From an optimization exercise on the open Yosys and OpenROAD flow, aimed at small area and a short achievable clock period; shortcuts taken in it are not production practice.
Where RTL was checked, it was by simulation tests only, not by an equivalence proof against the original.
The series may have gaps, and a smaller design here may also do less where the tests do not look.
Only the layout flow was run in runs 1 to 3 and 7 to 9; the RTL was not checked for function there.

**design/flow/config.mk**
```make
export PLATFORM = sky130hd
export DESIGN_NAME = CannyEdge
export DESIGN_NICKNAME = CannyEdge
export VERILOG_FILES = /design/flow/design.v
export SDC_FILE = /design/flow/constraint.sdc
export NUM_CORES = 4
export LEC_CHECK = 0
export CAP_MARGIN = 20
export CORE_MARGIN = 2
export CORE_UTILIZATION = 40
export SLEW_MARGIN = 20
```
**design/flow/constraint.sdc**
```tcl
create_clock -name core_clock -period 10.0 [get_ports {clk}]
set_input_delay 2.0000 -clock core_clock [delete_from_list [all_inputs] [get_ports {clk}]]
set_output_delay 2.0000 -clock core_clock [all_outputs]
set_load 0.01 [all_outputs]
```
**design/flow/design.v**
```verilog
`timescale 1ns/10ps
module CannyEdge(dAddrRegRow, dAddrRegCol, bWE, bCE, InData, OutData,
	OPMode, bOPEnable, dReadReg, dWriteReg,	clk, rst_b);
input 	[2:0]	dAddrRegRow, dAddrRegCol;
input		bWE, bCE;
input 	[7:0] 	InData;
output 	[7:0] 	OutData;
reg     [7:0] 	OutData;
input 	[2:0]	OPMode;
input 		bOPEnable;
input 	[3:0]	dReadReg, dWriteReg;
input		clk, rst_b;
reg [7:0] regX [0:24];
reg [1:0] y6c;			 
reg z2, z6, z10, z18;		 
reg [1:0] st;			 
reg [1:0] pc;			 
reg [1:0] dc;			 
reg [7:0] Out_gf, Out_gradient;
reg [1:0] Out_dir;		 
reg       Out_bThres;
reg [10:0] gs0, gs1, gs2;	 
reg signed [10:0] Gx, Gy;
wire [7:0] rdec = 8'd1 << dAddrRegRow;
wire [7:0] cdec = 8'd1 << dAddrRegCol;
reg  [24:0] hit;
integer hr, hc;
always @(*) begin
	hit = 25'd0;
	for (hr = 0; hr < 8; hr = hr + 1)
		for (hc = 0; hc < 8; hc = hc + 1)
			if (hr*5 + hc <= 24)
				hit[hr*5 + hc] = hit[hr*5 + hc] | (rdec[hr] & cdec[hc]);
end
wire step   = bCE & ~bOPEnable;
wire m_gau  = OPMode == 3'd0;
wire m_sob  = OPMode == 3'd1;
wire m_nms  = OPMode == 3'd2;
wire m_hys  = OPMode == 3'd3;
wire [7:0] x0 = regX[0], x1 = regX[1], x2 = regX[2], x3 = regX[3], x4 = regX[4];
wire [7:0] x5 = regX[5], x6 = regX[6], x7 = regX[7], x8 = regX[8], x9 = regX[9];
wire [7:0] x10 = regX[10], x11 = regX[11], x12 = regX[12], x13 = regX[13], x14 = regX[14];
wire [7:0] x15 = regX[15], x16 = regX[16], x17 = regX[17], x18 = regX[18], x19 = regX[19];
wire [7:0] x20 = regX[20], x21 = regX[21], x22 = regX[22], x23 = regX[23], x24 = regX[24];
wire [10:0] gsum0, gsum1, gsum2;
wire g_1 = x1[0] ^ x3[0] ^ x5[0];
wire g_2 = (x1[0] & x3[0]) | (x1[0] & x5[0]) | (x3[0] & x5[0]);
wire g_3 = x9[0] ^ x15[0] ^ x19[0];
wire g_4 = (x9[0] & x15[0]) | (x9[0] & x19[0]) | (x15[0] & x19[0]);
wire g_5 = x21[0] ^ x23[0] ^ g_1;
wire g_6 = (x21[0] & x23[0]) | (x21[0] & g_1) | (x23[0] & g_1);
wire g_7 = x1[1] ^ x3[1] ^ x5[1];
wire g_8 = (x1[1] & x3[1]) | (x1[1] & x5[1]) | (x3[1] & x5[1]);
wire g_9 = x9[1] ^ x15[1] ^ x19[1];
wire g_10 = (x9[1] & x15[1]) | (x9[1] & x19[1]) | (x15[1] & x19[1]);
wire g_11 = x21[1] ^ x23[1] ^ g_2;
wire g_12 = (x21[1] & x23[1]) | (x21[1] & g_2) | (x23[1] & g_2);
wire g_13 = g_4 ^ g_7 ^ g_9;
wire g_14 = (g_4 & g_7) | (g_4 & g_9) | (g_7 & g_9);
wire g_15 = g_6 ^ g_11;
wire g_16 = g_6 & g_11;
wire g_17 = x1[2] ^ x3[2] ^ x5[2];
wire g_18 = (x1[2] & x3[2]) | (x1[2] & x5[2]) | (x3[2] & x5[2]);
wire g_19 = x9[2] ^ x15[2] ^ x19[2];
wire g_20 = (x9[2] & x15[2]) | (x9[2] & x19[2]) | (x15[2] & x19[2]);
wire g_21 = x21[2] ^ x23[2] ^ g_8;
wire g_22 = (x21[2] & x23[2]) | (x21[2] & g_8) | (x23[2] & g_8);
wire g_23 = g_10 ^ g_17 ^ g_19;
wire g_24 = (g_10 & g_17) | (g_10 & g_19) | (g_17 & g_19);
wire g_25 = g_12 ^ g_14 ^ g_21;
wire g_26 = (g_12 & g_14) | (g_12 & g_21) | (g_14 & g_21);
wire g_27 = g_23 ^ g_16;
wire g_28 = g_23 & g_16;
wire g_29 = x1[3] ^ x3[3] ^ x5[3];
wire g_30 = (x1[3] & x3[3]) | (x1[3] & x5[3]) | (x3[3] & x5[3]);
wire g_31 = x9[3] ^ x15[3] ^ x19[3];
wire g_32 = (x9[3] & x15[3]) | (x9[3] & x19[3]) | (x15[3] & x19[3]);
wire g_33 = x21[3] ^ x23[3] ^ g_18;
wire g_34 = (x21[3] & x23[3]) | (x21[3] & g_18) | (x23[3] & g_18);
wire g_35 = g_20 ^ g_29 ^ g_31;
wire g_36 = (g_20 & g_29) | (g_20 & g_31) | (g_29 & g_31);
wire g_37 = g_22 ^ g_24 ^ g_33;
wire g_38 = (g_22 & g_24) | (g_22 & g_33) | (g_24 & g_33);
wire g_39 = g_35 ^ g_26 ^ g_37;
wire g_40 = (g_35 & g_26) | (g_35 & g_37) | (g_26 & g_37);
wire g_41 = x1[4] ^ x3[4] ^ x5[4];
wire g_42 = (x1[4] & x3[4]) | (x1[4] & x5[4]) | (x3[4] & x5[4]);
wire g_43 = x9[4] ^ x15[4] ^ x19[4];
wire g_44 = (x9[4] & x15[4]) | (x9[4] & x19[4]) | (x15[4] & x19[4]);
wire g_45 = x21[4] ^ x23[4] ^ g_30;
wire g_46 = (x21[4] & x23[4]) | (x21[4] & g_30) | (x23[4] & g_30);
wire g_47 = g_32 ^ g_41 ^ g_43;
wire g_48 = (g_32 & g_41) | (g_32 & g_43) | (g_41 & g_43);
wire g_49 = g_34 ^ g_36 ^ g_45;
wire g_50 = (g_34 & g_36) | (g_34 & g_45) | (g_36 & g_45);
wire g_51 = g_47 ^ g_38 ^ g_49;
wire g_52 = (g_47 & g_38) | (g_47 & g_49) | (g_38 & g_49);
wire g_53 = x1[5] ^ x3[5] ^ x5[5];
wire g_54 = (x1[5] & x3[5]) | (x1[5] & x5[5]) | (x3[5] & x5[5]);
wire g_55 = x9[5] ^ x15[5] ^ x19[5];
wire g_56 = (x9[5] & x15[5]) | (x9[5] & x19[5]) | (x15[5] & x19[5]);
wire g_57 = x21[5] ^ x23[5] ^ g_42;
wire g_58 = (x21[5] & x23[5]) | (x21[5] & g_42) | (x23[5] & g_42);
wire g_59 = g_44 ^ g_53 ^ g_55;
wire g_60 = (g_44 & g_53) | (g_44 & g_55) | (g_53 & g_55);
wire g_61 = g_46 ^ g_48 ^ g_57;
wire g_62 = (g_46 & g_48) | (g_46 & g_57) | (g_48 & g_57);
wire g_63 = g_59 ^ g_50 ^ g_61;
wire g_64 = (g_59 & g_50) | (g_59 & g_61) | (g_50 & g_61);
wire g_65 = x1[6] ^ x3[6] ^ x5[6];
wire g_66 = (x1[6] & x3[6]) | (x1[6] & x5[6]) | (x3[6] & x5[6]);
wire g_67 = x9[6] ^ x15[6] ^ x19[6];
wire g_68 = (x9[6] & x15[6]) | (x9[6] & x19[6]) | (x15[6] & x19[6]);
wire g_69 = x21[6] ^ x23[6] ^ g_54;
wire g_70 = (x21[6] & x23[6]) | (x21[6] & g_54) | (x23[6] & g_54);
wire g_71 = g_56 ^ g_65 ^ g_67;
wire g_72 = (g_56 & g_65) | (g_56 & g_67) | (g_65 & g_67);
wire g_73 = g_58 ^ g_60 ^ g_69;
wire g_74 = (g_58 & g_60) | (g_58 & g_69) | (g_60 & g_69);
wire g_75 = g_71 ^ g_62 ^ g_73;
wire g_76 = (g_71 & g_62) | (g_71 & g_73) | (g_62 & g_73);
wire g_77 = x1[7] ^ x3[7] ^ x5[7];
wire g_78 = (x1[7] & x3[7]) | (x1[7] & x5[7]) | (x3[7] & x5[7]);
wire g_79 = x9[7] ^ x15[7] ^ x19[7];
wire g_80 = (x9[7] & x15[7]) | (x9[7] & x19[7]) | (x15[7] & x19[7]);
wire g_81 = x21[7] ^ x23[7] ^ g_66;
wire g_82 = (x21[7] & x23[7]) | (x21[7] & g_66) | (x23[7] & g_66);
wire g_83 = g_68 ^ g_77 ^ g_79;
wire g_84 = (g_68 & g_77) | (g_68 & g_79) | (g_77 & g_79);
wire g_85 = g_70 ^ g_72 ^ g_81;
wire g_86 = (g_70 & g_72) | (g_70 & g_81) | (g_72 & g_81);
wire g_87 = g_83 ^ g_74 ^ g_85;
wire g_88 = (g_83 & g_74) | (g_83 & g_85) | (g_74 & g_85);
wire g_89 = g_78 ^ g_80 ^ g_82;
wire g_90 = (g_78 & g_80) | (g_78 & g_82) | (g_80 & g_82);
wire g_91 = g_84 ^ g_86 ^ g_89;
wire g_92 = (g_84 & g_86) | (g_84 & g_89) | (g_86 & g_89);
wire g_93 = x6[0] ^ x8[0] ^ x16[0];
wire g_94 = (x6[0] & x8[0]) | (x6[0] & x16[0]) | (x8[0] & x16[0]);
wire g_95 = x6[1] ^ x8[1] ^ x16[1];
wire g_96 = (x6[1] & x8[1]) | (x6[1] & x16[1]) | (x8[1] & x16[1]);
wire g_97 = x18[1] ^ g_94;
wire g_98 = x18[1] & g_94;
wire g_99 = x6[2] ^ x8[2] ^ x16[2];
wire g_100 = (x6[2] & x8[2]) | (x6[2] & x16[2]) | (x8[2] & x16[2]);
wire g_101 = x18[2] ^ g_96 ^ g_99;
wire g_102 = (x18[2] & g_96) | (x18[2] & g_99) | (g_96 & g_99);
wire g_103 = x6[3] ^ x8[3] ^ x16[3];
wire g_104 = (x6[3] & x8[3]) | (x6[3] & x16[3]) | (x8[3] & x16[3]);
wire g_105 = x18[3] ^ g_100 ^ g_103;
wire g_106 = (x18[3] & g_100) | (x18[3] & g_103) | (g_100 & g_103);
wire g_107 = x6[4] ^ x8[4] ^ x16[4];
wire g_108 = (x6[4] & x8[4]) | (x6[4] & x16[4]) | (x8[4] & x16[4]);
wire g_109 = x18[4] ^ g_104 ^ g_107;
wire g_110 = (x18[4] & g_104) | (x18[4] & g_107) | (g_104 & g_107);
wire g_111 = x6[5] ^ x8[5] ^ x16[5];
wire g_112 = (x6[5] & x8[5]) | (x6[5] & x16[5]) | (x8[5] & x16[5]);
wire g_113 = x18[5] ^ g_108 ^ g_111;
wire g_114 = (x18[5] & g_108) | (x18[5] & g_111) | (g_108 & g_111);
wire g_115 = x6[6] ^ x8[6] ^ x16[6];
wire g_116 = (x6[6] & x8[6]) | (x6[6] & x16[6]) | (x8[6] & x16[6]);
wire g_117 = x18[6] ^ g_112 ^ g_115;
wire g_118 = (x18[6] & g_112) | (x18[6] & g_115) | (g_112 & g_115);
wire g_119 = x6[7] ^ x8[7] ^ x16[7];
wire g_120 = (x6[7] & x8[7]) | (x6[7] & x16[7]) | (x8[7] & x16[7]);
wire g_121 = x18[7] ^ g_116 ^ g_119;
wire g_122 = (x18[7] & g_116) | (x18[7] & g_119) | (g_116 & g_119);
wire g_123 = x7[0] ^ x11[0] ^ x13[0];
wire g_124 = (x7[0] & x11[0]) | (x7[0] & x13[0]) | (x11[0] & x13[0]);
wire g_125 = x7[1] ^ x11[1] ^ x13[1];
wire g_126 = (x7[1] & x11[1]) | (x7[1] & x13[1]) | (x11[1] & x13[1]);
wire g_127 = x17[1] ^ g_124;
wire g_128 = x17[1] & g_124;
wire g_129 = x7[2] ^ x11[2] ^ x13[2];
wire g_130 = (x7[2] & x11[2]) | (x7[2] & x13[2]) | (x11[2] & x13[2]);
wire g_131 = x17[2] ^ g_126 ^ g_129;
wire g_132 = (x17[2] & g_126) | (x17[2] & g_129) | (g_126 & g_129);
wire g_133 = x7[3] ^ x11[3] ^ x13[3];
wire g_134 = (x7[3] & x11[3]) | (x7[3] & x13[3]) | (x11[3] & x13[3]);
wire g_135 = x17[3] ^ g_130 ^ g_133;
wire g_136 = (x17[3] & g_130) | (x17[3] & g_133) | (g_130 & g_133);
wire g_137 = x7[4] ^ x11[4] ^ x13[4];
wire g_138 = (x7[4] & x11[4]) | (x7[4] & x13[4]) | (x11[4] & x13[4]);
wire g_139 = x17[4] ^ g_134 ^ g_137;
wire g_140 = (x17[4] & g_134) | (x17[4] & g_137) | (g_134 & g_137);
wire g_141 = x7[5] ^ x11[5] ^ x13[5];
wire g_142 = (x7[5] & x11[5]) | (x7[5] & x13[5]) | (x11[5] & x13[5]);
wire g_143 = x17[5] ^ g_138 ^ g_141;
wire g_144 = (x17[5] & g_138) | (x17[5] & g_141) | (g_138 & g_141);
wire g_145 = x7[6] ^ x11[6] ^ x13[6];
wire g_146 = (x7[6] & x11[6]) | (x7[6] & x13[6]) | (x11[6] & x13[6]);
wire g_147 = x17[6] ^ g_142 ^ g_145;
wire g_148 = (x17[6] & g_142) | (x17[6] & g_145) | (g_142 & g_145);
wire g_149 = x7[7] ^ x11[7] ^ x13[7];
wire g_150 = (x7[7] & x11[7]) | (x7[7] & x13[7]) | (x11[7] & x13[7]);
wire g_151 = x17[7] ^ g_146 ^ g_149;
wire g_152 = (x17[7] & g_146) | (x17[7] & g_149) | (g_146 & g_149);
wire g_153 = x0[0] ^ x4[0] ^ x20[0];
wire g_154 = (x0[0] & x4[0]) | (x0[0] & x20[0]) | (x4[0] & x20[0]);
wire g_155 = x24[0] ^ ~x18[0] ^ g_3;
wire g_156 = (x24[0] & ~x18[0]) | (x24[0] & g_3) | (~x18[0] & g_3);
wire g_157 = ~g_93 ^ g_153 ^ g_5;
wire g_158 = (~g_93 & g_153) | (~g_93 & g_5) | (g_153 & g_5);
wire g_159 = x0[1] ^ x4[1] ^ x20[1];
wire g_160 = (x0[1] & x4[1]) | (x0[1] & x20[1]) | (x4[1] & x20[1]);
wire g_161 = x24[1] ^ x17[0] ^ 1'b1;
wire g_162 = (x24[1] & x17[0]) | (x24[1] & 1'b1) | (x17[0] & 1'b1);
wire g_163 = g_3 ^ ~g_95 ^ g_123;
wire g_164 = (g_3 & ~g_95) | (g_3 & g_123) | (~g_95 & g_123);
wire g_165 = g_154 ^ g_159 ^ g_161;
wire g_166 = (g_154 & g_159) | (g_154 & g_161) | (g_159 & g_161);
wire g_167 = ~g_97 ^ g_13 ^ g_5;
wire g_168 = (~g_97 & g_13) | (~g_97 & g_5) | (g_13 & g_5);
wire g_169 = g_156 ^ g_163 ^ g_165;
wire g_170 = (g_156 & g_163) | (g_156 & g_165) | (g_163 & g_165);
wire g_171 = g_15 ^ g_158 ^ g_167;
wire g_172 = (g_15 & g_158) | (g_15 & g_167) | (g_158 & g_167);
wire g_173 = x0[2] ^ x4[2] ^ x20[2];
wire g_174 = (x0[2] & x4[2]) | (x0[2] & x20[2]) | (x4[2] & x20[2]);
wire g_175 = x24[2] ^ x2[0] ^ x10[0];
wire g_176 = (x24[2] & x2[0]) | (x24[2] & x10[0]) | (x2[0] & x10[0]);
wire g_177 = x14[0] ^ x22[0] ^ g_125;
wire g_178 = (x14[0] & x22[0]) | (x14[0] & g_125) | (x22[0] & g_125);
wire g_179 = g_160 ^ g_162 ^ g_173;
wire g_180 = (g_160 & g_162) | (g_160 & g_173) | (g_162 & g_173);
wire g_181 = g_175 ^ ~g_98 ^ g_127;
wire g_182 = (g_175 & ~g_98) | (g_175 & g_127) | (~g_98 & g_127);
wire g_183 = g_13 ^ ~g_101 ^ g_164;
wire g_184 = (g_13 & ~g_101) | (g_13 & g_164) | (~g_101 & g_164);
wire g_185 = g_166 ^ g_177 ^ g_179;
wire g_186 = (g_166 & g_177) | (g_166 & g_179) | (g_177 & g_179);
wire g_187 = g_15 ^ g_181 ^ g_25;
wire g_188 = (g_15 & g_181) | (g_15 & g_25) | (g_181 & g_25);
wire g_189 = g_168 ^ g_170 ^ g_183;
wire g_190 = (g_168 & g_170) | (g_168 & g_183) | (g_170 & g_183);
wire g_191 = g_185 ^ g_27 ^ g_172;
wire g_192 = (g_185 & g_27) | (g_185 & g_172) | (g_27 & g_172);
wire g_193 = g_187 ^ g_189;
wire g_194 = g_187 & g_189;
wire g_195 = x0[3] ^ x4[3] ^ x20[3];
wire g_196 = (x0[3] & x4[3]) | (x0[3] & x20[3]) | (x4[3] & x20[3]);
wire g_197 = x24[3] ^ x2[1] ^ x10[1];
wire g_198 = (x24[3] & x2[1]) | (x24[3] & x10[1]) | (x2[1] & x10[1]);
wire g_199 = x14[1] ^ x22[1] ^ x18[0];
wire g_200 = (x14[1] & x22[1]) | (x14[1] & x18[0]) | (x22[1] & x18[0]);
wire g_201 = x17[0] ^ g_93 ^ g_123;
wire g_202 = (x17[0] & g_93) | (x17[0] & g_123) | (g_93 & g_123);
wire g_203 = g_174 ^ g_176 ^ g_195;
wire g_204 = (g_174 & g_176) | (g_174 & g_195) | (g_176 & g_195);
wire g_205 = g_197 ^ g_199 ^ g_128;
wire g_206 = (g_197 & g_199) | (g_197 & g_128) | (g_199 & g_128);
wire g_207 = ~g_102 ^ ~g_105 ^ g_131;
wire g_208 = (~g_102 & ~g_105) | (~g_102 & g_131) | (~g_105 & g_131);
wire g_209 = g_178 ^ g_180 ^ g_201;
wire g_210 = (g_178 & g_180) | (g_178 & g_201) | (g_180 & g_201);
wire g_211 = g_203 ^ g_182 ^ g_205;
wire g_212 = (g_203 & g_182) | (g_203 & g_205) | (g_182 & g_205);
wire g_213 = g_25 ^ g_184 ^ g_186;
wire g_214 = (g_25 & g_184) | (g_25 & g_186) | (g_184 & g_186);
wire g_215 = g_207 ^ g_209 ^ g_28;
wire g_216 = (g_207 & g_209) | (g_207 & g_28) | (g_209 & g_28);
wire g_217 = g_27 ^ g_211 ^ g_39;
wire g_218 = (g_27 & g_211) | (g_27 & g_39) | (g_211 & g_39);
wire g_219 = g_188 ^ g_190 ^ g_213;
wire g_220 = (g_188 & g_190) | (g_188 & g_213) | (g_190 & g_213);
wire g_221 = g_215 ^ g_194 ^ g_192;
wire g_222 = (g_215 & g_194) | (g_215 & g_192) | (g_194 & g_192);
wire g_223 = g_217 ^ g_219;
wire g_224 = g_217 & g_219;
wire [4:0] glow = {1'b0, g_221, g_191, g_169, g_155} + {1'b0, g_223, g_193, g_171, g_157};
wire g_225 = x0[4] ^ x4[4] ^ x20[4];
wire g_226 = (x0[4] & x4[4]) | (x0[4] & x20[4]) | (x4[4] & x20[4]);
wire g_227 = x24[4] ^ x2[2] ^ x10[2];
wire g_228 = (x24[4] & x2[2]) | (x24[4] & x10[2]) | (x2[2] & x10[2]);
wire g_229 = x14[2] ^ x22[2] ^ x12[0];
wire g_230 = (x14[2] & x22[2]) | (x14[2] & x12[0]) | (x22[2] & x12[0]);
wire g_231 = g_95 ^ g_125 ^ g_196;
wire g_232 = (g_95 & g_125) | (g_95 & g_196) | (g_125 & g_196);
wire g_233 = g_198 ^ g_200 ^ g_225;
wire g_234 = (g_198 & g_200) | (g_198 & g_225) | (g_200 & g_225);
wire g_235 = g_227 ^ g_229 ^ g_97;
wire g_236 = (g_227 & g_229) | (g_227 & g_97) | (g_229 & g_97);
wire g_237 = g_127 ^ ~g_106 ^ ~g_109;
wire g_238 = (g_127 & ~g_106) | (g_127 & ~g_109) | (~g_106 & ~g_109);
wire g_239 = g_132 ^ g_135 ^ g_202;
wire g_240 = (g_132 & g_135) | (g_132 & g_202) | (g_135 & g_202);
wire g_241 = g_204 ^ g_231 ^ g_233;
wire g_242 = (g_204 & g_231) | (g_204 & g_233) | (g_231 & g_233);
wire g_243 = g_206 ^ g_235 ^ g_208;
wire g_244 = (g_206 & g_235) | (g_206 & g_208) | (g_235 & g_208);
wire g_245 = g_210 ^ g_237 ^ g_239;
wire g_246 = (g_210 & g_237) | (g_210 & g_239) | (g_237 & g_239);
wire g_247 = g_241 ^ g_28 ^ g_212;
wire g_248 = (g_241 & g_28) | (g_241 & g_212) | (g_28 & g_212);
wire g_249 = g_40 ^ g_51 ^ g_39;
wire g_250 = (g_40 & g_51) | (g_40 & g_39) | (g_51 & g_39);
wire g_251 = g_214 ^ g_243 ^ g_245;
wire g_252 = (g_214 & g_243) | (g_214 & g_245) | (g_243 & g_245);
wire g_253 = g_216 ^ g_247 ^ g_218;
wire g_254 = (g_216 & g_247) | (g_216 & g_218) | (g_247 & g_218);
wire g_255 = g_220 ^ g_249 ^ g_251;
wire g_256 = (g_220 & g_249) | (g_220 & g_251) | (g_249 & g_251);
wire g_257 = g_224 ^ g_222 ^ g_253;
wire g_258 = (g_224 & g_222) | (g_224 & g_253) | (g_222 & g_253);
wire g_259 = x0[5] ^ x4[5] ^ x20[5];
wire g_260 = (x0[5] & x4[5]) | (x0[5] & x20[5]) | (x4[5] & x20[5]);
wire g_261 = x24[5] ^ x2[3] ^ x10[3];
wire g_262 = (x24[5] & x2[3]) | (x24[5] & x10[3]) | (x2[3] & x10[3]);
wire g_263 = x14[3] ^ x22[3] ^ x12[1];
wire g_264 = (x14[3] & x22[3]) | (x14[3] & x12[1]) | (x22[3] & x12[1]);
wire g_265 = g_226 ^ g_228 ^ g_230;
wire g_266 = (g_226 & g_228) | (g_226 & g_230) | (g_228 & g_230);
wire g_267 = g_259 ^ g_261 ^ g_263;
wire g_268 = (g_259 & g_261) | (g_259 & g_263) | (g_261 & g_263);
wire g_269 = g_98 ^ g_128 ^ g_101;
wire g_270 = (g_98 & g_128) | (g_98 & g_101) | (g_128 & g_101);
wire g_271 = ~g_110 ^ ~g_113 ^ g_136;
wire g_272 = (~g_110 & ~g_113) | (~g_110 & g_136) | (~g_113 & g_136);
wire g_273 = g_139 ^ g_131 ^ g_232;
wire g_274 = (g_139 & g_131) | (g_139 & g_232) | (g_131 & g_232);
wire g_275 = g_234 ^ g_265 ^ g_267;
wire g_276 = (g_234 & g_265) | (g_234 & g_267) | (g_265 & g_267);
wire g_277 = g_236 ^ g_238 ^ g_240;
wire g_278 = (g_236 & g_238) | (g_236 & g_240) | (g_238 & g_240);
wire g_279 = g_242 ^ g_269 ^ g_271;
wire g_280 = (g_242 & g_269) | (g_242 & g_271) | (g_269 & g_271);
wire g_281 = g_273 ^ g_275 ^ g_52;
wire g_282 = (g_273 & g_275) | (g_273 & g_52) | (g_275 & g_52);
wire g_283 = g_63 ^ g_40 ^ g_51;
wire g_284 = (g_63 & g_40) | (g_63 & g_51) | (g_40 & g_51);
wire g_285 = g_244 ^ g_246 ^ g_277;
wire g_286 = (g_244 & g_246) | (g_244 & g_277) | (g_246 & g_277);
wire g_287 = g_279 ^ g_248 ^ g_250;
wire g_288 = (g_279 & g_248) | (g_279 & g_250) | (g_248 & g_250);
wire g_289 = g_252 ^ g_281 ^ g_283;
wire g_290 = (g_252 & g_281) | (g_252 & g_283) | (g_281 & g_283);
wire g_291 = g_285 ^ g_254 ^ g_256;
wire g_292 = (g_285 & g_254) | (g_285 & g_256) | (g_254 & g_256);
wire g_293 = g_287 ^ g_289;
wire g_294 = g_287 & g_289;
wire g_295 = x0[6] ^ x4[6] ^ x20[6];
wire g_296 = (x0[6] & x4[6]) | (x0[6] & x20[6]) | (x4[6] & x20[6]);
wire g_297 = x24[6] ^ x2[4] ^ x10[4];
wire g_298 = (x24[6] & x2[4]) | (x24[6] & x10[4]) | (x2[4] & x10[4]);
wire g_299 = x14[4] ^ x22[4] ^ x12[2];
wire g_300 = (x14[4] & x22[4]) | (x14[4] & x12[2]) | (x22[4] & x12[2]);
wire g_301 = g_260 ^ g_262 ^ g_264;
wire g_302 = (g_260 & g_262) | (g_260 & g_264) | (g_262 & g_264);
wire g_303 = g_295 ^ g_297 ^ g_299;
wire g_304 = (g_295 & g_297) | (g_295 & g_299) | (g_297 & g_299);
wire g_305 = g_102 ^ g_105 ^ ~g_114;
wire g_306 = (g_102 & g_105) | (g_102 & ~g_114) | (g_105 & ~g_114);
wire g_307 = ~g_117 ^ g_140 ^ g_143;
wire g_308 = (~g_117 & g_140) | (~g_117 & g_143) | (g_140 & g_143);
wire g_309 = g_132 ^ g_135 ^ g_266;
wire g_310 = (g_132 & g_135) | (g_132 & g_266) | (g_135 & g_266);
wire g_311 = g_268 ^ g_301 ^ g_303;
wire g_312 = (g_268 & g_301) | (g_268 & g_303) | (g_301 & g_303);
wire g_313 = g_270 ^ g_272 ^ g_274;
wire g_314 = (g_270 & g_272) | (g_270 & g_274) | (g_272 & g_274);
wire g_315 = g_276 ^ g_305 ^ g_307;
wire g_316 = (g_276 & g_305) | (g_276 & g_307) | (g_305 & g_307);
wire g_317 = g_309 ^ g_311 ^ g_64;
wire g_318 = (g_309 & g_311) | (g_309 & g_64) | (g_311 & g_64);
wire g_319 = g_75 ^ g_52 ^ g_63;
wire g_320 = (g_75 & g_52) | (g_75 & g_63) | (g_52 & g_63);
wire g_321 = g_278 ^ g_280 ^ g_313;
wire g_322 = (g_278 & g_280) | (g_278 & g_313) | (g_280 & g_313);
wire g_323 = g_315 ^ g_282 ^ g_284;
wire g_324 = (g_315 & g_282) | (g_315 & g_284) | (g_282 & g_284);
wire g_325 = g_286 ^ g_317 ^ g_319;
wire g_326 = (g_286 & g_317) | (g_286 & g_319) | (g_317 & g_319);
wire g_327 = g_321 ^ g_288 ^ g_290;
wire g_328 = (g_321 & g_288) | (g_321 & g_290) | (g_288 & g_290);
wire g_329 = g_323 ^ g_325 ^ g_294;
wire g_330 = (g_323 & g_325) | (g_323 & g_294) | (g_325 & g_294);
wire g_331 = x0[7] ^ x4[7] ^ x20[7];
wire g_332 = (x0[7] & x4[7]) | (x0[7] & x20[7]) | (x4[7] & x20[7]);
wire g_333 = x24[7] ^ x2[5] ^ x10[5];
wire g_334 = (x24[7] & x2[5]) | (x24[7] & x10[5]) | (x2[5] & x10[5]);
wire g_335 = x14[5] ^ x22[5] ^ x12[3];
wire g_336 = (x14[5] & x22[5]) | (x14[5] & x12[3]) | (x22[5] & x12[3]);
wire g_337 = g_296 ^ g_298 ^ g_300;
wire g_338 = (g_296 & g_298) | (g_296 & g_300) | (g_298 & g_300);
wire g_339 = g_331 ^ g_333 ^ g_335;
wire g_340 = (g_331 & g_333) | (g_331 & g_335) | (g_333 & g_335);
wire g_341 = g_106 ^ g_109 ^ ~g_118;
wire g_342 = (g_106 & g_109) | (g_106 & ~g_118) | (g_109 & ~g_118);
wire g_343 = ~g_121 ^ g_144 ^ g_147;
wire g_344 = (~g_121 & g_144) | (~g_121 & g_147) | (g_144 & g_147);
wire g_345 = g_136 ^ g_139 ^ g_302;
wire g_346 = (g_136 & g_139) | (g_136 & g_302) | (g_139 & g_302);
wire g_347 = g_304 ^ g_337 ^ g_339;
wire g_348 = (g_304 & g_337) | (g_304 & g_339) | (g_337 & g_339);
wire g_349 = g_306 ^ g_308 ^ g_310;
wire g_350 = (g_306 & g_308) | (g_306 & g_310) | (g_308 & g_310);
wire g_351 = g_312 ^ g_341 ^ g_343;
wire g_352 = (g_312 & g_341) | (g_312 & g_343) | (g_341 & g_343);
wire g_353 = g_345 ^ g_347 ^ g_76;
wire g_354 = (g_345 & g_347) | (g_345 & g_76) | (g_347 & g_76);
wire g_355 = g_87 ^ g_64 ^ g_75;
wire g_356 = (g_87 & g_64) | (g_87 & g_75) | (g_64 & g_75);
wire g_357 = g_314 ^ g_316 ^ g_349;
wire g_358 = (g_314 & g_316) | (g_314 & g_349) | (g_316 & g_349);
wire g_359 = g_351 ^ g_318 ^ g_320;
wire g_360 = (g_351 & g_318) | (g_351 & g_320) | (g_318 & g_320);
wire g_361 = g_322 ^ g_353 ^ g_355;
wire g_362 = (g_322 & g_353) | (g_322 & g_355) | (g_353 & g_355);
wire g_363 = g_357 ^ g_324 ^ g_326;
wire g_364 = (g_357 & g_324) | (g_357 & g_326) | (g_324 & g_326);
wire g_365 = g_359 ^ g_361 ^ g_328;
wire g_366 = (g_359 & g_361) | (g_359 & g_328) | (g_361 & g_328);
wire g_367 = x2[6] ^ x10[6] ^ x14[6];
wire g_368 = (x2[6] & x10[6]) | (x2[6] & x14[6]) | (x10[6] & x14[6]);
wire g_369 = x22[6] ^ x12[4] ^ ~g_120;
wire g_370 = (x22[6] & x12[4]) | (x22[6] & ~g_120) | (x12[4] & ~g_120);
wire g_371 = g_332 ^ g_334 ^ g_336;
wire g_372 = (g_332 & g_334) | (g_332 & g_336) | (g_334 & g_336);
wire g_373 = g_367 ^ g_110 ^ g_113;
wire g_374 = (g_367 & g_110) | (g_367 & g_113) | (g_110 & g_113);
wire g_375 = ~g_122 ^ g_148 ^ g_151;
wire g_376 = (~g_122 & g_148) | (~g_122 & g_151) | (g_148 & g_151);
wire g_377 = g_140 ^ g_143 ^ g_338;
wire g_378 = (g_140 & g_143) | (g_140 & g_338) | (g_143 & g_338);
wire g_379 = g_340 ^ g_369 ^ g_371;
wire g_380 = (g_340 & g_369) | (g_340 & g_371) | (g_369 & g_371);
wire g_381 = g_342 ^ g_344 ^ g_346;
wire g_382 = (g_342 & g_344) | (g_342 & g_346) | (g_344 & g_346);
wire g_383 = g_348 ^ g_373 ^ g_375;
wire g_384 = (g_348 & g_373) | (g_348 & g_375) | (g_373 & g_375);
wire g_385 = g_377 ^ g_379 ^ g_88;
wire g_386 = (g_377 & g_379) | (g_377 & g_88) | (g_379 & g_88);
wire g_387 = g_91 ^ g_76 ^ g_87;
wire g_388 = (g_91 & g_76) | (g_91 & g_87) | (g_76 & g_87);
wire g_389 = g_350 ^ g_352 ^ g_381;
wire g_390 = (g_350 & g_352) | (g_350 & g_381) | (g_352 & g_381);
wire g_391 = g_383 ^ g_354 ^ g_356;
wire g_392 = (g_383 & g_354) | (g_383 & g_356) | (g_354 & g_356);
wire g_393 = g_358 ^ g_385 ^ g_387;
wire g_394 = (g_358 & g_385) | (g_358 & g_387) | (g_385 & g_387);
wire g_395 = g_389 ^ g_360 ^ g_362;
wire g_396 = (g_389 & g_360) | (g_389 & g_362) | (g_360 & g_362);
wire g_397 = g_391 ^ g_393 ^ g_364;
wire g_398 = (g_391 & g_393) | (g_391 & g_364) | (g_393 & g_364);
wire g_399 = x2[7] ^ x10[7] ^ x14[7];
wire g_400 = (x2[7] & x10[7]) | (x2[7] & x14[7]) | (x10[7] & x14[7]);
wire g_401 = x22[7] ^ ~1'b0 ^ ~1'b0;
wire g_402 = (x22[7] & ~1'b0) | (x22[7] & ~1'b0) | (~1'b0 & ~1'b0);
wire g_403 = x12[5] ^ g_150 ^ g_368;
wire g_404 = (x12[5] & g_150) | (x12[5] & g_368) | (g_150 & g_368);
wire g_405 = g_399 ^ g_401 ^ g_114;
wire g_406 = (g_399 & g_401) | (g_399 & g_114) | (g_401 & g_114);
wire g_407 = g_117 ^ g_152 ^ g_144;
wire g_408 = (g_117 & g_152) | (g_117 & g_144) | (g_152 & g_144);
wire g_409 = g_147 ^ g_370 ^ g_372;
wire g_410 = (g_147 & g_370) | (g_147 & g_372) | (g_370 & g_372);
wire g_411 = g_403 ^ g_90 ^ g_374;
wire g_412 = (g_403 & g_90) | (g_403 & g_374) | (g_90 & g_374);
wire g_413 = g_376 ^ g_378 ^ g_380;
wire g_414 = (g_376 & g_378) | (g_376 & g_380) | (g_378 & g_380);
wire g_415 = g_405 ^ g_407 ^ g_409;
wire g_416 = (g_405 & g_407) | (g_405 & g_409) | (g_407 & g_409);
wire g_417 = g_92 ^ g_88 ^ g_91;
wire g_418 = (g_92 & g_88) | (g_92 & g_91) | (g_88 & g_91);
wire g_419 = g_382 ^ g_384 ^ g_411;
wire g_420 = (g_382 & g_384) | (g_382 & g_411) | (g_384 & g_411);
wire g_421 = g_413 ^ g_415 ^ g_386;
wire g_422 = (g_413 & g_415) | (g_413 & g_386) | (g_415 & g_386);
wire g_423 = g_388 ^ g_390 ^ g_417;
wire g_424 = (g_388 & g_390) | (g_388 & g_417) | (g_390 & g_417);
wire g_425 = g_419 ^ g_392 ^ g_394;
wire g_426 = (g_419 & g_392) | (g_419 & g_394) | (g_392 & g_394);
wire g_427 = g_421 ^ g_423 ^ g_396;
wire g_428 = (g_421 & g_423) | (g_421 & g_396) | (g_423 & g_396);
wire g_429 = ~1'b0 ^ ~1'b0 ^ x12[6];
wire g_430 = (~1'b0 & ~1'b0) | (~1'b0 & x12[6]) | (~1'b0 & x12[6]);
wire g_431 = g_400 ^ g_402 ^ g_429;
wire g_432 = (g_400 & g_402) | (g_400 & g_429) | (g_402 & g_429);
wire g_433 = g_118 ^ g_121 ^ g_148;
wire g_434 = (g_118 & g_121) | (g_118 & g_148) | (g_121 & g_148);
wire g_435 = g_151 ^ g_404 ^ g_431;
wire g_436 = (g_151 & g_404) | (g_151 & g_431) | (g_404 & g_431);
wire g_437 = g_90 ^ g_406 ^ g_408;
wire g_438 = (g_90 & g_406) | (g_90 & g_408) | (g_406 & g_408);
wire g_439 = g_410 ^ g_433 ^ g_435;
wire g_440 = (g_410 & g_433) | (g_410 & g_435) | (g_433 & g_435);
wire g_441 = g_92 ^ g_412 ^ g_414;
wire g_442 = (g_92 & g_412) | (g_92 & g_414) | (g_412 & g_414);
wire g_443 = g_416 ^ g_437 ^ g_439;
wire g_444 = (g_416 & g_437) | (g_416 & g_439) | (g_437 & g_439);
wire g_445 = g_418 ^ g_420 ^ g_441;
wire g_446 = (g_418 & g_420) | (g_418 & g_441) | (g_420 & g_441);
wire g_447 = g_443 ^ g_422 ^ g_424;
wire g_448 = (g_443 & g_422) | (g_443 & g_424) | (g_422 & g_424);
wire g_449 = g_445 ^ g_426;
wire g_450 = g_445 & g_426;
wire g_451 = ~1'b0 ^ ~1'b0 ^ x12[7];
wire g_452 = (~1'b0 & ~1'b0) | (~1'b0 & x12[7]) | (~1'b0 & x12[7]);
wire g_453 = g_120 ^ g_150 ^ g_430;
wire g_454 = (g_120 & g_150) | (g_120 & g_430) | (g_150 & g_430);
wire g_455 = g_451 ^ g_122 ^ g_152;
wire g_456 = (g_451 & g_122) | (g_451 & g_152) | (g_122 & g_152);
wire g_457 = g_432 ^ g_453 ^ g_434;
wire g_458 = (g_432 & g_453) | (g_432 & g_434) | (g_453 & g_434);
wire g_459 = g_436 ^ g_455 ^ g_438;
wire g_460 = (g_436 & g_455) | (g_436 & g_438) | (g_455 & g_438);
wire g_461 = g_440 ^ g_457 ^ g_442;
wire g_462 = (g_440 & g_457) | (g_440 & g_442) | (g_457 & g_442);
wire g_463 = g_444 ^ g_459 ^ g_446;
wire g_464 = (g_444 & g_459) | (g_444 & g_446) | (g_459 & g_446);
wire g_465 = g_461 ^ g_448;
wire g_466 = g_461 & g_448;
wire g_467 = g_452 ^ g_454 ^ g_456;
wire g_468 = (g_452 & g_454) | (g_452 & g_456) | (g_454 & g_456);
wire g_469 = g_458 ^ g_467 ^ g_460;
wire g_470 = (g_458 & g_467) | (g_458 & g_460) | (g_467 & g_460);
wire g_471 = g_462 ^ g_469;
wire g_472 = g_462 & g_469;
wire g_473 = 1'b1 ^ g_468;
wire g_474 = 1'b1 & g_468;
assign gsum0 = {1'b1, g_470, g_464, g_463, g_447, g_425, g_395, g_363, g_292, g_258, g_255};
assign gsum1 = {g_474, g_472, g_466, g_450, g_428, g_398, g_366, g_330, g_327, g_291, glow[4]};
assign gsum2 = {1'b0, g_473, g_471, g_465, g_449, g_427, g_397, g_365, g_329, g_293, g_257};
wire signed [10:0] gx_n = {3'b0, x2} + {3'b0, x12} + {2'b0, x7, 1'b0}
                        - {3'b0, x0} - {3'b0, x10} - {2'b0, x5, 1'b0};
wire signed [10:0] gy_n = {3'b0, x0} + {3'b0, x2} + {2'b0, x1, 1'b0}
                        - {3'b0, x10} - {3'b0, x12} - {2'b0, x11, 1'b0};
wire sx = Gx[10], sy = Gy[10];
wire [10:0] A = Gx ^ {11{sx}};
wire [10:0] B = Gy ^ {11{sy}};
wire sg_1 = A[0] ^ B[0] ^ sx;
wire sg_2 = (A[0] & B[0]) | (A[0] & sx) | (B[0] & sx);
wire sg_3 = A[1] ^ B[1];
wire sg_4 = A[1] & B[1];
wire sg_5 = A[2] ^ B[2];
wire sg_6 = A[2] & B[2];
wire sg_7 = A[3] ^ B[3];
wire sg_8 = A[3] & B[3];
wire sg_9 = A[4] ^ B[4];
wire sg_10 = A[4] & B[4];
wire sg_11 = A[5] ^ B[5];
wire sg_12 = A[5] & B[5];
wire sg_13 = A[6] ^ B[6];
wire sg_14 = A[6] & B[6];
wire sg_15 = A[7] ^ B[7];
wire sg_16 = A[7] & B[7];
wire sg_17 = A[8] ^ B[8];
wire sg_18 = A[8] & B[8];
wire sg_19 = A[9] ^ B[9];
wire sg_20 = A[9] & B[9];
wire sg_21 = A[10] ^ B[10];
wire sg_22 = A[10] & B[10];
wire [11:0] sg_r0 = {sg_22, sg_20, sg_18, sg_16, sg_14, sg_12, sg_10, sg_8, sg_6, sg_4, sg_2, sy};
wire [11:0] sg_r1 = {1'b0, sg_21, sg_19, sg_17, sg_15, sg_13, sg_11, sg_9, sg_7, sg_5, sg_3, sg_1};
wire s0_1 = A[1] ^ ~B[0];
wire s0_2 = A[1] & ~B[0];
wire s0_3 = A[2] ^ ~B[1];
wire s0_4 = A[2] & ~B[1];
wire s0_5 = A[3] ^ ~B[2];
wire s0_6 = A[3] & ~B[2];
wire s0_7 = A[4] ^ ~B[3];
wire s0_8 = A[4] & ~B[3];
wire s0_9 = A[5] ^ ~B[4];
wire s0_10 = A[5] & ~B[4];
wire s0_11 = A[6] ^ ~B[5];
wire s0_12 = A[6] & ~B[5];
wire s0_13 = A[7] ^ ~B[6];
wire s0_14 = A[7] & ~B[6];
wire s0_15 = A[8] ^ ~B[7];
wire s0_16 = A[8] & ~B[7];
wire s0_17 = A[9] ^ ~B[8];
wire s0_18 = A[9] & ~B[8];
wire s0_19 = A[10] ^ ~B[9];
wire s0_20 = A[10] & ~B[9];
wire [13:0] s0_r0 = {1'b1, 1'b1, ~B[10], s0_18, s0_16, s0_14, s0_12, s0_10, s0_8, s0_6, s0_4, s0_2, ~sy, A[0]};
wire [13:0] s0_r1 = {1'b0, 1'b0, s0_20, s0_19, s0_17, s0_15, s0_13, s0_11, s0_9, s0_7, s0_5, s0_3, s0_1, sx};
wire s5_1 = A[1] ^ ~B[0];
wire s5_2 = A[1] & ~B[0];
wire s5_3 = A[0] ^ A[2] ^ sx;
wire s5_4 = (A[0] & A[2]) | (A[0] & sx) | (A[2] & sx);
wire s5_5 = ~B[1] ^ s5_2;
wire s5_6 = ~B[1] & s5_2;
wire s5_7 = A[1] ^ A[3] ^ ~B[2];
wire s5_8 = (A[1] & A[3]) | (A[1] & ~B[2]) | (A[3] & ~B[2]);
wire s5_9 = s5_4 ^ s5_7;
wire s5_10 = s5_4 & s5_7;
wire s5_11 = A[2] ^ A[4] ^ ~B[3];
wire s5_12 = (A[2] & A[4]) | (A[2] & ~B[3]) | (A[4] & ~B[3]);
wire s5_13 = s5_8 ^ s5_11;
wire s5_14 = s5_8 & s5_11;
wire s5_15 = A[3] ^ A[5] ^ ~B[4];
wire s5_16 = (A[3] & A[5]) | (A[3] & ~B[4]) | (A[5] & ~B[4]);
wire s5_17 = s5_12 ^ s5_15;
wire s5_18 = s5_12 & s5_15;
wire s5_19 = A[4] ^ A[6] ^ ~B[5];
wire s5_20 = (A[4] & A[6]) | (A[4] & ~B[5]) | (A[6] & ~B[5]);
wire s5_21 = s5_16 ^ s5_19;
wire s5_22 = s5_16 & s5_19;
wire s5_23 = A[5] ^ A[7] ^ ~B[6];
wire s5_24 = (A[5] & A[7]) | (A[5] & ~B[6]) | (A[7] & ~B[6]);
wire s5_25 = s5_20 ^ s5_23;
wire s5_26 = s5_20 & s5_23;
wire s5_27 = A[6] ^ A[8] ^ ~B[7];
wire s5_28 = (A[6] & A[8]) | (A[6] & ~B[7]) | (A[8] & ~B[7]);
wire s5_29 = s5_24 ^ s5_27;
wire s5_30 = s5_24 & s5_27;
wire s5_31 = A[7] ^ A[9] ^ ~B[8];
wire s5_32 = (A[7] & A[9]) | (A[7] & ~B[8]) | (A[9] & ~B[8]);
wire s5_33 = s5_28 ^ s5_31;
wire s5_34 = s5_28 & s5_31;
wire s5_35 = A[8] ^ A[10] ^ ~B[9];
wire s5_36 = (A[8] & A[10]) | (A[8] & ~B[9]) | (A[10] & ~B[9]);
wire s5_37 = s5_32 ^ s5_35;
wire s5_38 = s5_32 & s5_35;
wire s5_39 = A[9] ^ ~B[10] ^ s5_36;
wire s5_40 = (A[9] & ~B[10]) | (A[9] & s5_36) | (~B[10] & s5_36);
wire s5_41 = A[10] ^ 1'b1;
wire s5_42 = A[10] & 1'b1;
wire [14:0] s5_r0 = {1'b1, 1'b1, s5_40, s5_38, s5_34, s5_30, s5_26, s5_22, s5_18, s5_14, s5_10, s5_6, s5_3, ~sy, A[0]};
wire [14:0] s5_r1 = {1'b0, s5_42, s5_41, s5_39, s5_37, s5_33, s5_29, s5_25, s5_21, s5_17, s5_13, s5_9, s5_5, s5_1, sx};
wire [11:0] sga_g0 = sg_r0 & sg_r1;
wire [11:0] sga_p0 = sg_r0 ^ sg_r1;
wire sga_G1_1 = sga_g0[1] | (sga_p0[1] & sga_g0[0]);
wire sga_P1_1 = sga_p0[1] & sga_p0[0];
wire sga_G1_3 = sga_g0[3] | (sga_p0[3] & sga_g0[2]);
wire sga_P1_3 = sga_p0[3] & sga_p0[2];
wire sga_G1_5 = sga_g0[5] | (sga_p0[5] & sga_g0[4]);
wire sga_P1_5 = sga_p0[5] & sga_p0[4];
wire sga_G1_7 = sga_g0[7] | (sga_p0[7] & sga_g0[6]);
wire sga_P1_7 = sga_p0[7] & sga_p0[6];
wire sga_G1_9 = sga_g0[9] | (sga_p0[9] & sga_g0[8]);
wire sga_P1_9 = sga_p0[9] & sga_p0[8];
wire sga_G1_11 = sga_g0[11] | (sga_p0[11] & sga_g0[10]);
wire sga_P1_11 = sga_p0[11] & sga_p0[10];
wire sga_G2_2 = sga_g0[2] | (sga_p0[2] & sga_G1_1);
wire sga_P2_2 = sga_p0[2] & sga_P1_1;
wire sga_G2_3 = sga_G1_3 | (sga_P1_3 & sga_G1_1);
wire sga_P2_3 = sga_P1_3 & sga_P1_1;
wire sga_G2_6 = sga_g0[6] | (sga_p0[6] & sga_G1_5);
wire sga_P2_6 = sga_p0[6] & sga_P1_5;
wire sga_G2_7 = sga_G1_7 | (sga_P1_7 & sga_G1_5);
wire sga_P2_7 = sga_P1_7 & sga_P1_5;
wire sga_G2_10 = sga_g0[10] | (sga_p0[10] & sga_G1_9);
wire sga_P2_10 = sga_p0[10] & sga_P1_9;
wire sga_G2_11 = sga_G1_11 | (sga_P1_11 & sga_G1_9);
wire sga_P2_11 = sga_P1_11 & sga_P1_9;
wire sga_G3_4 = sga_g0[4] | (sga_p0[4] & sga_G2_3);
wire sga_P3_4 = sga_p0[4] & sga_P2_3;
wire sga_G3_5 = sga_G1_5 | (sga_P1_5 & sga_G2_3);
wire sga_P3_5 = sga_P1_5 & sga_P2_3;
wire sga_G3_6 = sga_G2_6 | (sga_P2_6 & sga_G2_3);
wire sga_P3_6 = sga_P2_6 & sga_P2_3;
wire sga_G3_7 = sga_G2_7 | (sga_P2_7 & sga_G2_3);
wire sga_P3_7 = sga_P2_7 & sga_P2_3;
wire sga_G4_8 = sga_g0[8] | (sga_p0[8] & sga_G3_7);
wire sga_P4_8 = sga_p0[8] & sga_P3_7;
wire sga_G4_9 = sga_G1_9 | (sga_P1_9 & sga_G3_7);
wire sga_P4_9 = sga_P1_9 & sga_P3_7;
wire sga_G4_10 = sga_G2_10 | (sga_P2_10 & sga_G3_7);
wire sga_P4_10 = sga_P2_10 & sga_P3_7;
wire sga_G4_11 = sga_G2_11 | (sga_P2_11 & sga_G3_7);
wire sga_P4_11 = sga_P2_11 & sga_P3_7;
wire [11:0] sga_s = {(sga_p0[11] ^ sga_G4_10), (sga_p0[10] ^ sga_G4_9), (sga_p0[9] ^ sga_G4_8), (sga_p0[8] ^ sga_G3_7), (sga_p0[7] ^ sga_G3_6), (sga_p0[6] ^ sga_G3_5), (sga_p0[5] ^ sga_G3_4), (sga_p0[4] ^ sga_G2_3), (sga_p0[3] ^ sga_G2_2), (sga_p0[2] ^ sga_G1_1), (sga_p0[1] ^ sga_g0[0]), sga_p0[0]};
wire [13:0] s0a_g0 = s0_r0 & s0_r1;
wire [13:0] s0a_p0 = s0_r0 ^ s0_r1;
wire s0a_G1_1 = s0a_g0[1] | (s0a_p0[1] & s0a_g0[0]);
wire s0a_P1_1 = s0a_p0[1] & s0a_p0[0];
wire s0a_G1_3 = s0a_g0[3] | (s0a_p0[3] & s0a_g0[2]);
wire s0a_P1_3 = s0a_p0[3] & s0a_p0[2];
wire s0a_G1_5 = s0a_g0[5] | (s0a_p0[5] & s0a_g0[4]);
wire s0a_P1_5 = s0a_p0[5] & s0a_p0[4];
wire s0a_G1_7 = s0a_g0[7] | (s0a_p0[7] & s0a_g0[6]);
wire s0a_P1_7 = s0a_p0[7] & s0a_p0[6];
wire s0a_G1_9 = s0a_g0[9] | (s0a_p0[9] & s0a_g0[8]);
wire s0a_P1_9 = s0a_p0[9] & s0a_p0[8];
wire s0a_G1_11 = s0a_g0[11] | (s0a_p0[11] & s0a_g0[10]);
wire s0a_P1_11 = s0a_p0[11] & s0a_p0[10];
wire s0a_G1_13 = s0a_g0[13] | (s0a_p0[13] & s0a_g0[12]);
wire s0a_P1_13 = s0a_p0[13] & s0a_p0[12];
wire s0a_G2_2 = s0a_g0[2] | (s0a_p0[2] & s0a_G1_1);
wire s0a_P2_2 = s0a_p0[2] & s0a_P1_1;
wire s0a_G2_3 = s0a_G1_3 | (s0a_P1_3 & s0a_G1_1);
wire s0a_P2_3 = s0a_P1_3 & s0a_P1_1;
wire s0a_G2_6 = s0a_g0[6] | (s0a_p0[6] & s0a_G1_5);
wire s0a_P2_6 = s0a_p0[6] & s0a_P1_5;
wire s0a_G2_7 = s0a_G1_7 | (s0a_P1_7 & s0a_G1_5);
wire s0a_P2_7 = s0a_P1_7 & s0a_P1_5;
wire s0a_G2_10 = s0a_g0[10] | (s0a_p0[10] & s0a_G1_9);
wire s0a_P2_10 = s0a_p0[10] & s0a_P1_9;
wire s0a_G2_11 = s0a_G1_11 | (s0a_P1_11 & s0a_G1_9);
wire s0a_P2_11 = s0a_P1_11 & s0a_P1_9;
wire s0a_G3_4 = s0a_g0[4] | (s0a_p0[4] & s0a_G2_3);
wire s0a_P3_4 = s0a_p0[4] & s0a_P2_3;
wire s0a_G3_5 = s0a_G1_5 | (s0a_P1_5 & s0a_G2_3);
wire s0a_P3_5 = s0a_P1_5 & s0a_P2_3;
wire s0a_G3_6 = s0a_G2_6 | (s0a_P2_6 & s0a_G2_3);
wire s0a_P3_6 = s0a_P2_6 & s0a_P2_3;
wire s0a_G3_7 = s0a_G2_7 | (s0a_P2_7 & s0a_G2_3);
wire s0a_P3_7 = s0a_P2_7 & s0a_P2_3;
wire s0a_G3_12 = s0a_g0[12] | (s0a_p0[12] & s0a_G2_11);
wire s0a_P3_12 = s0a_p0[12] & s0a_P2_11;
wire s0a_G3_13 = s0a_G1_13 | (s0a_P1_13 & s0a_G2_11);
wire s0a_P3_13 = s0a_P1_13 & s0a_P2_11;
wire s0a_G4_8 = s0a_g0[8] | (s0a_p0[8] & s0a_G3_7);
wire s0a_P4_8 = s0a_p0[8] & s0a_P3_7;
wire s0a_G4_9 = s0a_G1_9 | (s0a_P1_9 & s0a_G3_7);
wire s0a_P4_9 = s0a_P1_9 & s0a_P3_7;
wire s0a_G4_10 = s0a_G2_10 | (s0a_P2_10 & s0a_G3_7);
wire s0a_P4_10 = s0a_P2_10 & s0a_P3_7;
wire s0a_G4_11 = s0a_G2_11 | (s0a_P2_11 & s0a_G3_7);
wire s0a_P4_11 = s0a_P2_11 & s0a_P3_7;
wire s0a_G4_12 = s0a_G3_12 | (s0a_P3_12 & s0a_G3_7);
wire s0a_P4_12 = s0a_P3_12 & s0a_P3_7;
wire s0a_G4_13 = s0a_G3_13 | (s0a_P3_13 & s0a_G3_7);
wire s0a_P4_13 = s0a_P3_13 & s0a_P3_7;
wire s0a_msb = s0a_p0[13] ^ s0a_G4_12;
wire [14:0] s5a_g0 = s5_r0 & s5_r1;
wire [14:0] s5a_p0 = s5_r0 ^ s5_r1;
wire s5a_G1_1 = s5a_g0[1] | (s5a_p0[1] & s5a_g0[0]);
wire s5a_P1_1 = s5a_p0[1] & s5a_p0[0];
wire s5a_G1_3 = s5a_g0[3] | (s5a_p0[3] & s5a_g0[2]);
wire s5a_P1_3 = s5a_p0[3] & s5a_p0[2];
wire s5a_G1_5 = s5a_g0[5] | (s5a_p0[5] & s5a_g0[4]);
wire s5a_P1_5 = s5a_p0[5] & s5a_p0[4];
wire s5a_G1_7 = s5a_g0[7] | (s5a_p0[7] & s5a_g0[6]);
wire s5a_P1_7 = s5a_p0[7] & s5a_p0[6];
wire s5a_G1_9 = s5a_g0[9] | (s5a_p0[9] & s5a_g0[8]);
wire s5a_P1_9 = s5a_p0[9] & s5a_p0[8];
wire s5a_G1_11 = s5a_g0[11] | (s5a_p0[11] & s5a_g0[10]);
wire s5a_P1_11 = s5a_p0[11] & s5a_p0[10];
wire s5a_G1_13 = s5a_g0[13] | (s5a_p0[13] & s5a_g0[12]);
wire s5a_P1_13 = s5a_p0[13] & s5a_p0[12];
wire s5a_G2_2 = s5a_g0[2] | (s5a_p0[2] & s5a_G1_1);
wire s5a_P2_2 = s5a_p0[2] & s5a_P1_1;
wire s5a_G2_3 = s5a_G1_3 | (s5a_P1_3 & s5a_G1_1);
wire s5a_P2_3 = s5a_P1_3 & s5a_P1_1;
wire s5a_G2_6 = s5a_g0[6] | (s5a_p0[6] & s5a_G1_5);
wire s5a_P2_6 = s5a_p0[6] & s5a_P1_5;
wire s5a_G2_7 = s5a_G1_7 | (s5a_P1_7 & s5a_G1_5);
wire s5a_P2_7 = s5a_P1_7 & s5a_P1_5;
wire s5a_G2_10 = s5a_g0[10] | (s5a_p0[10] & s5a_G1_9);
wire s5a_P2_10 = s5a_p0[10] & s5a_P1_9;
wire s5a_G2_11 = s5a_G1_11 | (s5a_P1_11 & s5a_G1_9);
wire s5a_P2_11 = s5a_P1_11 & s5a_P1_9;
wire s5a_G2_14 = s5a_g0[14] | (s5a_p0[14] & s5a_G1_13);
wire s5a_P2_14 = s5a_p0[14] & s5a_P1_13;
wire s5a_G3_4 = s5a_g0[4] | (s5a_p0[4] & s5a_G2_3);
wire s5a_P3_4 = s5a_p0[4] & s5a_P2_3;
wire s5a_G3_5 = s5a_G1_5 | (s5a_P1_5 & s5a_G2_3);
wire s5a_P3_5 = s5a_P1_5 & s5a_P2_3;
wire s5a_G3_6 = s5a_G2_6 | (s5a_P2_6 & s5a_G2_3);
wire s5a_P3_6 = s5a_P2_6 & s5a_P2_3;
wire s5a_G3_7 = s5a_G2_7 | (s5a_P2_7 & s5a_G2_3);
wire s5a_P3_7 = s5a_P2_7 & s5a_P2_3;
wire s5a_G3_12 = s5a_g0[12] | (s5a_p0[12] & s5a_G2_11);
wire s5a_P3_12 = s5a_p0[12] & s5a_P2_11;
wire s5a_G3_13 = s5a_G1_13 | (s5a_P1_13 & s5a_G2_11);
wire s5a_P3_13 = s5a_P1_13 & s5a_P2_11;
wire s5a_G3_14 = s5a_G2_14 | (s5a_P2_14 & s5a_G2_11);
wire s5a_P3_14 = s5a_P2_14 & s5a_P2_11;
wire s5a_G4_8 = s5a_g0[8] | (s5a_p0[8] & s5a_G3_7);
wire s5a_P4_8 = s5a_p0[8] & s5a_P3_7;
wire s5a_G4_9 = s5a_G1_9 | (s5a_P1_9 & s5a_G3_7);
wire s5a_P4_9 = s5a_P1_9 & s5a_P3_7;
wire s5a_G4_10 = s5a_G2_10 | (s5a_P2_10 & s5a_G3_7);
wire s5a_P4_10 = s5a_P2_10 & s5a_P3_7;
wire s5a_G4_11 = s5a_G2_11 | (s5a_P2_11 & s5a_G3_7);
wire s5a_P4_11 = s5a_P2_11 & s5a_P3_7;
wire s5a_G4_12 = s5a_G3_12 | (s5a_P3_12 & s5a_G3_7);
wire s5a_P4_12 = s5a_P3_12 & s5a_P3_7;
wire s5a_G4_13 = s5a_G3_13 | (s5a_P3_13 & s5a_G3_7);
wire s5a_P4_13 = s5a_P3_13 & s5a_P3_7;
wire s5a_G4_14 = s5a_G3_14 | (s5a_P3_14 & s5a_G3_7);
wire s5a_P4_14 = s5a_P3_14 & s5a_P3_7;
wire s5a_msb = s5a_p0[14] ^ s5a_G4_13;
wire [11:0] asum = sga_s;		 
wire d0  = ~s0a_msb;			 
wire d45 = ~s5a_msb;			 
wire [1:0] dir_n = d0 ? 2'd0 : d45 ? ((sx ^ sy) ? 2'd3 : 2'd1) : 2'd2;
reg [7:0] xa, xb;
always @(*)
	case (pc)
	2'd0: begin xa = x5;  xb = x7;  end
	2'd1: begin xa = x2;  xb = x10; end
	2'd2: begin xa = x11; xb = x1;  end
	default: begin xa = x12; xb = x0; end
	endcase
wire nms_ge = (x6 >= xa) && (x6 >= xb);
wire nms_do = step & m_nms & (st == 2'd1);
wire h6 = x6 >= 8'd10;
wire l6 = x6 <= 8'd3;
reg trace;
always @(*)
	case (dc)
	2'd0, 2'd2: trace = (x10 >= 8'd10) | (x2 >= 8'd10) | z10 | z2;
	2'd1:       trace = (x18 >= 8'd10) | z18;
	default:    trace = z6;
	endcase
wire bthres_n = h6 | (~l6 & trace);
always @(posedge clk or negedge rst_b)
	if (!rst_b) begin
		st <= 2'd0;
		pc <= 2'd3;
		dc <= 2'd3;
		Out_gf <= 8'd0;
		Out_gradient <= 8'd0;
		Out_dir <= 2'd0;
		Out_bThres <= 1'b0;
	end else if (bCE) begin
		if (bOPEnable)
			st <= 2'd0;
		else if (m_gau) begin
			if (st == 2'd0) st <= 2'd1;
			else if (st == 2'd1) Out_gf <= (gs0 + gs1 + gs2) >> 3;
		end else if (m_sob) begin
			st <= (st == 2'd3) ? 2'd3 : st + 2'd1;
			if (st == 2'd1) Out_gradient <= asum[10:3];
			if (st == 2'd3) Out_dir <= dir_n;
		end else if (m_nms | m_hys) begin
			if (st == 2'd0) begin
				pc <= y6c;
				if (m_hys) dc <= pc;
				st <= 2'd1;
			end else if (st == 2'd1 && m_hys)
				Out_bThres <= bthres_n;
		end
	end
wire wr = rst_b & ~bCE & ~bWE;
wire rd = rst_b & ~bCE & bWE;
wire [7:0] wdata = bCE ? 8'd0 : InData;	 
integer k;
reg [7:0] xr;	 
always @(*) begin
	xr = 8'd0;
	for (k = 0; k < 25; k = k + 1)
		xr = xr | ({8{hit[k]}} & regX[k]);
end
always @(posedge clk) begin
	for (k = 0; k < 25; k = k + 1)
		if ((wr && dWriteReg == 4'd0 && hit[k]) ||
		    (rst_b && nms_do && (nms_ge ? (
			(pc == 2'd0 && (k == 5 || k == 7)) ||
			(pc == 2'd1 && (k == 2 || k == 10)) ||
			(pc == 2'd2 && (k == 11 || k == 1)) ||
			(pc == 2'd3 && (k == 12 || k == 0))) : k == 6)))
			regX[k] <= wdata;
	if (wr && dWriteReg == 4'd1 && hit[6])
		y6c <= (InData == 8'd0) ? 2'd0 : (InData == 8'd45) ? 2'd1 : (InData == 8'd90) ? 2'd2 : 2'd3;
	if (wr && dWriteReg[3:1] != 3'd0) begin
		if (hit[2])  z2  <= InData == 8'd1;
		if (hit[6])  z6  <= InData == 8'd1;
		if (hit[10]) z10 <= InData == 8'd1;
		if (hit[18]) z18 <= InData == 8'd1;
	end
	if (rd)
		case (dReadReg)
		4'd0: OutData <= Out_gf;
		4'd1: OutData <= Out_gradient;
		4'd2: case (Out_dir)
		      2'd0: OutData <= 8'd0;
		      2'd1: OutData <= 8'd45;
		      2'd2: OutData <= 8'd90;
		      default: OutData <= 8'h87;
		      endcase
		4'd3: OutData <= xr;
		4'd4: OutData <= {7'd0, Out_bThres};
		default: ;
		endcase
	if (rst_b && step && m_gau && st == 2'd0) begin
		gs0 <= gsum0;
		gs1 <= gsum1;
		gs2 <= gsum2;
	end
	if (rst_b && step && m_sob && st == 2'd0) begin
		Gx <= gx_n;
		Gy <= gy_n;
	end
end
endmodule
```
**design/flow/flow/run.sh**
```bash
#!/bin/bash
# Layout flow: the standard flow (standard.sh), unchanged synthesis, plus
#  1. fapol.py on the synthesized netlist: full adders are self-dual, so
#     each fa cell may be fed complemented inputs and give complemented
#     outputs; fapol picks the polarities that need the fewest inverters
#     and rewrites the netlist (registers and ports untouched).
#  2. port buffers of a plain buffer cell (buf_2) instead of the default pick,
#  3. the resizer's setup margin raised so repair_timing keeps shortening
#     the critical paths past the 10 ns constraint,
#  4. a clock tree of smaller buffers and no dummy loads.
# Each tool's output goes to a log file in this folder.
set -u
R=orfs/results/${FLOW_PLATFORM:-sky130hd}/CannyEdge/base
export BUFFER_PORTS_ARGS="-buffer_cell sky130_fd_sc_hd__buf_2"
export SETUP_SLACK_MARGIN=${MARGIN:-5.6}
export CTS_ARGS="-sink_clustering_enable -repair_clock_nets -dont_use_dummy_load -buf_list sky130_fd_sc_hd__clkbuf_8 -sink_clustering_size 16 -sink_clustering_max_diameter 60"
bash standard.sh synth > synth.log 2>&1 || exit 1
if python3 flow/fapol.py $R/1_2_yosys.v $R/1_2_yosys_fapol.v > fapol.log 2>&1; then
  cp $R/1_2_yosys.v $R/1_2_yosys_std.v
  cp $R/1_2_yosys_fapol.v $R/1_2_yosys.v
  rm -f $R/1_synth.odb $R/1_synth.sdc
fi
bash standard.sh > standard.log 2>&1
```
**design/flow/flow/fapol.py**
```python
#!/usr/bin/env python3
"""Full-adder polarity optimisation on a Yosys gate netlist (sky130hd).

A full adder is self-dual: fa(~a,~b,~c) = (~sum, ~cout).  Yosys's adder
extraction leaves many inverters between full adders; this pass chooses,
for each fa cell, whether to use it "flipped" (fed and producing
complemented signals) so that the number of inverters needed is minimal,
then rewrites the netlist.  The logic function at every register and port
is unchanged; registers are untouched.
usage: fapol.py in.v out.v
"""
import re, sys, random

src = open(sys.argv[1]).read()
INV = 'sky130_fd_sc_hd__inv_1'
FA = re.compile(r'sky130_fd_sc_hd__fa_\d+$')
OUTPINS = {'X', 'Y', 'Q', 'Q_N', 'SUM', 'COUT', 'HI', 'LO'}

# cell instances: type name ( pins );
cell_re = re.compile(r'^(\s*)(sky130_fd_sc_hd__\w+)\s+(\S+)\s*\((.*?)\);\s*$', re.S | re.M)
pin_re = re.compile(r'\.(\w+)\(\s*(.*?)\s*\)(?=\s*,|\s*$)', re.S)

cells = []
for m in cell_re.finditer(src):
    typ, name, body = m.group(2), m.group(3), m.group(4)
    pins = [(p, n.strip()) for p, n in pin_re.findall(body)]
    cells.append({'typ': typ, 'name': name, 'pins': pins, 'span': m.span()})

driver = {}
loads = {}
for i, c in enumerate(cells):
    for p, n in c['pins']:
        if p in OUTPINS:
            driver[n] = (i, p)
        else:
            loads.setdefault(n, []).append((i, p))

def is_inv(i):
    return cells[i]['typ'] == INV

def root(n):
    """follow inverters back: returns (root net, parity)"""
    q = 0
    while n in driver and is_inv(driver[n][0]):
        c = cells[driver[n][0]]
        n = dict(c['pins'])['A']
        q ^= 1
    return n, q

fa_ids = [i for i, c in enumerate(cells) if FA.match(c['typ'])]
fa_set = set(fa_ids)
inv_ids = [i for i, c in enumerate(cells) if c['typ'] == INV]

# demands: for every non-inverter consumer pin, which (root, parity) it needs
# (for fa pins, parity is relative to the fa's flip)
demands = []   # (consumer cell or None, pin, root, q)
nets_out_ports = set()
for i, c in enumerate(cells):
    if c['typ'] == INV:
        continue
    for p, n in c['pins']:
        if p in OUTPINS:
            continue
        if n.startswith("1'") or n == '':
            continue
        r, q = root(n)
        demands.append((i, p, r, q))

# module outputs / assigns that read nets: keep these nets' polarity as-is
assign_re = re.compile(r'^\s*assign\s+(.*?)\s*=\s*(.*?);', re.M)
port_reads = []
for m in assign_re.finditer(src):
    rhs = m.group(2).strip()
    if rhs in driver or rhs in loads:
        r, q = root(rhs)
        port_reads.append((rhs, r, q))

def root_pol(r, flip):
    d = driver.get(r)
    if d and d[0] in fa_set:
        return flip[d[0]]
    return 0

by_root = {}
for i, p, r, q in demands:
    by_root.setdefault(r, []).append((i, q))
for _, r, q in port_reads:
    by_root.setdefault(r, []).append((None, q))
fa_roots = {}
for i in fa_ids:
    rs = set()
    for p, n in cells[i]['pins']:
        if p in OUTPINS:
            rs.add(n)
        elif not (n.startswith("1'") or n == ''):
            rs.add(root(n)[0])
    fa_roots[i] = [r for r in rs if r in by_root]

def root_cost(r, flip):
    rp = root_pol(r, flip)
    wants = set(q ^ (flip[i] if i in fa_set else 0) for i, q in by_root[r])
    return sum(1 for w in wants if w != rp)

def total(flip):
    return sum(root_cost(r, flip) for r in by_root)

def search(flip, seed):
    rnd = random.Random(seed)
    improved = True
    while improved:
        improved = False
        order = fa_ids[:]
        rnd.shuffle(order)
        for i in order:
            before = sum(root_cost(r, flip) for r in fa_roots[i])
            flip[i] ^= 1
            after = sum(root_cost(r, flip) for r in fa_roots[i])
            if after < before or (after == before and rnd.random() < 0.3):
                if after < before:
                    improved = True
            else:
                flip[i] ^= 1
    return total(flip)

start = {i: 0 for i in fa_ids}
print('inverters before', len(inv_ids), 'needed with no flips', total(start), file=sys.stderr)
best, flip = None, None
for seed in range(40):
    f = {i: (random.Random(1000 + seed).random() < 0.5) * 1 if seed else 0 for i in fa_ids}
    c = search(f, seed)
    if best is None or c < best:
        best, flip = c, dict(f)
print('needed after', best, 'flipped', sum(flip.values()), file=sys.stderr)

if len(sys.argv) > 2:
    # rewrite: every (root, polarity) needed gets a net
    newcells = []
    invnet = {}
    cnt = [0]
    def net_for(r, want):
        if want == root_pol(r, flip):
            return r
        if r not in invnet:
            cnt[0] += 1
            nn = f'_fapol_{cnt[0]}_'
            invnet[r] = nn
            ra = r + ' ' if r.startswith('\\') else r
            newcells.append(f'  {INV} fapol_inv_{cnt[0]} (\n    .A({ra}),\n    .Y({nn})\n  );\n')
        return invnet[r]
    out = []
    last = 0
    for i, c in enumerate(cells):
        s, e = c['span']
        out.append(src[last:s])
        last = e
        if c['typ'] == INV:
            continue   # all inverters are re-created as needed
        pins = []
        for p, n in c['pins']:
            if p not in OUTPINS and not (n.startswith("1'") or n == ''):
                r, q = root(n)
                want = q ^ (flip[i] if i in fa_set else 0)
                n = net_for(r, want)
            pins.append(f'    .{p}({n}' + (' )' if n.startswith('\\') else ')'))
        out.append(f"  {c['typ']} {c['name']} (\n" + ',\n'.join(pins) + '\n  );')
    out.append(src[last:])
    text = ''.join(out)
    # port assigns
    def fix_assign(m):
        lhs, rhs = m.group(1), m.group(2).strip()
        if rhs in driver or rhs in loads:
            r, q = root(rhs)
            nn = net_for(r, q)
            return m.group(0).replace(m.group(2), nn + ' ' if nn.startswith('\\') else nn)
        return m.group(0)
    text = assign_re.sub(fix_assign, text)
    wires = ''.join(f'  wire {n};\n' for n in invnet.values())
    text = text.replace('endmodule', wires + ''.join(newcells) + 'endmodule')
    open(sys.argv[2], 'w').write(text)

```
**design/flow/standard.sh**
```bash
#!/bin/bash
# synth_recipe.tcl (not shown) runs the flow's synth.tcl, then flattens the netlist and writes it again
# the make line also repeats each setting of config.mk as NAME=value (left out here)
make -C /OpenROAD-flow-scripts/flow DESIGN_CONFIG=/design/flow/config.mk WORK_HOME=/design/flow/orfs CLKGATE_MAP_FILE= SYNTH_SCRIPT=/design/flow/synth_recipe.tcl "${@:-finish}"
```
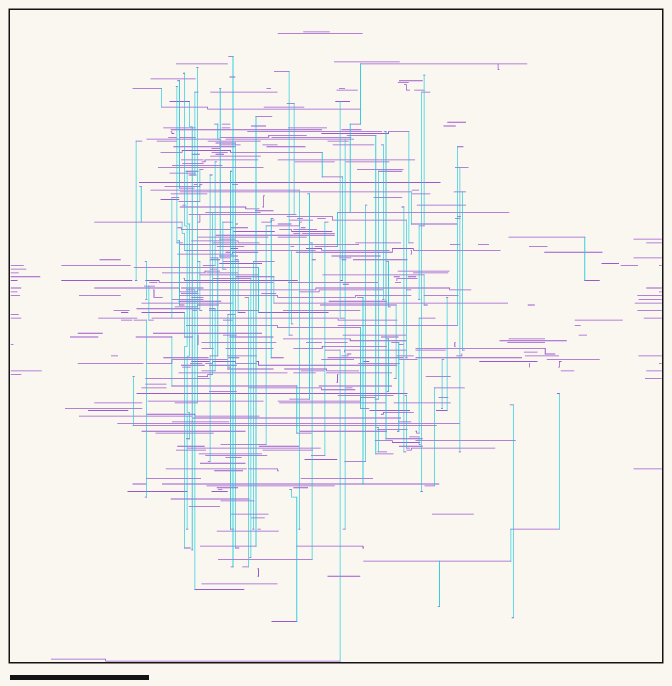
Run 1: routed metal, one colour a layer
Scale bar: 50 µm. Only two layers are drawn.
Key: metal 3 = purple [wire length 6950 µm]; metal 4 = cyan [wire length 5280 µm]

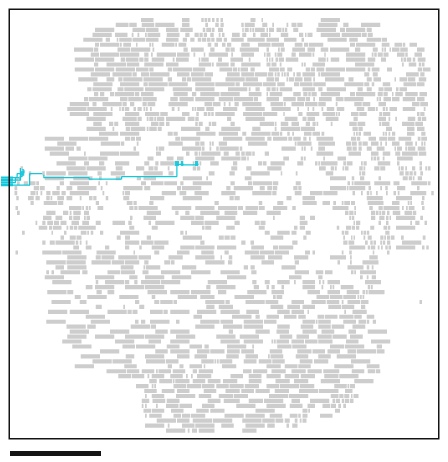
Run 1: nets reached from selected ports
Scale bar: 50 µm.
Key: dWriteReg = cyan [bits 4, direction input, end cells 4, wire 151 µm]

==> out/results.ini, run 1 <==
[routing]
post-route-drc-count=0
ant_nets=0
drtIter0Drc=1822
avgViaCountPerCell=6.07
first_pass_iters=6
vias=14070
wl_per_cell_um=33.2
routed_wl_mm=77.1

[setup_path]
path_class=reg -> reg
required_ns=10.34
arrival_ns=4.86
crit_path_end_kind=register
start_kind=register
worstPathMaxFanout=2

[placement]
port_buffers=37
dp_hpwl_mm=60.8
globalplace.congestion=1.07

[logic_synthesis]
netlist_area_mm2=0.0214
syn_nets=1968
postSynthCellCount=1509
post_synth.cell_area_avg_um2=14.2
ys_warn_count=2

[die]
io_pins=38
die-area_mm2=0.0554
coreArea_mm2=0.0528
initial_core_util_pct=40.6

[final_layout]
utilization_pct=45.0
nets=2090
layout-drive-gt1-share_pct=19.5
final_cell_mix=267 x edfxtp_1, 218 x fa_1, 129 x inv_1
seq_area_mm2=0.00865
multi_input_area_mm2=0.0124
final_common_cell=edfxtp_1
syn_to_final_growth_pct=10.9
fillCellCount=4742

[clock_network]
cts-buffers-inserted=28
cts_root_buf=clkbuf_8
cts_setup_buffers=58
clk_pin_slew_ns=0.09
clkSinkCount=292
clock_path_buffers=3
cts_tree=built
clk_latency_ns=0.67
cts_resized=59
cts_hold_buf=0
cts-htree-levels=1

[timing]
finalHoldViolCount=0
max-slew-margin-rel_pct=23.8
drv_slew=0
period_needed_ns=4.53
rsz0062_at_grt=yes
period_share_pct=45.3
fin_skew_ns=0.0795
finalSetupTns_ns=0
finalSetupViolCount=0
worst_slew_pin_slew_ns=1.14
timing.fmax_mhz=221

[flow_run]
cap_viol_max_count=0

[global_route]
grt_max_degree=40
grt_overflow=0
grt_pass1_vias=14607
grt_pass1_wl_mm=109
antenna_found_initial=5
grt_use_total_pct=28.0

[run_status]
status=finished clean

[hold_path]
hold_class=reg -> reg

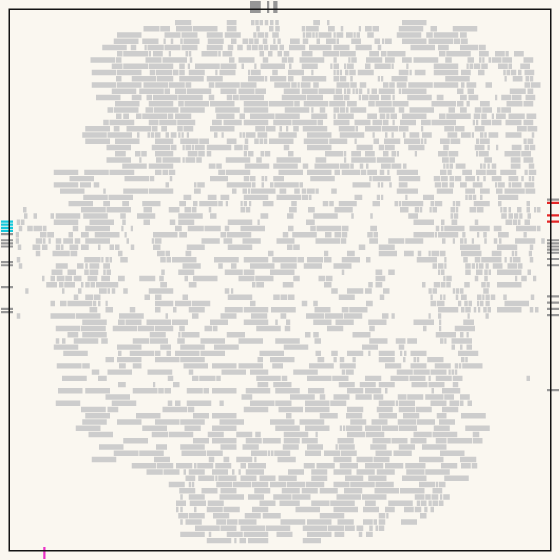
Run 1: pin placement
Pins as bars across the die edge, other pins in grey.
Key: OPMode = red [pins 3, direction input, edge right]; dWriteReg = cyan [pins 4, direction input, edge left]; clk = magenta [pins 1, direction input, edge bottom]

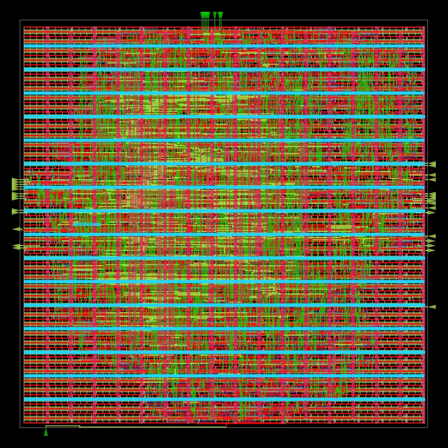
Run 1: the whole layout, all layers
num rows: 84
Die W: 235 µm
die height: 235 µm
final instance area: 0.0237 mm²

run 1: routing by layer:
metal / global-route usage (%) / vias to the layer above / wire length [µm]
met3: 5.01 / 217 / 6950
met5: 0 / - / 13
li1: - / 5732 / -
met4: 15.9 / 2 / 5280
met1: 37.7 / 7306 / 30600
met2: 43.1 / 813 / 34200
run 1: area by class of cell:
type,instances,share of cell area [%]
multi-input combinational,1049,52.3
sequential,292,36.4
timing repair buffer,130,3.91
tap,688,3.63
inverter,130,2.06
clock buffer,28,1.62
antenna,2,0.0211
run 1: per-stage QoR:
stage / instance area, µm² / setup WS [ns] / std cells / hold WS [ns]
final: 23700 / 5.47 / 2319 / 0.491
after global placement: 22400 / 4.86 / 2214 / 0.468
after global routing: 23700 / 5.43 / 2318 / 0.520
after CTS: 23400 / 5.47 / 2301 / 0.490
after detailed placement: 22400 / 4.83 / 2215 / 0.474
after floorplan: 21400 / 5.61 / 1509 / 0.444
run 1: worst max-delay path, cell delays in order (launching register included):
cell and delay [ns]:
edfxtp_1 0.54, fa_2 0.44, fa_2 0.60, fa_2 0.45, fa_2 0.62, fa_1 0.45
fa_2 0.35, fa_2 0.35, fa_2 0.41
run 1: flip-flops by register name, summed over array words and instances (netlist names), 2 cells and up:
signal	cells
gs1	11
st	2
pc	2
Gy	11
OutData	8
Out_gradient	8
Gx	11
gs2	10
dc	2
Out_gf	8
regX	200
Out_dir	2
gs0	10
y6c	2
run 1: worst paths after layout:
path	to	cells after the start	startpoint	slack, ns
max	gs2[3]$_DFFE_PP_	8	regX[3][3]$_DFFE_PP_	5.47
min	Out_gf[0]$_DFFE_PN0P_	2	Out_gf[0]$_DFFE_PN0P_	0.49
max reg2reg	gs2[3]$_DFFE_PP_	8	regX[3][3]$_DFFE_PP_	5.47
min reg2reg	Out_gf[0]$_DFFE_PN0P_	2	Out_gf[0]$_DFFE_PN0P_	0.49
max in group asynchronous	Out_gf[2]$_DFFE_PN0P_	1	rst_b	8.15
min in group asynchronous	Out_gradient[4]$_DFFE_PN0P_	1	rst_b	1.39
==> run 1 -> run 2 <==
--- a/design/flow/design.v
+++ b/design/flow/design.v
@@ -19,7 +19,7 @@
 reg [7:0] Out_gf, Out_gradient;
 reg [1:0] Out_dir;		 
 reg       Out_bThres;
-reg [10:0] gs0, gs1, gs2;	 
+reg [11:0] gs0, gs1, gs2, gs3;	 
 reg signed [10:0] Gx, Gy;
 wire [7:0] rdec = 8'd1 << dAddrRegRow;
 wire [7:0] cdec = 8'd1 << dAddrRegCol;
@@ -42,7 +42,7 @@
 wire [7:0] x10 = regX[10], x11 = regX[11], x12 = regX[12], x13 = regX[13], x14 = regX[14];
 wire [7:0] x15 = regX[15], x16 = regX[16], x17 = regX[17], x18 = regX[18], x19 = regX[19];
 wire [7:0] x20 = regX[20], x21 = regX[21], x22 = regX[22], x23 = regX[23], x24 = regX[24];
-wire [10:0] gsum0, gsum1, gsum2;
+wire [11:0] gsum0, gsum1, gsum2, gsum3;
 wire g_1 = x1[0] ^ x3[0] ^ x5[0];
 wire g_2 = (x1[0] & x3[0]) | (x1[0] & x5[0]) | (x3[0] & x5[0]);
 wire g_3 = x9[0] ^ x15[0] ^ x19[0];
@@ -237,6 +237,7 @@
 wire g_192 = (g_185 & g_27) | (g_185 & g_172) | (g_27 & g_172);
 wire g_193 = g_187 ^ g_189;
 wire g_194 = g_187 & g_189;
+wire [3:0] glow = {1'b0, g_191, g_169, g_155} + {1'b0, g_193, g_171, g_157};
 wire g_195 = x0[3] ^ x4[3] ^ x20[3];
 wire g_196 = (x0[3] & x4[3]) | (x0[3] & x20[3]) | (x4[3] & x20[3]);
 wire g_197 = x24[3] ^ x2[1] ^ x10[1];
@@ -265,262 +266,240 @@
 wire g_220 = (g_188 & g_190) | (g_188 & g_213) | (g_190 & g_213);
 wire g_221 = g_215 ^ g_194 ^ g_192;
 wire g_222 = (g_215 & g_194) | (g_215 & g_192) | (g_194 & g_192);
-wire g_223 = g_217 ^ g_219;
-wire g_224 = g_217 & g_219;
-wire [4:0] glow = {1'b0, g_221, g_191, g_169, g_155} + {1'b0, g_223, g_193, g_171, g_157};
-wire g_225 = x0[4] ^ x4[4] ^ x20[4];
-wire g_226 = (x0[4] & x4[4]) | (x0[4] & x20[4]) | (x4[4] & x20[4]);
-wire g_227 = x24[4] ^ x2[2] ^ x10[2];
-wire g_228 = (x24[4] & x2[2]) | (x24[4] & x10[2]) | (x2[2] & x10[2]);
-wire g_229 = x14[2] ^ x22[2] ^ x12[0];
-wire g_230 = (x14[2] & x22[2]) | (x14[2] & x12[0]) | (x22[2] & x12[0]);
-wire g_231 = g_95 ^ g_125 ^ g_196;
-wire g_232 = (g_95 & g_125) | (g_95 & g_196) | (g_125 & g_196);
-wire g_233 = g_198 ^ g_200 ^ g_225;
-wire g_234 = (g_198 & g_200) | (g_198 & g_225) | (g_200 & g_225);
-wire g_235 = g_227 ^ g_229 ^ g_97;
-wire g_236 = (g_227 & g_229) | (g_227 & g_97) | (g_229 & g_97);
-wire g_237 = g_127 ^ ~g_106 ^ ~g_109;
-wire g_238 = (g_127 & ~g_106) | (g_127 & ~g_109) | (~g_106 & ~g_109);
-wire g_239 = g_132 ^ g_135 ^ g_202;
-wire g_240 = (g_132 & g_135) | (g_132 & g_202) | (g_135 & g_202);
-wire g_241 = g_204 ^ g_231 ^ g_233;
-wire g_242 = (g_204 & g_231) | (g_204 & g_233) | (g_231 & g_233);
-wire g_243 = g_206 ^ g_235 ^ g_208;
-wire g_244 = (g_206 & g_235) | (g_206 & g_208) | (g_235 & g_208);
-wire g_245 = g_210 ^ g_237 ^ g_239;
-wire g_246 = (g_210 & g_237) | (g_210 & g_239) | (g_237 & g_239);
-wire g_247 = g_241 ^ g_28 ^ g_212;
-wire g_248 = (g_241 & g_28) | (g_241 & g_212) | (g_28 & g_212);
-wire g_249 = g_40 ^ g_51 ^ g_39;
-wire g_250 = (g_40 & g_51) | (g_40 & g_39) | (g_51 & g_39);
-wire g_251 = g_214 ^ g_243 ^ g_245;
-wire g_252 = (g_214 & g_243) | (g_214 & g_245) | (g_243 & g_245);
-wire g_253 = g_216 ^ g_247 ^ g_218;
-wire g_254 = (g_216 & g_247) | (g_216 & g_218) | (g_247 & g_218);
-wire g_255 = g_220 ^ g_249 ^ g_251;
-wire g_256 = (g_220 & g_249) | (g_220 & g_251) | (g_249 & g_251);
-wire g_257 = g_224 ^ g_222 ^ g_253;
-wire g_258 = (g_224 & g_222) | (g_224 & g_253) | (g_222 & g_253);
-wire g_259 = x0[5] ^ x4[5] ^ x20[5];
-wire g_260 = (x0[5] & x4[5]) | (x0[5] & x20[5]) | (x4[5] & x20[5]);
-wire g_261 = x24[5] ^ x2[3] ^ x10[3];
-wire g_262 = (x24[5] & x2[3]) | (x24[5] & x10[3]) | (x2[3] & x10[3]);
-wire g_263 = x14[3] ^ x22[3] ^ x12[1];
-wire g_264 = (x14[3] & x22[3]) | (x14[3] & x12[1]) | (x22[3] & x12[1]);
-wire g_265 = g_226 ^ g_228 ^ g_230;
-wire g_266 = (g_226 & g_228) | (g_226 & g_230) | (g_228 & g_230);
-wire g_267 = g_259 ^ g_261 ^ g_263;
-wire g_268 = (g_259 & g_261) | (g_259 & g_263) | (g_261 & g_263);
-wire g_269 = g_98 ^ g_128 ^ g_101;
-wire g_270 = (g_98 & g_128) | (g_98 & g_101) | (g_128 & g_101);
-wire g_271 = ~g_110 ^ ~g_113 ^ g_136;
-wire g_272 = (~g_110 & ~g_113) | (~g_110 & g_136) | (~g_113 & g_136);
-wire g_273 = g_139 ^ g_131 ^ g_232;
-wire g_274 = (g_139 & g_131) | (g_139 & g_232) | (g_131 & g_232);
-wire g_275 = g_234 ^ g_265 ^ g_267;
-wire g_276 = (g_234 & g_265) | (g_234 & g_267) | (g_265 & g_267);
-wire g_277 = g_236 ^ g_238 ^ g_240;
-wire g_278 = (g_236 & g_238) | (g_236 & g_240) | (g_238 & g_240);
-wire g_279 = g_242 ^ g_269 ^ g_271;
-wire g_280 = (g_242 & g_269) | (g_242 & g_271) | (g_269 & g_271);
-wire g_281 = g_273 ^ g_275 ^ g_52;
-wire g_282 = (g_273 & g_275) | (g_273 & g_52) | (g_275 & g_52);
-wire g_283 = g_63 ^ g_40 ^ g_51;
-wire g_284 = (g_63 & g_40) | (g_63 & g_51) | (g_40 & g_51);
-wire g_285 = g_244 ^ g_246 ^ g_277;
-wire g_286 = (g_244 & g_246) | (g_244 & g_277) | (g_246 & g_277);
-wire g_287 = g_279 ^ g_248 ^ g_250;
-wire g_288 = (g_279 & g_248) | (g_279 & g_250) | (g_248 & g_250);
-wire g_289 = g_252 ^ g_281 ^ g_283;
-wire g_290 = (g_252 & g_281) | (g_252 & g_283) | (g_281 & g_283);
-wire g_291 = g_285 ^ g_254 ^ g_256;
-wire g_292 = (g_285 & g_254) | (g_285 & g_256) | (g_254 & g_256);
-wire g_293 = g_287 ^ g_289;
-wire g_294 = g_287 & g_289;
-wire g_295 = x0[6] ^ x4[6] ^ x20[6];
-wire g_296 = (x0[6] & x4[6]) | (x0[6] & x20[6]) | (x4[6] & x20[6]);
-wire g_297 = x24[6] ^ x2[4] ^ x10[4];
-wire g_298 = (x24[6] & x2[4]) | (x24[6] & x10[4]) | (x2[4] & x10[4]);
-wire g_299 = x14[4] ^ x22[4] ^ x12[2];
-wire g_300 = (x14[4] & x22[4]) | (x14[4] & x12[2]) | (x22[4] & x12[2]);
-wire g_301 = g_260 ^ g_262 ^ g_264;
-wire g_302 = (g_260 & g_262) | (g_260 & g_264) | (g_262 & g_264);
-wire g_303 = g_295 ^ g_297 ^ g_299;
-wire g_304 = (g_295 & g_297) | (g_295 & g_299) | (g_297 & g_299);
-wire g_305 = g_102 ^ g_105 ^ ~g_114;
-wire g_306 = (g_102 & g_105) | (g_102 & ~g_114) | (g_105 & ~g_114);
-wire g_307 = ~g_117 ^ g_140 ^ g_143;
-wire g_308 = (~g_117 & g_140) | (~g_117 & g_143) | (g_140 & g_143);
-wire g_309 = g_132 ^ g_135 ^ g_266;
-wire g_310 = (g_132 & g_135) | (g_132 & g_266) | (g_135 & g_266);
-wire g_311 = g_268 ^ g_301 ^ g_303;
-wire g_312 = (g_268 & g_301) | (g_268 & g_303) | (g_301 & g_303);
-wire g_313 = g_270 ^ g_272 ^ g_274;
-wire g_314 = (g_270 & g_272) | (g_270 & g_274) | (g_272 & g_274);
-wire g_315 = g_276 ^ g_305 ^ g_307;
-wire g_316 = (g_276 & g_305) | (g_276 & g_307) | (g_305 & g_307);
-wire g_317 = g_309 ^ g_311 ^ g_64;
-wire g_318 = (g_309 & g_311) | (g_309 & g_64) | (g_311 & g_64);
-wire g_319 = g_75 ^ g_52 ^ g_63;
-wire g_320 = (g_75 & g_52) | (g_75 & g_63) | (g_52 & g_63);
-wire g_321 = g_278 ^ g_280 ^ g_313;
-wire g_322 = (g_278 & g_280) | (g_278 & g_313) | (g_280 & g_313);
-wire g_323 = g_315 ^ g_282 ^ g_284;
-wire g_324 = (g_315 & g_282) | (g_315 & g_284) | (g_282 & g_284);
-wire g_325 = g_286 ^ g_317 ^ g_319;
-wire g_326 = (g_286 & g_317) | (g_286 & g_319) | (g_317 & g_319);
-wire g_327 = g_321 ^ g_288 ^ g_290;
-wire g_328 = (g_321 & g_288) | (g_321 & g_290) | (g_288 & g_290);
-wire g_329 = g_323 ^ g_325 ^ g_294;
-wire g_330 = (g_323 & g_325) | (g_323 & g_294) | (g_325 & g_294);
-wire g_331 = x0[7] ^ x4[7] ^ x20[7];
-wire g_332 = (x0[7] & x4[7]) | (x0[7] & x20[7]) | (x4[7] & x20[7]);
-wire g_333 = x24[7] ^ x2[5] ^ x10[5];
-wire g_334 = (x24[7] & x2[5]) | (x24[7] & x10[5]) | (x2[5] & x10[5]);
-wire g_335 = x14[5] ^ x22[5] ^ x12[3];
-wire g_336 = (x14[5] & x22[5]) | (x14[5] & x12[3]) | (x22[5] & x12[3]);
-wire g_337 = g_296 ^ g_298 ^ g_300;
-wire g_338 = (g_296 & g_298) | (g_296 & g_300) | (g_298 & g_300);
-wire g_339 = g_331 ^ g_333 ^ g_335;
-wire g_340 = (g_331 & g_333) | (g_331 & g_335) | (g_333 & g_335);
-wire g_341 = g_106 ^ g_109 ^ ~g_118;
-wire g_342 = (g_106 & g_109) | (g_106 & ~g_118) | (g_109 & ~g_118);
-wire g_343 = ~g_121 ^ g_144 ^ g_147;
-wire g_344 = (~g_121 & g_144) | (~g_121 & g_147) | (g_144 & g_147);
-wire g_345 = g_136 ^ g_139 ^ g_302;
-wire g_346 = (g_136 & g_139) | (g_136 & g_302) | (g_139 & g_302);
-wire g_347 = g_304 ^ g_337 ^ g_339;
-wire g_348 = (g_304 & g_337) | (g_304 & g_339) | (g_337 & g_339);
-wire g_349 = g_306 ^ g_308 ^ g_310;
-wire g_350 = (g_306 & g_308) | (g_306 & g_310) | (g_308 & g_310);
-wire g_351 = g_312 ^ g_341 ^ g_343;
-wire g_352 = (g_312 & g_341) | (g_312 & g_343) | (g_341 & g_343);
-wire g_353 = g_345 ^ g_347 ^ g_76;
-wire g_354 = (g_345 & g_347) | (g_345 & g_76) | (g_347 & g_76);
-wire g_355 = g_87 ^ g_64 ^ g_75;
-wire g_356 = (g_87 & g_64) | (g_87 & g_75) | (g_64 & g_75);
-wire g_357 = g_314 ^ g_316 ^ g_349;
-wire g_358 = (g_314 & g_316) | (g_314 & g_349) | (g_316 & g_349);
-wire g_359 = g_351 ^ g_318 ^ g_320;
-wire g_360 = (g_351 & g_318) | (g_351 & g_320) | (g_318 & g_320);
-wire g_361 = g_322 ^ g_353 ^ g_355;
-wire g_362 = (g_322 & g_353) | (g_322 & g_355) | (g_353 & g_355);
-wire g_363 = g_357 ^ g_324 ^ g_326;
-wire g_364 = (g_357 & g_324) | (g_357 & g_326) | (g_324 & g_326);
-wire g_365 = g_359 ^ g_361 ^ g_328;
-wire g_366 = (g_359 & g_361) | (g_359 & g_328) | (g_361 & g_328);
-wire g_367 = x2[6] ^ x10[6] ^ x14[6];
-wire g_368 = (x2[6] & x10[6]) | (x2[6] & x14[6]) | (x10[6] & x14[6]);
-wire g_369 = x22[6] ^ x12[4] ^ ~g_120;
-wire g_370 = (x22[6] & x12[4]) | (x22[6] & ~g_120) | (x12[4] & ~g_120);
-wire g_371 = g_332 ^ g_334 ^ g_336;
-wire g_372 = (g_332 & g_334) | (g_332 & g_336) | (g_334 & g_336);
-wire g_373 = g_367 ^ g_110 ^ g_113;
-wire g_374 = (g_367 & g_110) | (g_367 & g_113) | (g_110 & g_113);
-wire g_375 = ~g_122 ^ g_148 ^ g_151;
-wire g_376 = (~g_122 & g_148) | (~g_122 & g_151) | (g_148 & g_151);
-wire g_377 = g_140 ^ g_143 ^ g_338;
-wire g_378 = (g_140 & g_143) | (g_140 & g_338) | (g_143 & g_338);
-wire g_379 = g_340 ^ g_369 ^ g_371;
-wire g_380 = (g_340 & g_369) | (g_340 & g_371) | (g_369 & g_371);
-wire g_381 = g_342 ^ g_344 ^ g_346;
-wire g_382 = (g_342 & g_344) | (g_342 & g_346) | (g_344 & g_346);
-wire g_383 = g_348 ^ g_373 ^ g_375;
-wire g_384 = (g_348 & g_373) | (g_348 & g_375) | (g_373 & g_375);
-wire g_385 = g_377 ^ g_379 ^ g_88;
-wire g_386 = (g_377 & g_379) | (g_377 & g_88) | (g_379 & g_88);
-wire g_387 = g_91 ^ g_76 ^ g_87;
-wire g_388 = (g_91 & g_76) | (g_91 & g_87) | (g_76 & g_87);
-wire g_389 = g_350 ^ g_352 ^ g_381;
-wire g_390 = (g_350 & g_352) | (g_350 & g_381) | (g_352 & g_381);
-wire g_391 = g_383 ^ g_354 ^ g_356;
-wire g_392 = (g_383 & g_354) | (g_383 & g_356) | (g_354 & g_356);
-wire g_393 = g_358 ^ g_385 ^ g_387;
-wire g_394 = (g_358 & g_385) | (g_358 & g_387) | (g_385 & g_387);
-wire g_395 = g_389 ^ g_360 ^ g_362;
-wire g_396 = (g_389 & g_360) | (g_389 & g_362) | (g_360 & g_362);
-wire g_397 = g_391 ^ g_393 ^ g_364;
-wire g_398 = (g_391 & g_393) | (g_391 & g_364) | (g_393 & g_364);
-wire g_399 = x2[7] ^ x10[7] ^ x14[7];
-wire g_400 = (x2[7] & x10[7]) | (x2[7] & x14[7]) | (x10[7] & x14[7]);
-wire g_401 = x22[7] ^ ~1'b0 ^ ~1'b0;
-wire g_402 = (x22[7] & ~1'b0) | (x22[7] & ~1'b0) | (~1'b0 & ~1'b0);
-wire g_403 = x12[5] ^ g_150 ^ g_368;
-wire g_404 = (x12[5] & g_150) | (x12[5] & g_368) | (g_150 & g_368);
-wire g_405 = g_399 ^ g_401 ^ g_114;
-wire g_406 = (g_399 & g_401) | (g_399 & g_114) | (g_401 & g_114);
-wire g_407 = g_117 ^ g_152 ^ g_144;
-wire g_408 = (g_117 & g_152) | (g_117 & g_144) | (g_152 & g_144);
-wire g_409 = g_147 ^ g_370 ^ g_372;
-wire g_410 = (g_147 & g_370) | (g_147 & g_372) | (g_370 & g_372);
-wire g_411 = g_403 ^ g_90 ^ g_374;
-wire g_412 = (g_403 & g_90) | (g_403 & g_374) | (g_90 & g_374);
-wire g_413 = g_376 ^ g_378 ^ g_380;
-wire g_414 = (g_376 & g_378) | (g_376 & g_380) | (g_378 & g_380);
-wire g_415 = g_405 ^ g_407 ^ g_409;
-wire g_416 = (g_405 & g_407) | (g_405 & g_409) | (g_407 & g_409);
-wire g_417 = g_92 ^ g_88 ^ g_91;
-wire g_418 = (g_92 & g_88) | (g_92 & g_91) | (g_88 & g_91);
-wire g_419 = g_382 ^ g_384 ^ g_411;
-wire g_420 = (g_382 & g_384) | (g_382 & g_411) | (g_384 & g_411);
-wire g_421 = g_413 ^ g_415 ^ g_386;
-wire g_422 = (g_413 & g_415) | (g_413 & g_386) | (g_415 & g_386);
-wire g_423 = g_388 ^ g_390 ^ g_417;
-wire g_424 = (g_388 & g_390) | (g_388 & g_417) | (g_390 & g_417);
-wire g_425 = g_419 ^ g_392 ^ g_394;
-wire g_426 = (g_419 & g_392) | (g_419 & g_394) | (g_392 & g_394);
-wire g_427 = g_421 ^ g_423 ^ g_396;
-wire g_428 = (g_421 & g_423) | (g_421 & g_396) | (g_423 & g_396);
-wire g_429 = ~1'b0 ^ ~1'b0 ^ x12[6];
-wire g_430 = (~1'b0 & ~1'b0) | (~1'b0 & x12[6]) | (~1'b0 & x12[6]);
-wire g_431 = g_400 ^ g_402 ^ g_429;
-wire g_432 = (g_400 & g_402) | (g_400 & g_429) | (g_402 & g_429);
-wire g_433 = g_118 ^ g_121 ^ g_148;
-wire g_434 = (g_118 & g_121) | (g_118 & g_148) | (g_121 & g_148);
-wire g_435 = g_151 ^ g_404 ^ g_431;
-wire g_436 = (g_151 & g_404) | (g_151 & g_431) | (g_404 & g_431);
-wire g_437 = g_90 ^ g_406 ^ g_408;
-wire g_438 = (g_90 & g_406) | (g_90 & g_408) | (g_406 & g_408);
-wire g_439 = g_410 ^ g_433 ^ g_435;
-wire g_440 = (g_410 & g_433) | (g_410 & g_435) | (g_433 & g_435);
-wire g_441 = g_92 ^ g_412 ^ g_414;
-wire g_442 = (g_92 & g_412) | (g_92 & g_414) | (g_412 & g_414);
-wire g_443 = g_416 ^ g_437 ^ g_439;
-wire g_444 = (g_416 & g_437) | (g_416 & g_439) | (g_437 & g_439);
-wire g_445 = g_418 ^ g_420 ^ g_441;
-wire g_446 = (g_418 & g_420) | (g_418 & g_441) | (g_420 & g_441);
-wire g_447 = g_443 ^ g_422 ^ g_424;
-wire g_448 = (g_443 & g_422) | (g_443 & g_424) | (g_422 & g_424);
-wire g_449 = g_445 ^ g_426;
-wire g_450 = g_445 & g_426;
-wire g_451 = ~1'b0 ^ ~1'b0 ^ x12[7];
-wire g_452 = (~1'b0 & ~1'b0) | (~1'b0 & x12[7]) | (~1'b0 & x12[7]);
-wire g_453 = g_120 ^ g_150 ^ g_430;
-wire g_454 = (g_120 & g_150) | (g_120 & g_430) | (g_150 & g_430);
-wire g_455 = g_451 ^ g_122 ^ g_152;
-wire g_456 = (g_451 & g_122) | (g_451 & g_152) | (g_122 & g_152);
-wire g_457 = g_432 ^ g_453 ^ g_434;
-wire g_458 = (g_432 & g_453) | (g_432 & g_434) | (g_453 & g_434);
-wire g_459 = g_436 ^ g_455 ^ g_438;
-wire g_460 = (g_436 & g_455) | (g_436 & g_438) | (g_455 & g_438);
-wire g_461 = g_440 ^ g_457 ^ g_442;
-wire g_462 = (g_440 & g_457) | (g_440 & g_442) | (g_457 & g_442);
-wire g_463 = g_444 ^ g_459 ^ g_446;
-wire g_464 = (g_444 & g_459) | (g_444 & g_446) | (g_459 & g_446);
-wire g_465 = g_461 ^ g_448;
-wire g_466 = g_461 & g_448;
-wire g_467 = g_452 ^ g_454 ^ g_456;
-wire g_468 = (g_452 & g_454) | (g_452 & g_456) | (g_454 & g_456);
-wire g_469 = g_458 ^ g_467 ^ g_460;
-wire g_470 = (g_458 & g_467) | (g_458 & g_460) | (g_467 & g_460);
-wire g_471 = g_462 ^ g_469;
-wire g_472 = g_462 & g_469;
-wire g_473 = 1'b1 ^ g_468;
-wire g_474 = 1'b1 & g_468;
-assign gsum0 = {1'b1, g_470, g_464, g_463, g_447, g_425, g_395, g_363, g_292, g_258, g_255};
-assign gsum1 = {g_474, g_472, g_466, g_450, g_428, g_398, g_366, g_330, g_327, g_291, glow[4]};
-assign gsum2 = {1'b0, g_473, g_471, g_465, g_449, g_427, g_397, g_365, g_329, g_293, g_257};
+wire g_223 = x0[4] ^ x4[4] ^ x20[4];
+wire g_224 = (x0[4] & x4[4]) | (x0[4] & x20[4]) | (x4[4] & x20[4]);
+wire g_225 = x24[4] ^ x2[2] ^ x10[2];
+wire g_226 = (x24[4] & x2[2]) | (x24[4] & x10[2]) | (x2[2] & x10[2]);
+wire g_227 = x14[2] ^ x22[2] ^ x12[0];
+wire g_228 = (x14[2] & x22[2]) | (x14[2] & x12[0]) | (x22[2] & x12[0]);
+wire g_229 = g_95 ^ g_125 ^ g_196;
+wire g_230 = (g_95 & g_125) | (g_95 & g_196) | (g_125 & g_196);
+wire g_231 = g_198 ^ g_200 ^ g_223;
+wire g_232 = (g_198 & g_200) | (g_198 & g_223) | (g_200 & g_223);
+wire g_233 = g_225 ^ g_227 ^ g_97;
+wire g_234 = (g_225 & g_227) | (g_225 & g_97) | (g_227 & g_97);
+wire g_235 = g_127 ^ ~g_106 ^ ~g_109;
+wire g_236 = (g_127 & ~g_106) | (g_127 & ~g_109) | (~g_106 & ~g_109);
+wire g_237 = g_132 ^ g_135 ^ g_202;
+wire g_238 = (g_132 & g_135) | (g_132 & g_202) | (g_135 & g_202);
+wire g_239 = g_204 ^ g_229 ^ g_231;
+wire g_240 = (g_204 & g_229) | (g_204 & g_231) | (g_229 & g_231);
+wire g_241 = g_206 ^ g_233 ^ g_208;
+wire g_242 = (g_206 & g_233) | (g_206 & g_208) | (g_233 & g_208);
+wire g_243 = g_210 ^ g_235 ^ g_237;
+wire g_244 = (g_210 & g_235) | (g_210 & g_237) | (g_235 & g_237);
+wire g_245 = g_239 ^ g_28 ^ g_212;
+wire g_246 = (g_239 & g_28) | (g_239 & g_212) | (g_28 & g_212);
+wire g_247 = g_40 ^ g_51 ^ g_39;
+wire g_248 = (g_40 & g_51) | (g_40 & g_39) | (g_51 & g_39);
+wire g_249 = g_214 ^ g_241 ^ g_243;
+wire g_250 = (g_214 & g_241) | (g_214 & g_243) | (g_241 & g_243);
+wire g_251 = g_216 ^ g_245 ^ g_218;
+wire g_252 = (g_216 & g_245) | (g_216 & g_218) | (g_245 & g_218);
+wire g_253 = g_220 ^ g_247;
+wire g_254 = g_220 & g_247;
+wire g_255 = x0[5] ^ x4[5] ^ x20[5];
+wire g_256 = (x0[5] & x4[5]) | (x0[5] & x20[5]) | (x4[5] & x20[5]);
+wire g_257 = x24[5] ^ x2[3] ^ x10[3];
+wire g_258 = (x24[5] & x2[3]) | (x24[5] & x10[3]) | (x2[3] & x10[3]);
+wire g_259 = x14[3] ^ x22[3] ^ x12[1];
+wire g_260 = (x14[3] & x22[3]) | (x14[3] & x12[1]) | (x22[3] & x12[1]);
+wire g_261 = g_224 ^ g_226 ^ g_228;
+wire g_262 = (g_224 & g_226) | (g_224 & g_228) | (g_226 & g_228);
+wire g_263 = g_255 ^ g_257 ^ g_259;
+wire g_264 = (g_255 & g_257) | (g_255 & g_259) | (g_257 & g_259);
+wire g_265 = g_98 ^ g_128 ^ g_101;
+wire g_266 = (g_98 & g_128) | (g_98 & g_101) | (g_128 & g_101);
+wire g_267 = ~g_110 ^ ~g_113 ^ g_136;
+wire g_268 = (~g_110 & ~g_113) | (~g_110 & g_136) | (~g_113 & g_136);
+wire g_269 = g_139 ^ g_131 ^ g_230;
+wire g_270 = (g_139 & g_131) | (g_139 & g_230) | (g_131 & g_230);
+wire g_271 = g_232 ^ g_261 ^ g_263;
+wire g_272 = (g_232 & g_261) | (g_232 & g_263) | (g_261 & g_263);
+wire g_273 = g_234 ^ g_236 ^ g_238;
+wire g_274 = (g_234 & g_236) | (g_234 & g_238) | (g_236 & g_238);
+wire g_275 = g_240 ^ g_265 ^ g_267;
+wire g_276 = (g_240 & g_265) | (g_240 & g_267) | (g_265 & g_267);
+wire g_277 = g_269 ^ g_271 ^ g_52;
+wire g_278 = (g_269 & g_271) | (g_269 & g_52) | (g_271 & g_52);
+wire g_279 = g_63 ^ g_40 ^ g_51;
+wire g_280 = (g_63 & g_40) | (g_63 & g_51) | (g_40 & g_51);
+wire g_281 = g_242 ^ g_244 ^ g_273;
+wire g_282 = (g_242 & g_244) | (g_242 & g_273) | (g_244 & g_273);
+wire g_283 = g_275 ^ g_246 ^ g_248;
+wire g_284 = (g_275 & g_246) | (g_275 & g_248) | (g_246 & g_248);
+wire g_285 = g_250 ^ g_277 ^ g_279;
+wire g_286 = (g_250 & g_277) | (g_250 & g_279) | (g_277 & g_279);
+wire g_287 = g_281 ^ g_254;
+wire g_288 = g_281 & g_254;
+wire g_289 = x0[6] ^ x4[6] ^ x20[6];
+wire g_290 = (x0[6] & x4[6]) | (x0[6] & x20[6]) | (x4[6] & x20[6]);
+wire g_291 = x24[6] ^ x2[4] ^ x10[4];
+wire g_292 = (x24[6] & x2[4]) | (x24[6] & x10[4]) | (x2[4] & x10[4]);
+wire g_293 = x14[4] ^ x22[4] ^ x12[2];
+wire g_294 = (x14[4] & x22[4]) | (x14[4] & x12[2]) | (x22[4] & x12[2]);
+wire g_295 = g_256 ^ g_258 ^ g_260;
+wire g_296 = (g_256 & g_258) | (g_256 & g_260) | (g_258 & g_260);
+wire g_297 = g_289 ^ g_291 ^ g_293;
+wire g_298 = (g_289 & g_291) | (g_289 & g_293) | (g_291 & g_293);
+wire g_299 = g_102 ^ g_105 ^ ~g_114;
+wire g_300 = (g_102 & g_105) | (g_102 & ~g_114) | (g_105 & ~g_114);
+wire g_301 = ~g_117 ^ g_140 ^ g_143;
+wire g_302 = (~g_117 & g_140) | (~g_117 & g_143) | (g_140 & g_143);
+wire g_303 = g_132 ^ g_135 ^ g_262;
+wire g_304 = (g_132 & g_135) | (g_132 & g_262) | (g_135 & g_262);
+wire g_305 = g_264 ^ g_295 ^ g_297;
+wire g_306 = (g_264 & g_295) | (g_264 & g_297) | (g_295 & g_297);
+wire g_307 = g_266 ^ g_268 ^ g_270;
+wire g_308 = (g_266 & g_268) | (g_266 & g_270) | (g_268 & g_270);
+wire g_309 = g_272 ^ g_299 ^ g_301;
+wire g_310 = (g_272 & g_299) | (g_272 & g_301) | (g_299 & g_301);
+wire g_311 = g_303 ^ g_305 ^ g_64;
+wire g_312 = (g_303 & g_305) | (g_303 & g_64) | (g_305 & g_64);
+wire g_313 = g_75 ^ g_52 ^ g_63;
+wire g_314 = (g_75 & g_52) | (g_75 & g_63) | (g_52 & g_63);
+wire g_315 = g_274 ^ g_276 ^ g_307;
+wire g_316 = (g_274 & g_276) | (g_274 & g_307) | (g_276 & g_307);
+wire g_317 = g_309 ^ g_278 ^ g_280;
+wire g_318 = (g_309 & g_278) | (g_309 & g_280) | (g_278 & g_280);
+wire g_319 = g_282 ^ g_311 ^ g_313;
+wire g_320 = (g_282 & g_311) | (g_282 & g_313) | (g_311 & g_313);
+wire g_321 = g_315 ^ g_284 ^ g_286;
+wire g_322 = (g_315 & g_284) | (g_315 & g_286) | (g_284 & g_286);
+wire g_323 = x0[7] ^ x4[7] ^ x20[7];
+wire g_324 = (x0[7] & x4[7]) | (x0[7] & x20[7]) | (x4[7] & x20[7]);
+wire g_325 = x24[7] ^ x2[5] ^ x10[5];
+wire g_326 = (x24[7] & x2[5]) | (x24[7] & x10[5]) | (x2[5] & x10[5]);
+wire g_327 = x14[5] ^ x22[5] ^ x12[3];
+wire g_328 = (x14[5] & x22[5]) | (x14[5] & x12[3]) | (x22[5] & x12[3]);
+wire g_329 = g_290 ^ g_292 ^ g_294;
+wire g_330 = (g_290 & g_292) | (g_290 & g_294) | (g_292 & g_294);
+wire g_331 = g_323 ^ g_325 ^ g_327;
+wire g_332 = (g_323 & g_325) | (g_323 & g_327) | (g_325 & g_327);
+wire g_333 = g_106 ^ g_109 ^ ~g_118;
+wire g_334 = (g_106 & g_109) | (g_106 & ~g_118) | (g_109 & ~g_118);
+wire g_335 = ~g_121 ^ g_144 ^ g_147;
+wire g_336 = (~g_121 & g_144) | (~g_121 & g_147) | (g_144 & g_147);
+wire g_337 = g_136 ^ g_139 ^ g_296;
+wire g_338 = (g_136 & g_139) | (g_136 & g_296) | (g_139 & g_296);
+wire g_339 = g_298 ^ g_329 ^ g_331;
+wire g_340 = (g_298 & g_329) | (g_298 & g_331) | (g_329 & g_331);
+wire g_341 = g_300 ^ g_302 ^ g_304;
+wire g_342 = (g_300 & g_302) | (g_300 & g_304) | (g_302 & g_304);
+wire g_343 = g_306 ^ g_333 ^ g_335;
+wire g_344 = (g_306 & g_333) | (g_306 & g_335) | (g_333 & g_335);
+wire g_345 = g_337 ^ g_339 ^ g_76;
+wire g_346 = (g_337 & g_339) | (g_337 & g_76) | (g_339 & g_76);
+wire g_347 = g_87 ^ g_64 ^ g_75;
+wire g_348 = (g_87 & g_64) | (g_87 & g_75) | (g_64 & g_75);
+wire g_349 = g_308 ^ g_310 ^ g_341;
+wire g_350 = (g_308 & g_310) | (g_308 & g_341) | (g_310 & g_341);
+wire g_351 = g_343 ^ g_312 ^ g_314;
+wire g_352 = (g_343 & g_312) | (g_343 & g_314) | (g_312 & g_314);
+wire g_353 = g_316 ^ g_345 ^ g_347;
+wire g_354 = (g_316 & g_345) | (g_316 & g_347) | (g_345 & g_347);
+wire g_355 = g_349 ^ g_318 ^ g_320;
+wire g_356 = (g_349 & g_318) | (g_349 & g_320) | (g_318 & g_320);
+wire g_357 = x2[6] ^ x10[6] ^ x14[6];
+wire g_358 = (x2[6] & x10[6]) | (x2[6] & x14[6]) | (x10[6] & x14[6]);
+wire g_359 = x22[6] ^ x12[4] ^ ~g_120;
+wire g_360 = (x22[6] & x12[4]) | (x22[6] & ~g_120) | (x12[4] & ~g_120);
+wire g_361 = g_324 ^ g_326 ^ g_328;
+wire g_362 = (g_324 & g_326) | (g_324 & g_328) | (g_326 & g_328);
+wire g_363 = g_357 ^ g_110 ^ g_113;
+wire g_364 = (g_357 & g_110) | (g_357 & g_113) | (g_110 & g_113);
+wire g_365 = ~g_122 ^ g_148 ^ g_151;
+wire g_366 = (~g_122 & g_148) | (~g_122 & g_151) | (g_148 & g_151);
+wire g_367 = g_140 ^ g_143 ^ g_330;
+wire g_368 = (g_140 & g_143) | (g_140 & g_330) | (g_143 & g_330);
+wire g_369 = g_332 ^ g_359 ^ g_361;
+wire g_370 = (g_332 & g_359) | (g_332 & g_361) | (g_359 & g_361);
+wire g_371 = g_334 ^ g_336 ^ g_338;
+wire g_372 = (g_334 & g_336) | (g_334 & g_338) | (g_336 & g_338);
+wire g_373 = g_340 ^ g_363 ^ g_365;
+wire g_374 = (g_340 & g_363) | (g_340 & g_365) | (g_363 & g_365);
+wire g_375 = g_367 ^ g_369 ^ g_88;
+wire g_376 = (g_367 & g_369) | (g_367 & g_88) | (g_369 & g_88);
+wire g_377 = g_91 ^ g_76 ^ g_87;
+wire g_378 = (g_91 & g_76) | (g_91 & g_87) | (g_76 & g_87);
+wire g_379 = g_342 ^ g_344 ^ g_371;
+wire g_380 = (g_342 & g_344) | (g_342 & g_371) | (g_344 & g_371);
+wire g_381 = g_373 ^ g_346 ^ g_348;
+wire g_382 = (g_373 & g_346) | (g_373 & g_348) | (g_346 & g_348);
+wire g_383 = g_350 ^ g_375 ^ g_377;
+wire g_384 = (g_350 & g_375) | (g_350 & g_377) | (g_375 & g_377);
+wire g_385 = g_379 ^ g_352 ^ g_354;
+wire g_386 = (g_379 & g_352) | (g_379 & g_354) | (g_352 & g_354);
+wire g_387 = x2[7] ^ x10[7] ^ x14[7];
+wire g_388 = (x2[7] & x10[7]) | (x2[7] & x14[7]) | (x10[7] & x14[7]);
+wire g_389 = x22[7] ^ ~1'b0 ^ ~1'b0;
+wire g_390 = (x22[7] & ~1'b0) | (x22[7] & ~1'b0) | (~1'b0 & ~1'b0);
+wire g_391 = x12[5] ^ g_150 ^ g_358;
+wire g_392 = (x12[5] & g_150) | (x12[5] & g_358) | (g_150 & g_358);
+wire g_393 = g_387 ^ g_389 ^ g_114;
+wire g_394 = (g_387 & g_389) | (g_387 & g_114) | (g_389 & g_114);
+wire g_395 = g_117 ^ g_152 ^ g_144;
+wire g_396 = (g_117 & g_152) | (g_117 & g_144) | (g_152 & g_144);
+wire g_397 = g_147 ^ g_360 ^ g_362;
+wire g_398 = (g_147 & g_360) | (g_147 & g_362) | (g_360 & g_362);
+wire g_399 = g_391 ^ g_90 ^ g_364;
+wire g_400 = (g_391 & g_90) | (g_391 & g_364) | (g_90 & g_364);
+wire g_401 = g_366 ^ g_368 ^ g_370;
+wire g_402 = (g_366 & g_368) | (g_366 & g_370) | (g_368 & g_370);
+wire g_403 = g_393 ^ g_395 ^ g_397;
+wire g_404 = (g_393 & g_395) | (g_393 & g_397) | (g_395 & g_397);
+wire g_405 = g_92 ^ g_88 ^ g_91;
+wire g_406 = (g_92 & g_88) | (g_92 & g_91) | (g_88 & g_91);
+wire g_407 = g_372 ^ g_374 ^ g_399;
+wire g_408 = (g_372 & g_374) | (g_372 & g_399) | (g_374 & g_399);
+wire g_409 = g_401 ^ g_403 ^ g_376;
+wire g_410 = (g_401 & g_403) | (g_401 & g_376) | (g_403 & g_376);
+wire g_411 = g_378 ^ g_380 ^ g_405;
+wire g_412 = (g_378 & g_380) | (g_378 & g_405) | (g_380 & g_405);
+wire g_413 = g_407 ^ g_382 ^ g_384;
+wire g_414 = (g_407 & g_382) | (g_407 & g_384) | (g_382 & g_384);
+wire g_415 = ~1'b0 ^ ~1'b0 ^ x12[6];
+wire g_416 = (~1'b0 & ~1'b0) | (~1'b0 & x12[6]) | (~1'b0 & x12[6]);
+wire g_417 = g_388 ^ g_390 ^ g_415;
+wire g_418 = (g_388 & g_390) | (g_388 & g_415) | (g_390 & g_415);
+wire g_419 = g_118 ^ g_121 ^ g_148;
+wire g_420 = (g_118 & g_121) | (g_118 & g_148) | (g_121 & g_148);
+wire g_421 = g_151 ^ g_392 ^ g_417;
+wire g_422 = (g_151 & g_392) | (g_151 & g_417) | (g_392 & g_417);
+wire g_423 = g_90 ^ g_394 ^ g_396;
+wire g_424 = (g_90 & g_394) | (g_90 & g_396) | (g_394 & g_396);
+wire g_425 = g_398 ^ g_419 ^ g_421;
+wire g_426 = (g_398 & g_419) | (g_398 & g_421) | (g_419 & g_421);
+wire g_427 = g_92 ^ g_400 ^ g_402;
+wire g_428 = (g_92 & g_400) | (g_92 & g_402) | (g_400 & g_402);
+wire g_429 = g_404 ^ g_423 ^ g_425;
+wire g_430 = (g_404 & g_423) | (g_404 & g_425) | (g_423 & g_425);
+wire g_431 = g_406 ^ g_408 ^ g_427;
+wire g_432 = (g_406 & g_408) | (g_406 & g_427) | (g_408 & g_427);
+wire g_433 = g_429 ^ g_410;
+wire g_434 = g_429 & g_410;
+wire g_435 = ~1'b0 ^ ~1'b0 ^ x12[7];
+wire g_436 = (~1'b0 & ~1'b0) | (~1'b0 & x12[7]) | (~1'b0 & x12[7]);
+wire g_437 = g_120 ^ g_150 ^ g_416;
+wire g_438 = (g_120 & g_150) | (g_120 & g_416) | (g_150 & g_416);
+wire g_439 = g_435 ^ g_122 ^ g_152;
+wire g_440 = (g_435 & g_122) | (g_435 & g_152) | (g_122 & g_152);
+wire g_441 = g_418 ^ g_437 ^ g_420;
+wire g_442 = (g_418 & g_437) | (g_418 & g_420) | (g_437 & g_420);
+wire g_443 = g_422 ^ g_439 ^ g_424;
+wire g_444 = (g_422 & g_439) | (g_422 & g_424) | (g_439 & g_424);
+wire g_445 = g_426 ^ g_441 ^ g_428;
+wire g_446 = (g_426 & g_441) | (g_426 & g_428) | (g_441 & g_428);
+wire g_447 = g_430 ^ g_443;
+wire g_448 = g_430 & g_443;
+wire g_449 = g_436 ^ g_438 ^ g_440;
+wire g_450 = (g_436 & g_438) | (g_436 & g_440) | (g_438 & g_440);
+wire g_451 = g_442 ^ g_449;
+wire g_452 = g_442 & g_449;
+assign gsum0 = {1'b1, 1'b1, g_444, g_432, g_412, g_409, g_381, g_351, g_317, g_252, g_249, g_217};
+assign gsum1 = {1'b0, g_450, g_448, g_445, g_431, g_411, g_383, g_353, g_319, g_283, g_222, g_219};
+assign gsum2 = {1'b0, g_452, g_446, g_434, g_414, g_386, g_356, g_322, g_288, g_285, g_251, glow[3]};
+assign gsum3 = {1'b0, 1'b0, g_451, g_447, g_433, g_413, g_385, g_355, g_321, g_287, g_253, g_221};
 wire signed [10:0] gx_n = {3'b0, x2} + {3'b0, x12} + {2'b0, x7, 1'b0}
                         - {3'b0, x0} - {3'b0, x10} - {2'b0, x5, 1'b0};
 wire signed [10:0] gy_n = {3'b0, x0} + {3'b0, x2} + {2'b0, x1, 1'b0}
@@ -811,7 +790,7 @@
 			st <= 2'd0;
 		else if (m_gau) begin
 			if (st == 2'd0) st <= 2'd1;
-			else if (st == 2'd1) Out_gf <= (gs0 + gs1 + gs2) >> 3;
+			else if (st == 2'd1) Out_gf <= (gs0 + gs1 + gs2 + gs3) >> 4;
 		end else if (m_sob) begin
 			st <= (st == 2'd3) ? 2'd3 : st + 2'd1;
 			if (st == 2'd1) Out_gradient <= asum[10:3];
@@ -870,6 +849,7 @@
 		gs0 <= gsum0;
 		gs1 <= gsum1;
 		gs2 <= gsum2;
+		gs3 <= gsum3;
 	end
 	if (rst_b && step && m_sob && st == 2'd0) begin
 		Gx <= gx_n;
--- a/design/flow/flow/run.sh
+++ b/design/flow/flow/run.sh
@@ -12,7 +12,7 @@
 set -u
 R=orfs/results/${FLOW_PLATFORM:-sky130hd}/CannyEdge/base
 export BUFFER_PORTS_ARGS="-buffer_cell sky130_fd_sc_hd__buf_2"
-export SETUP_SLACK_MARGIN=${MARGIN:-5.6}
+export SETUP_SLACK_MARGIN=${MARGIN:-6.2}
 export CTS_ARGS="-sink_clustering_enable -repair_clock_nets -dont_use_dummy_load -buf_list sky130_fd_sc_hd__clkbuf_8 -sink_clustering_size 16 -sink_clustering_max_diameter 60"
 bash standard.sh synth > synth.log 2>&1 || exit 1
 if python3 flow/fapol.py $R/1_2_yosys.v $R/1_2_yosys_fapol.v > fapol.log 2>&1; then
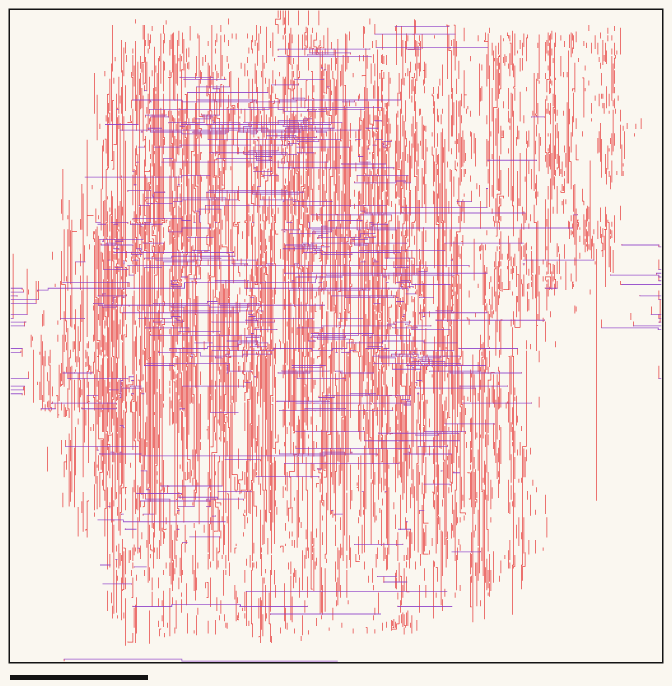
Run 2: routed metal, one colour a layer
Scale bar: 50 µm. Only two layers are drawn.
Key: metal 2 = red [wire length 33.0 mm]; metal 3 = purple [wire length 5910 µm]

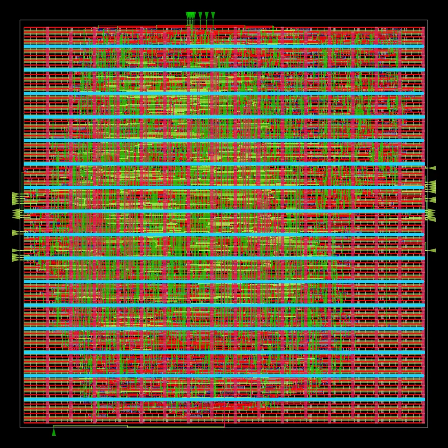
Run 2: the whole layout, all layers
final instance area: 0.0250 mm²
Die W: 235 µm
num ports: 38
Non-Filler Instances: 2368
final WL: 72.8 mm

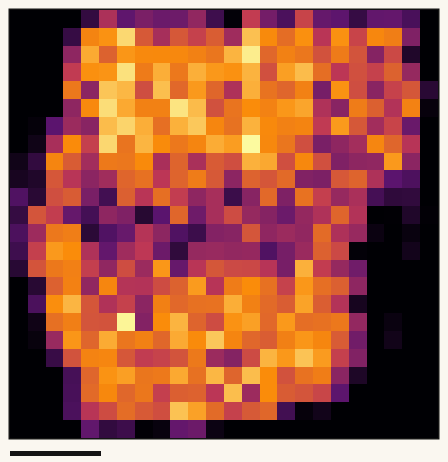
Run 2: placement density heat map
Scale bar: 50 µm. 24 x 24 tiles, from black (low) to pale yellow (high), 0 to 100% covered.
The emptiest ninth of the die: lower right. The densest ninth of the die: top centre. 19% of the tiles are nearly empty. 14% of the tiles are over 75% full.

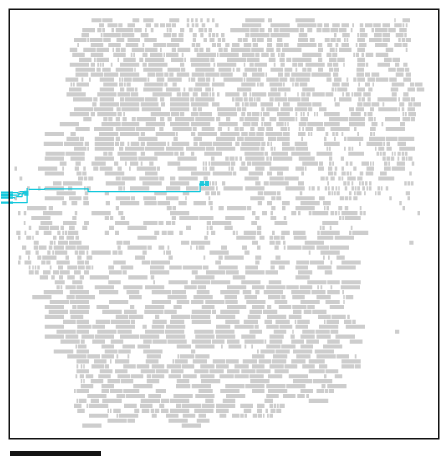
Run 2: nets reached from selected ports
Scale bar: 50 µm.
Key: dWriteReg = cyan [bits 4, direction input, end cells 3, wire 145 µm]

==> out/results.ini, run 2 <==
[run_status]
status=finished clean

[final_layout]
regMostFlops=regX
final_common_cell=edfxtp_1
largest_reg_flops=200
layout-drive-gt1-share_pct=26.0
final_cell_mix=278 x edfxtp_1, 218 x fa_1, 135 x inv_1, 135 x buf_4, 125 x ha_1
nets=2141
syn_to_final_growth_pct=16.8

[global_route]
grt_overflow=0
grt_use_total_pct=26.5
grt_pass1_vias=14523
met1_usage_pct=35.5
grt_pass1_wl_mm=104
grtUsageMet3_pct=4.41
grt_max_degree=43
top_usage_layer=met2
grt.met2_usage_pct=40.9
antenna_found_initial=2

[setup_path]
arrival_ns=4.45
worstPathMaxFanout=2
crit_path_end_kind=register
path_class=reg -> reg
start_kind=register
required_ns=10.31

[routing]
avgViaCountPerCell=5.89
first_pass_iters=7
drtIter0Drc=1767
wl_per_cell_um=30.8
post-route-drc-count=0
vias=13939
ant_nets=0

[timing]
finalHoldViolCount=0
worst_slew_pin_slew_ns=0.799
max-slew-margin-rel_pct=46.4
fin_skew_ns=0.0714
rsz0062_at_grt=yes
timing.fmax_mhz=241
setup_slack_ns=5.86
finalSetupViolCount=0
finalSetupTns_ns=0
period_share_pct=41.4
period_needed_ns=4.14
drv_slew=0

[die]
initial_core_util_pct=40.6
row_count=84
die-area_mm2=0.0555
coreArea_mm2=0.0528

[clock_network]
clk_latency_ns=0.63
clock_path_buffers=3
cts_root_buf=clkbuf_8
cts_hold_buf=0
clk_pin_slew_ns=0.10
cts_tree=built
clkSinkCount=303
cts-htree-levels=2
cts-buffers-inserted=35

[placement]
port_buffers=37
globalplace.congestion=0.973
pre_cts_slack_ns=5.11
dp_cells=2193
dp_hpwl_mm=55.7

[flow_run]
cap_viol_max_count=0

[logic_synthesis]
syn_nets=1947
netlist_area_mm2=0.0214
postSynthCellCount=1487
ys_warn_count=2
post_synth.cell_area_avg_um2=14.4

[hold_path]
hold_class=reg -> reg

## run 2: path summary, 6_finish.rpt
path / from / to / slack [ns] / cells past startpoint
hold / removal: Out_gf[4]$_DFFE_PN0P_ / Out_gf[4]$_DFFE_PN0P_ / 0.48 / 2
setup reg to reg: regX[1][4]$_DFFE_PP_ / gs3[3]$_DFFE_PP_ / 5.86 / 7
hold reg to reg: Out_gf[4]$_DFFE_PN0P_ / Out_gf[4]$_DFFE_PN0P_ / 0.48 / 2
setup / recovery: regX[1][4]$_DFFE_PP_ / gs3[3]$_DFFE_PP_ / 5.86 / 7
min in group asynchronous: rst_b / Out_gf[5]$_DFFE_PN0P_ / 1.36 / 1
max in group asynchronous: rst_b / dc[1]$_DFFE_PN1P_ / 8.23 / 1
## run 2: timing repair
action,CTS,global route
endpoints found under the setup margin,200,221
setup buffers,90,49
gates resized for setup,108,52
pin swaps,65,72
gates cloned,0,0
## run 2: layout make-up
class	count	area, µm²
Inverter	140	526
Fill cell	4616	27700
Antenna cell	1	2.50
Tap cell	688	861
Clock buffer	35	482
Multi-Input combinational cell	1008	12600
Sequential cell	303	8990
Timing Repair Buffer	193	1540
## run 2: stage by stage
stage | util (%) | area, µm² | hold slack [ns]
4_1_cts | 46.2 | 24400 | 0.492
2_1_floorplan | - | 21700 | 0.441
6_report | 47.5 | 25000 | 0.485
5_1_grt | 47.5 | 25000 | 0.500
3_3_place_gp | 43.0 | 22700 | 0.461
3_5_place_dp | 43.1 | 22700 | 0.466
## run 2: per-layer routing
layer | share of wire, % | wire (µm)
met1 | 40 | 28900
met2 | 45 | 33000
met3 | 8.1 | 5910
met4 | 7.0 | 5080
met5 | 0 | 0
## run 2: worst max-delay path, cell delays in order, from the launching register on
cell	delay, ns
edfxtp_1	0.50
fa_2	0.55
fa_2	0.38
fa_1	0.52
fa_2	0.60
fa_1	0.46
fa_2	0.40
fa_2	0.41
==> run 2 -> run 3 <==
--- a/design/flow/design.v
+++ b/design/flow/design.v
@@ -500,261 +500,16 @@
 assign gsum1 = {1'b0, g_450, g_448, g_445, g_431, g_411, g_383, g_353, g_319, g_283, g_222, g_219};
 assign gsum2 = {1'b0, g_452, g_446, g_434, g_414, g_386, g_356, g_322, g_288, g_285, g_251, glow[3]};
 assign gsum3 = {1'b0, 1'b0, g_451, g_447, g_433, g_413, g_385, g_355, g_321, g_287, g_253, g_221};
-wire signed [10:0] gx_n = {3'b0, x2} + {3'b0, x12} + {2'b0, x7, 1'b0}
-                        - {3'b0, x0} - {3'b0, x10} - {2'b0, x5, 1'b0};
-wire signed [10:0] gy_n = {3'b0, x0} + {3'b0, x2} + {2'b0, x1, 1'b0}
-                        - {3'b0, x10} - {3'b0, x12} - {2'b0, x11, 1'b0};
+wire signed [10:0] gx_n = $signed({3'b0, x2}) + $signed({3'b0, x12}) + $signed({2'b0, x7, 1'b0})
+                        - $signed({3'b0, x0}) - $signed({3'b0, x10}) - $signed({2'b0, x5, 1'b0});
+wire signed [10:0] gy_n = $signed({3'b0, x0}) + $signed({3'b0, x2}) + $signed({2'b0, x1, 1'b0})
+                        - $signed({3'b0, x10}) - $signed({3'b0, x12}) - $signed({2'b0, x11, 1'b0});
 wire sx = Gx[10], sy = Gy[10];
-wire [10:0] A = Gx ^ {11{sx}};
-wire [10:0] B = Gy ^ {11{sy}};
-wire sg_1 = A[0] ^ B[0] ^ sx;
-wire sg_2 = (A[0] & B[0]) | (A[0] & sx) | (B[0] & sx);
-wire sg_3 = A[1] ^ B[1];
-wire sg_4 = A[1] & B[1];
-wire sg_5 = A[2] ^ B[2];
-wire sg_6 = A[2] & B[2];
-wire sg_7 = A[3] ^ B[3];
-wire sg_8 = A[3] & B[3];
-wire sg_9 = A[4] ^ B[4];
-wire sg_10 = A[4] & B[4];
-wire sg_11 = A[5] ^ B[5];
-wire sg_12 = A[5] & B[5];
-wire sg_13 = A[6] ^ B[6];
-wire sg_14 = A[6] & B[6];
-wire sg_15 = A[7] ^ B[7];
-wire sg_16 = A[7] & B[7];
-wire sg_17 = A[8] ^ B[8];
-wire sg_18 = A[8] & B[8];
-wire sg_19 = A[9] ^ B[9];
-wire sg_20 = A[9] & B[9];
-wire sg_21 = A[10] ^ B[10];
-wire sg_22 = A[10] & B[10];
-wire [11:0] sg_r0 = {sg_22, sg_20, sg_18, sg_16, sg_14, sg_12, sg_10, sg_8, sg_6, sg_4, sg_2, sy};
-wire [11:0] sg_r1 = {1'b0, sg_21, sg_19, sg_17, sg_15, sg_13, sg_11, sg_9, sg_7, sg_5, sg_3, sg_1};
-wire s0_1 = A[1] ^ ~B[0];
-wire s0_2 = A[1] & ~B[0];
-wire s0_3 = A[2] ^ ~B[1];
-wire s0_4 = A[2] & ~B[1];
-wire s0_5 = A[3] ^ ~B[2];
-wire s0_6 = A[3] & ~B[2];
-wire s0_7 = A[4] ^ ~B[3];
-wire s0_8 = A[4] & ~B[3];
-wire s0_9 = A[5] ^ ~B[4];
-wire s0_10 = A[5] & ~B[4];
-wire s0_11 = A[6] ^ ~B[5];
-wire s0_12 = A[6] & ~B[5];
-wire s0_13 = A[7] ^ ~B[6];
-wire s0_14 = A[7] & ~B[6];
-wire s0_15 = A[8] ^ ~B[7];
-wire s0_16 = A[8] & ~B[7];
-wire s0_17 = A[9] ^ ~B[8];
-wire s0_18 = A[9] & ~B[8];
-wire s0_19 = A[10] ^ ~B[9];
-wire s0_20 = A[10] & ~B[9];
-wire [13:0] s0_r0 = {1'b1, 1'b1, ~B[10], s0_18, s0_16, s0_14, s0_12, s0_10, s0_8, s0_6, s0_4, s0_2, ~sy, A[0]};
-wire [13:0] s0_r1 = {1'b0, 1'b0, s0_20, s0_19, s0_17, s0_15, s0_13, s0_11, s0_9, s0_7, s0_5, s0_3, s0_1, sx};
-wire s5_1 = A[1] ^ ~B[0];
-wire s5_2 = A[1] & ~B[0];
-wire s5_3 = A[0] ^ A[2] ^ sx;
-wire s5_4 = (A[0] & A[2]) | (A[0] & sx) | (A[2] & sx);
-wire s5_5 = ~B[1] ^ s5_2;
-wire s5_6 = ~B[1] & s5_2;
-wire s5_7 = A[1] ^ A[3] ^ ~B[2];
-wire s5_8 = (A[1] & A[3]) | (A[1] & ~B[2]) | (A[3] & ~B[2]);
-wire s5_9 = s5_4 ^ s5_7;
-wire s5_10 = s5_4 & s5_7;
-wire s5_11 = A[2] ^ A[4] ^ ~B[3];
-wire s5_12 = (A[2] & A[4]) | (A[2] & ~B[3]) | (A[4] & ~B[3]);
-wire s5_13 = s5_8 ^ s5_11;
-wire s5_14 = s5_8 & s5_11;
-wire s5_15 = A[3] ^ A[5] ^ ~B[4];
-wire s5_16 = (A[3] & A[5]) | (A[3] & ~B[4]) | (A[5] & ~B[4]);
-wire s5_17 = s5_12 ^ s5_15;
-wire s5_18 = s5_12 & s5_15;
-wire s5_19 = A[4] ^ A[6] ^ ~B[5];
-wire s5_20 = (A[4] & A[6]) | (A[4] & ~B[5]) | (A[6] & ~B[5]);
-wire s5_21 = s5_16 ^ s5_19;
-wire s5_22 = s5_16 & s5_19;
-wire s5_23 = A[5] ^ A[7] ^ ~B[6];
-wire s5_24 = (A[5] & A[7]) | (A[5] & ~B[6]) | (A[7] & ~B[6]);
-wire s5_25 = s5_20 ^ s5_23;
-wire s5_26 = s5_20 & s5_23;
-wire s5_27 = A[6] ^ A[8] ^ ~B[7];
-wire s5_28 = (A[6] & A[8]) | (A[6] & ~B[7]) | (A[8] & ~B[7]);
-wire s5_29 = s5_24 ^ s5_27;
-wire s5_30 = s5_24 & s5_27;
-wire s5_31 = A[7] ^ A[9] ^ ~B[8];
-wire s5_32 = (A[7] & A[9]) | (A[7] & ~B[8]) | (A[9] & ~B[8]);
-wire s5_33 = s5_28 ^ s5_31;
-wire s5_34 = s5_28 & s5_31;
-wire s5_35 = A[8] ^ A[10] ^ ~B[9];
-wire s5_36 = (A[8] & A[10]) | (A[8] & ~B[9]) | (A[10] & ~B[9]);
-wire s5_37 = s5_32 ^ s5_35;
-wire s5_38 = s5_32 & s5_35;
-wire s5_39 = A[9] ^ ~B[10] ^ s5_36;
-wire s5_40 = (A[9] & ~B[10]) | (A[9] & s5_36) | (~B[10] & s5_36);
-wire s5_41 = A[10] ^ 1'b1;
-wire s5_42 = A[10] & 1'b1;
-wire [14:0] s5_r0 = {1'b1, 1'b1, s5_40, s5_38, s5_34, s5_30, s5_26, s5_22, s5_18, s5_14, s5_10, s5_6, s5_3, ~sy, A[0]};
-wire [14:0] s5_r1 = {1'b0, s5_42, s5_41, s5_39, s5_37, s5_33, s5_29, s5_25, s5_21, s5_17, s5_13, s5_9, s5_5, s5_1, sx};
-wire [11:0] sga_g0 = sg_r0 & sg_r1;
-wire [11:0] sga_p0 = sg_r0 ^ sg_r1;
-wire sga_G1_1 = sga_g0[1] | (sga_p0[1] & sga_g0[0]);
-wire sga_P1_1 = sga_p0[1] & sga_p0[0];
-wire sga_G1_3 = sga_g0[3] | (sga_p0[3] & sga_g0[2]);
-wire sga_P1_3 = sga_p0[3] & sga_p0[2];
-wire sga_G1_5 = sga_g0[5] | (sga_p0[5] & sga_g0[4]);
-wire sga_P1_5 = sga_p0[5] & sga_p0[4];
-wire sga_G1_7 = sga_g0[7] | (sga_p0[7] & sga_g0[6]);
-wire sga_P1_7 = sga_p0[7] & sga_p0[6];
-wire sga_G1_9 = sga_g0[9] | (sga_p0[9] & sga_g0[8]);
-wire sga_P1_9 = sga_p0[9] & sga_p0[8];
-wire sga_G1_11 = sga_g0[11] | (sga_p0[11] & sga_g0[10]);
-wire sga_P1_11 = sga_p0[11] & sga_p0[10];
-wire sga_G2_2 = sga_g0[2] | (sga_p0[2] & sga_G1_1);
-wire sga_P2_2 = sga_p0[2] & sga_P1_1;
-wire sga_G2_3 = sga_G1_3 | (sga_P1_3 & sga_G1_1);
-wire sga_P2_3 = sga_P1_3 & sga_P1_1;
-wire sga_G2_6 = sga_g0[6] | (sga_p0[6] & sga_G1_5);
-wire sga_P2_6 = sga_p0[6] & sga_P1_5;
-wire sga_G2_7 = sga_G1_7 | (sga_P1_7 & sga_G1_5);
-wire sga_P2_7 = sga_P1_7 & sga_P1_5;
-wire sga_G2_10 = sga_g0[10] | (sga_p0[10] & sga_G1_9);
-wire sga_P2_10 = sga_p0[10] & sga_P1_9;
-wire sga_G2_11 = sga_G1_11 | (sga_P1_11 & sga_G1_9);
-wire sga_P2_11 = sga_P1_11 & sga_P1_9;
-wire sga_G3_4 = sga_g0[4] | (sga_p0[4] & sga_G2_3);
-wire sga_P3_4 = sga_p0[4] & sga_P2_3;
-wire sga_G3_5 = sga_G1_5 | (sga_P1_5 & sga_G2_3);
-wire sga_P3_5 = sga_P1_5 & sga_P2_3;
-wire sga_G3_6 = sga_G2_6 | (sga_P2_6 & sga_G2_3);
-wire sga_P3_6 = sga_P2_6 & sga_P2_3;
-wire sga_G3_7 = sga_G2_7 | (sga_P2_7 & sga_G2_3);
-wire sga_P3_7 = sga_P2_7 & sga_P2_3;
-wire sga_G4_8 = sga_g0[8] | (sga_p0[8] & sga_G3_7);
-wire sga_P4_8 = sga_p0[8] & sga_P3_7;
-wire sga_G4_9 = sga_G1_9 | (sga_P1_9 & sga_G3_7);
-wire sga_P4_9 = sga_P1_9 & sga_P3_7;
-wire sga_G4_10 = sga_G2_10 | (sga_P2_10 & sga_G3_7);
-wire sga_P4_10 = sga_P2_10 & sga_P3_7;
-wire sga_G4_11 = sga_G2_11 | (sga_P2_11 & sga_G3_7);
-wire sga_P4_11 = sga_P2_11 & sga_P3_7;
-wire [11:0] sga_s = {(sga_p0[11] ^ sga_G4_10), (sga_p0[10] ^ sga_G4_9), (sga_p0[9] ^ sga_G4_8), (sga_p0[8] ^ sga_G3_7), (sga_p0[7] ^ sga_G3_6), (sga_p0[6] ^ sga_G3_5), (sga_p0[5] ^ sga_G3_4), (sga_p0[4] ^ sga_G2_3), (sga_p0[3] ^ sga_G2_2), (sga_p0[2] ^ sga_G1_1), (sga_p0[1] ^ sga_g0[0]), sga_p0[0]};
-wire [13:0] s0a_g0 = s0_r0 & s0_r1;
-wire [13:0] s0a_p0 = s0_r0 ^ s0_r1;
-wire s0a_G1_1 = s0a_g0[1] | (s0a_p0[1] & s0a_g0[0]);
-wire s0a_P1_1 = s0a_p0[1] & s0a_p0[0];
-wire s0a_G1_3 = s0a_g0[3] | (s0a_p0[3] & s0a_g0[2]);
-wire s0a_P1_3 = s0a_p0[3] & s0a_p0[2];
-wire s0a_G1_5 = s0a_g0[5] | (s0a_p0[5] & s0a_g0[4]);
-wire s0a_P1_5 = s0a_p0[5] & s0a_p0[4];
-wire s0a_G1_7 = s0a_g0[7] | (s0a_p0[7] & s0a_g0[6]);
-wire s0a_P1_7 = s0a_p0[7] & s0a_p0[6];
-wire s0a_G1_9 = s0a_g0[9] | (s0a_p0[9] & s0a_g0[8]);
-wire s0a_P1_9 = s0a_p0[9] & s0a_p0[8];
-wire s0a_G1_11 = s0a_g0[11] | (s0a_p0[11] & s0a_g0[10]);
-wire s0a_P1_11 = s0a_p0[11] & s0a_p0[10];
-wire s0a_G1_13 = s0a_g0[13] | (s0a_p0[13] & s0a_g0[12]);
-wire s0a_P1_13 = s0a_p0[13] & s0a_p0[12];
-wire s0a_G2_2 = s0a_g0[2] | (s0a_p0[2] & s0a_G1_1);
-wire s0a_P2_2 = s0a_p0[2] & s0a_P1_1;
-wire s0a_G2_3 = s0a_G1_3 | (s0a_P1_3 & s0a_G1_1);
-wire s0a_P2_3 = s0a_P1_3 & s0a_P1_1;
-wire s0a_G2_6 = s0a_g0[6] | (s0a_p0[6] & s0a_G1_5);
-wire s0a_P2_6 = s0a_p0[6] & s0a_P1_5;
-wire s0a_G2_7 = s0a_G1_7 | (s0a_P1_7 & s0a_G1_5);
-wire s0a_P2_7 = s0a_P1_7 & s0a_P1_5;
-wire s0a_G2_10 = s0a_g0[10] | (s0a_p0[10] & s0a_G1_9);
-wire s0a_P2_10 = s0a_p0[10] & s0a_P1_9;
-wire s0a_G2_11 = s0a_G1_11 | (s0a_P1_11 & s0a_G1_9);
-wire s0a_P2_11 = s0a_P1_11 & s0a_P1_9;
-wire s0a_G3_4 = s0a_g0[4] | (s0a_p0[4] & s0a_G2_3);
-wire s0a_P3_4 = s0a_p0[4] & s0a_P2_3;
-wire s0a_G3_5 = s0a_G1_5 | (s0a_P1_5 & s0a_G2_3);
-wire s0a_P3_5 = s0a_P1_5 & s0a_P2_3;
-wire s0a_G3_6 = s0a_G2_6 | (s0a_P2_6 & s0a_G2_3);
-wire s0a_P3_6 = s0a_P2_6 & s0a_P2_3;
-wire s0a_G3_7 = s0a_G2_7 | (s0a_P2_7 & s0a_G2_3);
-wire s0a_P3_7 = s0a_P2_7 & s0a_P2_3;
-wire s0a_G3_12 = s0a_g0[12] | (s0a_p0[12] & s0a_G2_11);
-wire s0a_P3_12 = s0a_p0[12] & s0a_P2_11;
-wire s0a_G3_13 = s0a_G1_13 | (s0a_P1_13 & s0a_G2_11);
-wire s0a_P3_13 = s0a_P1_13 & s0a_P2_11;
-wire s0a_G4_8 = s0a_g0[8] | (s0a_p0[8] & s0a_G3_7);
-wire s0a_P4_8 = s0a_p0[8] & s0a_P3_7;
-wire s0a_G4_9 = s0a_G1_9 | (s0a_P1_9 & s0a_G3_7);
-wire s0a_P4_9 = s0a_P1_9 & s0a_P3_7;
-wire s0a_G4_10 = s0a_G2_10 | (s0a_P2_10 & s0a_G3_7);
-wire s0a_P4_10 = s0a_P2_10 & s0a_P3_7;
-wire s0a_G4_11 = s0a_G2_11 | (s0a_P2_11 & s0a_G3_7);
-wire s0a_P4_11 = s0a_P2_11 & s0a_P3_7;
-wire s0a_G4_12 = s0a_G3_12 | (s0a_P3_12 & s0a_G3_7);
-wire s0a_P4_12 = s0a_P3_12 & s0a_P3_7;
-wire s0a_G4_13 = s0a_G3_13 | (s0a_P3_13 & s0a_G3_7);
-wire s0a_P4_13 = s0a_P3_13 & s0a_P3_7;
-wire s0a_msb = s0a_p0[13] ^ s0a_G4_12;
-wire [14:0] s5a_g0 = s5_r0 & s5_r1;
-wire [14:0] s5a_p0 = s5_r0 ^ s5_r1;
-wire s5a_G1_1 = s5a_g0[1] | (s5a_p0[1] & s5a_g0[0]);
-wire s5a_P1_1 = s5a_p0[1] & s5a_p0[0];
-wire s5a_G1_3 = s5a_g0[3] | (s5a_p0[3] & s5a_g0[2]);
-wire s5a_P1_3 = s5a_p0[3] & s5a_p0[2];
-wire s5a_G1_5 = s5a_g0[5] | (s5a_p0[5] & s5a_g0[4]);
-wire s5a_P1_5 = s5a_p0[5] & s5a_p0[4];
-wire s5a_G1_7 = s5a_g0[7] | (s5a_p0[7] & s5a_g0[6]);
-wire s5a_P1_7 = s5a_p0[7] & s5a_p0[6];
-wire s5a_G1_9 = s5a_g0[9] | (s5a_p0[9] & s5a_g0[8]);
-wire s5a_P1_9 = s5a_p0[9] & s5a_p0[8];
-wire s5a_G1_11 = s5a_g0[11] | (s5a_p0[11] & s5a_g0[10]);
-wire s5a_P1_11 = s5a_p0[11] & s5a_p0[10];
-wire s5a_G1_13 = s5a_g0[13] | (s5a_p0[13] & s5a_g0[12]);
-wire s5a_P1_13 = s5a_p0[13] & s5a_p0[12];
-wire s5a_G2_2 = s5a_g0[2] | (s5a_p0[2] & s5a_G1_1);
-wire s5a_P2_2 = s5a_p0[2] & s5a_P1_1;
-wire s5a_G2_3 = s5a_G1_3 | (s5a_P1_3 & s5a_G1_1);
-wire s5a_P2_3 = s5a_P1_3 & s5a_P1_1;
-wire s5a_G2_6 = s5a_g0[6] | (s5a_p0[6] & s5a_G1_5);
-wire s5a_P2_6 = s5a_p0[6] & s5a_P1_5;
-wire s5a_G2_7 = s5a_G1_7 | (s5a_P1_7 & s5a_G1_5);
-wire s5a_P2_7 = s5a_P1_7 & s5a_P1_5;
-wire s5a_G2_10 = s5a_g0[10] | (s5a_p0[10] & s5a_G1_9);
-wire s5a_P2_10 = s5a_p0[10] & s5a_P1_9;
-wire s5a_G2_11 = s5a_G1_11 | (s5a_P1_11 & s5a_G1_9);
-wire s5a_P2_11 = s5a_P1_11 & s5a_P1_9;
-wire s5a_G2_14 = s5a_g0[14] | (s5a_p0[14] & s5a_G1_13);
-wire s5a_P2_14 = s5a_p0[14] & s5a_P1_13;
-wire s5a_G3_4 = s5a_g0[4] | (s5a_p0[4] & s5a_G2_3);
-wire s5a_P3_4 = s5a_p0[4] & s5a_P2_3;
-wire s5a_G3_5 = s5a_G1_5 | (s5a_P1_5 & s5a_G2_3);
-wire s5a_P3_5 = s5a_P1_5 & s5a_P2_3;
-wire s5a_G3_6 = s5a_G2_6 | (s5a_P2_6 & s5a_G2_3);
-wire s5a_P3_6 = s5a_P2_6 & s5a_P2_3;
-wire s5a_G3_7 = s5a_G2_7 | (s5a_P2_7 & s5a_G2_3);
-wire s5a_P3_7 = s5a_P2_7 & s5a_P2_3;
-wire s5a_G3_12 = s5a_g0[12] | (s5a_p0[12] & s5a_G2_11);
-wire s5a_P3_12 = s5a_p0[12] & s5a_P2_11;
-wire s5a_G3_13 = s5a_G1_13 | (s5a_P1_13 & s5a_G2_11);
-wire s5a_P3_13 = s5a_P1_13 & s5a_P2_11;
-wire s5a_G3_14 = s5a_G2_14 | (s5a_P2_14 & s5a_G2_11);
-wire s5a_P3_14 = s5a_P2_14 & s5a_P2_11;
-wire s5a_G4_8 = s5a_g0[8] | (s5a_p0[8] & s5a_G3_7);
-wire s5a_P4_8 = s5a_p0[8] & s5a_P3_7;
-wire s5a_G4_9 = s5a_G1_9 | (s5a_P1_9 & s5a_G3_7);
-wire s5a_P4_9 = s5a_P1_9 & s5a_P3_7;
-wire s5a_G4_10 = s5a_G2_10 | (s5a_P2_10 & s5a_G3_7);
-wire s5a_P4_10 = s5a_P2_10 & s5a_P3_7;
-wire s5a_G4_11 = s5a_G2_11 | (s5a_P2_11 & s5a_G3_7);
-wire s5a_P4_11 = s5a_P2_11 & s5a_P3_7;
-wire s5a_G4_12 = s5a_G3_12 | (s5a_P3_12 & s5a_G3_7);
-wire s5a_P4_12 = s5a_P3_12 & s5a_P3_7;
-wire s5a_G4_13 = s5a_G3_13 | (s5a_P3_13 & s5a_G3_7);
-wire s5a_P4_13 = s5a_P3_13 & s5a_P3_7;
-wire s5a_G4_14 = s5a_G3_14 | (s5a_P3_14 & s5a_G3_7);
-wire s5a_P4_14 = s5a_P3_14 & s5a_P3_7;
-wire s5a_msb = s5a_p0[14] ^ s5a_G4_13;
-wire [11:0] asum = sga_s;		 
-wire d0  = ~s0a_msb;			 
-wire d45 = ~s5a_msb;			 
+wire [10:0] ax = sx ? -Gx : Gx;
+wire [10:0] ay = sy ? -Gy : Gy;
+wire [11:0] asum = ax + ay;
+wire d0  = {ay, 1'b0} <= {1'b0, ax};
+wire d45 = {2'b0, ay, 1'b0} <= ({1'b0, ax, 2'b0} + {3'b0, ax});
 wire [1:0] dir_n = d0 ? 2'd0 : d45 ? ((sx ^ sy) ? 2'd3 : 2'd1) : 2'd2;
 reg [7:0] xa, xb;
 always @(*)
--- a/design/flow/flow/run.sh
+++ b/design/flow/flow/run.sh
@@ -12,7 +12,7 @@
 set -u
 R=orfs/results/${FLOW_PLATFORM:-sky130hd}/CannyEdge/base
 export BUFFER_PORTS_ARGS="-buffer_cell sky130_fd_sc_hd__buf_2"
-export SETUP_SLACK_MARGIN=${MARGIN:-6.2}
+export SETUP_SLACK_MARGIN=${MARGIN:-5.6}
 export CTS_ARGS="-sink_clustering_enable -repair_clock_nets -dont_use_dummy_load -buf_list sky130_fd_sc_hd__clkbuf_8 -sink_clustering_size 16 -sink_clustering_max_diameter 60"
 bash standard.sh synth > synth.log 2>&1 || exit 1
 if python3 flow/fapol.py $R/1_2_yosys.v $R/1_2_yosys_fapol.v > fapol.log 2>&1; then
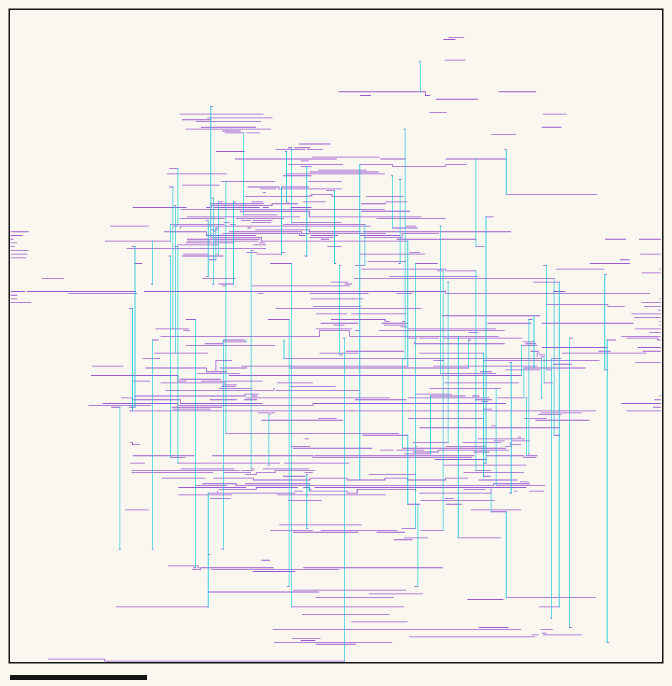
Run 3: routed metal, one colour a layer
Scale bar: 50 µm. Only two layers are drawn.
Key: metal 4 = cyan [wire length 3530 µm]; metal 3 = purple [wire length 7770 µm]

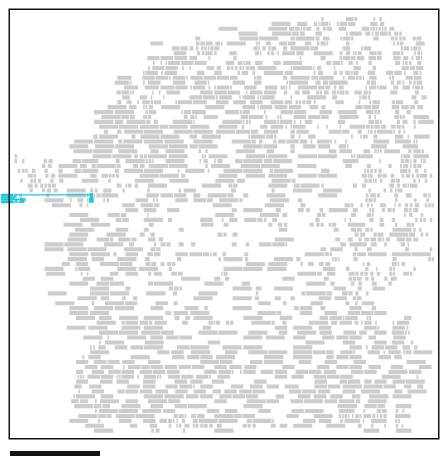
Run 3: nets reached from selected ports
Scale bar: 50 µm.
Key: dWriteReg = cyan [bits 4, direction input, end cells 3, wire 74.7 µm]

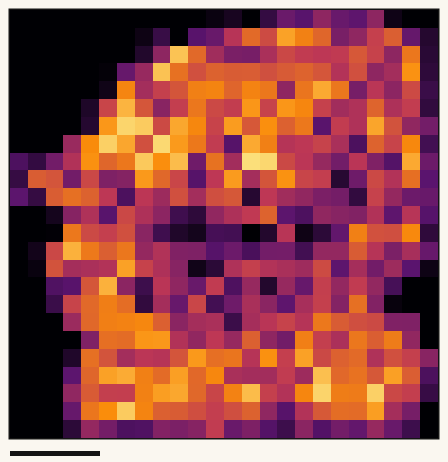
Run 3: placement density heat map
Scale bar: 50 µm. 24 x 24 tiles, from black (low) to pale yellow (high), 0 to 100% covered.
Initial Util: 40.5%
Final Util: 43.6%
core footprint: 0.0539 mm²

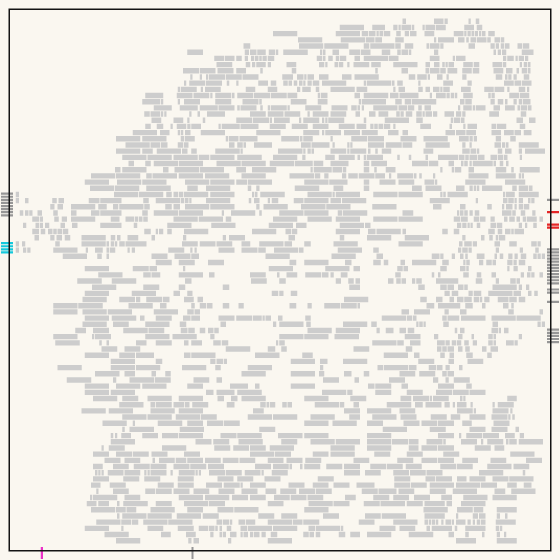
Run 3: pin placement
Pins as bars across the die edge, other pins in grey.
number of port buffers: 37
Die W: 238 µm
die height: 238 µm

==> out/results.ini, run 3 <==
[global_route]
grt_max_degree=43
grt_pass1_wl_mm=110
antenna_found_initial=4
grt_pass1_vias=14622
grt_use_total_pct=28.2
grt_overflow=0

[setup_path]
worstPathMaxFanout=30
rrSetupSlack_ns=5.68
r2r-end=gs3[3]$_DFFE_PP_
required_ns=10.19
start_kind=primary input
crit_path_end_kind=register
reg2reg_depth=7
r2r-start=regX[7][2]$_DFFE_PP_
arrival_ns=4.51

[routing]
routed_wl_mm=77.5
avgViaCountPerCell=6.16
ant_nets=0
first_pass_iters=6
wl_per_cell_um=33.2
vias=14390
post-route-drc-count=0
drtIter0Drc=1919

[clock_network]
clkSinkCount=303
cts_root_buf=clkbuf_8
cts-buffers-inserted=34
clock_path_buffers=3
clk_latency_ns=0.65
cts_hold_buf=0
cts-htree-levels=2
cts_tree=built

[run_status]
status=finished clean

[timing]
finalSetupTns_ns=0
max-slew-margin-rel_pct=33.8
fin_skew_ns=0.0764
finalHoldViolCount=0
rsz0062_at_grt=yes
timing.fmax_mhz=231
period_needed_ns=4.32
worst_slew_pin_slew_ns=0.993
drv_slew=0

[final_layout]
layout-drive-gt1-share_pct=10.2
final_common_cell=fa_1
largest_reg_flops=200
fin_cells=2337
regMostFlops=regX
syn_to_final_growth_pct=7.65
nets=2075

[hold_path]
hold_class=reg -> reg
min_from=y6c[1]$_SDFFCE_PP0P_
hold_path_depth=1
hold_end=pc[1]$_DFFE_PN1P_

[die]
die-area_mm2=0.0564
io_pins=38
row_count=85

[placement]
dp_cells=2286
globalplace.congestion=0.995
dp_hpwl_mm=61.9

[flow_run]
cap_viol_max_count=0

[logic_synthesis]
post_synth.cell_area_avg_um2=13.8
ys_warn_count=2
syn_nets=2012

## run 3: how the worst max path moves through the flow
stage / startpoint / endpoint / slack, ns / depth (start not counted)
after global routing: rst_b / regX[5][7]$_DFFE_PP_ / 5.58 / 7
after CTS: regX[16][2]$_DFFE_PP_ / gs3[5]$_DFFE_PP_ / 5.60 / 7
after floorplan: regX[6][2]$_DFFE_PP_ / gs3[3]$_DFFE_PP_ / 5.97 / 8
final: rst_b / regX[5][7]$_DFFE_PP_ / 5.68 / 7
after detailed placement: bCE / regX[1][6]$_DFFE_PP_ / 4.82 / 7
after global placement: rst_b / regX[5][4]$_DFFE_PP_ / 5.03 / 7
## run 3: routing by layer
layer  share of wire (%)  track usage, %  routed length [µm]
met3                  10            7.23                7770
met4                 4.6            10.6                3530
met2                  43            41.7               33600
met1                  42            40.0               32500
met5               0.017               0                  13
## run 3: critical path, stage by stage
cell        delay (ns)
buf_2             0.07
buf_4             0.45
nor3b_1           0.38
nand3b_1          0.46
clkinvlp_4        0.56
nand2_1           0.11
o21ai_1           0.44
## run 3: per-stage QoR
step	setup WS [ns]	hold WS, ns	instance area, µm²
3_5_place_dp	4.82	0.467	22800
5_1_grt	5.58	0.502	23500
3_3_place_gp	5.03	0.469	22800
4_1_cts	5.60	0.490	23400
6_report	5.68	0.488	23500
2_1_floorplan	5.97	0.445	21800
## run 3: area by class of cell
| cell class | instances | area [µm²] |
|---|---|---|
| timing repair buffer | 71 | 440 |
| inverter | 135 | 510 |
| sequential | 303 | 8980 |
| clock buffer | 34 | 468 |
| fill | 4879 | 30400 |
| antenna | 1 | 2.50 |
| multi-input combinational | 1097 | 12200 |
| tap | 696 | 871 |
## run 3: what timing repair did
action	CTS	global route
gates cloned	0	0
endpoints found under the setup margin	39	83
setup buffers	6	10
resized for setup	5	11
pin swaps	0	0
==> run 3 -> run 4 <==
--- a/design/flow/design.v
+++ b/design/flow/design.v
@@ -500,10 +500,10 @@
 assign gsum1 = {1'b0, g_450, g_448, g_445, g_431, g_411, g_383, g_353, g_319, g_283, g_222, g_219};
 assign gsum2 = {1'b0, g_452, g_446, g_434, g_414, g_386, g_356, g_322, g_288, g_285, g_251, glow[3]};
 assign gsum3 = {1'b0, 1'b0, g_451, g_447, g_433, g_413, g_385, g_355, g_321, g_287, g_253, g_221};
-wire signed [10:0] gx_n = $signed({3'b0, x2}) + $signed({3'b0, x12}) + $signed({2'b0, x7, 1'b0})
-                        - $signed({3'b0, x0}) - $signed({3'b0, x10}) - $signed({2'b0, x5, 1'b0});
-wire signed [10:0] gy_n = $signed({3'b0, x0}) + $signed({3'b0, x2}) + $signed({2'b0, x1, 1'b0})
-                        - $signed({3'b0, x10}) - $signed({3'b0, x12}) - $signed({2'b0, x11, 1'b0});
+wire signed [10:0] gx_n = {3'b0, x2} + {3'b0, x12} + {2'b0, x7, 1'b0}
+                        - {3'b0, x0} - {3'b0, x10} - {2'b0, x5, 1'b0};
+wire signed [10:0] gy_n = {3'b0, x0} + {3'b0, x2} + {2'b0, x1, 1'b0}
+                        - {3'b0, x10} - {3'b0, x12} - {2'b0, x11, 1'b0};
 wire sx = Gx[10], sy = Gy[10];
 wire [10:0] ax = sx ? -Gx : Gx;
 wire [10:0] ay = sy ? -Gy : Gy;
--- a/design/flow/flow/run.sh
+++ b/design/flow/flow/run.sh
@@ -12,7 +12,7 @@
 set -u
 R=orfs/results/${FLOW_PLATFORM:-sky130hd}/CannyEdge/base
 export BUFFER_PORTS_ARGS="-buffer_cell sky130_fd_sc_hd__buf_2"
-export SETUP_SLACK_MARGIN=${MARGIN:-5.6}
+export SETUP_SLACK_MARGIN=${MARGIN:-6.0}
 export CTS_ARGS="-sink_clustering_enable -repair_clock_nets -dont_use_dummy_load -buf_list sky130_fd_sc_hd__clkbuf_8 -sink_clustering_size 16 -sink_clustering_max_diameter 60"
 bash standard.sh synth > synth.log 2>&1 || exit 1
 if python3 flow/fapol.py $R/1_2_yosys.v $R/1_2_yosys_fapol.v > fapol.log 2>&1; then
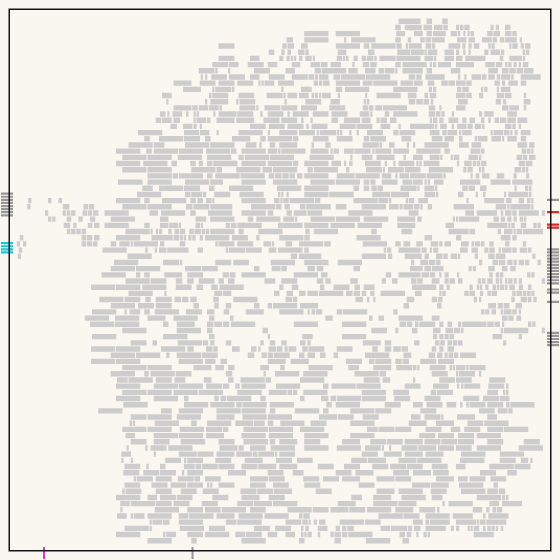
Run 4: pin placement
Pins as bars across the die edge, other pins in grey.
Key: clk = magenta [pins 1, direction input, edge bottom]; OPMode = red [pins 3, direction input, edge right]; dWriteReg = cyan [pins 4, direction input, edge left]

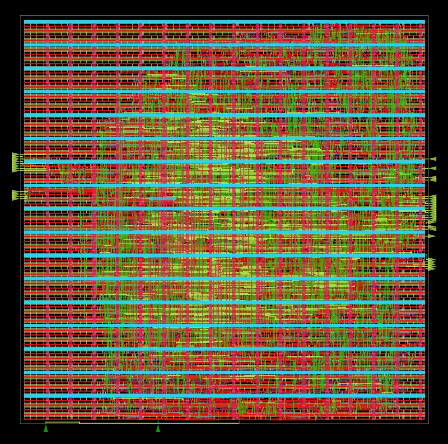
Run 4: the whole layout, all layers
Final Util: 45.4%
final WL: 76.0 mm
Non-Filler Instances: 2407

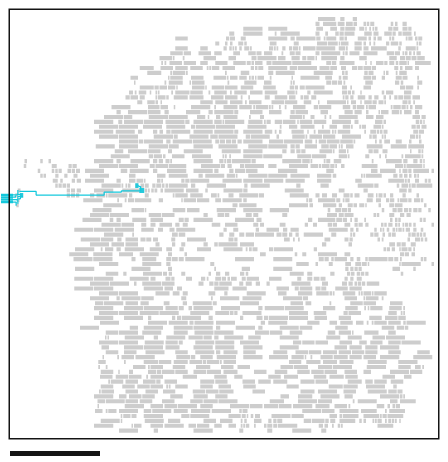
Run 4: nets reached from selected ports
Scale bar: 50 µm.
Key: dWriteReg = cyan [bits 4, direction input, end cells 3, wire 106 µm]

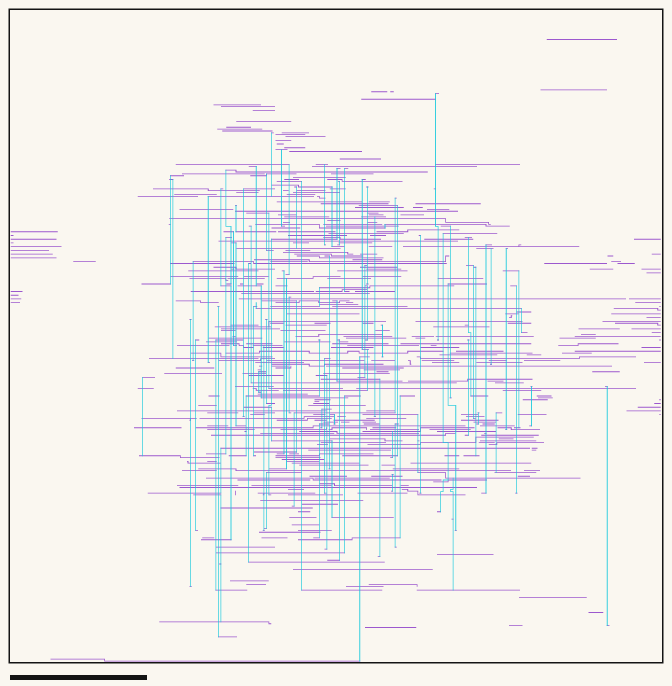
Run 4: routed metal, one colour a layer
Scale bar: 50 µm. Only two layers are drawn.
routed len/inst: 31.6 µm
via count: 14670
gr usage total: 27.4%

==> out/results.ini, run 4 <==
[run_status]
status=finished clean

[die]
io_pins=38
coreArea_mm2=0.0539
die_w_um=238
die-area_mm2=0.0564
initial_core_util_pct=40.5
row_count=85
die_h_um=238

[clock_network]
clk_pin_slew_ns=0.10
clock_path_buffers=3
cts-buffers-inserted=35
cts_tree=built
cts_root_buf=clkbuf_8
cts-htree-levels=2
clk_latency_ns=0.64
clkSinkCount=303

[timing]
timing.fmax_mhz=242
period_share_pct=41.4
finalSetupTns_ns=0
max-slew-margin-rel_pct=15.7
hold_ws_ns=0.499
fin_skew_ns=0.0692
period_needed_ns=4.14
rsz0062_at_grt=yes
worst_slew_pin_slew_ns=1.26
finalHoldViolCount=0
setup_slack_ns=5.86
drv_slew=0
finalSetupViolCount=0

[routing]
post-route-drc-count=0
avgViaCountPerCell=6.09
first_pass_iters=8
ant_nets=0
drtIter0Drc=2037

[global_route]
grt_pass1_wl_mm=108
antenna_found_initial=4
grt_overflow=0
grt_max_degree=43
grt_pass1_vias=14941

[hold_path]
hold_end=Out_gradient[5]$_DFFE_PN0P_
hold_class=reg -> reg
hold_path_depth=2
min_from=Out_gradient[5]$_DFFE_PN0P_

[placement]
port_buffers=37
globalplace.congestion=1.05
pre_cts_slack_ns=4.71
dp_hpwl_mm=58.5

[final_layout]
largest_reg_flops=200
nets=2144
final_cell_mix=278 x edfxtp_1, 237 x fa_1, 128 x inv_1
syn_to_final_growth_pct=12.2
layout-drive-gt1-share_pct=19.1
fillCellCount=4787
final_common_cell=edfxtp_1
regMostFlops=regX

[logic_synthesis]
syn_nets=2012
netlist_area_mm2=0.0218
postSynthCellCount=1579
post_synth.cell_area_avg_um2=13.8
ys_warn_count=2

[setup_path]
worstPathMaxFanout=2
start_kind=register
r2r-end=gs3[3]$_DFFE_PP_
rrSetupSlack_ns=5.86
required_ns=10.34
crit_path_end_kind=register
arrival_ns=4.48
reg2reg_depth=7
r2r-start=regX[1][3]$_DFFE_PP_
path_class=reg -> reg

[flow_run]
cap_viol_max_count=0

-- run 4: worst max path at each step --
stage / cells past startpoint / slack (ns) / endpoint / from
global placement: 6 / 4.86 / regX[7][5]$_DFFE_PP_ / rst_b
floorplan: 4 / 6.00 / gs0[0]$_DFFE_PP_ / bCE
finish: 7 / 5.86 / gs3[3]$_DFFE_PP_ / regX[1][3]$_DFFE_PP_
detailed placement: 6 / 4.71 / regX[5][2]$_DFFE_PP_ / rst_b
global route: 8 / 5.79 / gs3[3]$_DFFE_PP_ / regX[16][4]$_DFFE_PP_
CTS: 8 / 5.88 / gs3[3]$_DFFE_PP_ / regX[8][4]$_DFFE_PP_
-- run 4: metal layers --
metal / global-route usage [%] / routed length (µm) / vias to the layer above
met5: 0 / 13 / -
met1: 36.6 / 29400 / 7533
met2: 41.3 / 33400 / 899
met3: 7.36 / 8390 / 216
met4: 13.9 / 4820 / 2
li1: - / - / 6020
-- run 4: through the flow --
step	utilization, %	instance area [µm²]	cells
after floorplan	-	21800	1579
after global placement	42.3	22800	2278
after detailed placement	42.3	22800	2278
after CTS	44.4	23900	2371
after global routing	45.4	24500	2406
final	45.4	24500	2407
-- run 4: area by class of cell --
type / instances / area (µm²) / share of cell area (%)
antenna: 2 / 5.00 / 0.0204
clock buffer: 35 / 482 / 1.97
inverter: 135 / 513 / 2.10
multi-input combinational: 1097 / 12600 / 51.6
sequential: 303 / 8990 / 36.7
tap: 696 / 871 / 3.56
timing repair buffer: 138 / 973 / 3.98
timing repair inverter: 1 / 7.51 / 0.0307
-- run 4: critical path, cell delays in order, from the launching register on --
cell and delay, ns:
edfxtp_1 0.50, fa_2 0.54, fa_1 0.43, fa_1 0.52, fa_2 0.62, fa_2 0.48, fa_2 0.40, fa_2 0.41
-- run 4: what timing repair did --
item | CTS | global route
hold buffers | 0 | 0
gates resized for setup | 71 | 65
hold endpoints to repair | 0 | 0
cloned | 1 | 0
setup buffers | 57 | 34
endpoints found under the setup margin | 225 | 139
pin swaps | 39 | 49
==> run 4 -> run 5 <==
--- a/design/flow/flow/run.sh
+++ b/design/flow/flow/run.sh
@@ -12,7 +12,7 @@
 set -u
 R=orfs/results/${FLOW_PLATFORM:-sky130hd}/CannyEdge/base
 export BUFFER_PORTS_ARGS="-buffer_cell sky130_fd_sc_hd__buf_2"
-export SETUP_SLACK_MARGIN=${MARGIN:-6.0}
+export SETUP_SLACK_MARGIN=${MARGIN:-6.4}
 export CTS_ARGS="-sink_clustering_enable -repair_clock_nets -dont_use_dummy_load -buf_list sky130_fd_sc_hd__clkbuf_8 -sink_clustering_size 16 -sink_clustering_max_diameter 60"
 bash standard.sh synth > synth.log 2>&1 || exit 1
 if python3 flow/fapol.py $R/1_2_yosys.v $R/1_2_yosys_fapol.v > fapol.log 2>&1; then
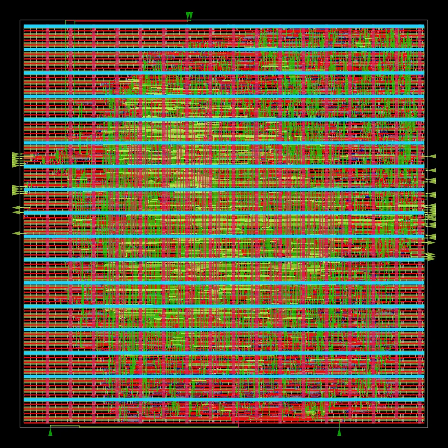
Run 5: the whole layout, all layers
final WL: 79.4 mm
Final Util: 47.8%
num rows: 85
Die Footprint: 0.0564 mm²
final instance area: 0.0258 mm²

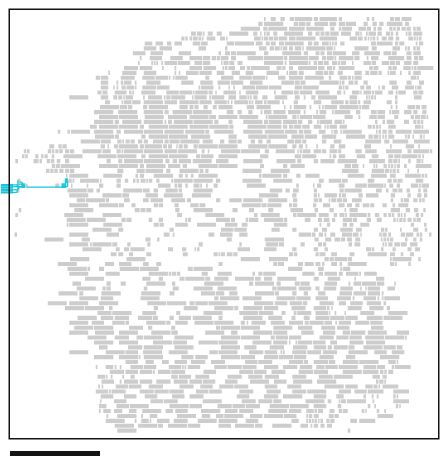
Run 5: nets reached from selected ports
Scale bar: 50 µm.
Key: dWriteReg = cyan [bits 4, direction input, end cells 3, wire 63.9 µm]

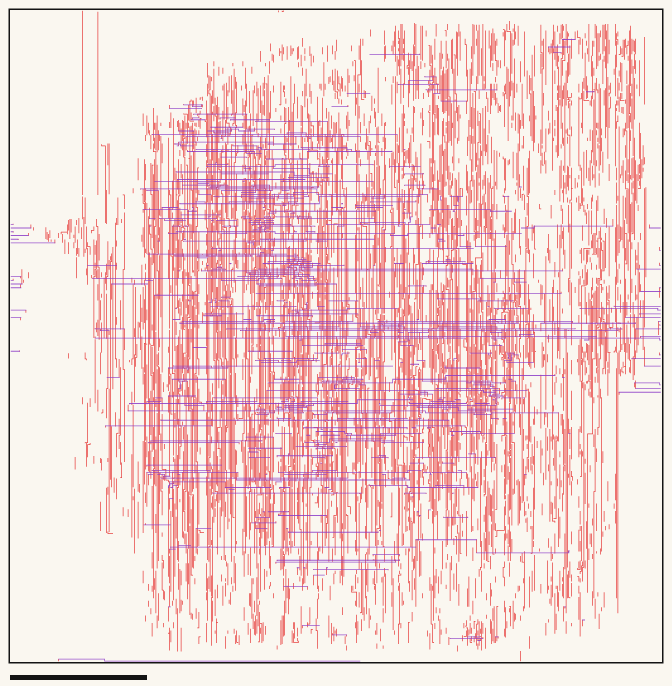
Run 5: routed metal, one colour a layer
Scale bar: 50 µm. Only two layers are drawn.
Key: metal 2 = red [wire length 35.7 mm]; metal 3 = purple [wire length 7230 µm]

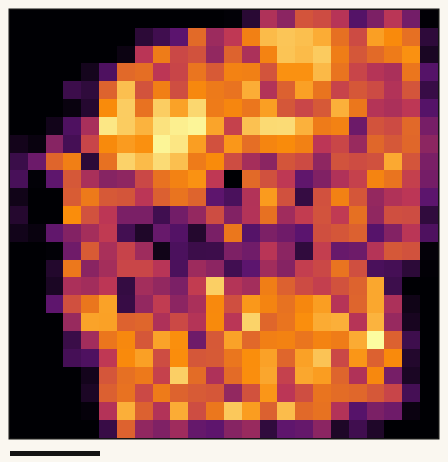
Run 5: placement density heat map
Scale bar: 50 µm. 24 x 24 tiles, from black (low) to pale yellow (high), 0 to 100% covered.
The fullest tile reaches 99%. 14% of the tiles are over 75% full. The emptiest ninth of the die: upper left. 17% of the tiles are nearly empty. The mean over all tiles is 44%.

==> out/results.ini, run 5 <==
[setup_path]
crit_path_end_kind=register
start_kind=register
reg2reg_depth=7
arrival_ns=4.51
path_buf_inv=0
cpLargestDelayFamily=adder cells
worstPathMaxFanout=2
critical_path.max_stage_delay_ns=0.59
cp_num_cells=7
critPathSlowestCell=fa_2
required_ns=10.37
path_class=reg -> reg
cpMostUsedCell=fa_2
crit_chain=fa_2, fa_2, fa_1, fa_2, fa_1, fa_2, fa_2

[logic_synthesis]
ys_warn_count=2
netlist_area_mm2=0.0218
postSynthCellCount=1579
post_synth.cell_area_avg_um2=13.8
syn_nets=2012

[final_layout]
final_cell_mix=278 x edfxtp_1, 184 x fa_1, 159 x buf_4
fillCellCount=4683
regMostFlops=regX
syn_to_final_growth_pct=18.1
multi_input_area_mm2=0.0132
layout-drive-gt1-share_pct=30.0
nets=2221
final_common_cell=edfxtp_1
largest_reg_flops=200
seq_area_mm2=0.00899

[clock_network]
clock_path_buffers=3
cts-buffers-inserted=31
clk_latency_ns=0.66
cts_root_buf=clkbuf_8
clkSinkCount=303
cts_tree=built
cts-htree-levels=1
clk_pin_slew_ns=0.10

[timing]
fin_skew_ns=0.0704
drv_slew=0
max-slew-margin-rel_pct=37.1
worst_slew_pin_slew_ns=0.933
hold_ws_ns=0.497
finalHoldViolCount=0
finalSetupTns_ns=0
period_needed_ns=4.14
period_share_pct=41.4
finalSetupViolCount=0
timing.fmax_mhz=242
rsz0062_at_grt=yes

[routing]
avgViaCountPerCell=6.03
ant_nets=0
drtIter0Drc=1699
vias=14986
first_pass_iters=6
wl_per_cell_um=32.0
post-route-drc-count=0

[die]
coreArea_mm2=0.0539
die_h_um=238
die_w_um=238
io_pins=38
initial_core_util_pct=40.5

[global_route]
grt_pass1_vias=15363
grt_max_degree=35
grt_overflow=0
grt_use_total_pct=28.1
antenna_found_initial=2
grt_pass1_wl_mm=111

[hold_path]
hold_class=reg -> reg
hold_path_depth=2

[flow_run]
cap_viol_max_count=0

[placement]
port_buffers=37
globalplace.congestion=1.02
dp_hpwl_mm=59.6
placed_cell_area_mm2=0.0230

[run_status]
status=finished clean

## run 5: per-layer routing
layer	global-route usage, %	share of wire [%]	vias up
li1	-	-	6185
met3	6.63	9.1	228
met1	36.4	39	7732
met4	14.9	6.7	0
met5	0	0	-
met2	44.1	45	841
## run 5: stage by stage
| step | instances | worst slack [ns] |
|---|---|---|
| after global placement | 2280 | 4.29 |
| final | 2484 | 5.86 |
| after global routing | 2483 | 5.81 |
| after CTS | 2441 | 5.91 |
| after detailed placement | 2280 | 4.23 |
| after floorplan | 1579 | 6.09 |
## run 5: repair_timing
action	CTS	global route
endpoints found under the setup margin	306	238
gates resized for setup	146	99
setup buffers	128	41
cloned	2	0
hold buffers	0	0
pin swaps	93	83
## run 5: layout make-up
cell class / count / share of cell area, %
inverter: 135 / 2.00
tap: 696 / 3.38
clock buffer: 31 / 1.66
multi-input combinational: 1098 / 51.4
sequential: 303 / 34.9
timing repair inverter: 1 / 0.0291
timing repair buffer: 218 / 6.67
antenna: 2 / 0.0194
## run 5: worst paths after layout
check                                       startpoint                          end  slack (ns)
max reg2reg                       regX[5][4]$_DFFE_PP_             gs3[3]$_DFFE_PP_        5.86
min                        Out_gradient[4]$_DFFE_PN0P_  Out_gradient[4]$_DFFE_PN0P_        0.50
min reg2reg                Out_gradient[4]$_DFFE_PN0P_  Out_gradient[4]$_DFFE_PN0P_        0.50
max                               regX[5][4]$_DFFE_PP_             gs3[3]$_DFFE_PP_        5.86
max in group asynchronous                        rst_b            dc[1]$_DFFE_PN1P_        8.34
min in group asynchronous                        rst_b        Out_gf[7]$_DFFE_PN0P_        1.30
## run 5: worst reg2reg max path, stage by stage, from the launching register on
cell      delay (ns)
edfxtp_1        0.54
fa_2            0.40
fa_2            0.59
fa_1            0.45
fa_2            0.59
fa_1            0.46
fa_2            0.41
fa_2            0.40
==> run 5 -> run 6 <==
--- a/design/flow/flow/run.sh
+++ b/design/flow/flow/run.sh
@@ -12,7 +12,7 @@
 set -u
 R=orfs/results/${FLOW_PLATFORM:-sky130hd}/CannyEdge/base
 export BUFFER_PORTS_ARGS="-buffer_cell sky130_fd_sc_hd__buf_2"
-export SETUP_SLACK_MARGIN=${MARGIN:-6.4}
+export SETUP_SLACK_MARGIN=${MARGIN:-5.6}
 export CTS_ARGS="-sink_clustering_enable -repair_clock_nets -dont_use_dummy_load -buf_list sky130_fd_sc_hd__clkbuf_8 -sink_clustering_size 16 -sink_clustering_max_diameter 60"
 bash standard.sh synth > synth.log 2>&1 || exit 1
 if python3 flow/fapol.py $R/1_2_yosys.v $R/1_2_yosys_fapol.v > fapol.log 2>&1; then
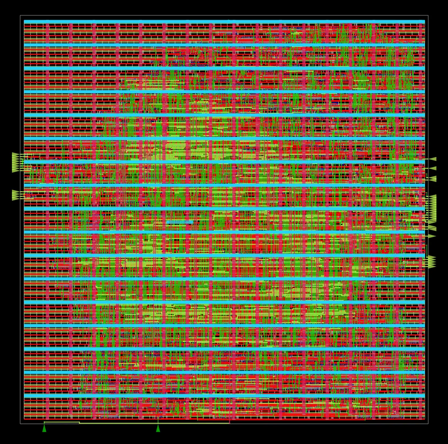
Run 6: the whole layout, all layers
Non-Filler Instances: 2337
final WL: 77.5 mm
final instance area: 0.0235 mm²

==> out/results.ini, run 6 <==
[timing]
hold_ws_ns=0.488
drv_slew=0
worst_slew_pin_slew_ns=0.993
rsz0062_at_grt=yes
timing.fmax_mhz=231
setup_slack_ns=5.68
finalSetupViolCount=0
fin_skew_ns=0.0764
finalHoldViolCount=0
finalSetupTns_ns=0
max-slew-margin-rel_pct=33.8
period_needed_ns=4.32
period_share_pct=43.2

[placement]
dp_cells=2286
pre_cts_slack_ns=4.82
port_buffers=37
globalplace.congestion=0.995
dp_hpwl_mm=61.9
placed_cell_area_mm2=0.0228

[global_route]
grt_pass1_vias=14622
grt_pass1_wl_mm=110
antenna_found_initial=4
grt_max_degree=43
grt_overflow=0
grt_use_total_pct=28.2

[die]
die-area_mm2=0.0564
coreArea_mm2=0.0539
die_w_um=238
initial_core_util_pct=40.5
row_count=85
io_pins=38
die_h_um=238

[setup_path]
arrival_ns=4.51
path_class=in -> reg
worstPathMaxFanout=30
required_ns=10.19
start_kind=primary input
rrSetupSlack_ns=5.68
crit_path_end_kind=register

[final_layout]
final_cell_mix=286 x fa_1, 278 x edfxtp_1, 133 x inv_1
utilization_pct=43.6
syn_to_final_growth_pct=7.65
largest_reg_flops=200
layout-drive-gt1-share_pct=10.2
regMostFlops=regX
nets=2075
final_common_cell=fa_1

[logic_synthesis]
postSynthCellCount=1579
netlist_area_mm2=0.0218
ys_warn_count=2
post_synth.cell_area_avg_um2=13.8
syn_nets=2012

[clock_network]
clock_path_buffers=3
cts-buffers-inserted=34
cts-htree-levels=2
clkSinkCount=303
clk_latency_ns=0.65
cts_hold_buf=0
clk_pin_slew_ns=0.10
cts_root_buf=clkbuf_8
cts_tree=built

[routing]
wl_per_cell_um=33.2
first_pass_iters=6
drtIter0Drc=1919
vias=14390
ant_nets=0
avgViaCountPerCell=6.16
post-route-drc-count=0

[hold_path]
hold_class=reg -> reg

[run_status]
status=finished clean

[flow_run]
cap_viol_max_count=0

run 6: cell count changes in the layout (fill, tap and decap cells not counted), sizes merged:
cell	previous run	this run
and3b	2	1
buf	215	71
clkinv	0	1
clkinvlp	3	1
diode	2	1
run 6: final cells by class:
type | instances | area (µm²)
Sequential cell | 303 | 8980
Clock buffer | 34 | 468
Antenna cell | 1 | 2.50
Fill cell | 4879 | 30400
Multi-Input combinational cell | 1097 | 12200
Timing Repair Buffer | 71 | 440
Inverter | 135 | 510
Tap cell | 696 | 871
run 6: layer usage:
metal / share of wire [%] / global-route usage [%]
met4: 4.6 / 10.6
met3: 10 / 7.23
met5: 0.017 / 0
met1: 42 / 40.0
met2: 43 / 41.7
run 6: critical path: stages:
cell	delay [ns]
buf_2	0.07
buf_4	0.45
nor3b_1	0.38
nand3b_1	0.46
clkinvlp_4	0.56
nand2_1	0.11
o21ai_1	0.44
run 6: worst paths after layout:
path	start	end	cells past startpoint
worst max-delay path	rst_b	regX[5][7]$_DFFE_PP_	7
worst min register to register	y6c[1]$_SDFFCE_PP0P_	pc[1]$_DFFE_PN1P_	1
max in group asynchronous	rst_b	dc[0]$_DFFE_PN1P_	2
worst min-delay path	y6c[1]$_SDFFCE_PP0P_	pc[1]$_DFFE_PN1P_	1
worst max register to register	regX[7][2]$_DFFE_PP_	gs3[3]$_DFFE_PP_	7
min in group asynchronous	rst_b	Out_gf[5]$_DFFE_PN0P_	2
run 6: what timing repair did:
action | 4_1_cts | 5_1_grt
setup buffers | 6 | 10
gates resized for setup | 5 | 11
setup endpoints to repair | 39 | 83
--- run 7 (changed files replaced; the others as in run 6) ---
==> design/flow/design.v <==
`timescale 1ns/10ps
module CannyEdge(dAddrRegRow, dAddrRegCol, bWE, bCE, InData, OutData,
	OPMode, bOPEnable, dReadReg, dWriteReg,	clk, rst_b);
input 	[2:0]	dAddrRegRow, dAddrRegCol;
input		bWE, bCE;
input 	[7:0] 	InData;
output 	[7:0] 	OutData;
reg     [7:0] 	OutData;
input 	[2:0]	OPMode;
input 		bOPEnable;
input 	[3:0]	dReadReg, dWriteReg;
input		clk, rst_b;
reg [7:0] regX [0:24];
reg [1:0] y6c;			 
reg z2, z6, z10, z18;		 
reg [1:0] st;			 
reg [1:0] pc;			 
reg [1:0] dc;			 
reg [7:0] Out_gf, Out_gradient;
reg [1:0] Out_dir;		 
reg       Out_bThres;
reg [12:0] gs0, gs1, gs2, gs3, gs4;	 
reg signed [10:0] Gx, Gy;
wire [7:0] rdec = 8'd1 << dAddrRegRow;
wire [7:0] cdec = 8'd1 << dAddrRegCol;
reg  [24:0] hit;
integer hr, hc;
always @(*) begin
	hit = 25'd0;
	for (hr = 0; hr < 8; hr = hr + 1)
		for (hc = 0; hc < 8; hc = hc + 1)
			if (hr*5 + hc <= 24)
				hit[hr*5 + hc] = hit[hr*5 + hc] | (rdec[hr] & cdec[hc]);
end
wire step   = bCE & ~bOPEnable;
wire m_gau  = OPMode == 3'd0;
wire m_sob  = OPMode == 3'd1;
wire m_nms  = OPMode == 3'd2;
wire m_hys  = OPMode == 3'd3;
wire [7:0] x0 = regX[0], x1 = regX[1], x2 = regX[2], x3 = regX[3], x4 = regX[4];
wire [7:0] x5 = regX[5], x6 = regX[6], x7 = regX[7], x8 = regX[8], x9 = regX[9];
wire [7:0] x10 = regX[10], x11 = regX[11], x12 = regX[12], x13 = regX[13], x14 = regX[14];
wire [7:0] x15 = regX[15], x16 = regX[16], x17 = regX[17], x18 = regX[18], x19 = regX[19];
wire [7:0] x20 = regX[20], x21 = regX[21], x22 = regX[22], x23 = regX[23], x24 = regX[24];
wire [12:0] gsum0, gsum1, gsum2, gsum3, gsum4;
wire g_1 = x1[0] ^ x3[0] ^ x5[0];
wire g_2 = (x1[0] & x3[0]) | (x1[0] & x5[0]) | (x3[0] & x5[0]);
wire g_3 = x9[0] ^ x15[0] ^ x19[0];
wire g_4 = (x9[0] & x15[0]) | (x9[0] & x19[0]) | (x15[0] & x19[0]);
wire g_5 = x21[0] ^ x23[0] ^ g_1;
wire g_6 = (x21[0] & x23[0]) | (x21[0] & g_1) | (x23[0] & g_1);
wire g_7 = x1[1] ^ x3[1] ^ x5[1];
wire g_8 = (x1[1] & x3[1]) | (x1[1] & x5[1]) | (x3[1] & x5[1]);
wire g_9 = x9[1] ^ x15[1] ^ x19[1];
wire g_10 = (x9[1] & x15[1]) | (x9[1] & x19[1]) | (x15[1] & x19[1]);
wire g_11 = x21[1] ^ x23[1] ^ g_2;
wire g_12 = (x21[1] & x23[1]) | (x21[1] & g_2) | (x23[1] & g_2);
wire g_13 = g_4 ^ g_7 ^ g_9;
wire g_14 = (g_4 & g_7) | (g_4 & g_9) | (g_7 & g_9);
wire g_15 = g_6 ^ g_11;
wire g_16 = g_6 & g_11;
wire g_17 = x1[2] ^ x3[2] ^ x5[2];
wire g_18 = (x1[2] & x3[2]) | (x1[2] & x5[2]) | (x3[2] & x5[2]);
wire g_19 = x9[2] ^ x15[2] ^ x19[2];
wire g_20 = (x9[2] & x15[2]) | (x9[2] & x19[2]) | (x15[2] & x19[2]);
wire g_21 = x21[2] ^ x23[2] ^ g_8;
wire g_22 = (x21[2] & x23[2]) | (x21[2] & g_8) | (x23[2] & g_8);
wire g_23 = g_10 ^ g_17 ^ g_19;
wire g_24 = (g_10 & g_17) | (g_10 & g_19) | (g_17 & g_19);
wire g_25 = g_12 ^ g_14 ^ g_21;
wire g_26 = (g_12 & g_14) | (g_12 & g_21) | (g_14 & g_21);
wire g_27 = g_23 ^ g_16;
wire g_28 = g_23 & g_16;
wire g_29 = x1[3] ^ x3[3] ^ x5[3];
wire g_30 = (x1[3] & x3[3]) | (x1[3] & x5[3]) | (x3[3] & x5[3]);
wire g_31 = x9[3] ^ x15[3] ^ x19[3];
wire g_32 = (x9[3] & x15[3]) | (x9[3] & x19[3]) | (x15[3] & x19[3]);
wire g_33 = x21[3] ^ x23[3] ^ g_18;
wire g_34 = (x21[3] & x23[3]) | (x21[3] & g_18) | (x23[3] & g_18);
wire g_35 = g_20 ^ g_29 ^ g_31;
wire g_36 = (g_20 & g_29) | (g_20 & g_31) | (g_29 & g_31);
wire g_37 = g_22 ^ g_24 ^ g_33;
wire g_38 = (g_22 & g_24) | (g_22 & g_33) | (g_24 & g_33);
wire g_39 = g_35 ^ g_26 ^ g_37;
wire g_40 = (g_35 & g_26) | (g_35 & g_37) | (g_26 & g_37);
wire g_41 = x1[4] ^ x3[4] ^ x5[4];
wire g_42 = (x1[4] & x3[4]) | (x1[4] & x5[4]) | (x3[4] & x5[4]);
wire g_43 = x9[4] ^ x15[4] ^ x19[4];
wire g_44 = (x9[4] & x15[4]) | (x9[4] & x19[4]) | (x15[4] & x19[4]);
wire g_45 = x21[4] ^ x23[4] ^ g_30;
wire g_46 = (x21[4] & x23[4]) | (x21[4] & g_30) | (x23[4] & g_30);
wire g_47 = g_32 ^ g_41 ^ g_43;
wire g_48 = (g_32 & g_41) | (g_32 & g_43) | (g_41 & g_43);
wire g_49 = g_34 ^ g_36 ^ g_45;
wire g_50 = (g_34 & g_36) | (g_34 & g_45) | (g_36 & g_45);
wire g_51 = g_47 ^ g_38 ^ g_49;
wire g_52 = (g_47 & g_38) | (g_47 & g_49) | (g_38 & g_49);
wire g_53 = x1[5] ^ x3[5] ^ x5[5];
wire g_54 = (x1[5] & x3[5]) | (x1[5] & x5[5]) | (x3[5] & x5[5]);
wire g_55 = x9[5] ^ x15[5] ^ x19[5];
wire g_56 = (x9[5] & x15[5]) | (x9[5] & x19[5]) | (x15[5] & x19[5]);
wire g_57 = x21[5] ^ x23[5] ^ g_42;
wire g_58 = (x21[5] & x23[5]) | (x21[5] & g_42) | (x23[5] & g_42);
wire g_59 = g_44 ^ g_53 ^ g_55;
wire g_60 = (g_44 & g_53) | (g_44 & g_55) | (g_53 & g_55);
wire g_61 = g_46 ^ g_48 ^ g_57;
wire g_62 = (g_46 & g_48) | (g_46 & g_57) | (g_48 & g_57);
wire g_63 = g_59 ^ g_50 ^ g_61;
wire g_64 = (g_59 & g_50) | (g_59 & g_61) | (g_50 & g_61);
wire g_65 = x1[6] ^ x3[6] ^ x5[6];
wire g_66 = (x1[6] & x3[6]) | (x1[6] & x5[6]) | (x3[6] & x5[6]);
wire g_67 = x9[6] ^ x15[6] ^ x19[6];
wire g_68 = (x9[6] & x15[6]) | (x9[6] & x19[6]) | (x15[6] & x19[6]);
wire g_69 = x21[6] ^ x23[6] ^ g_54;
wire g_70 = (x21[6] & x23[6]) | (x21[6] & g_54) | (x23[6] & g_54);
wire g_71 = g_56 ^ g_65 ^ g_67;
wire g_72 = (g_56 & g_65) | (g_56 & g_67) | (g_65 & g_67);
wire g_73 = g_58 ^ g_60 ^ g_69;
wire g_74 = (g_58 & g_60) | (g_58 & g_69) | (g_60 & g_69);
wire g_75 = g_71 ^ g_62 ^ g_73;
wire g_76 = (g_71 & g_62) | (g_71 & g_73) | (g_62 & g_73);
wire g_77 = x1[7] ^ x3[7] ^ x5[7];
wire g_78 = (x1[7] & x3[7]) | (x1[7] & x5[7]) | (x3[7] & x5[7]);
wire g_79 = x9[7] ^ x15[7] ^ x19[7];
wire g_80 = (x9[7] & x15[7]) | (x9[7] & x19[7]) | (x15[7] & x19[7]);
wire g_81 = x21[7] ^ x23[7] ^ g_66;
wire g_82 = (x21[7] & x23[7]) | (x21[7] & g_66) | (x23[7] & g_66);
wire g_83 = g_68 ^ g_77 ^ g_79;
wire g_84 = (g_68 & g_77) | (g_68 & g_79) | (g_77 & g_79);
wire g_85 = g_70 ^ g_72 ^ g_81;
wire g_86 = (g_70 & g_72) | (g_70 & g_81) | (g_72 & g_81);
wire g_87 = g_83 ^ g_74 ^ g_85;
wire g_88 = (g_83 & g_74) | (g_83 & g_85) | (g_74 & g_85);
wire g_89 = g_78 ^ g_80 ^ g_82;
wire g_90 = (g_78 & g_80) | (g_78 & g_82) | (g_80 & g_82);
wire g_91 = g_84 ^ g_86 ^ g_89;
wire g_92 = (g_84 & g_86) | (g_84 & g_89) | (g_86 & g_89);
wire g_93 = x6[0] ^ x8[0] ^ x16[0];
wire g_94 = (x6[0] & x8[0]) | (x6[0] & x16[0]) | (x8[0] & x16[0]);
wire g_95 = x6[1] ^ x8[1] ^ x16[1];
wire g_96 = (x6[1] & x8[1]) | (x6[1] & x16[1]) | (x8[1] & x16[1]);
wire g_97 = x18[1] ^ g_94;
wire g_98 = x18[1] & g_94;
wire g_99 = x6[2] ^ x8[2] ^ x16[2];
wire g_100 = (x6[2] & x8[2]) | (x6[2] & x16[2]) | (x8[2] & x16[2]);
wire g_101 = x18[2] ^ g_96 ^ g_99;
wire g_102 = (x18[2] & g_96) | (x18[2] & g_99) | (g_96 & g_99);
wire g_103 = x6[3] ^ x8[3] ^ x16[3];
wire g_104 = (x6[3] & x8[3]) | (x6[3] & x16[3]) | (x8[3] & x16[3]);
wire g_105 = x18[3] ^ g_100 ^ g_103;
wire g_106 = (x18[3] & g_100) | (x18[3] & g_103) | (g_100 & g_103);
wire g_107 = x6[4] ^ x8[4] ^ x16[4];
wire g_108 = (x6[4] & x8[4]) | (x6[4] & x16[4]) | (x8[4] & x16[4]);
wire g_109 = x18[4] ^ g_104 ^ g_107;
wire g_110 = (x18[4] & g_104) | (x18[4] & g_107) | (g_104 & g_107);
wire g_111 = x6[5] ^ x8[5] ^ x16[5];
wire g_112 = (x6[5] & x8[5]) | (x6[5] & x16[5]) | (x8[5] & x16[5]);
wire g_113 = x18[5] ^ g_108 ^ g_111;
wire g_114 = (x18[5] & g_108) | (x18[5] & g_111) | (g_108 & g_111);
wire g_115 = x6[6] ^ x8[6] ^ x16[6];
wire g_116 = (x6[6] & x8[6]) | (x6[6] & x16[6]) | (x8[6] & x16[6]);
wire g_117 = x18[6] ^ g_112 ^ g_115;
wire g_118 = (x18[6] & g_112) | (x18[6] & g_115) | (g_112 & g_115);
wire g_119 = x6[7] ^ x8[7] ^ x16[7];
wire g_120 = (x6[7] & x8[7]) | (x6[7] & x16[7]) | (x8[7] & x16[7]);
wire g_121 = x18[7] ^ g_116 ^ g_119;
wire g_122 = (x18[7] & g_116) | (x18[7] & g_119) | (g_116 & g_119);
wire g_123 = x7[0] ^ x11[0] ^ x13[0];
wire g_124 = (x7[0] & x11[0]) | (x7[0] & x13[0]) | (x11[0] & x13[0]);
wire g_125 = x7[1] ^ x11[1] ^ x13[1];
wire g_126 = (x7[1] & x11[1]) | (x7[1] & x13[1]) | (x11[1] & x13[1]);
wire g_127 = x17[1] ^ g_124;
wire g_128 = x17[1] & g_124;
wire g_129 = x7[2] ^ x11[2] ^ x13[2];
wire g_130 = (x7[2] & x11[2]) | (x7[2] & x13[2]) | (x11[2] & x13[2]);
wire g_131 = x17[2] ^ g_126 ^ g_129;
wire g_132 = (x17[2] & g_126) | (x17[2] & g_129) | (g_126 & g_129);
wire g_133 = x7[3] ^ x11[3] ^ x13[3];
wire g_134 = (x7[3] & x11[3]) | (x7[3] & x13[3]) | (x11[3] & x13[3]);
wire g_135 = x17[3] ^ g_130 ^ g_133;
wire g_136 = (x17[3] & g_130) | (x17[3] & g_133) | (g_130 & g_133);
wire g_137 = x7[4] ^ x11[4] ^ x13[4];
wire g_138 = (x7[4] & x11[4]) | (x7[4] & x13[4]) | (x11[4] & x13[4]);
wire g_139 = x17[4] ^ g_134 ^ g_137;
wire g_140 = (x17[4] & g_134) | (x17[4] & g_137) | (g_134 & g_137);
wire g_141 = x7[5] ^ x11[5] ^ x13[5];
wire g_142 = (x7[5] & x11[5]) | (x7[5] & x13[5]) | (x11[5] & x13[5]);
wire g_143 = x17[5] ^ g_138 ^ g_141;
wire g_144 = (x17[5] & g_138) | (x17[5] & g_141) | (g_138 & g_141);
wire g_145 = x7[6] ^ x11[6] ^ x13[6];
wire g_146 = (x7[6] & x11[6]) | (x7[6] & x13[6]) | (x11[6] & x13[6]);
wire g_147 = x17[6] ^ g_142 ^ g_145;
wire g_148 = (x17[6] & g_142) | (x17[6] & g_145) | (g_142 & g_145);
wire g_149 = x7[7] ^ x11[7] ^ x13[7];
wire g_150 = (x7[7] & x11[7]) | (x7[7] & x13[7]) | (x11[7] & x13[7]);
wire g_151 = x17[7] ^ g_146 ^ g_149;
wire g_152 = (x17[7] & g_146) | (x17[7] & g_149) | (g_146 & g_149);
wire g_153 = x0[0] ^ x4[0] ^ x20[0];
wire g_154 = (x0[0] & x4[0]) | (x0[0] & x20[0]) | (x4[0] & x20[0]);
wire g_155 = x24[0] ^ ~x18[0] ^ g_3;
wire g_156 = (x24[0] & ~x18[0]) | (x24[0] & g_3) | (~x18[0] & g_3);
wire g_157 = ~g_93 ^ g_153 ^ g_5;
wire g_158 = (~g_93 & g_153) | (~g_93 & g_5) | (g_153 & g_5);
wire g_159 = x0[1] ^ x4[1] ^ x20[1];
wire g_160 = (x0[1] & x4[1]) | (x0[1] & x20[1]) | (x4[1] & x20[1]);
wire g_161 = x24[1] ^ x17[0] ^ 1'b1;
wire g_162 = (x24[1] & x17[0]) | (x24[1] & 1'b1) | (x17[0] & 1'b1);
wire g_163 = g_3 ^ ~g_95 ^ g_123;
wire g_164 = (g_3 & ~g_95) | (g_3 & g_123) | (~g_95 & g_123);
wire g_165 = g_154 ^ g_159 ^ g_161;
wire g_166 = (g_154 & g_159) | (g_154 & g_161) | (g_159 & g_161);
wire g_167 = ~g_97 ^ g_13 ^ g_5;
wire g_168 = (~g_97 & g_13) | (~g_97 & g_5) | (g_13 & g_5);
wire g_169 = g_156 ^ g_163 ^ g_165;
wire g_170 = (g_156 & g_163) | (g_156 & g_165) | (g_163 & g_165);
wire g_171 = g_15 ^ g_158 ^ g_167;
wire g_172 = (g_15 & g_158) | (g_15 & g_167) | (g_158 & g_167);
wire [2:0] glow = {1'b0, g_169, g_155} + {1'b0, g_171, g_157};
wire g_173 = x0[2] ^ x4[2] ^ x20[2];
wire g_174 = (x0[2] & x4[2]) | (x0[2] & x20[2]) | (x4[2] & x20[2]);
wire g_175 = x24[2] ^ x2[0] ^ x10[0];
wire g_176 = (x24[2] & x2[0]) | (x24[2] & x10[0]) | (x2[0] & x10[0]);
wire g_177 = x14[0] ^ x22[0] ^ g_125;
wire g_178 = (x14[0] & x22[0]) | (x14[0] & g_125) | (x22[0] & g_125);
wire g_179 = g_160 ^ g_162 ^ g_173;
wire g_180 = (g_160 & g_162) | (g_160 & g_173) | (g_162 & g_173);
wire g_181 = g_175 ^ ~g_98 ^ g_127;
wire g_182 = (g_175 & ~g_98) | (g_175 & g_127) | (~g_98 & g_127);
wire g_183 = g_13 ^ ~g_101 ^ g_164;
wire g_184 = (g_13 & ~g_101) | (g_13 & g_164) | (~g_101 & g_164);
wire g_185 = g_166 ^ g_177 ^ g_179;
wire g_186 = (g_166 & g_177) | (g_166 & g_179) | (g_177 & g_179);
wire g_187 = g_15 ^ g_181 ^ g_25;
wire g_188 = (g_15 & g_181) | (g_15 & g_25) | (g_181 & g_25);
wire g_189 = g_168 ^ g_170 ^ g_183;
wire g_190 = (g_168 & g_170) | (g_168 & g_183) | (g_170 & g_183);
wire g_191 = g_185 ^ g_27;
wire g_192 = g_185 & g_27;
wire g_193 = x0[3] ^ x4[3] ^ x20[3];
wire g_194 = (x0[3] & x4[3]) | (x0[3] & x20[3]) | (x4[3] & x20[3]);
wire g_195 = x24[3] ^ x2[1] ^ x10[1];
wire g_196 = (x24[3] & x2[1]) | (x24[3] & x10[1]) | (x2[1] & x10[1]);
wire g_197 = x14[1] ^ x22[1] ^ x18[0];
wire g_198 = (x14[1] & x22[1]) | (x14[1] & x18[0]) | (x22[1] & x18[0]);
wire g_199 = x17[0] ^ g_93 ^ g_123;
wire g_200 = (x17[0] & g_93) | (x17[0] & g_123) | (g_93 & g_123);
wire g_201 = g_174 ^ g_176 ^ g_193;
wire g_202 = (g_174 & g_176) | (g_174 & g_193) | (g_176 & g_193);
wire g_203 = g_195 ^ g_197 ^ g_128;
wire g_204 = (g_195 & g_197) | (g_195 & g_128) | (g_197 & g_128);
wire g_205 = ~g_102 ^ ~g_105 ^ g_131;
wire g_206 = (~g_102 & ~g_105) | (~g_102 & g_131) | (~g_105 & g_131);
wire g_207 = g_178 ^ g_180 ^ g_199;
wire g_208 = (g_178 & g_180) | (g_178 & g_199) | (g_180 & g_199);
wire g_209 = g_201 ^ g_182 ^ g_203;
wire g_210 = (g_201 & g_182) | (g_201 & g_203) | (g_182 & g_203);
wire g_211 = g_25 ^ g_184 ^ g_186;
wire g_212 = (g_25 & g_184) | (g_25 & g_186) | (g_184 & g_186);
wire g_213 = g_205 ^ g_207 ^ g_28;
wire g_214 = (g_205 & g_207) | (g_205 & g_28) | (g_207 & g_28);
wire g_215 = g_27 ^ g_209 ^ g_192;
wire g_216 = (g_27 & g_209) | (g_27 & g_192) | (g_209 & g_192);
wire g_217 = g_39 ^ g_188;
wire g_218 = g_39 & g_188;
wire g_219 = x0[4] ^ x4[4] ^ x20[4];
wire g_220 = (x0[4] & x4[4]) | (x0[4] & x20[4]) | (x4[4] & x20[4]);
wire g_221 = x24[4] ^ x2[2] ^ x10[2];
wire g_222 = (x24[4] & x2[2]) | (x24[4] & x10[2]) | (x2[2] & x10[2]);
wire g_223 = x14[2] ^ x22[2] ^ x12[0];
wire g_224 = (x14[2] & x22[2]) | (x14[2] & x12[0]) | (x22[2] & x12[0]);
wire g_225 = g_95 ^ g_125 ^ g_194;
wire g_226 = (g_95 & g_125) | (g_95 & g_194) | (g_125 & g_194);
wire g_227 = g_196 ^ g_198 ^ g_219;
wire g_228 = (g_196 & g_198) | (g_196 & g_219) | (g_198 & g_219);
wire g_229 = g_221 ^ g_223 ^ g_97;
wire g_230 = (g_221 & g_223) | (g_221 & g_97) | (g_223 & g_97);
wire g_231 = g_127 ^ ~g_106 ^ ~g_109;
wire g_232 = (g_127 & ~g_106) | (g_127 & ~g_109) | (~g_106 & ~g_109);
wire g_233 = g_132 ^ g_135 ^ g_200;
wire g_234 = (g_132 & g_135) | (g_132 & g_200) | (g_135 & g_200);
wire g_235 = g_202 ^ g_225 ^ g_227;
wire g_236 = (g_202 & g_225) | (g_202 & g_227) | (g_225 & g_227);
wire g_237 = g_204 ^ g_229 ^ g_206;
wire g_238 = (g_204 & g_229) | (g_204 & g_206) | (g_229 & g_206);
wire g_239 = g_208 ^ g_231 ^ g_233;
wire g_240 = (g_208 & g_231) | (g_208 & g_233) | (g_231 & g_233);
wire g_241 = g_235 ^ g_28 ^ g_210;
wire g_242 = (g_235 & g_28) | (g_235 & g_210) | (g_28 & g_210);
wire g_243 = g_40 ^ g_51 ^ g_39;
wire g_244 = (g_40 & g_51) | (g_40 & g_39) | (g_51 & g_39);
wire g_245 = g_212 ^ g_237 ^ g_239;
wire g_246 = (g_212 & g_237) | (g_212 & g_239) | (g_237 & g_239);
wire g_247 = g_214 ^ g_218;
wire g_248 = g_214 & g_218;
wire g_249 = x0[5] ^ x4[5] ^ x20[5];
wire g_250 = (x0[5] & x4[5]) | (x0[5] & x20[5]) | (x4[5] & x20[5]);
wire g_251 = x24[5] ^ x2[3] ^ x10[3];
wire g_252 = (x24[5] & x2[3]) | (x24[5] & x10[3]) | (x2[3] & x10[3]);
wire g_253 = x14[3] ^ x22[3] ^ x12[1];
wire g_254 = (x14[3] & x22[3]) | (x14[3] & x12[1]) | (x22[3] & x12[1]);
wire g_255 = g_220 ^ g_222 ^ g_224;
wire g_256 = (g_220 & g_222) | (g_220 & g_224) | (g_222 & g_224);
wire g_257 = g_249 ^ g_251 ^ g_253;
wire g_258 = (g_249 & g_251) | (g_249 & g_253) | (g_251 & g_253);
wire g_259 = g_98 ^ g_128 ^ g_101;
wire g_260 = (g_98 & g_128) | (g_98 & g_101) | (g_128 & g_101);
wire g_261 = ~g_110 ^ ~g_113 ^ g_136;
wire g_262 = (~g_110 & ~g_113) | (~g_110 & g_136) | (~g_113 & g_136);
wire g_263 = g_139 ^ g_131 ^ g_226;
wire g_264 = (g_139 & g_131) | (g_139 & g_226) | (g_131 & g_226);
wire g_265 = g_228 ^ g_255 ^ g_257;
wire g_266 = (g_228 & g_255) | (g_228 & g_257) | (g_255 & g_257);
wire g_267 = g_230 ^ g_232 ^ g_234;
wire g_268 = (g_230 & g_232) | (g_230 & g_234) | (g_232 & g_234);
wire g_269 = g_236 ^ g_259 ^ g_261;
wire g_270 = (g_236 & g_259) | (g_236 & g_261) | (g_259 & g_261);
wire g_271 = g_263 ^ g_265 ^ g_52;
wire g_272 = (g_263 & g_265) | (g_263 & g_52) | (g_265 & g_52);
wire g_273 = g_63 ^ g_40 ^ g_51;
wire g_274 = (g_63 & g_40) | (g_63 & g_51) | (g_40 & g_51);
wire g_275 = g_238 ^ g_240 ^ g_267;
wire g_276 = (g_238 & g_240) | (g_238 & g_267) | (g_240 & g_267);
wire g_277 = g_269 ^ g_242 ^ g_244;
wire g_278 = (g_269 & g_242) | (g_269 & g_244) | (g_242 & g_244);
wire g_279 = g_246 ^ g_271;
wire g_280 = g_246 & g_271;
wire g_281 = x0[6] ^ x4[6] ^ x20[6];
wire g_282 = (x0[6] & x4[6]) | (x0[6] & x20[6]) | (x4[6] & x20[6]);
wire g_283 = x24[6] ^ x2[4] ^ x10[4];
wire g_284 = (x24[6] & x2[4]) | (x24[6] & x10[4]) | (x2[4] & x10[4]);
wire g_285 = x14[4] ^ x22[4] ^ x12[2];
wire g_286 = (x14[4] & x22[4]) | (x14[4] & x12[2]) | (x22[4] & x12[2]);
wire g_287 = g_250 ^ g_252 ^ g_254;
wire g_288 = (g_250 & g_252) | (g_250 & g_254) | (g_252 & g_254);
wire g_289 = g_281 ^ g_283 ^ g_285;
wire g_290 = (g_281 & g_283) | (g_281 & g_285) | (g_283 & g_285);
wire g_291 = g_102 ^ g_105 ^ ~g_114;
wire g_292 = (g_102 & g_105) | (g_102 & ~g_114) | (g_105 & ~g_114);
wire g_293 = ~g_117 ^ g_140 ^ g_143;
wire g_294 = (~g_117 & g_140) | (~g_117 & g_143) | (g_140 & g_143);
wire g_295 = g_132 ^ g_135 ^ g_256;
wire g_296 = (g_132 & g_135) | (g_132 & g_256) | (g_135 & g_256);
wire g_297 = g_258 ^ g_287 ^ g_289;
wire g_298 = (g_258 & g_287) | (g_258 & g_289) | (g_287 & g_289);
wire g_299 = g_260 ^ g_262 ^ g_264;
wire g_300 = (g_260 & g_262) | (g_260 & g_264) | (g_262 & g_264);
wire g_301 = g_266 ^ g_291 ^ g_293;
wire g_302 = (g_266 & g_291) | (g_266 & g_293) | (g_291 & g_293);
wire g_303 = g_295 ^ g_297 ^ g_64;
wire g_304 = (g_295 & g_297) | (g_295 & g_64) | (g_297 & g_64);
wire g_305 = g_75 ^ g_52 ^ g_63;
wire g_306 = (g_75 & g_52) | (g_75 & g_63) | (g_52 & g_63);
wire g_307 = g_268 ^ g_270 ^ g_299;
wire g_308 = (g_268 & g_270) | (g_268 & g_299) | (g_270 & g_299);
wire g_309 = g_301 ^ g_272 ^ g_274;
wire g_310 = (g_301 & g_272) | (g_301 & g_274) | (g_272 & g_274);
wire g_311 = g_276 ^ g_303 ^ g_305;
wire g_312 = (g_276 & g_303) | (g_276 & g_305) | (g_303 & g_305);
wire g_313 = x0[7] ^ x4[7] ^ x20[7];
wire g_314 = (x0[7] & x4[7]) | (x0[7] & x20[7]) | (x4[7] & x20[7]);
wire g_315 = x24[7] ^ x2[5] ^ x10[5];
wire g_316 = (x24[7] & x2[5]) | (x24[7] & x10[5]) | (x2[5] & x10[5]);
wire g_317 = x14[5] ^ x22[5] ^ x12[3];
wire g_318 = (x14[5] & x22[5]) | (x14[5] & x12[3]) | (x22[5] & x12[3]);
wire g_319 = g_282 ^ g_284 ^ g_286;
wire g_320 = (g_282 & g_284) | (g_282 & g_286) | (g_284 & g_286);
wire g_321 = g_313 ^ g_315 ^ g_317;
wire g_322 = (g_313 & g_315) | (g_313 & g_317) | (g_315 & g_317);
wire g_323 = g_106 ^ g_109 ^ ~g_118;
wire g_324 = (g_106 & g_109) | (g_106 & ~g_118) | (g_109 & ~g_118);
wire g_325 = ~g_121 ^ g_144 ^ g_147;
wire g_326 = (~g_121 & g_144) | (~g_121 & g_147) | (g_144 & g_147);
wire g_327 = g_136 ^ g_139 ^ g_288;
wire g_328 = (g_136 & g_139) | (g_136 & g_288) | (g_139 & g_288);
wire g_329 = g_290 ^ g_319 ^ g_321;
wire g_330 = (g_290 & g_319) | (g_290 & g_321) | (g_319 & g_321);
wire g_331 = g_292 ^ g_294 ^ g_296;
wire g_332 = (g_292 & g_294) | (g_292 & g_296) | (g_294 & g_296);
wire g_333 = g_298 ^ g_323 ^ g_325;
wire g_334 = (g_298 & g_323) | (g_298 & g_325) | (g_323 & g_325);
wire g_335 = g_327 ^ g_329 ^ g_76;
wire g_336 = (g_327 & g_329) | (g_327 & g_76) | (g_329 & g_76);
wire g_337 = g_87 ^ g_64 ^ g_75;
wire g_338 = (g_87 & g_64) | (g_87 & g_75) | (g_64 & g_75);
wire g_339 = g_300 ^ g_302 ^ g_331;
wire g_340 = (g_300 & g_302) | (g_300 & g_331) | (g_302 & g_331);
wire g_341 = g_333 ^ g_304 ^ g_306;
wire g_342 = (g_333 & g_304) | (g_333 & g_306) | (g_304 & g_306);
wire g_343 = g_308 ^ g_335 ^ g_337;
wire g_344 = (g_308 & g_335) | (g_308 & g_337) | (g_335 & g_337);
wire g_345 = x2[6] ^ x10[6] ^ x14[6];
wire g_346 = (x2[6] & x10[6]) | (x2[6] & x14[6]) | (x10[6] & x14[6]);
wire g_347 = x22[6] ^ x12[4] ^ ~g_120;
wire g_348 = (x22[6] & x12[4]) | (x22[6] & ~g_120) | (x12[4] & ~g_120);
wire g_349 = g_314 ^ g_316 ^ g_318;
wire g_350 = (g_314 & g_316) | (g_314 & g_318) | (g_316 & g_318);
wire g_351 = g_345 ^ g_110 ^ g_113;
wire g_352 = (g_345 & g_110) | (g_345 & g_113) | (g_110 & g_113);
wire g_353 = ~g_122 ^ g_148 ^ g_151;
wire g_354 = (~g_122 & g_148) | (~g_122 & g_151) | (g_148 & g_151);
wire g_355 = g_140 ^ g_143 ^ g_320;
wire g_356 = (g_140 & g_143) | (g_140 & g_320) | (g_143 & g_320);
wire g_357 = g_322 ^ g_347 ^ g_349;
wire g_358 = (g_322 & g_347) | (g_322 & g_349) | (g_347 & g_349);
wire g_359 = g_324 ^ g_326 ^ g_328;
wire g_360 = (g_324 & g_326) | (g_324 & g_328) | (g_326 & g_328);
wire g_361 = g_330 ^ g_351 ^ g_353;
wire g_362 = (g_330 & g_351) | (g_330 & g_353) | (g_351 & g_353);
wire g_363 = g_355 ^ g_357 ^ g_88;
wire g_364 = (g_355 & g_357) | (g_355 & g_88) | (g_357 & g_88);
wire g_365 = g_91 ^ g_76 ^ g_87;
wire g_366 = (g_91 & g_76) | (g_91 & g_87) | (g_76 & g_87);
wire g_367 = g_332 ^ g_334 ^ g_359;
wire g_368 = (g_332 & g_334) | (g_332 & g_359) | (g_334 & g_359);
wire g_369 = g_361 ^ g_336 ^ g_338;
wire g_370 = (g_361 & g_336) | (g_361 & g_338) | (g_336 & g_338);
wire g_371 = g_340 ^ g_363 ^ g_365;
wire g_372 = (g_340 & g_363) | (g_340 & g_365) | (g_363 & g_365);
wire g_373 = x2[7] ^ x10[7] ^ x14[7];
wire g_374 = (x2[7] & x10[7]) | (x2[7] & x14[7]) | (x10[7] & x14[7]);
wire g_375 = x22[7] ^ ~1'b0 ^ ~1'b0;
wire g_376 = (x22[7] & ~1'b0) | (x22[7] & ~1'b0) | (~1'b0 & ~1'b0);
wire g_377 = x12[5] ^ g_150 ^ g_346;
wire g_378 = (x12[5] & g_150) | (x12[5] & g_346) | (g_150 & g_346);
wire g_379 = g_373 ^ g_375 ^ g_114;
wire g_380 = (g_373 & g_375) | (g_373 & g_114) | (g_375 & g_114);
wire g_381 = g_117 ^ g_152 ^ g_144;
wire g_382 = (g_117 & g_152) | (g_117 & g_144) | (g_152 & g_144);
wire g_383 = g_147 ^ g_348 ^ g_350;
wire g_384 = (g_147 & g_348) | (g_147 & g_350) | (g_348 & g_350);
wire g_385 = g_377 ^ g_90 ^ g_352;
wire g_386 = (g_377 & g_90) | (g_377 & g_352) | (g_90 & g_352);
wire g_387 = g_354 ^ g_356 ^ g_358;
wire g_388 = (g_354 & g_356) | (g_354 & g_358) | (g_356 & g_358);
wire g_389 = g_379 ^ g_381 ^ g_383;
wire g_390 = (g_379 & g_381) | (g_379 & g_383) | (g_381 & g_383);
wire g_391 = g_92 ^ g_88 ^ g_91;
wire g_392 = (g_92 & g_88) | (g_92 & g_91) | (g_88 & g_91);
wire g_393 = g_360 ^ g_362 ^ g_385;
wire g_394 = (g_360 & g_362) | (g_360 & g_385) | (g_362 & g_385);
wire g_395 = g_387 ^ g_389 ^ g_364;
wire g_396 = (g_387 & g_389) | (g_387 & g_364) | (g_389 & g_364);
wire g_397 = g_366 ^ g_368 ^ g_391;
wire g_398 = (g_366 & g_368) | (g_366 & g_391) | (g_368 & g_391);
wire g_399 = ~1'b0 ^ ~1'b0 ^ x12[6];
wire g_400 = (~1'b0 & ~1'b0) | (~1'b0 & x12[6]) | (~1'b0 & x12[6]);
wire g_401 = g_374 ^ g_376 ^ g_399;
wire g_402 = (g_374 & g_376) | (g_374 & g_399) | (g_376 & g_399);
wire g_403 = g_118 ^ g_121 ^ g_148;
wire g_404 = (g_118 & g_121) | (g_118 & g_148) | (g_121 & g_148);
wire g_405 = g_151 ^ g_378 ^ g_401;
wire g_406 = (g_151 & g_378) | (g_151 & g_401) | (g_378 & g_401);
wire g_407 = g_90 ^ g_380 ^ g_382;
wire g_408 = (g_90 & g_380) | (g_90 & g_382) | (g_380 & g_382);
wire g_409 = g_384 ^ g_403 ^ g_405;
wire g_410 = (g_384 & g_403) | (g_384 & g_405) | (g_403 & g_405);
wire g_411 = g_92 ^ g_386 ^ g_388;
wire g_412 = (g_92 & g_386) | (g_92 & g_388) | (g_386 & g_388);
wire g_413 = g_390 ^ g_407 ^ g_409;
wire g_414 = (g_390 & g_407) | (g_390 & g_409) | (g_407 & g_409);
wire g_415 = g_392 ^ g_394;
wire g_416 = g_392 & g_394;
wire g_417 = ~1'b0 ^ ~1'b0 ^ x12[7];
wire g_418 = (~1'b0 & ~1'b0) | (~1'b0 & x12[7]) | (~1'b0 & x12[7]);
wire g_419 = g_120 ^ g_150 ^ g_400;
wire g_420 = (g_120 & g_150) | (g_120 & g_400) | (g_150 & g_400);
wire g_421 = g_417 ^ g_122 ^ g_152;
wire g_422 = (g_417 & g_122) | (g_417 & g_152) | (g_122 & g_152);
wire g_423 = g_402 ^ g_419 ^ g_404;
wire g_424 = (g_402 & g_419) | (g_402 & g_404) | (g_419 & g_404);
wire g_425 = g_406 ^ g_421 ^ g_408;
wire g_426 = (g_406 & g_421) | (g_406 & g_408) | (g_421 & g_408);
wire g_427 = g_410 ^ g_423;
wire g_428 = g_410 & g_423;
wire g_429 = g_418 ^ g_420;
wire g_430 = g_418 & g_420;
assign gsum0 = {1'b1, 1'b1, g_422, g_412, g_411, g_393, g_367, g_339, g_307, g_273, g_241, g_190, g_172};
assign gsum1 = {1'b0, g_430, g_424, g_414, g_413, g_370, g_342, g_310, g_280, g_275, g_216, g_211, g_187};
assign gsum2 = {1'b0, 1'b0, g_428, g_425, g_396, g_372, g_344, g_312, g_278, g_248, g_243, g_213, g_189};
assign gsum3 = {1'b0, 1'b0, g_426, g_416, g_398, g_395, g_369, g_341, g_309, g_277, g_245, g_215, glow[2]};
assign gsum4 = {1'b0, 1'b0, g_429, g_427, g_415, g_397, g_371, g_343, g_311, g_279, g_247, g_217, g_191};
wire signed [10:0] gx_n = {3'b0, x2} + {3'b0, x12} + {2'b0, x7, 1'b0}
                        - {3'b0, x0} - {3'b0, x10} - {2'b0, x5, 1'b0};
wire signed [10:0] gy_n = {3'b0, x0} + {3'b0, x2} + {2'b0, x1, 1'b0}
                        - {3'b0, x10} - {3'b0, x12} - {2'b0, x11, 1'b0};
wire sx = Gx[10], sy = Gy[10];
wire [10:0] ax = sx ? -Gx : Gx;
wire [10:0] ay = sy ? -Gy : Gy;
wire [11:0] asum = ax + ay;
wire d0  = {ay, 1'b0} <= {1'b0, ax};
wire d45 = {2'b0, ay, 1'b0} <= ({1'b0, ax, 2'b0} + {3'b0, ax});
wire [1:0] dir_n = d0 ? 2'd0 : d45 ? ((sx ^ sy) ? 2'd3 : 2'd1) : 2'd2;
reg [7:0] xa, xb;
always @(*)
	case (pc)
	2'd0: begin xa = x5;  xb = x7;  end
	2'd1: begin xa = x2;  xb = x10; end
	2'd2: begin xa = x11; xb = x1;  end
	default: begin xa = x12; xb = x0; end
	endcase
wire nms_ge = (x6 >= xa) && (x6 >= xb);
wire nms_do = step & m_nms & (st == 2'd1);
wire h6 = x6 >= 8'd10;
wire l6 = x6 <= 8'd3;
reg trace;
always @(*)
	case (dc)
	2'd0, 2'd2: trace = (x10 >= 8'd10) | (x2 >= 8'd10) | z10 | z2;
	2'd1:       trace = (x18 >= 8'd10) | z18;
	default:    trace = z6;
	endcase
wire bthres_n = h6 | (~l6 & trace);
always @(posedge clk or negedge rst_b)
	if (!rst_b) begin
		st <= 2'd0;
		pc <= 2'd3;
		dc <= 2'd3;
		Out_gf <= 8'd0;
		Out_gradient <= 8'd0;
		Out_dir <= 2'd0;
		Out_bThres <= 1'b0;
	end else if (bCE) begin
		if (bOPEnable)
			st <= 2'd0;
		else if (m_gau) begin
			if (st == 2'd0) st <= 2'd1;
			else if (st == 2'd1) Out_gf <= (gs0 + gs1 + gs2 + gs3 + gs4) >> 5;
		end else if (m_sob) begin
			st <= (st == 2'd3) ? 2'd3 : st + 2'd1;
			if (st == 2'd1) Out_gradient <= asum[10:3];
			if (st == 2'd3) Out_dir <= dir_n;
		end else if (m_nms | m_hys) begin
			if (st == 2'd0) begin
				pc <= y6c;
				if (m_hys) dc <= pc;
				st <= 2'd1;
			end else if (st == 2'd1 && m_hys)
				Out_bThres <= bthres_n;
		end
	end
wire wr = rst_b & ~bCE & ~bWE;
wire rd = rst_b & ~bCE & bWE;
wire [7:0] wdata = bCE ? 8'd0 : InData;	 
integer k;
reg [7:0] xr;	 
always @(*) begin
	xr = 8'd0;
	for (k = 0; k < 25; k = k + 1)
		xr = xr | ({8{hit[k]}} & regX[k]);
end
always @(posedge clk) begin
	for (k = 0; k < 25; k = k + 1)
		if ((wr && dWriteReg == 4'd0 && hit[k]) ||
		    (rst_b && nms_do && (nms_ge ? (
			(pc == 2'd0 && (k == 5 || k == 7)) ||
			(pc == 2'd1 && (k == 2 || k == 10)) ||
			(pc == 2'd2 && (k == 11 || k == 1)) ||
			(pc == 2'd3 && (k == 12 || k == 0))) : k == 6)))
			regX[k] <= wdata;
	if (wr && dWriteReg == 4'd1 && hit[6])
		y6c <= (InData == 8'd0) ? 2'd0 : (InData == 8'd45) ? 2'd1 : (InData == 8'd90) ? 2'd2 : 2'd3;
	if (wr && dWriteReg[3:1] != 3'd0) begin
		if (hit[2])  z2  <= InData == 8'd1;
		if (hit[6])  z6  <= InData == 8'd1;
		if (hit[10]) z10 <= InData == 8'd1;
		if (hit[18]) z18 <= InData == 8'd1;
	end
	if (rd)
		case (dReadReg)
		4'd0: OutData <= Out_gf;
		4'd1: OutData <= Out_gradient;
		4'd2: case (Out_dir)
		      2'd0: OutData <= 8'd0;
		      2'd1: OutData <= 8'd45;
		      2'd2: OutData <= 8'd90;
		      default: OutData <= 8'h87;
		      endcase
		4'd3: OutData <= xr;
		4'd4: OutData <= {7'd0, Out_bThres};
		default: ;
		endcase
	if (rst_b && step && m_gau && st == 2'd0) begin
		gs0 <= gsum0;
		gs1 <= gsum1;
		gs2 <= gsum2;
		gs3 <= gsum3;
		gs4 <= gsum4;
	end
	if (rst_b && step && m_sob && st == 2'd0) begin
		Gx <= gx_n;
		Gy <= gy_n;
	end
end
endmodule
==> design/flow/flow/run.sh <==
#!/bin/bash
# Layout flow: the standard flow (standard.sh), unchanged synthesis, plus
#  1. fapol.py on the synthesized netlist: full adders are self-dual, so
#     each fa cell may be fed complemented inputs and give complemented
#     outputs; fapol picks the polarities that need the fewest inverters
#     and rewrites the netlist (registers and ports untouched).
#  2. port buffers of a plain buffer cell (buf_2) instead of the default pick,
#  3. the resizer's setup margin raised so repair_timing keeps shortening
#     the critical paths past the 10 ns constraint,
#  4. a clock tree of smaller buffers and no dummy loads.
# Each tool's output goes to a log file in this folder.
set -u
R=orfs/results/${FLOW_PLATFORM:-sky130hd}/CannyEdge/base
export BUFFER_PORTS_ARGS="-buffer_cell sky130_fd_sc_hd__buf_2"
export SETUP_SLACK_MARGIN=${MARGIN:-6.0}
export CTS_ARGS="-sink_clustering_enable -repair_clock_nets -dont_use_dummy_load -buf_list sky130_fd_sc_hd__clkbuf_8 -sink_clustering_size 16 -sink_clustering_max_diameter 60"
bash standard.sh synth > synth.log 2>&1 || exit 1
if python3 flow/fapol.py $R/1_2_yosys.v $R/1_2_yosys_fapol.v > fapol.log 2>&1; then
  cp $R/1_2_yosys.v $R/1_2_yosys_std.v
  cp $R/1_2_yosys_fapol.v $R/1_2_yosys.v
  rm -f $R/1_synth.odb $R/1_synth.sdc
fi
bash standard.sh > standard.log 2>&1
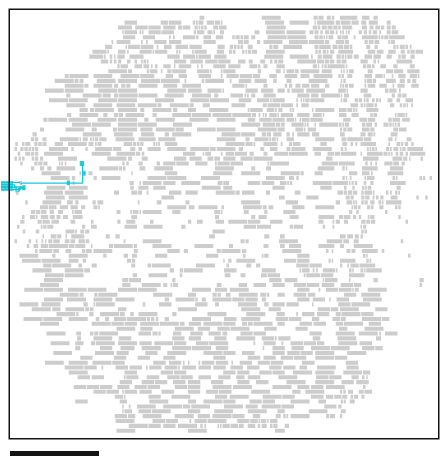
Run 7: nets reached from selected ports
Scale bar: 50 µm.
Key: dWriteReg = cyan [bits 4, direction input, end cells 4, wire 80.3 µm]

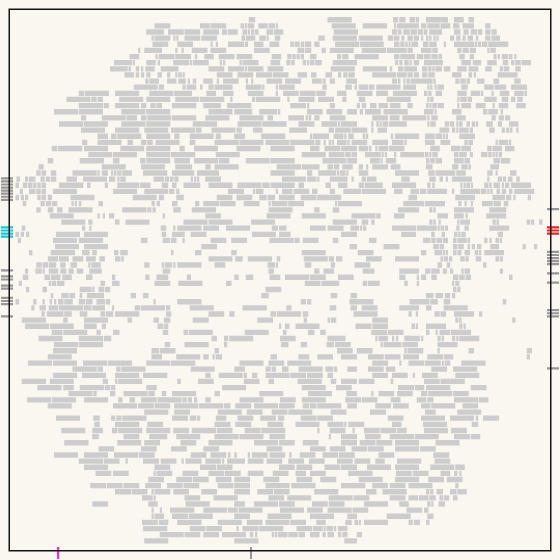
Run 7: pin placement
Pins as bars across the die edge, other pins in grey.
Key: clk = magenta [pins 1, direction input, edge bottom]; dWriteReg = cyan [pins 4, direction input, edge left]; OPMode = red [pins 3, direction input, edge right]
All pins by edge: 21 left, 15 right, 2 bottom.

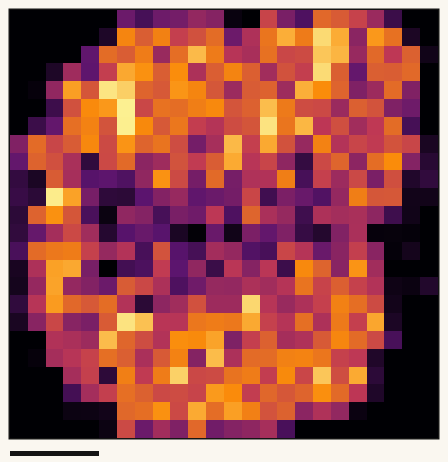
Run 7: placement density heat map
Scale bar: 50 µm. 24 x 24 tiles, from black (low) to pale yellow (high), 0 to 100% covered.
Final Util: 45.0%
core footprint: 0.0550 mm²
Initial Util: 40.4%

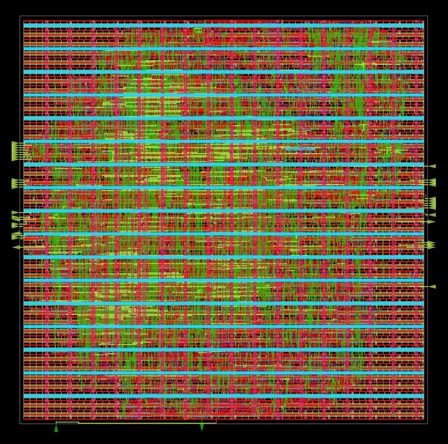
Run 7: the whole layout, all layers
final WL: 75.2 mm
num rows: 86
final instance area: 0.0247 mm²
Die W: 240 µm

==> out/results.ini, run 7 <==
[setup_path]
critical_path.max_stage_delay_ns=0.40
path_class=reg -> reg
worstPathMaxFanout=6
cpLargestDelayFamily=compound AO/OA/AOI/OAI gates
crit_path_end_kind=register
critPathSlowestCell=edfxtp_1
arrival_ns=4.52
path_buf_inv=2
start_kind=register
required_ns=10.45
crit_chain=inv_2, ha_4, nor3b_4, nand2_1, o31a_1, xor2_4, ha_4, or4_4, o211ai_1, nand2b_1, a21oi_2, xnor2_1, ha_1, o21ai_1, a21oi_1, o31ai_2, a31oi_1, buf_4, o22ai_4, nand2_1

[clock_network]
clk_pin_slew_ns=0.07
clock_path_buffers=3
cts_hold_buf=0
clk_latency_ns=0.65
cts_root_buf=clkbuf_8
cts-htree-levels=2
cts-buffers-inserted=34
cts_tree=built
clkSinkCount=317

[routing]
met1_length_mm=31.0
wl_met2_mm=34.8
ant_nets=0
post-route-drc-count=0
first_pass_iters=5
avgViaCountPerCell=5.85
drtIter0Drc=1658
wl_per_cell_um=30.8
route.met3.wl_mm=5.52
vias=14285
top_layer=met5

[timing]
finalSetupViolCount=0
drv_slew=0
fin_skew_ns=0.109
max-slew-margin-rel_pct=24.7
rsz0062_at_grt=yes
period_share_pct=40.7
worst_slew_pin_slew_ns=1.12
finalSetupTns_ns=0
hold_ws_ns=0.486
timing.fmax_mhz=246
period_needed_ns=4.07
finalHoldViolCount=0

[final_layout]
layout-drive-gt1-share_pct=16.6
final_common_cell=edfxtp_1
largest_reg_flops=200
regMostFlops=regX
syn_to_final_growth_pct=11.4
nets=2130
fillCellCount=4907
reg.largest.list=regX x200, gs1 x12
final_cell_mix=292 x edfxtp_1, 285 x fa_1, 125 x inv_1

[logic_synthesis]
ys_warn_count=2
postSynthCellCount=1572
netlist_area_mm2=0.0222
post_synth.cell_area_avg_um2=14.1
syn_nets=2007

[global_route]
antenna_found_initial=6
grt_pass1_wl_mm=107
grt_use_total_pct=26.8
grt_overflow=0
grt_pass1_vias=14735
grt_max_degree=57

[die]
die-area_mm2=0.0574
io_pins=38

[placement]
placed_cell_area_mm2=0.0233
port_buffers=37
globalplace.congestion=0.994
dp_hpwl_mm=59.5

[hold_path]
hold_class=reg -> reg

[run_status]
status=finished clean

[flow_run]
cap_viol_max_count=0

==> run 7: cell count changes in the layout (fill, tap and decap cells not counted), sizes merged, moves of 9 or more <==
cell | previous run | this run
and2 | 30 | 13
xor2 | 13 | 23
nor2 | 47 | 56
a22oi | 33 | 52
buf | 71 | 119
edfxtp | 278 | 292
nor3 | 19 | 34
==> run 7: per-layer routing <==
metal  track usage, %  vias to the layer above
met2             42.0                      699
met3             4.75                      153
met5                0                        -
met1             36.4                     7463
met4             12.8                        2
li1                 -                     5968
==> run 7: path summary, 6_finish.rpt <==
check | depth (start not counted) | slack, ns | endpoint | start
setup / recovery | 20 | 5.93 | Out_dir[1]$_DFFE_PN0P_ | Gx[1]$_DFFE_PP_
hold / removal | 2 | 0.49 | Out_gradient[0]$_DFFE_PN0P_ | Out_gradient[0]$_DFFE_PN0P_
setup reg to reg | 20 | 5.93 | Out_dir[1]$_DFFE_PN0P_ | Gx[1]$_DFFE_PP_
hold reg to reg | 2 | 0.49 | Out_gradient[0]$_DFFE_PN0P_ | Out_gradient[0]$_DFFE_PN0P_
max in group asynchronous | 2 | 8.22 | dc[1]$_DFFE_PN1P_ | rst_b
min in group asynchronous | 2 | 1.41 | Out_gf[0]$_DFFE_PN0P_ | rst_b
==> run 7: per-stage QoR <==
| stage | cells | worst slack [ns] |
|---|---|---|
| finish | 2442 | 5.93 |
| CTS | 2411 | 5.99 |
| detailed placement | 2346 | 4.69 |
| global route | 2442 | 5.79 |
| global placement | 2346 | 4.79 |
| floorplan | 1572 | 5.48 |
==> run 7: worst min-delay path, cell delays in order, from the launching register on <==
cell and delay (ns):
dfrtp_1 0.35, nand2_1 0.05, o21ai_0 0.06
==> run 7: what timing repair did <==
action,4_1_cts,5_1_grt
gates resized for setup,45,48
setup endpoints to repair,198,149
setup buffers,31,30
pin swaps,3,22
==> run 7: cell type report <==
| cell class | count | area [µm²] | share of cell area, % |
|---|---|---|---|
| inverter | 128 | 480 | 1.94 |
| clock buffer | 34 | 468 | 1.89 |
| sequential | 317 | 9410 | 38.0 |
| multi-input combinational | 1095 | 12600 | 51.0 |
| antenna | 1 | 2.50 | 0.0101 |
| timing repair buffer | 119 | 828 | 3.35 |
| tap | 748 | 936 | 3.78 |
==> run 7 -> run 8 <==
--- a/design/flow/flow/run.sh
+++ b/design/flow/flow/run.sh
@@ -12,7 +12,7 @@
 set -u
 R=orfs/results/${FLOW_PLATFORM:-sky130hd}/CannyEdge/base
 export BUFFER_PORTS_ARGS="-buffer_cell sky130_fd_sc_hd__buf_2"
-export SETUP_SLACK_MARGIN=${MARGIN:-6.0}
+export SETUP_SLACK_MARGIN=${MARGIN:-6.2}
 export CTS_ARGS="-sink_clustering_enable -repair_clock_nets -dont_use_dummy_load -buf_list sky130_fd_sc_hd__clkbuf_8 -sink_clustering_size 16 -sink_clustering_max_diameter 60"
 bash standard.sh synth > synth.log 2>&1 || exit 1
 if python3 flow/fapol.py $R/1_2_yosys.v $R/1_2_yosys_fapol.v > fapol.log 2>&1; then
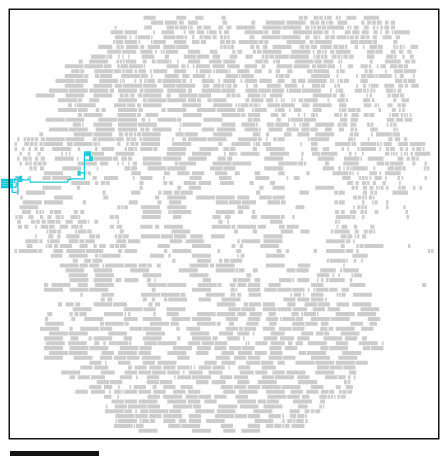
Run 8: nets reached from selected ports
Scale bar: 50 µm.
Key: dWriteReg = cyan [bits 4, direction input, end cells 4, wire 97.2 µm]

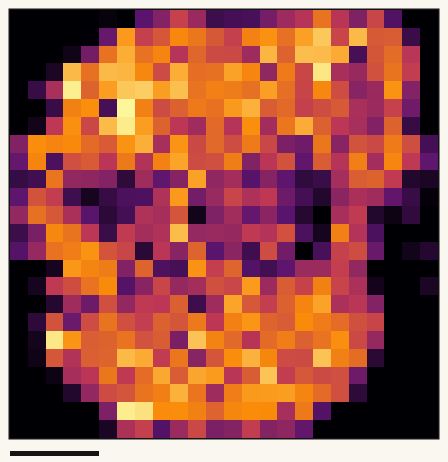
Run 8: placement density heat map
Scale bar: 50 µm. 24 x 24 tiles, from black (low) to pale yellow (high), 0 to 100% covered.
12% of the tiles are over 75% full. 17% of the tiles are nearly empty. The mean over all tiles is 43%.

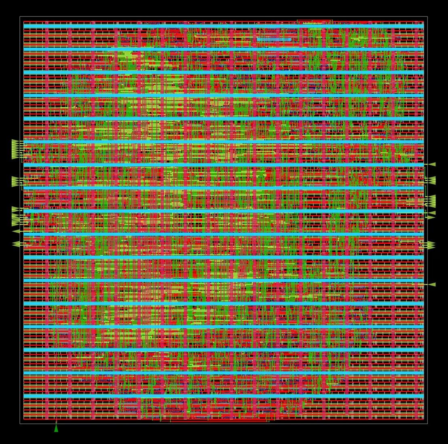
Run 8: the whole layout, all layers
Non-Filler Instances: 2483
Die Footprint: 0.0574 mm²

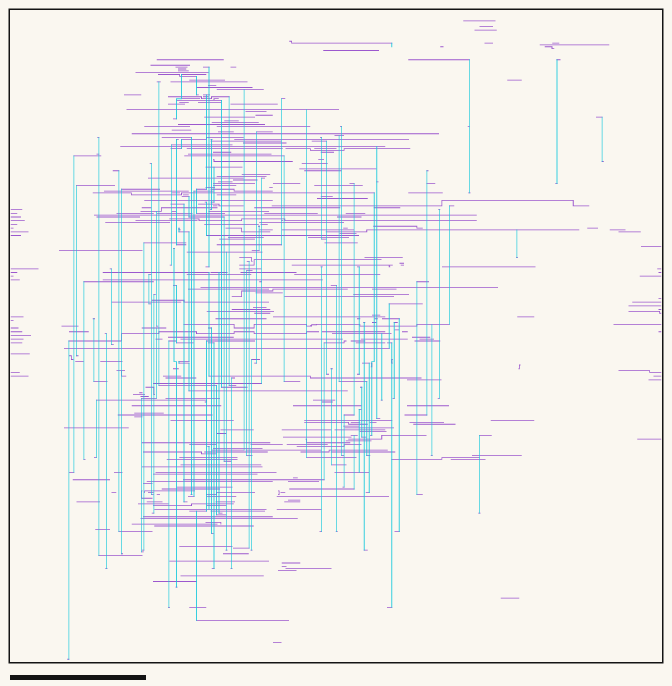
Run 8: routed metal, one colour a layer
Scale bar: 50 µm. Only two layers are drawn.
via count: 14558
routed len/inst: 31.7 µm

==> out/results.ini, run 8 <==
[placement]
dp_hpwl_mm=59.6
globalplace.congestion=1.01
port_buffers=37
dp_cells=2344

[routing]
avgViaCountPerCell=5.86
ant_nets=0
routed_wl_mm=78.7
drtIter0Drc=1601
first_pass_iters=8
post-route-drc-count=0

[final_layout]
final_cell_mix=292 x edfxtp_1, 248 x fa_1, 124 x inv_1
nets=2171
utilization_pct=46.4
fillCellCount=4828
layout-drive-gt1-share_pct=22.3
regMostFlops=regX
reg.largest.list=regX x200, gs1 x12
syn_to_final_growth_pct=14.9
final_common_cell=edfxtp_1
largest_reg_flops=200

[die]
coreArea_mm2=0.0550
die_h_um=240
initial_core_util_pct=40.4
row_count=86
die_w_um=240
io_pins=38

[flow_run]
cap_viol_max_count=0

[logic_synthesis]
postSynthCellCount=1572
netlist_area_mm2=0.0222
syn_nets=2007
post_synth.cell_area_avg_um2=14.1
ys_warn_count=2

[global_route]
met1_usage_pct=36.6
grt.met2_usage_pct=42.7
top_usage_layer=met2
grtUsageMet3_pct=5.57
grt_use_total_pct=28.0
grt_max_degree=57
grt_overflow=0
grt_pass1_vias=15027
grt_pass1_wl_mm=111
antenna_found_initial=3

[setup_path]
path_buf_inv=1
start_kind=register
r2r-start=Gx[1]$_DFFE_PP_
required_ns=10.52
cpLargestDelayFamily=compound AO/OA/AOI/OAI gates
arrival_ns=4.42
crit_chain=inv_2, ha_4, nor3b_4, nand2_1, o31a_1, xor2_4, ha_4, or4_1, o211ai_1, nand2b_1, a21oi_2, xnor2_1, ha_1, nand2_2, nor2_1, a41oi_2, o31ai_4, a31oi_4, o22ai_1, nand2_1
crit_path_end_kind=register
critical_path.max_stage_delay_ns=0.41
path_class=reg -> reg
worstPathMaxFanout=5
critPathSlowestCell=edfxtp_1
crit_start=Gx[1]$_DFFE_PP_

[clock_network]
clk_latency_ns=0.65
cts_root_buf=clkbuf_8
cts-htree-levels=2
clock_path_buffers=3
cts_tree=built
cts-buffers-inserted=34
clk_pin_slew_ns=0.09
clkSinkCount=317

[timing]
rsz0062_at_grt=yes
max-slew-margin-rel_pct=35.2
drv_slew=0
worst_slew_pin_slew_ns=0.965
period_needed_ns=3.90
timing.fmax_mhz=256
finalSetupViolCount=0
hold_ws_ns=0.481
period_share_pct=39.0
fin_skew_ns=0.103
finalSetupTns_ns=0
finalHoldViolCount=0

[hold_path]
min_from=Out_gradient[3]$_DFFE_PN0P_
hold_class=reg -> reg

[run_status]
status=finished clean

-- run 8: layout make-up --
cell class                      instances  area, µm²  share of cell area [%]
Multi-Input combinational cell       1095      13000                    50.8
Sequential cell                       317       9410                    36.9
Timing Repair Buffer                  160       1260                    4.95
Tap cell                              748        936                    3.67
Inverter                              128        480                    1.88
Clock buffer                           34        468                    1.83
Antenna cell                            1       2.50                 0.00981
-- run 8: repair_timing --
item,CTS,global route
setup buffers,78,26
hold buffers,0,0
setup endpoints to repair,234,151
pin swaps,46,40
gates resized for setup,107,70
-- run 8: metal layers --
layer	share of wire, %	up-vias
met3	8.6	213
met5	0.023	-
met2	45	811
met4	7.7	2
li1	-	6047
met1	39	7485
-- run 8: per-stage QoR --
step / area [µm²] / worst slack, ns
floorplan: 22300 / 5.48
global placement: 23300 / 4.76
detailed placement: 23400 / 4.64
CTS: 24900 / 6.10
global route: 25500 / 5.90
finish: 25500 / 6.10
-- run 8: tightest hold or removal path, delay by kind of cell (launching register included) --
kind            cells  cell delay (ns)
compound gates      1             0.06
flops               1             0.34
simple gates        1             0.05
-- run 8: final timing paths --
path / end / slack, ns / cells after the start
worst min register to register: Out_gradient[3]$_DFFE_PN0P_ / 0.48 / 2
max in group asynchronous: pc[0]$_DFFE_PN1P_ / 8.30 / 1
worst max register to register: Out_dir[1]$_DFFE_PN0P_ / 6.10 / 20
worst max-delay path: Out_dir[1]$_DFFE_PN0P_ / 6.10 / 20
min in group asynchronous: Out_gf[1]$_DFFE_PN0P_ / 1.33 / 1
worst min-delay path: Out_gradient[3]$_DFFE_PN0P_ / 0.48 / 2
==> run 8 -> run 9 <==
--- a/design/flow/config.mk
+++ b/design/flow/config.mk
@@ -7,5 +7,5 @@
 export LEC_CHECK = 0
 export CAP_MARGIN = 20
 export CORE_MARGIN = 2
-export CORE_UTILIZATION = 40
+export CORE_UTILIZATION = 60
 export SLEW_MARGIN = 20
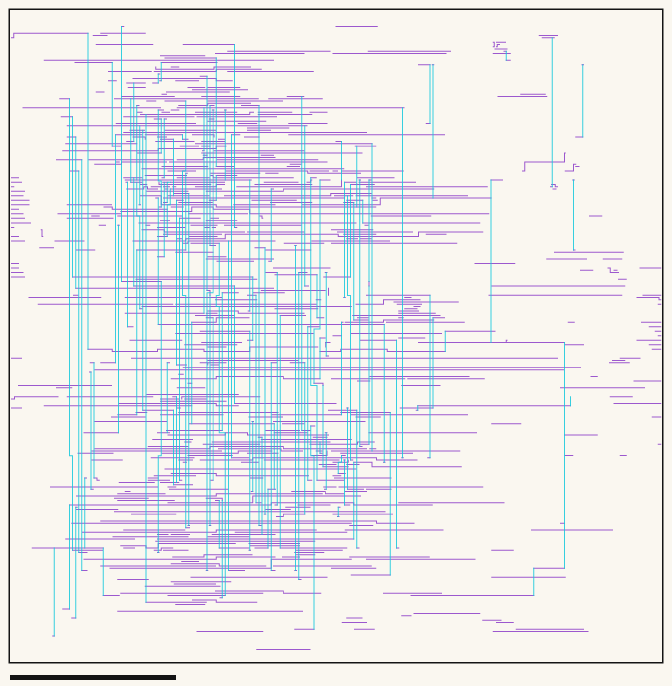
Run 9: routed metal, one colour a layer
Scale bar: 50 µm. Only two layers are drawn.
Key: metal 3 = purple [wire length 9500 µm]; metal 4 = cyan [wire length 5860 µm]

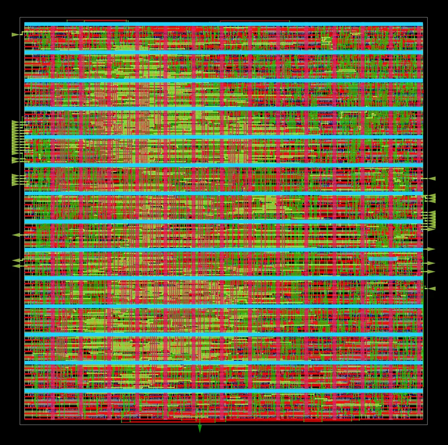
Run 9: the whole layout, all layers
die height: 196 µm
num rows: 70
Die W: 196 µm

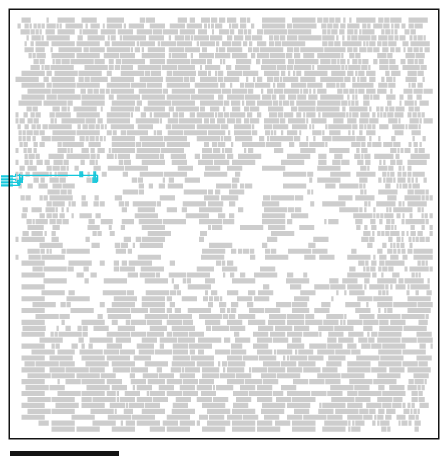
Run 9: nets reached from selected ports
Scale bar: 50 µm.

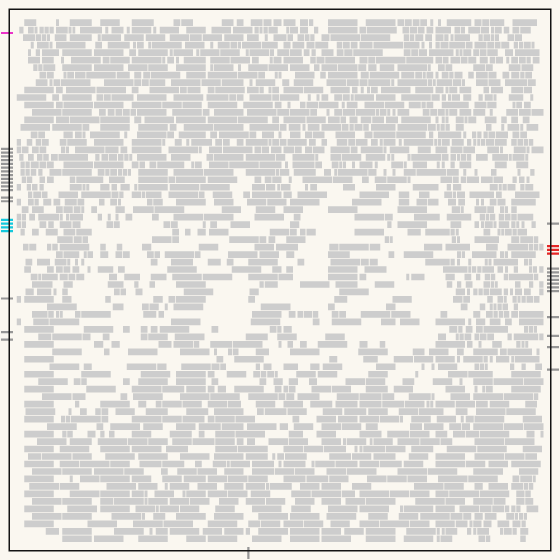
Run 9: pin placement
Pins as bars across the die edge, other pins in grey.
Key: dWriteReg = cyan [pins 4, direction input, edge left]; clk = magenta [pins 1, direction input, edge left]; OPMode = red [pins 3, direction input, edge right]
All pins by edge: 22 left, 15 right, 1 bottom.

==> out/results.ini, run 9 <==
[run_status]
status=finished clean

[logic_synthesis]
postSynthCellCount=1572
post_synth.cell_area_avg_um2=14.1
syn_nets=2007
ys_warn_count=2
netlist_area_mm2=0.0222

[setup_path]
crit_end=Out_dir[1]$_DFFE_PN0P_
r2r-start=Gx[1]$_DFFE_PP_
cpLargestDelayFamily=compound AO/OA/AOI/OAI gates
path_class=reg -> reg
start_kind=register
crit_path_end_kind=register
arrival_ns=4.61
worstPathMaxFanout=5
cp_num_cells=20
path_buf_inv=1
crit_chain=inv_2, ha_4, nor3b_4, nand2_1, o31a_1, xor2_2, ha_4, or4_4, o211ai_1, nand2b_1, a21oi_2, xnor2_1, ha_1, nand2_2, nor2_1, a41oi_2, o31ai_2, a31oi_2, o22ai_2, nand2_1
critical_path.max_stage_delay_ns=0.41
crit_start=Gx[1]$_DFFE_PP_
rrSetupSlack_ns=5.90
r2r-end=Out_dir[1]$_DFFE_PN0P_
reg2reg_depth=20
critPathSlowestCell=edfxtp_1
required_ns=10.51

[clock_network]
clkSinkCount=317
cts_tree=built
cts_root_buf=clkbuf_8
cts_hold_buf=0
cts-buffers-inserted=29
cts-htree-levels=1
clk_latency_ns=0.68
clock_path_buffers=3
clk_pin_slew_ns=0.09

[die]
initial_core_util_pct=60.8
coreArea_mm2=0.0365
die-area_mm2=0.0386
io_pins=38

[timing]
worst_slew_pin_slew_ns=1.03
timing.fmax_mhz=244
finalHoldViolCount=0
setup_slack_ns=5.90
finalSetupViolCount=0
period_share_pct=41.0
hold_ws_ns=0.489
finalSetupTns_ns=0
rsz0062_at_grt=yes
drv_slew=0
max-slew-margin-rel_pct=30.8
period_needed_ns=4.10
fin_skew_ns=0.108

[final_layout]
multi_input_area_mm2=0.0129
fillCellCount=2436
seq_area_mm2=0.00941
syn_to_final_growth_pct=13.8
reg.largest.list=regX x200, gs1 x12
final_cell_mix=292 x edfxtp_1, 237 x fa_1, 151 x buf_4
diodes=0
largest_reg_flops=200
fin_cells=2235
regMostFlops=regX
layout-drive-gt1-share_pct=24.3
nets=2204
design_area_mm2=0.0253
final_common_cell=edfxtp_1

[placement]
pre_cts_slack_ns=5.02
globalplace.congestion=1.02
dp_cells=2070
dp_hpwl_mm=58.2
placed_cell_area_mm2=0.0230
port_buffers=37

[flow_run]
cap_viol_max_count=0

[global_route]
grt_max_degree=57
grt_pass1_vias=15475
grt_use_total_pct=40.6
grt_overflow=0
grt_pass1_wl_mm=108
antenna_found_initial=3

[routing]
post-route-drc-count=0
drtIter0Drc=2095
routed_wl_mm=76.7
avgViaCountPerCell=6.76
wl_per_cell_um=34.3
first_pass_iters=6
ant_nets=0
vias=15119

[hold_path]
hold_class=reg -> reg

-- run 9: worst min-delay path by stage --
stage | from | endpoint | cells past startpoint
finish | Out_gradient[3]$_DFFE_PN0P_ | Out_gradient[3]$_DFFE_PN0P_ | 2
global placement | Out_gf[0]$_DFFE_PN0P_ | Out_gf[0]$_DFFE_PN0P_ | 2
detailed placement | Out_gradient[3]$_DFFE_PN0P_ | Out_gradient[3]$_DFFE_PN0P_ | 2
global route | Out_gradient[0]$_DFFE_PN0P_ | Out_gradient[0]$_DFFE_PN0P_ | 2
floorplan | Out_gf[0]$_DFFE_PN0P_ | Out_gf[0]$_DFFE_PN0P_ | 2
CTS | Out_gradient[3]$_DFFE_PN0P_ | Out_gradient[3]$_DFFE_PN0P_ | 2
-- run 9: repair_timing --
action	in CTS	in global routing
pin swaps	40	48
setup endpoints to repair	239	104
resized for setup	117	64
setup buffers	90	46
-- run 9: metal layers --
| metal | global-route usage (%) | wire [µm] | vias up |
|---|---|---|---|
| met5 | 0 | 11 | - |
| met3 | 11.4 | 9500 | 288 |
| met4 | 23.9 | 5860 | 2 |
| li1 | - | - | 6128 |
| met1 | 53.3 | 27500 | 7602 |
| met2 | 61.1 | 33900 | 1099 |
-- run 9: per-stage QoR --
| stage | utilization (%) |
|---|---|
| floorplan | - |
| global placement | 63.1 |
| detailed placement | 63.1 |
| CTS | 67.4 |
| global route | 69.2 |
| finish | 69.2 |
-- run 9: area by class of cell --
cell class,instances,share of cell area (%)
Clock buffer,29,1.58
Inverter,128,1.90
Multi-Input combinational cell,1095,51.1
Sequential cell,317,37.2
Tap cell,468,2.32
Timing Repair Buffer,198,5.88
-- run 9: worst reg2reg max path: cells and delay by family, from the launching register on --
family / cells / cell delay [ns]
flip-flops: 1 / 0.41
AND/OR/NAND/NOR: 7 / 1.12
adder cells (fa/ha/maj): 3 / 0.60
XOR/XNOR: 2 / 0.32
AO/OA/AOI/OAI: 7 / 1.44
buffers and inverters: 1 / 0.10
--- run 10: outline of the changes from run 9 ---
design/flow/design.v: 594 -> 839 lines; modules unchanged: 0
  CannyEdge: edited, 593 -> 838 lines
--- a/design/flow/flow/run.sh
+++ b/design/flow/flow/run.sh
@@ -13,5 +13,5 @@
 R=orfs/results/${FLOW_PLATFORM:-sky130hd}/CannyEdge/base
 export BUFFER_PORTS_ARGS="-buffer_cell sky130_fd_sc_hd__buf_2"
-export SETUP_SLACK_MARGIN=${MARGIN:-6.2}
+export SETUP_SLACK_MARGIN=${MARGIN:-6.4}
 export CTS_ARGS="-sink_clustering_enable -repair_clock_nets -dont_use_dummy_load -buf_list sky130_fd_sc_hd__clkbuf_8 -sink_clustering_size 16 -sink_clustering_max_diameter 60"
 bash standard.sh synth > synth.log 2>&1 || exit 1
--- a/design/flow/config.mk
+++ b/design/flow/config.mk
@@ -8,4 +8,4 @@
 export CAP_MARGIN = 20
 export CORE_MARGIN = 2
-export CORE_UTILIZATION = 60
+export CORE_UTILIZATION = 40
 export SLEW_MARGIN = 20
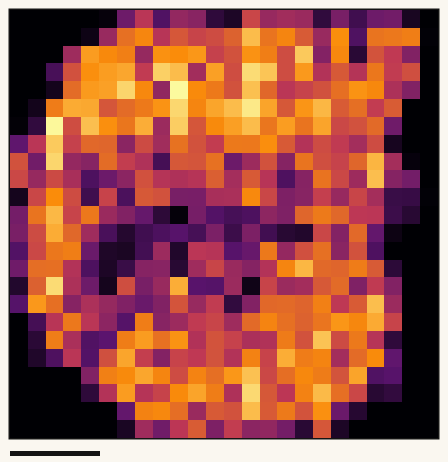
Run 10: placement density heat map
Scale bar: 50 µm. 24 x 24 tiles, from black (low) to pale yellow (high), 0 to 100% covered.
The fullest tile reaches 99%. 12% of the tiles are over 75% full. The densest ninth of the die: top centre. The mean over all tiles is 44%.

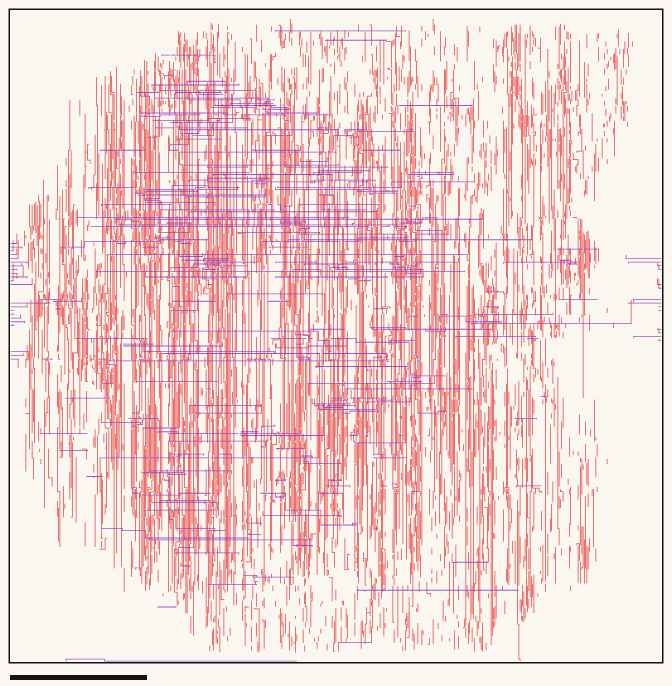
Run 10: routed metal, one colour a layer
Scale bar: 50 µm. Only two layers are drawn.
via count: 14072
routed len/inst: 32.7 µm
gr usage total: 27.9%
final WL: 77.7 mm

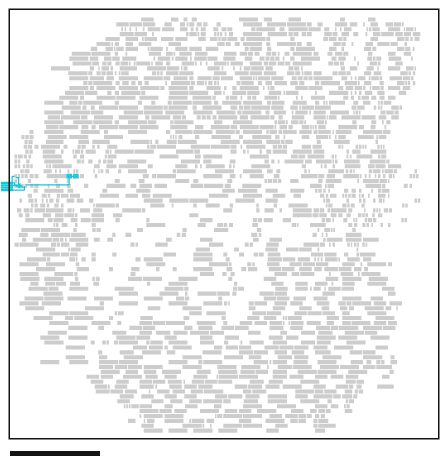
Run 10: nets reached from selected ports
Scale bar: 50 µm.
Key: dWriteReg = cyan [bits 4, direction input, end cells 4, wire 69.7 µm]

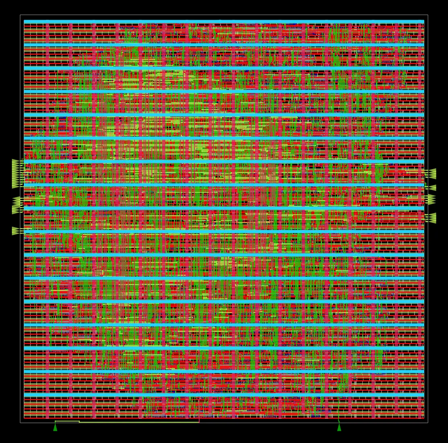
Run 10: the whole layout, all layers
Non-Filler Instances: 2380
final instance area: 0.0255 mm²

==> out/results.ini, run 10 <==
[placement]
port_buffers=37
dp_hpwl_mm=60.1
pre_cts_slack_ns=4.92
dp_cells=2217
globalplace.congestion=1.03
placed_cell_area_mm2=0.0233

[clock_network]
clk_pin_slew_ns=0.10
cts_tree=built
clock_path_buffers=3
clk_latency_ns=0.68
cts-buffers-inserted=31
clkSinkCount=317
cts-htree-levels=1
cts_root_buf=clkbuf_8
cts_hold_buf=0

[routing]
first_pass_iters=6
avgViaCountPerCell=5.91
ant_nets=0
post-route-drc-count=0
drtIter0Drc=1694

[global_route]
antenna_found_initial=3
grt_overflow=0
grt_max_degree=57
grt_pass1_vias=14564
grt_pass1_wl_mm=109

[logic_synthesis]
ys_warn_count=2
post_synth.cell_area_avg_um2=14.6
syn_nets=1958
postSynthCellCount=1496
netlist_area_mm2=0.0219

[hold_path]
hold_end=Out_gradient[3]$_DFFE_PN0P_
hold_path_depth=2
min_from=Out_gradient[3]$_DFFE_PN0P_
hold_class=reg -> reg

[final_layout]
syn_to_final_growth_pct=16.5
final_cell_mix=292 x edfxtp_1, 220 x fa_1, 127 x ha_1
regMostFlops=regX
reg.largest.list=regX x200, gs1 x12
layout-drive-gt1-share_pct=25.3
nets=2145
largest_reg_flops=200
final_common_cell=edfxtp_1

[die]
io_pins=38
coreArea_mm2=0.0539
die_w_um=238
die-area_mm2=0.0566
die_h_um=238
initial_core_util_pct=40.6
row_count=85

[timing]
finalSetupViolCount=0
period_share_pct=39.2
rsz0062_at_grt=yes
finalHoldViolCount=0
setup_slack_ns=6.08
drv_slew=0
finalSetupTns_ns=0
max-slew-margin-rel_pct=35.0
worst_slew_pin_slew_ns=0.972
fin_skew_ns=0.0800
period_needed_ns=3.92
timing.fmax_mhz=255

[setup_path]
required_ns=10.36
r2r-end=gs4[4]$_DFFE_PP_
start_kind=register
reg2reg_depth=6
arrival_ns=4.28
worstPathMaxFanout=2
path_class=reg -> reg
r2r-start=regX[15][5]$_DFFE_PP_
rrSetupSlack_ns=6.08
crit_path_end_kind=register

[run_status]
status=finished clean

[flow_run]
cap_viol_max_count=0

-- run 10: critical path, stage by stage (launching register included) --
cell and delay [ns]:
edfxtp_1 0.53, fa_1 0.54, fa_2 0.41, fa_1 0.60, fa_2 0.51, fa_2 0.56, fa_2 0.44
-- run 10: through the flow --
step	util, %	hold slack [ns]
floorplan	-	0.450
global placement	43.3	0.470
detailed placement	43.3	0.476
CTS	46.5	0.500
global route	47.2	0.527
finish	47.2	0.497
-- run 10: layout make-up --
| cell class | instances | area, µm² |
|---|---|---|
| Sequential cell | 317 | 9410 |
| Inverter | 130 | 488 |
| Multi-Input combinational cell | 1017 | 12700 |
| Antenna cell | 3 | 7.51 |
| Tap cell | 696 | 871 |
| Timing Repair Buffer | 186 | 1550 |
| Fill cell | 4649 | 28500 |
| Clock buffer | 31 | 427 |
-- run 10: how the worst max path moves through the flow --
stage | startpoint | to
after floorplan | bOPEnable | gs0[0]$_DFFE_PP_
after global placement | rst_b | regX[12][1]$_DFFE_PP_
after detailed placement | rst_b | regX[12][1]$_DFFE_PP_
after CTS | regX[10][2]$_DFFE_PP_ | Gx[10]$_DFFE_PP_
after global routing | gs0[2]$_DFFE_PP_ | Out_gf[7]$_DFFE_PN0P_
final | regX[15][5]$_DFFE_PP_ | gs4[4]$_DFFE_PP_
-- run 10: timing repair --
item | 4_1_cts | 5_1_grt
setup endpoints to repair | 254 | 195
pin swaps | 91 | 54
buffers inserted | 101 | 28
gates resized for setup | 132 | 37
-- run 10: metal layers --
metal  GRT usage [%]  part of all wire, %
met1            38.1                   41
met2            43.7                   45
met3            3.83                  7.2
met4            14.8                  6.6
met5               0                    0
==> run 10 -> run 11 <==
--- a/design/flow/flow/run.sh
+++ b/design/flow/flow/run.sh
@@ -12,7 +12,7 @@
 set -u
 R=orfs/results/${FLOW_PLATFORM:-sky130hd}/CannyEdge/base
 export BUFFER_PORTS_ARGS="-buffer_cell sky130_fd_sc_hd__buf_2"
-export SETUP_SLACK_MARGIN=${MARGIN:-6.4}
+export SETUP_SLACK_MARGIN=${MARGIN:-6.2}
 export CTS_ARGS="-sink_clustering_enable -repair_clock_nets -dont_use_dummy_load -buf_list sky130_fd_sc_hd__clkbuf_8 -sink_clustering_size 16 -sink_clustering_max_diameter 60"
 bash standard.sh synth > synth.log 2>&1 || exit 1
 if python3 flow/fapol.py $R/1_2_yosys.v $R/1_2_yosys_fapol.v > fapol.log 2>&1; then
--- a/design/flow/config.mk
+++ b/design/flow/config.mk
@@ -9,3 +9,4 @@
 export CORE_MARGIN = 2
 export CORE_UTILIZATION = 40
 export SLEW_MARGIN = 20
+export TNS_END_PERCENT = 10
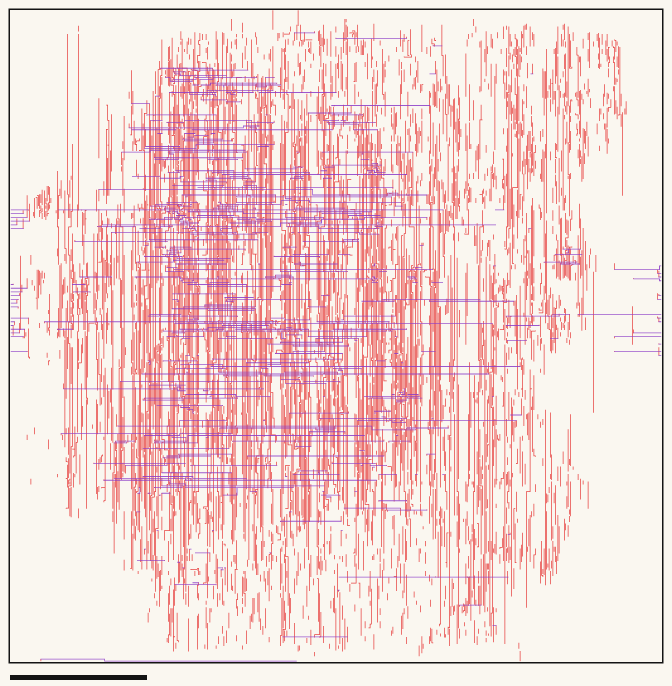
Run 11: routed metal, one colour a layer
Scale bar: 50 µm. Only two layers are drawn.
Key: metal 2 = red [wire length 33.2 mm]; metal 3 = purple [wire length 6460 µm]

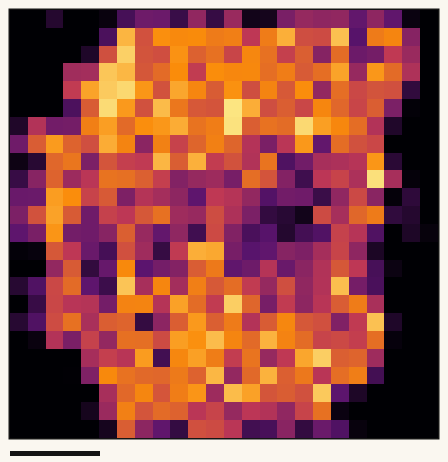
Run 11: placement density heat map
Scale bar: 50 µm. 24 x 24 tiles, from black (low) to pale yellow (high), 0 to 100% covered.
11% of the tiles are over 75% full. The fullest tile reaches 94%. The mean over all tiles is 42%. 18% of the tiles are nearly empty.

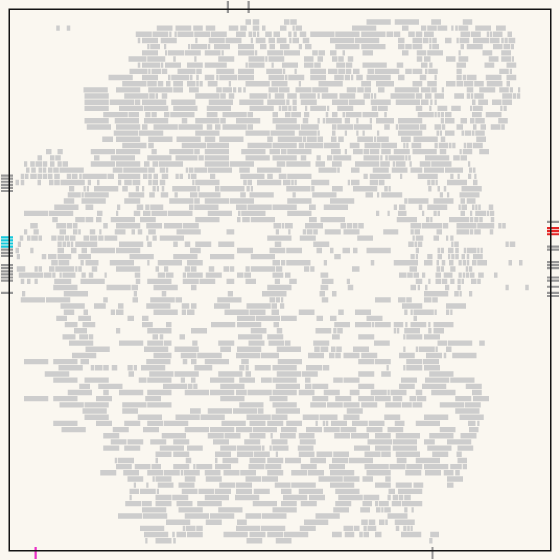
Run 11: pin placement
Pins as bars across the die edge, other pins in grey.
Key: OPMode = red [pins 3, direction input, edge right]; dWriteReg = cyan [pins 4, direction input, edge left]; clk = magenta [pins 1, direction input, edge bottom]
All pins by edge: 20 left, 14 right, 2 top, 2 bottom.

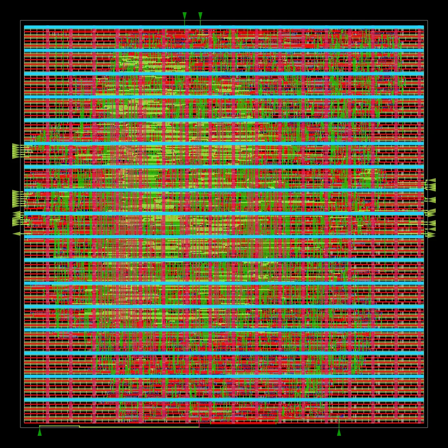
Run 11: the whole layout, all layers
final WL: 74.3 mm
Die Footprint: 0.0566 mm²

==> out/results.ini, run 11 <==
[run_status]
status=finished clean

[routing]
avgViaCountPerCell=5.96
ant_nets=0
first_pass_iters=8
wl_per_cell_um=32.1
drtIter0Drc=1527
vias=13784
post-route-drc-count=0

[setup_path]
r2r-end=gs4[6]$_DFFE_PP_
required_ns=10.35
path_class=reg -> reg
worstPathMaxFanout=2
r2r-start=regX[1][6]$_DFFE_PP_
reg2reg_depth=6
start_kind=register
arrival_ns=4.34
rrSetupSlack_ns=6.01
crit_path_end_kind=register

[final_layout]
final_common_cell=edfxtp_1
utilization_pct=45.1
layout-drive-gt1-share_pct=16.5
reg.largest.list=regX x200, gs1 x12
fin_cells=2312
largest_reg_flops=200
nets=2079
syn_to_final_growth_pct=11.3
final_cell_mix=292 x edfxtp_1, 287 x fa_1, 130 x ha_1
regMostFlops=regX

[die]
initial_core_util_pct=40.6
die_w_um=238
die_h_um=238
coreArea_mm2=0.0539
row_count=85
io_pins=38

[timing]
finalSetupTns_ns=0
fin_skew_ns=0.0779
period_share_pct=39.9
drv_slew=0
timing.fmax_mhz=251
max-slew-margin-rel_pct=41.9
period_needed_ns=3.99
rsz0062_at_grt=yes
worst_slew_pin_slew_ns=0.867
finalSetupViolCount=0
finalHoldViolCount=0

[clock_network]
cts-buffers-inserted=29
cts_tree=built
cts-htree-levels=1
cts_hold_buf=0
clkSinkCount=317
clk_pin_slew_ns=0.10
cts_root_buf=clkbuf_8
clock_path_buffers=3
clk_latency_ns=0.67

[global_route]
grt_pass1_vias=14597
grt_max_degree=57
grt_overflow=0
grt_use_total_pct=26.7
grt_pass1_wl_mm=106
antenna_found_initial=1

[hold_path]
hold_class=reg -> reg
min_from=Out_gf[0]$_DFFE_PN0P_
hold_path_depth=2
hold_end=Out_gf[0]$_DFFE_PN0P_

[logic_synthesis]
ys_warn_count=2
netlist_area_mm2=0.0219
post_synth.cell_area_avg_um2=14.6
postSynthCellCount=1496
syn_nets=1958

[flow_run]
cap_viol_max_count=0

[placement]
dp_hpwl_mm=58.3
globalplace.congestion=1.02
port_buffers=37
dp_cells=2216

==> run 11: cell type report <==
| cell class | count | area (µm²) |
|---|---|---|
| fillers | 4682 | 29600 |
| clock buffers | 29 | 399 |
| flip-flops and latches | 317 | 9410 |
| well taps | 696 | 871 |
| inverters | 130 | 488 |
| multi-input cells | 1017 | 12300 |
| repair buffers | 122 | 885 |
| diodes | 1 | 2.50 |
==> run 11: worst max path at each step <==
stage,start,endpoint,slack [ns],cells after the start
finish,regX[1][6]$_DFFE_PP_,gs4[6]$_DFFE_PP_,6.01,6
global route,regX[1][6]$_DFFE_PP_,gs4[6]$_DFFE_PP_,5.97,6
floorplan,bOPEnable,gs0[0]$_DFFE_PP_,5.29,4
global placement,bCE,regX[1][0]$_DFFE_PP_,4.94,7
detailed placement,rst_b,regX[8][3]$_DFFE_PP_,4.79,6
CTS,regX[6][6]$_DFFE_PP_,gs4[6]$_DFFE_PP_,6.05,7
==> run 11: what timing repair did <==
action / 4_1_cts / 5_1_grt
endpoints found under the hold margin: 0 / 0
setup endpoints to repair: 237 / 240
setup buffers: 45 / 21
pin swaps: 12 / 29
resized for setup: 45 / 50
gates cloned: 0 / 0
==> run 11: per-layer routing <==
layer  vias to the layer above  wire length [µm]  GRT usage (%)
met1                      7141             29300           35.2
met5                         -                 0              0
li1                       5691                 -              -
met3                       201              6460           5.63
met4                         0              5340           16.1
met2                       751             33200           40.8
==> run 11: metrics by stage <==
stage | worst slack, ns | instance area [µm²] | hold slack (ns)
2_1_floorplan | 5.29 | 21900 | 0.450
3_3_place_gp | 4.94 | 23000 | 0.473
3_5_place_dp | 4.79 | 23000 | 0.481
4_1_cts | 6.05 | 24000 | 0.502
5_1_grt | 5.97 | 24300 | 0.531
6_report | 6.01 | 24300 | 0.495
==> run 11: critical path, stage by stage, from the launching register on <==
cell and delay [ns]:
edfxtp_1 0.57, fa_1 0.50, fa_1 0.48, fa_1 0.62, fa_1 0.50, fa_1 0.56, fa_1 0.44
==> run 11 -> run 12 <==
--- a/design/flow/config.mk
+++ b/design/flow/config.mk
@@ -9,4 +9,4 @@
 export CORE_MARGIN = 2
 export CORE_UTILIZATION = 40
 export SLEW_MARGIN = 20
-export TNS_END_PERCENT = 10
+export TNS_END_PERCENT = 30
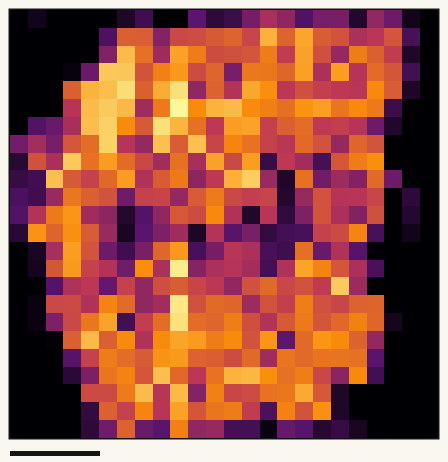
Run 12: placement density heat map
Scale bar: 50 µm. 24 x 24 tiles, from black (low) to pale yellow (high), 0 to 100% covered.
Initial Util: 40.6%
Final Util: 45.6%
core footprint: 0.0539 mm²

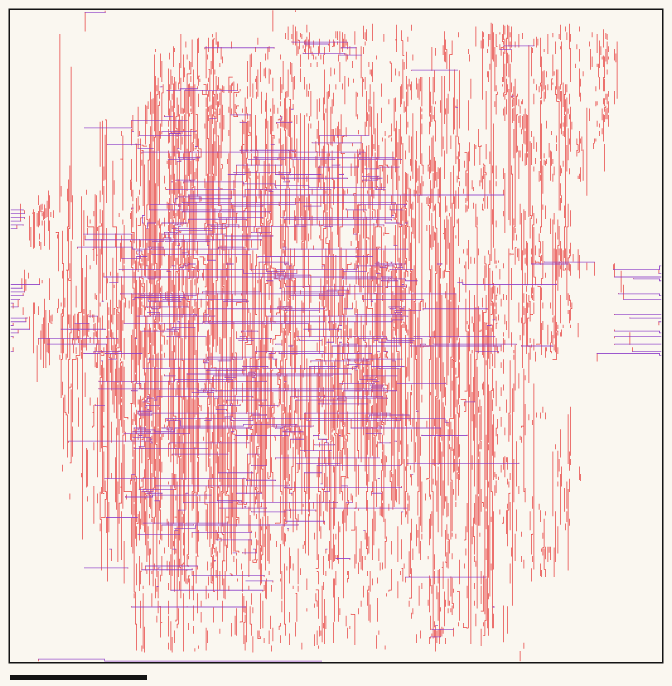
Run 12: routed metal, one colour a layer
Scale bar: 50 µm. Only two layers are drawn.
Key: metal 2 = red [wire length 31.8 mm]; metal 3 = purple [wire length 6250 µm]

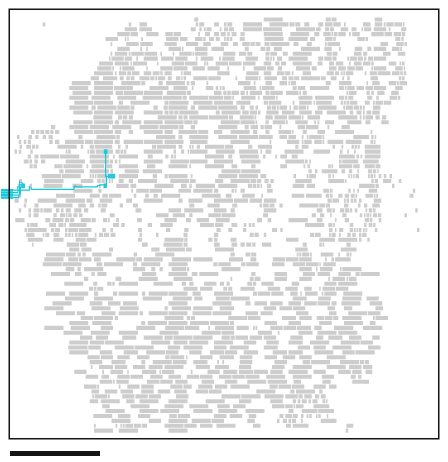
Run 12: nets reached from selected ports
Scale bar: 50 µm.
Key: dWriteReg = cyan [bits 4, direction input, end cells 4, wire 116 µm]

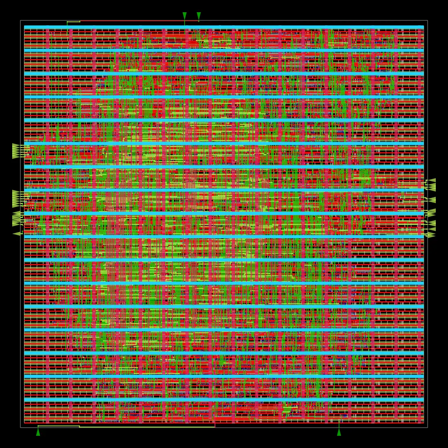
Run 12: the whole layout, all layers
num rows: 85
final WL: 71.3 mm
die height: 238 µm
final instance area: 0.0246 mm²

==> out/results.ini, run 12 <==
[run_status]
status=finished clean

[setup_path]
worstPathMaxFanout=4
crit_path_end_kind=register
start_kind=register
cpMostUsedCell=fa_1
required_ns=10.36
crit_start=regX[10][2]$_DFFE_PP_
arrival_ns=4.22
r2r-end=Gx[9]$_DFFE_PP_
rrSetupSlack_ns=6.13
path_class=reg -> reg
reg2reg_depth=13
crit_end=Gx[9]$_DFFE_PP_
critical_path.max_stage_delay_ns=0.53
critPathSlowestCell=edfxtp_1
r2r-start=regX[10][2]$_DFFE_PP_
crit_chain=buf_6, fa_1, inv_1, fa_1, fa_1, buf_4, fa_2, a21oi_2, o21bai_2, a21o_1, a21oi_2, o21ai_1, xor2_1

[final_layout]
fillCellCount=4708
final_cell_mix=292 x edfxtp_1, 250 x fa_1, 129 x ha_1
largest_reg_flops=200
reg.largest.list=regX x200, gs1 x12
layout-drive-gt1-share_pct=19.2
final_common_cell=edfxtp_1
nets=2090
regMostFlops=regX
seq_area_mm2=0.00941
syn_to_final_growth_pct=12.3
multi_input_area_mm2=0.0124

[logic_synthesis]
netlist_area_mm2=0.0219
post_synth.cell_area_avg_um2=14.6
syn_nets=1958
ys_warn_count=2
postSynthCellCount=1496

[clock_network]
clk_pin_slew_ns=0.09
clock_path_buffers=3
cts_tree=built
cts_root_buf=clkbuf_8
clkSinkCount=317
cts_hold_buf=0
clk_latency_ns=0.63
cts-buffers-inserted=28
cts-htree-levels=1

[routing]
wl_met2_mm=31.8
met1_length_mm=28.4
post-route-drc-count=0
drtIter0Drc=1927
avgViaCountPerCell=5.90
ant_nets=0
wl_per_cell_um=30.7
top_layer=met4
route.met3.wl_mm=6.25
first_pass_iters=7
vias=13712

[timing]
worst_slew_pin_slew_ns=0.953
setup_slack_ns=6.13
hold_ws_ns=0.495
fin_skew_ns=0.0631
period_needed_ns=3.87
timing.fmax_mhz=259
period_share_pct=38.7
max-slew-margin-rel_pct=36.2
finalSetupViolCount=0
rsz0062_at_grt=yes
drv_slew=0
finalHoldViolCount=0
finalSetupTns_ns=0

[global_route]
grt_max_degree=57
antenna_found_initial=4
grt_overflow=0
grt_pass1_wl_mm=101
grt_use_total_pct=25.5
grt_pass1_vias=14203

[die]
die_w_um=238
die-area_mm2=0.0566
io_pins=38

[placement]
dp_hpwl_mm=56.5
pre_cts_slack_ns=4.74
globalplace.congestion=1.05
port_buffers=37

[flow_run]
cap_viol_max_count=0

[hold_path]
hold_class=reg -> reg

==> run 12: cell type report <==
cell class                 count  area share (%)
antenna                        1          0.0102
clock buffer                  28            1.57
inverter                     130            1.99
multi-input combinational   1017            50.4
sequential                   317            38.3
tap                          696            3.54
timing repair buffer         134            4.20
==> run 12: how the worst min path moves through the flow <==
stage                           from                     to  depth (start not counted)
2_1_floorplan  Out_gf[6]$_DFFE_PN0P_  Out_gf[6]$_DFFE_PN0P_                          2
3_3_place_gp   Out_gf[2]$_DFFE_PN0P_  Out_gf[2]$_DFFE_PN0P_                          2
3_5_place_dp   Out_gf[2]$_DFFE_PN0P_  Out_gf[2]$_DFFE_PN0P_                          2
4_1_cts        Out_gf[2]$_DFFE_PN0P_  Out_gf[2]$_DFFE_PN0P_                          2
5_1_grt        Out_gf[1]$_DFFE_PN0P_  Out_gf[1]$_DFFE_PN0P_                          2
6_report       Out_gf[0]$_DFFE_PN0P_  Out_gf[0]$_DFFE_PN0P_                          2
==> run 12: metal layers <==
| metal | track usage (%) | vias up |
|---|---|---|
| li1 | - | 5708 |
| met5 | 0 | - |
| met3 | 3.97 | 182 |
| met4 | 13.7 | 0 |
| met2 | 39.0 | 787 |
| met1 | 35.2 | 7035 |
==> run 12: stage by stage <==
stage	util [%]	std cells	cell area (µm²)
final	45.6	2323	24600
after floorplan	-	1496	21900
after global placement	42.6	2215	23000
after detailed placement	42.6	2215	23000
after CTS	43.9	2263	23700
after global routing	45.6	2323	24600
==> run 12: timing repair <==
action	in CTS	in global routing
setup buffers	20	59
setup endpoints to repair	233	218
pin swaps	1	67
resized for setup	35	100
==> run 12: worst max-delay path: cells and delay by family, from the launching register on <==
family / cells / cell delay [ns]
buffers and inverters: 3 / 0.39
AOI/OAI and AO/OA: 5 / 0.71
adders and majority gates: 4 / 1.84
xor gates and xnor gates: 1 / 0.16
DFF: 1 / 0.53

[re-timing with driven ports]
How much do the figures lean on ideal ports? The routed layouts below were timed once more, with nothing changed but the port constraints.
Step 1 (the two cells are an assumption about what drives the block):
set clk [get_ports {clk}]
set_driving_cell -lib_cell sky130_fd_sc_hd__clkbuf_16 $clk
set_driving_cell -lib_cell sky130_fd_sc_hd__buf_2 [delete_from_list [all_inputs] $clk]
Step 2 times the ports against the registers' clock, not the clock port: input delays grow and output delays shrink by t, the midpoint of the rising clock arrivals with the driver on.
a / b / c = ideal / step 1 / step 2; a / b = the first two.
| run | shift t [ns] | slack for setup (ns) | pins driven straight from the clock port |
|---|---|---|---|
| run 1 | 0.679 | 5.474 / 5.474 / 5.067 | 1 |
| run 2 | 0.643 | 5.855 / 5.855 / 5.568 | 1 |
| run 3 | 0.645 | 5.678 / 5.679 / 5.065 | 1 |
| run 4 | 0.652 | 5.863 / 5.863 / 5.272 | 1 |
| run 5 | 0.677 | 5.863 / 5.863 / 5.686 | 1 |
| run 6 | 0.645 | 5.678 / 5.679 / 5.065 | 1 |
| run 7 | 0.644 | 5.929 / 5.929 / 5.405 | 1 |
| run 8 | 0.661 | 6.101 / 6.101 / 5.545 | 1 |
| run 9 | 0.680 | 5.903 / 5.903 / 5.583 | 1 |
| run 10 | 0.694 | 6.085 / 6.085 / 5.696 | 1 |
| run 11 | 0.683 | 6.012 / 6.012 / 5.499 | 1 |
| run 12 | 0.649 | 6.134 / 6.134 / 5.513 | 1 |
After both steps setup and hold are still met in every run listed. For run 12, which loses most, drivers alone change the setup slack by 0.000 ns; drivers and shift together by -0.621 ns.
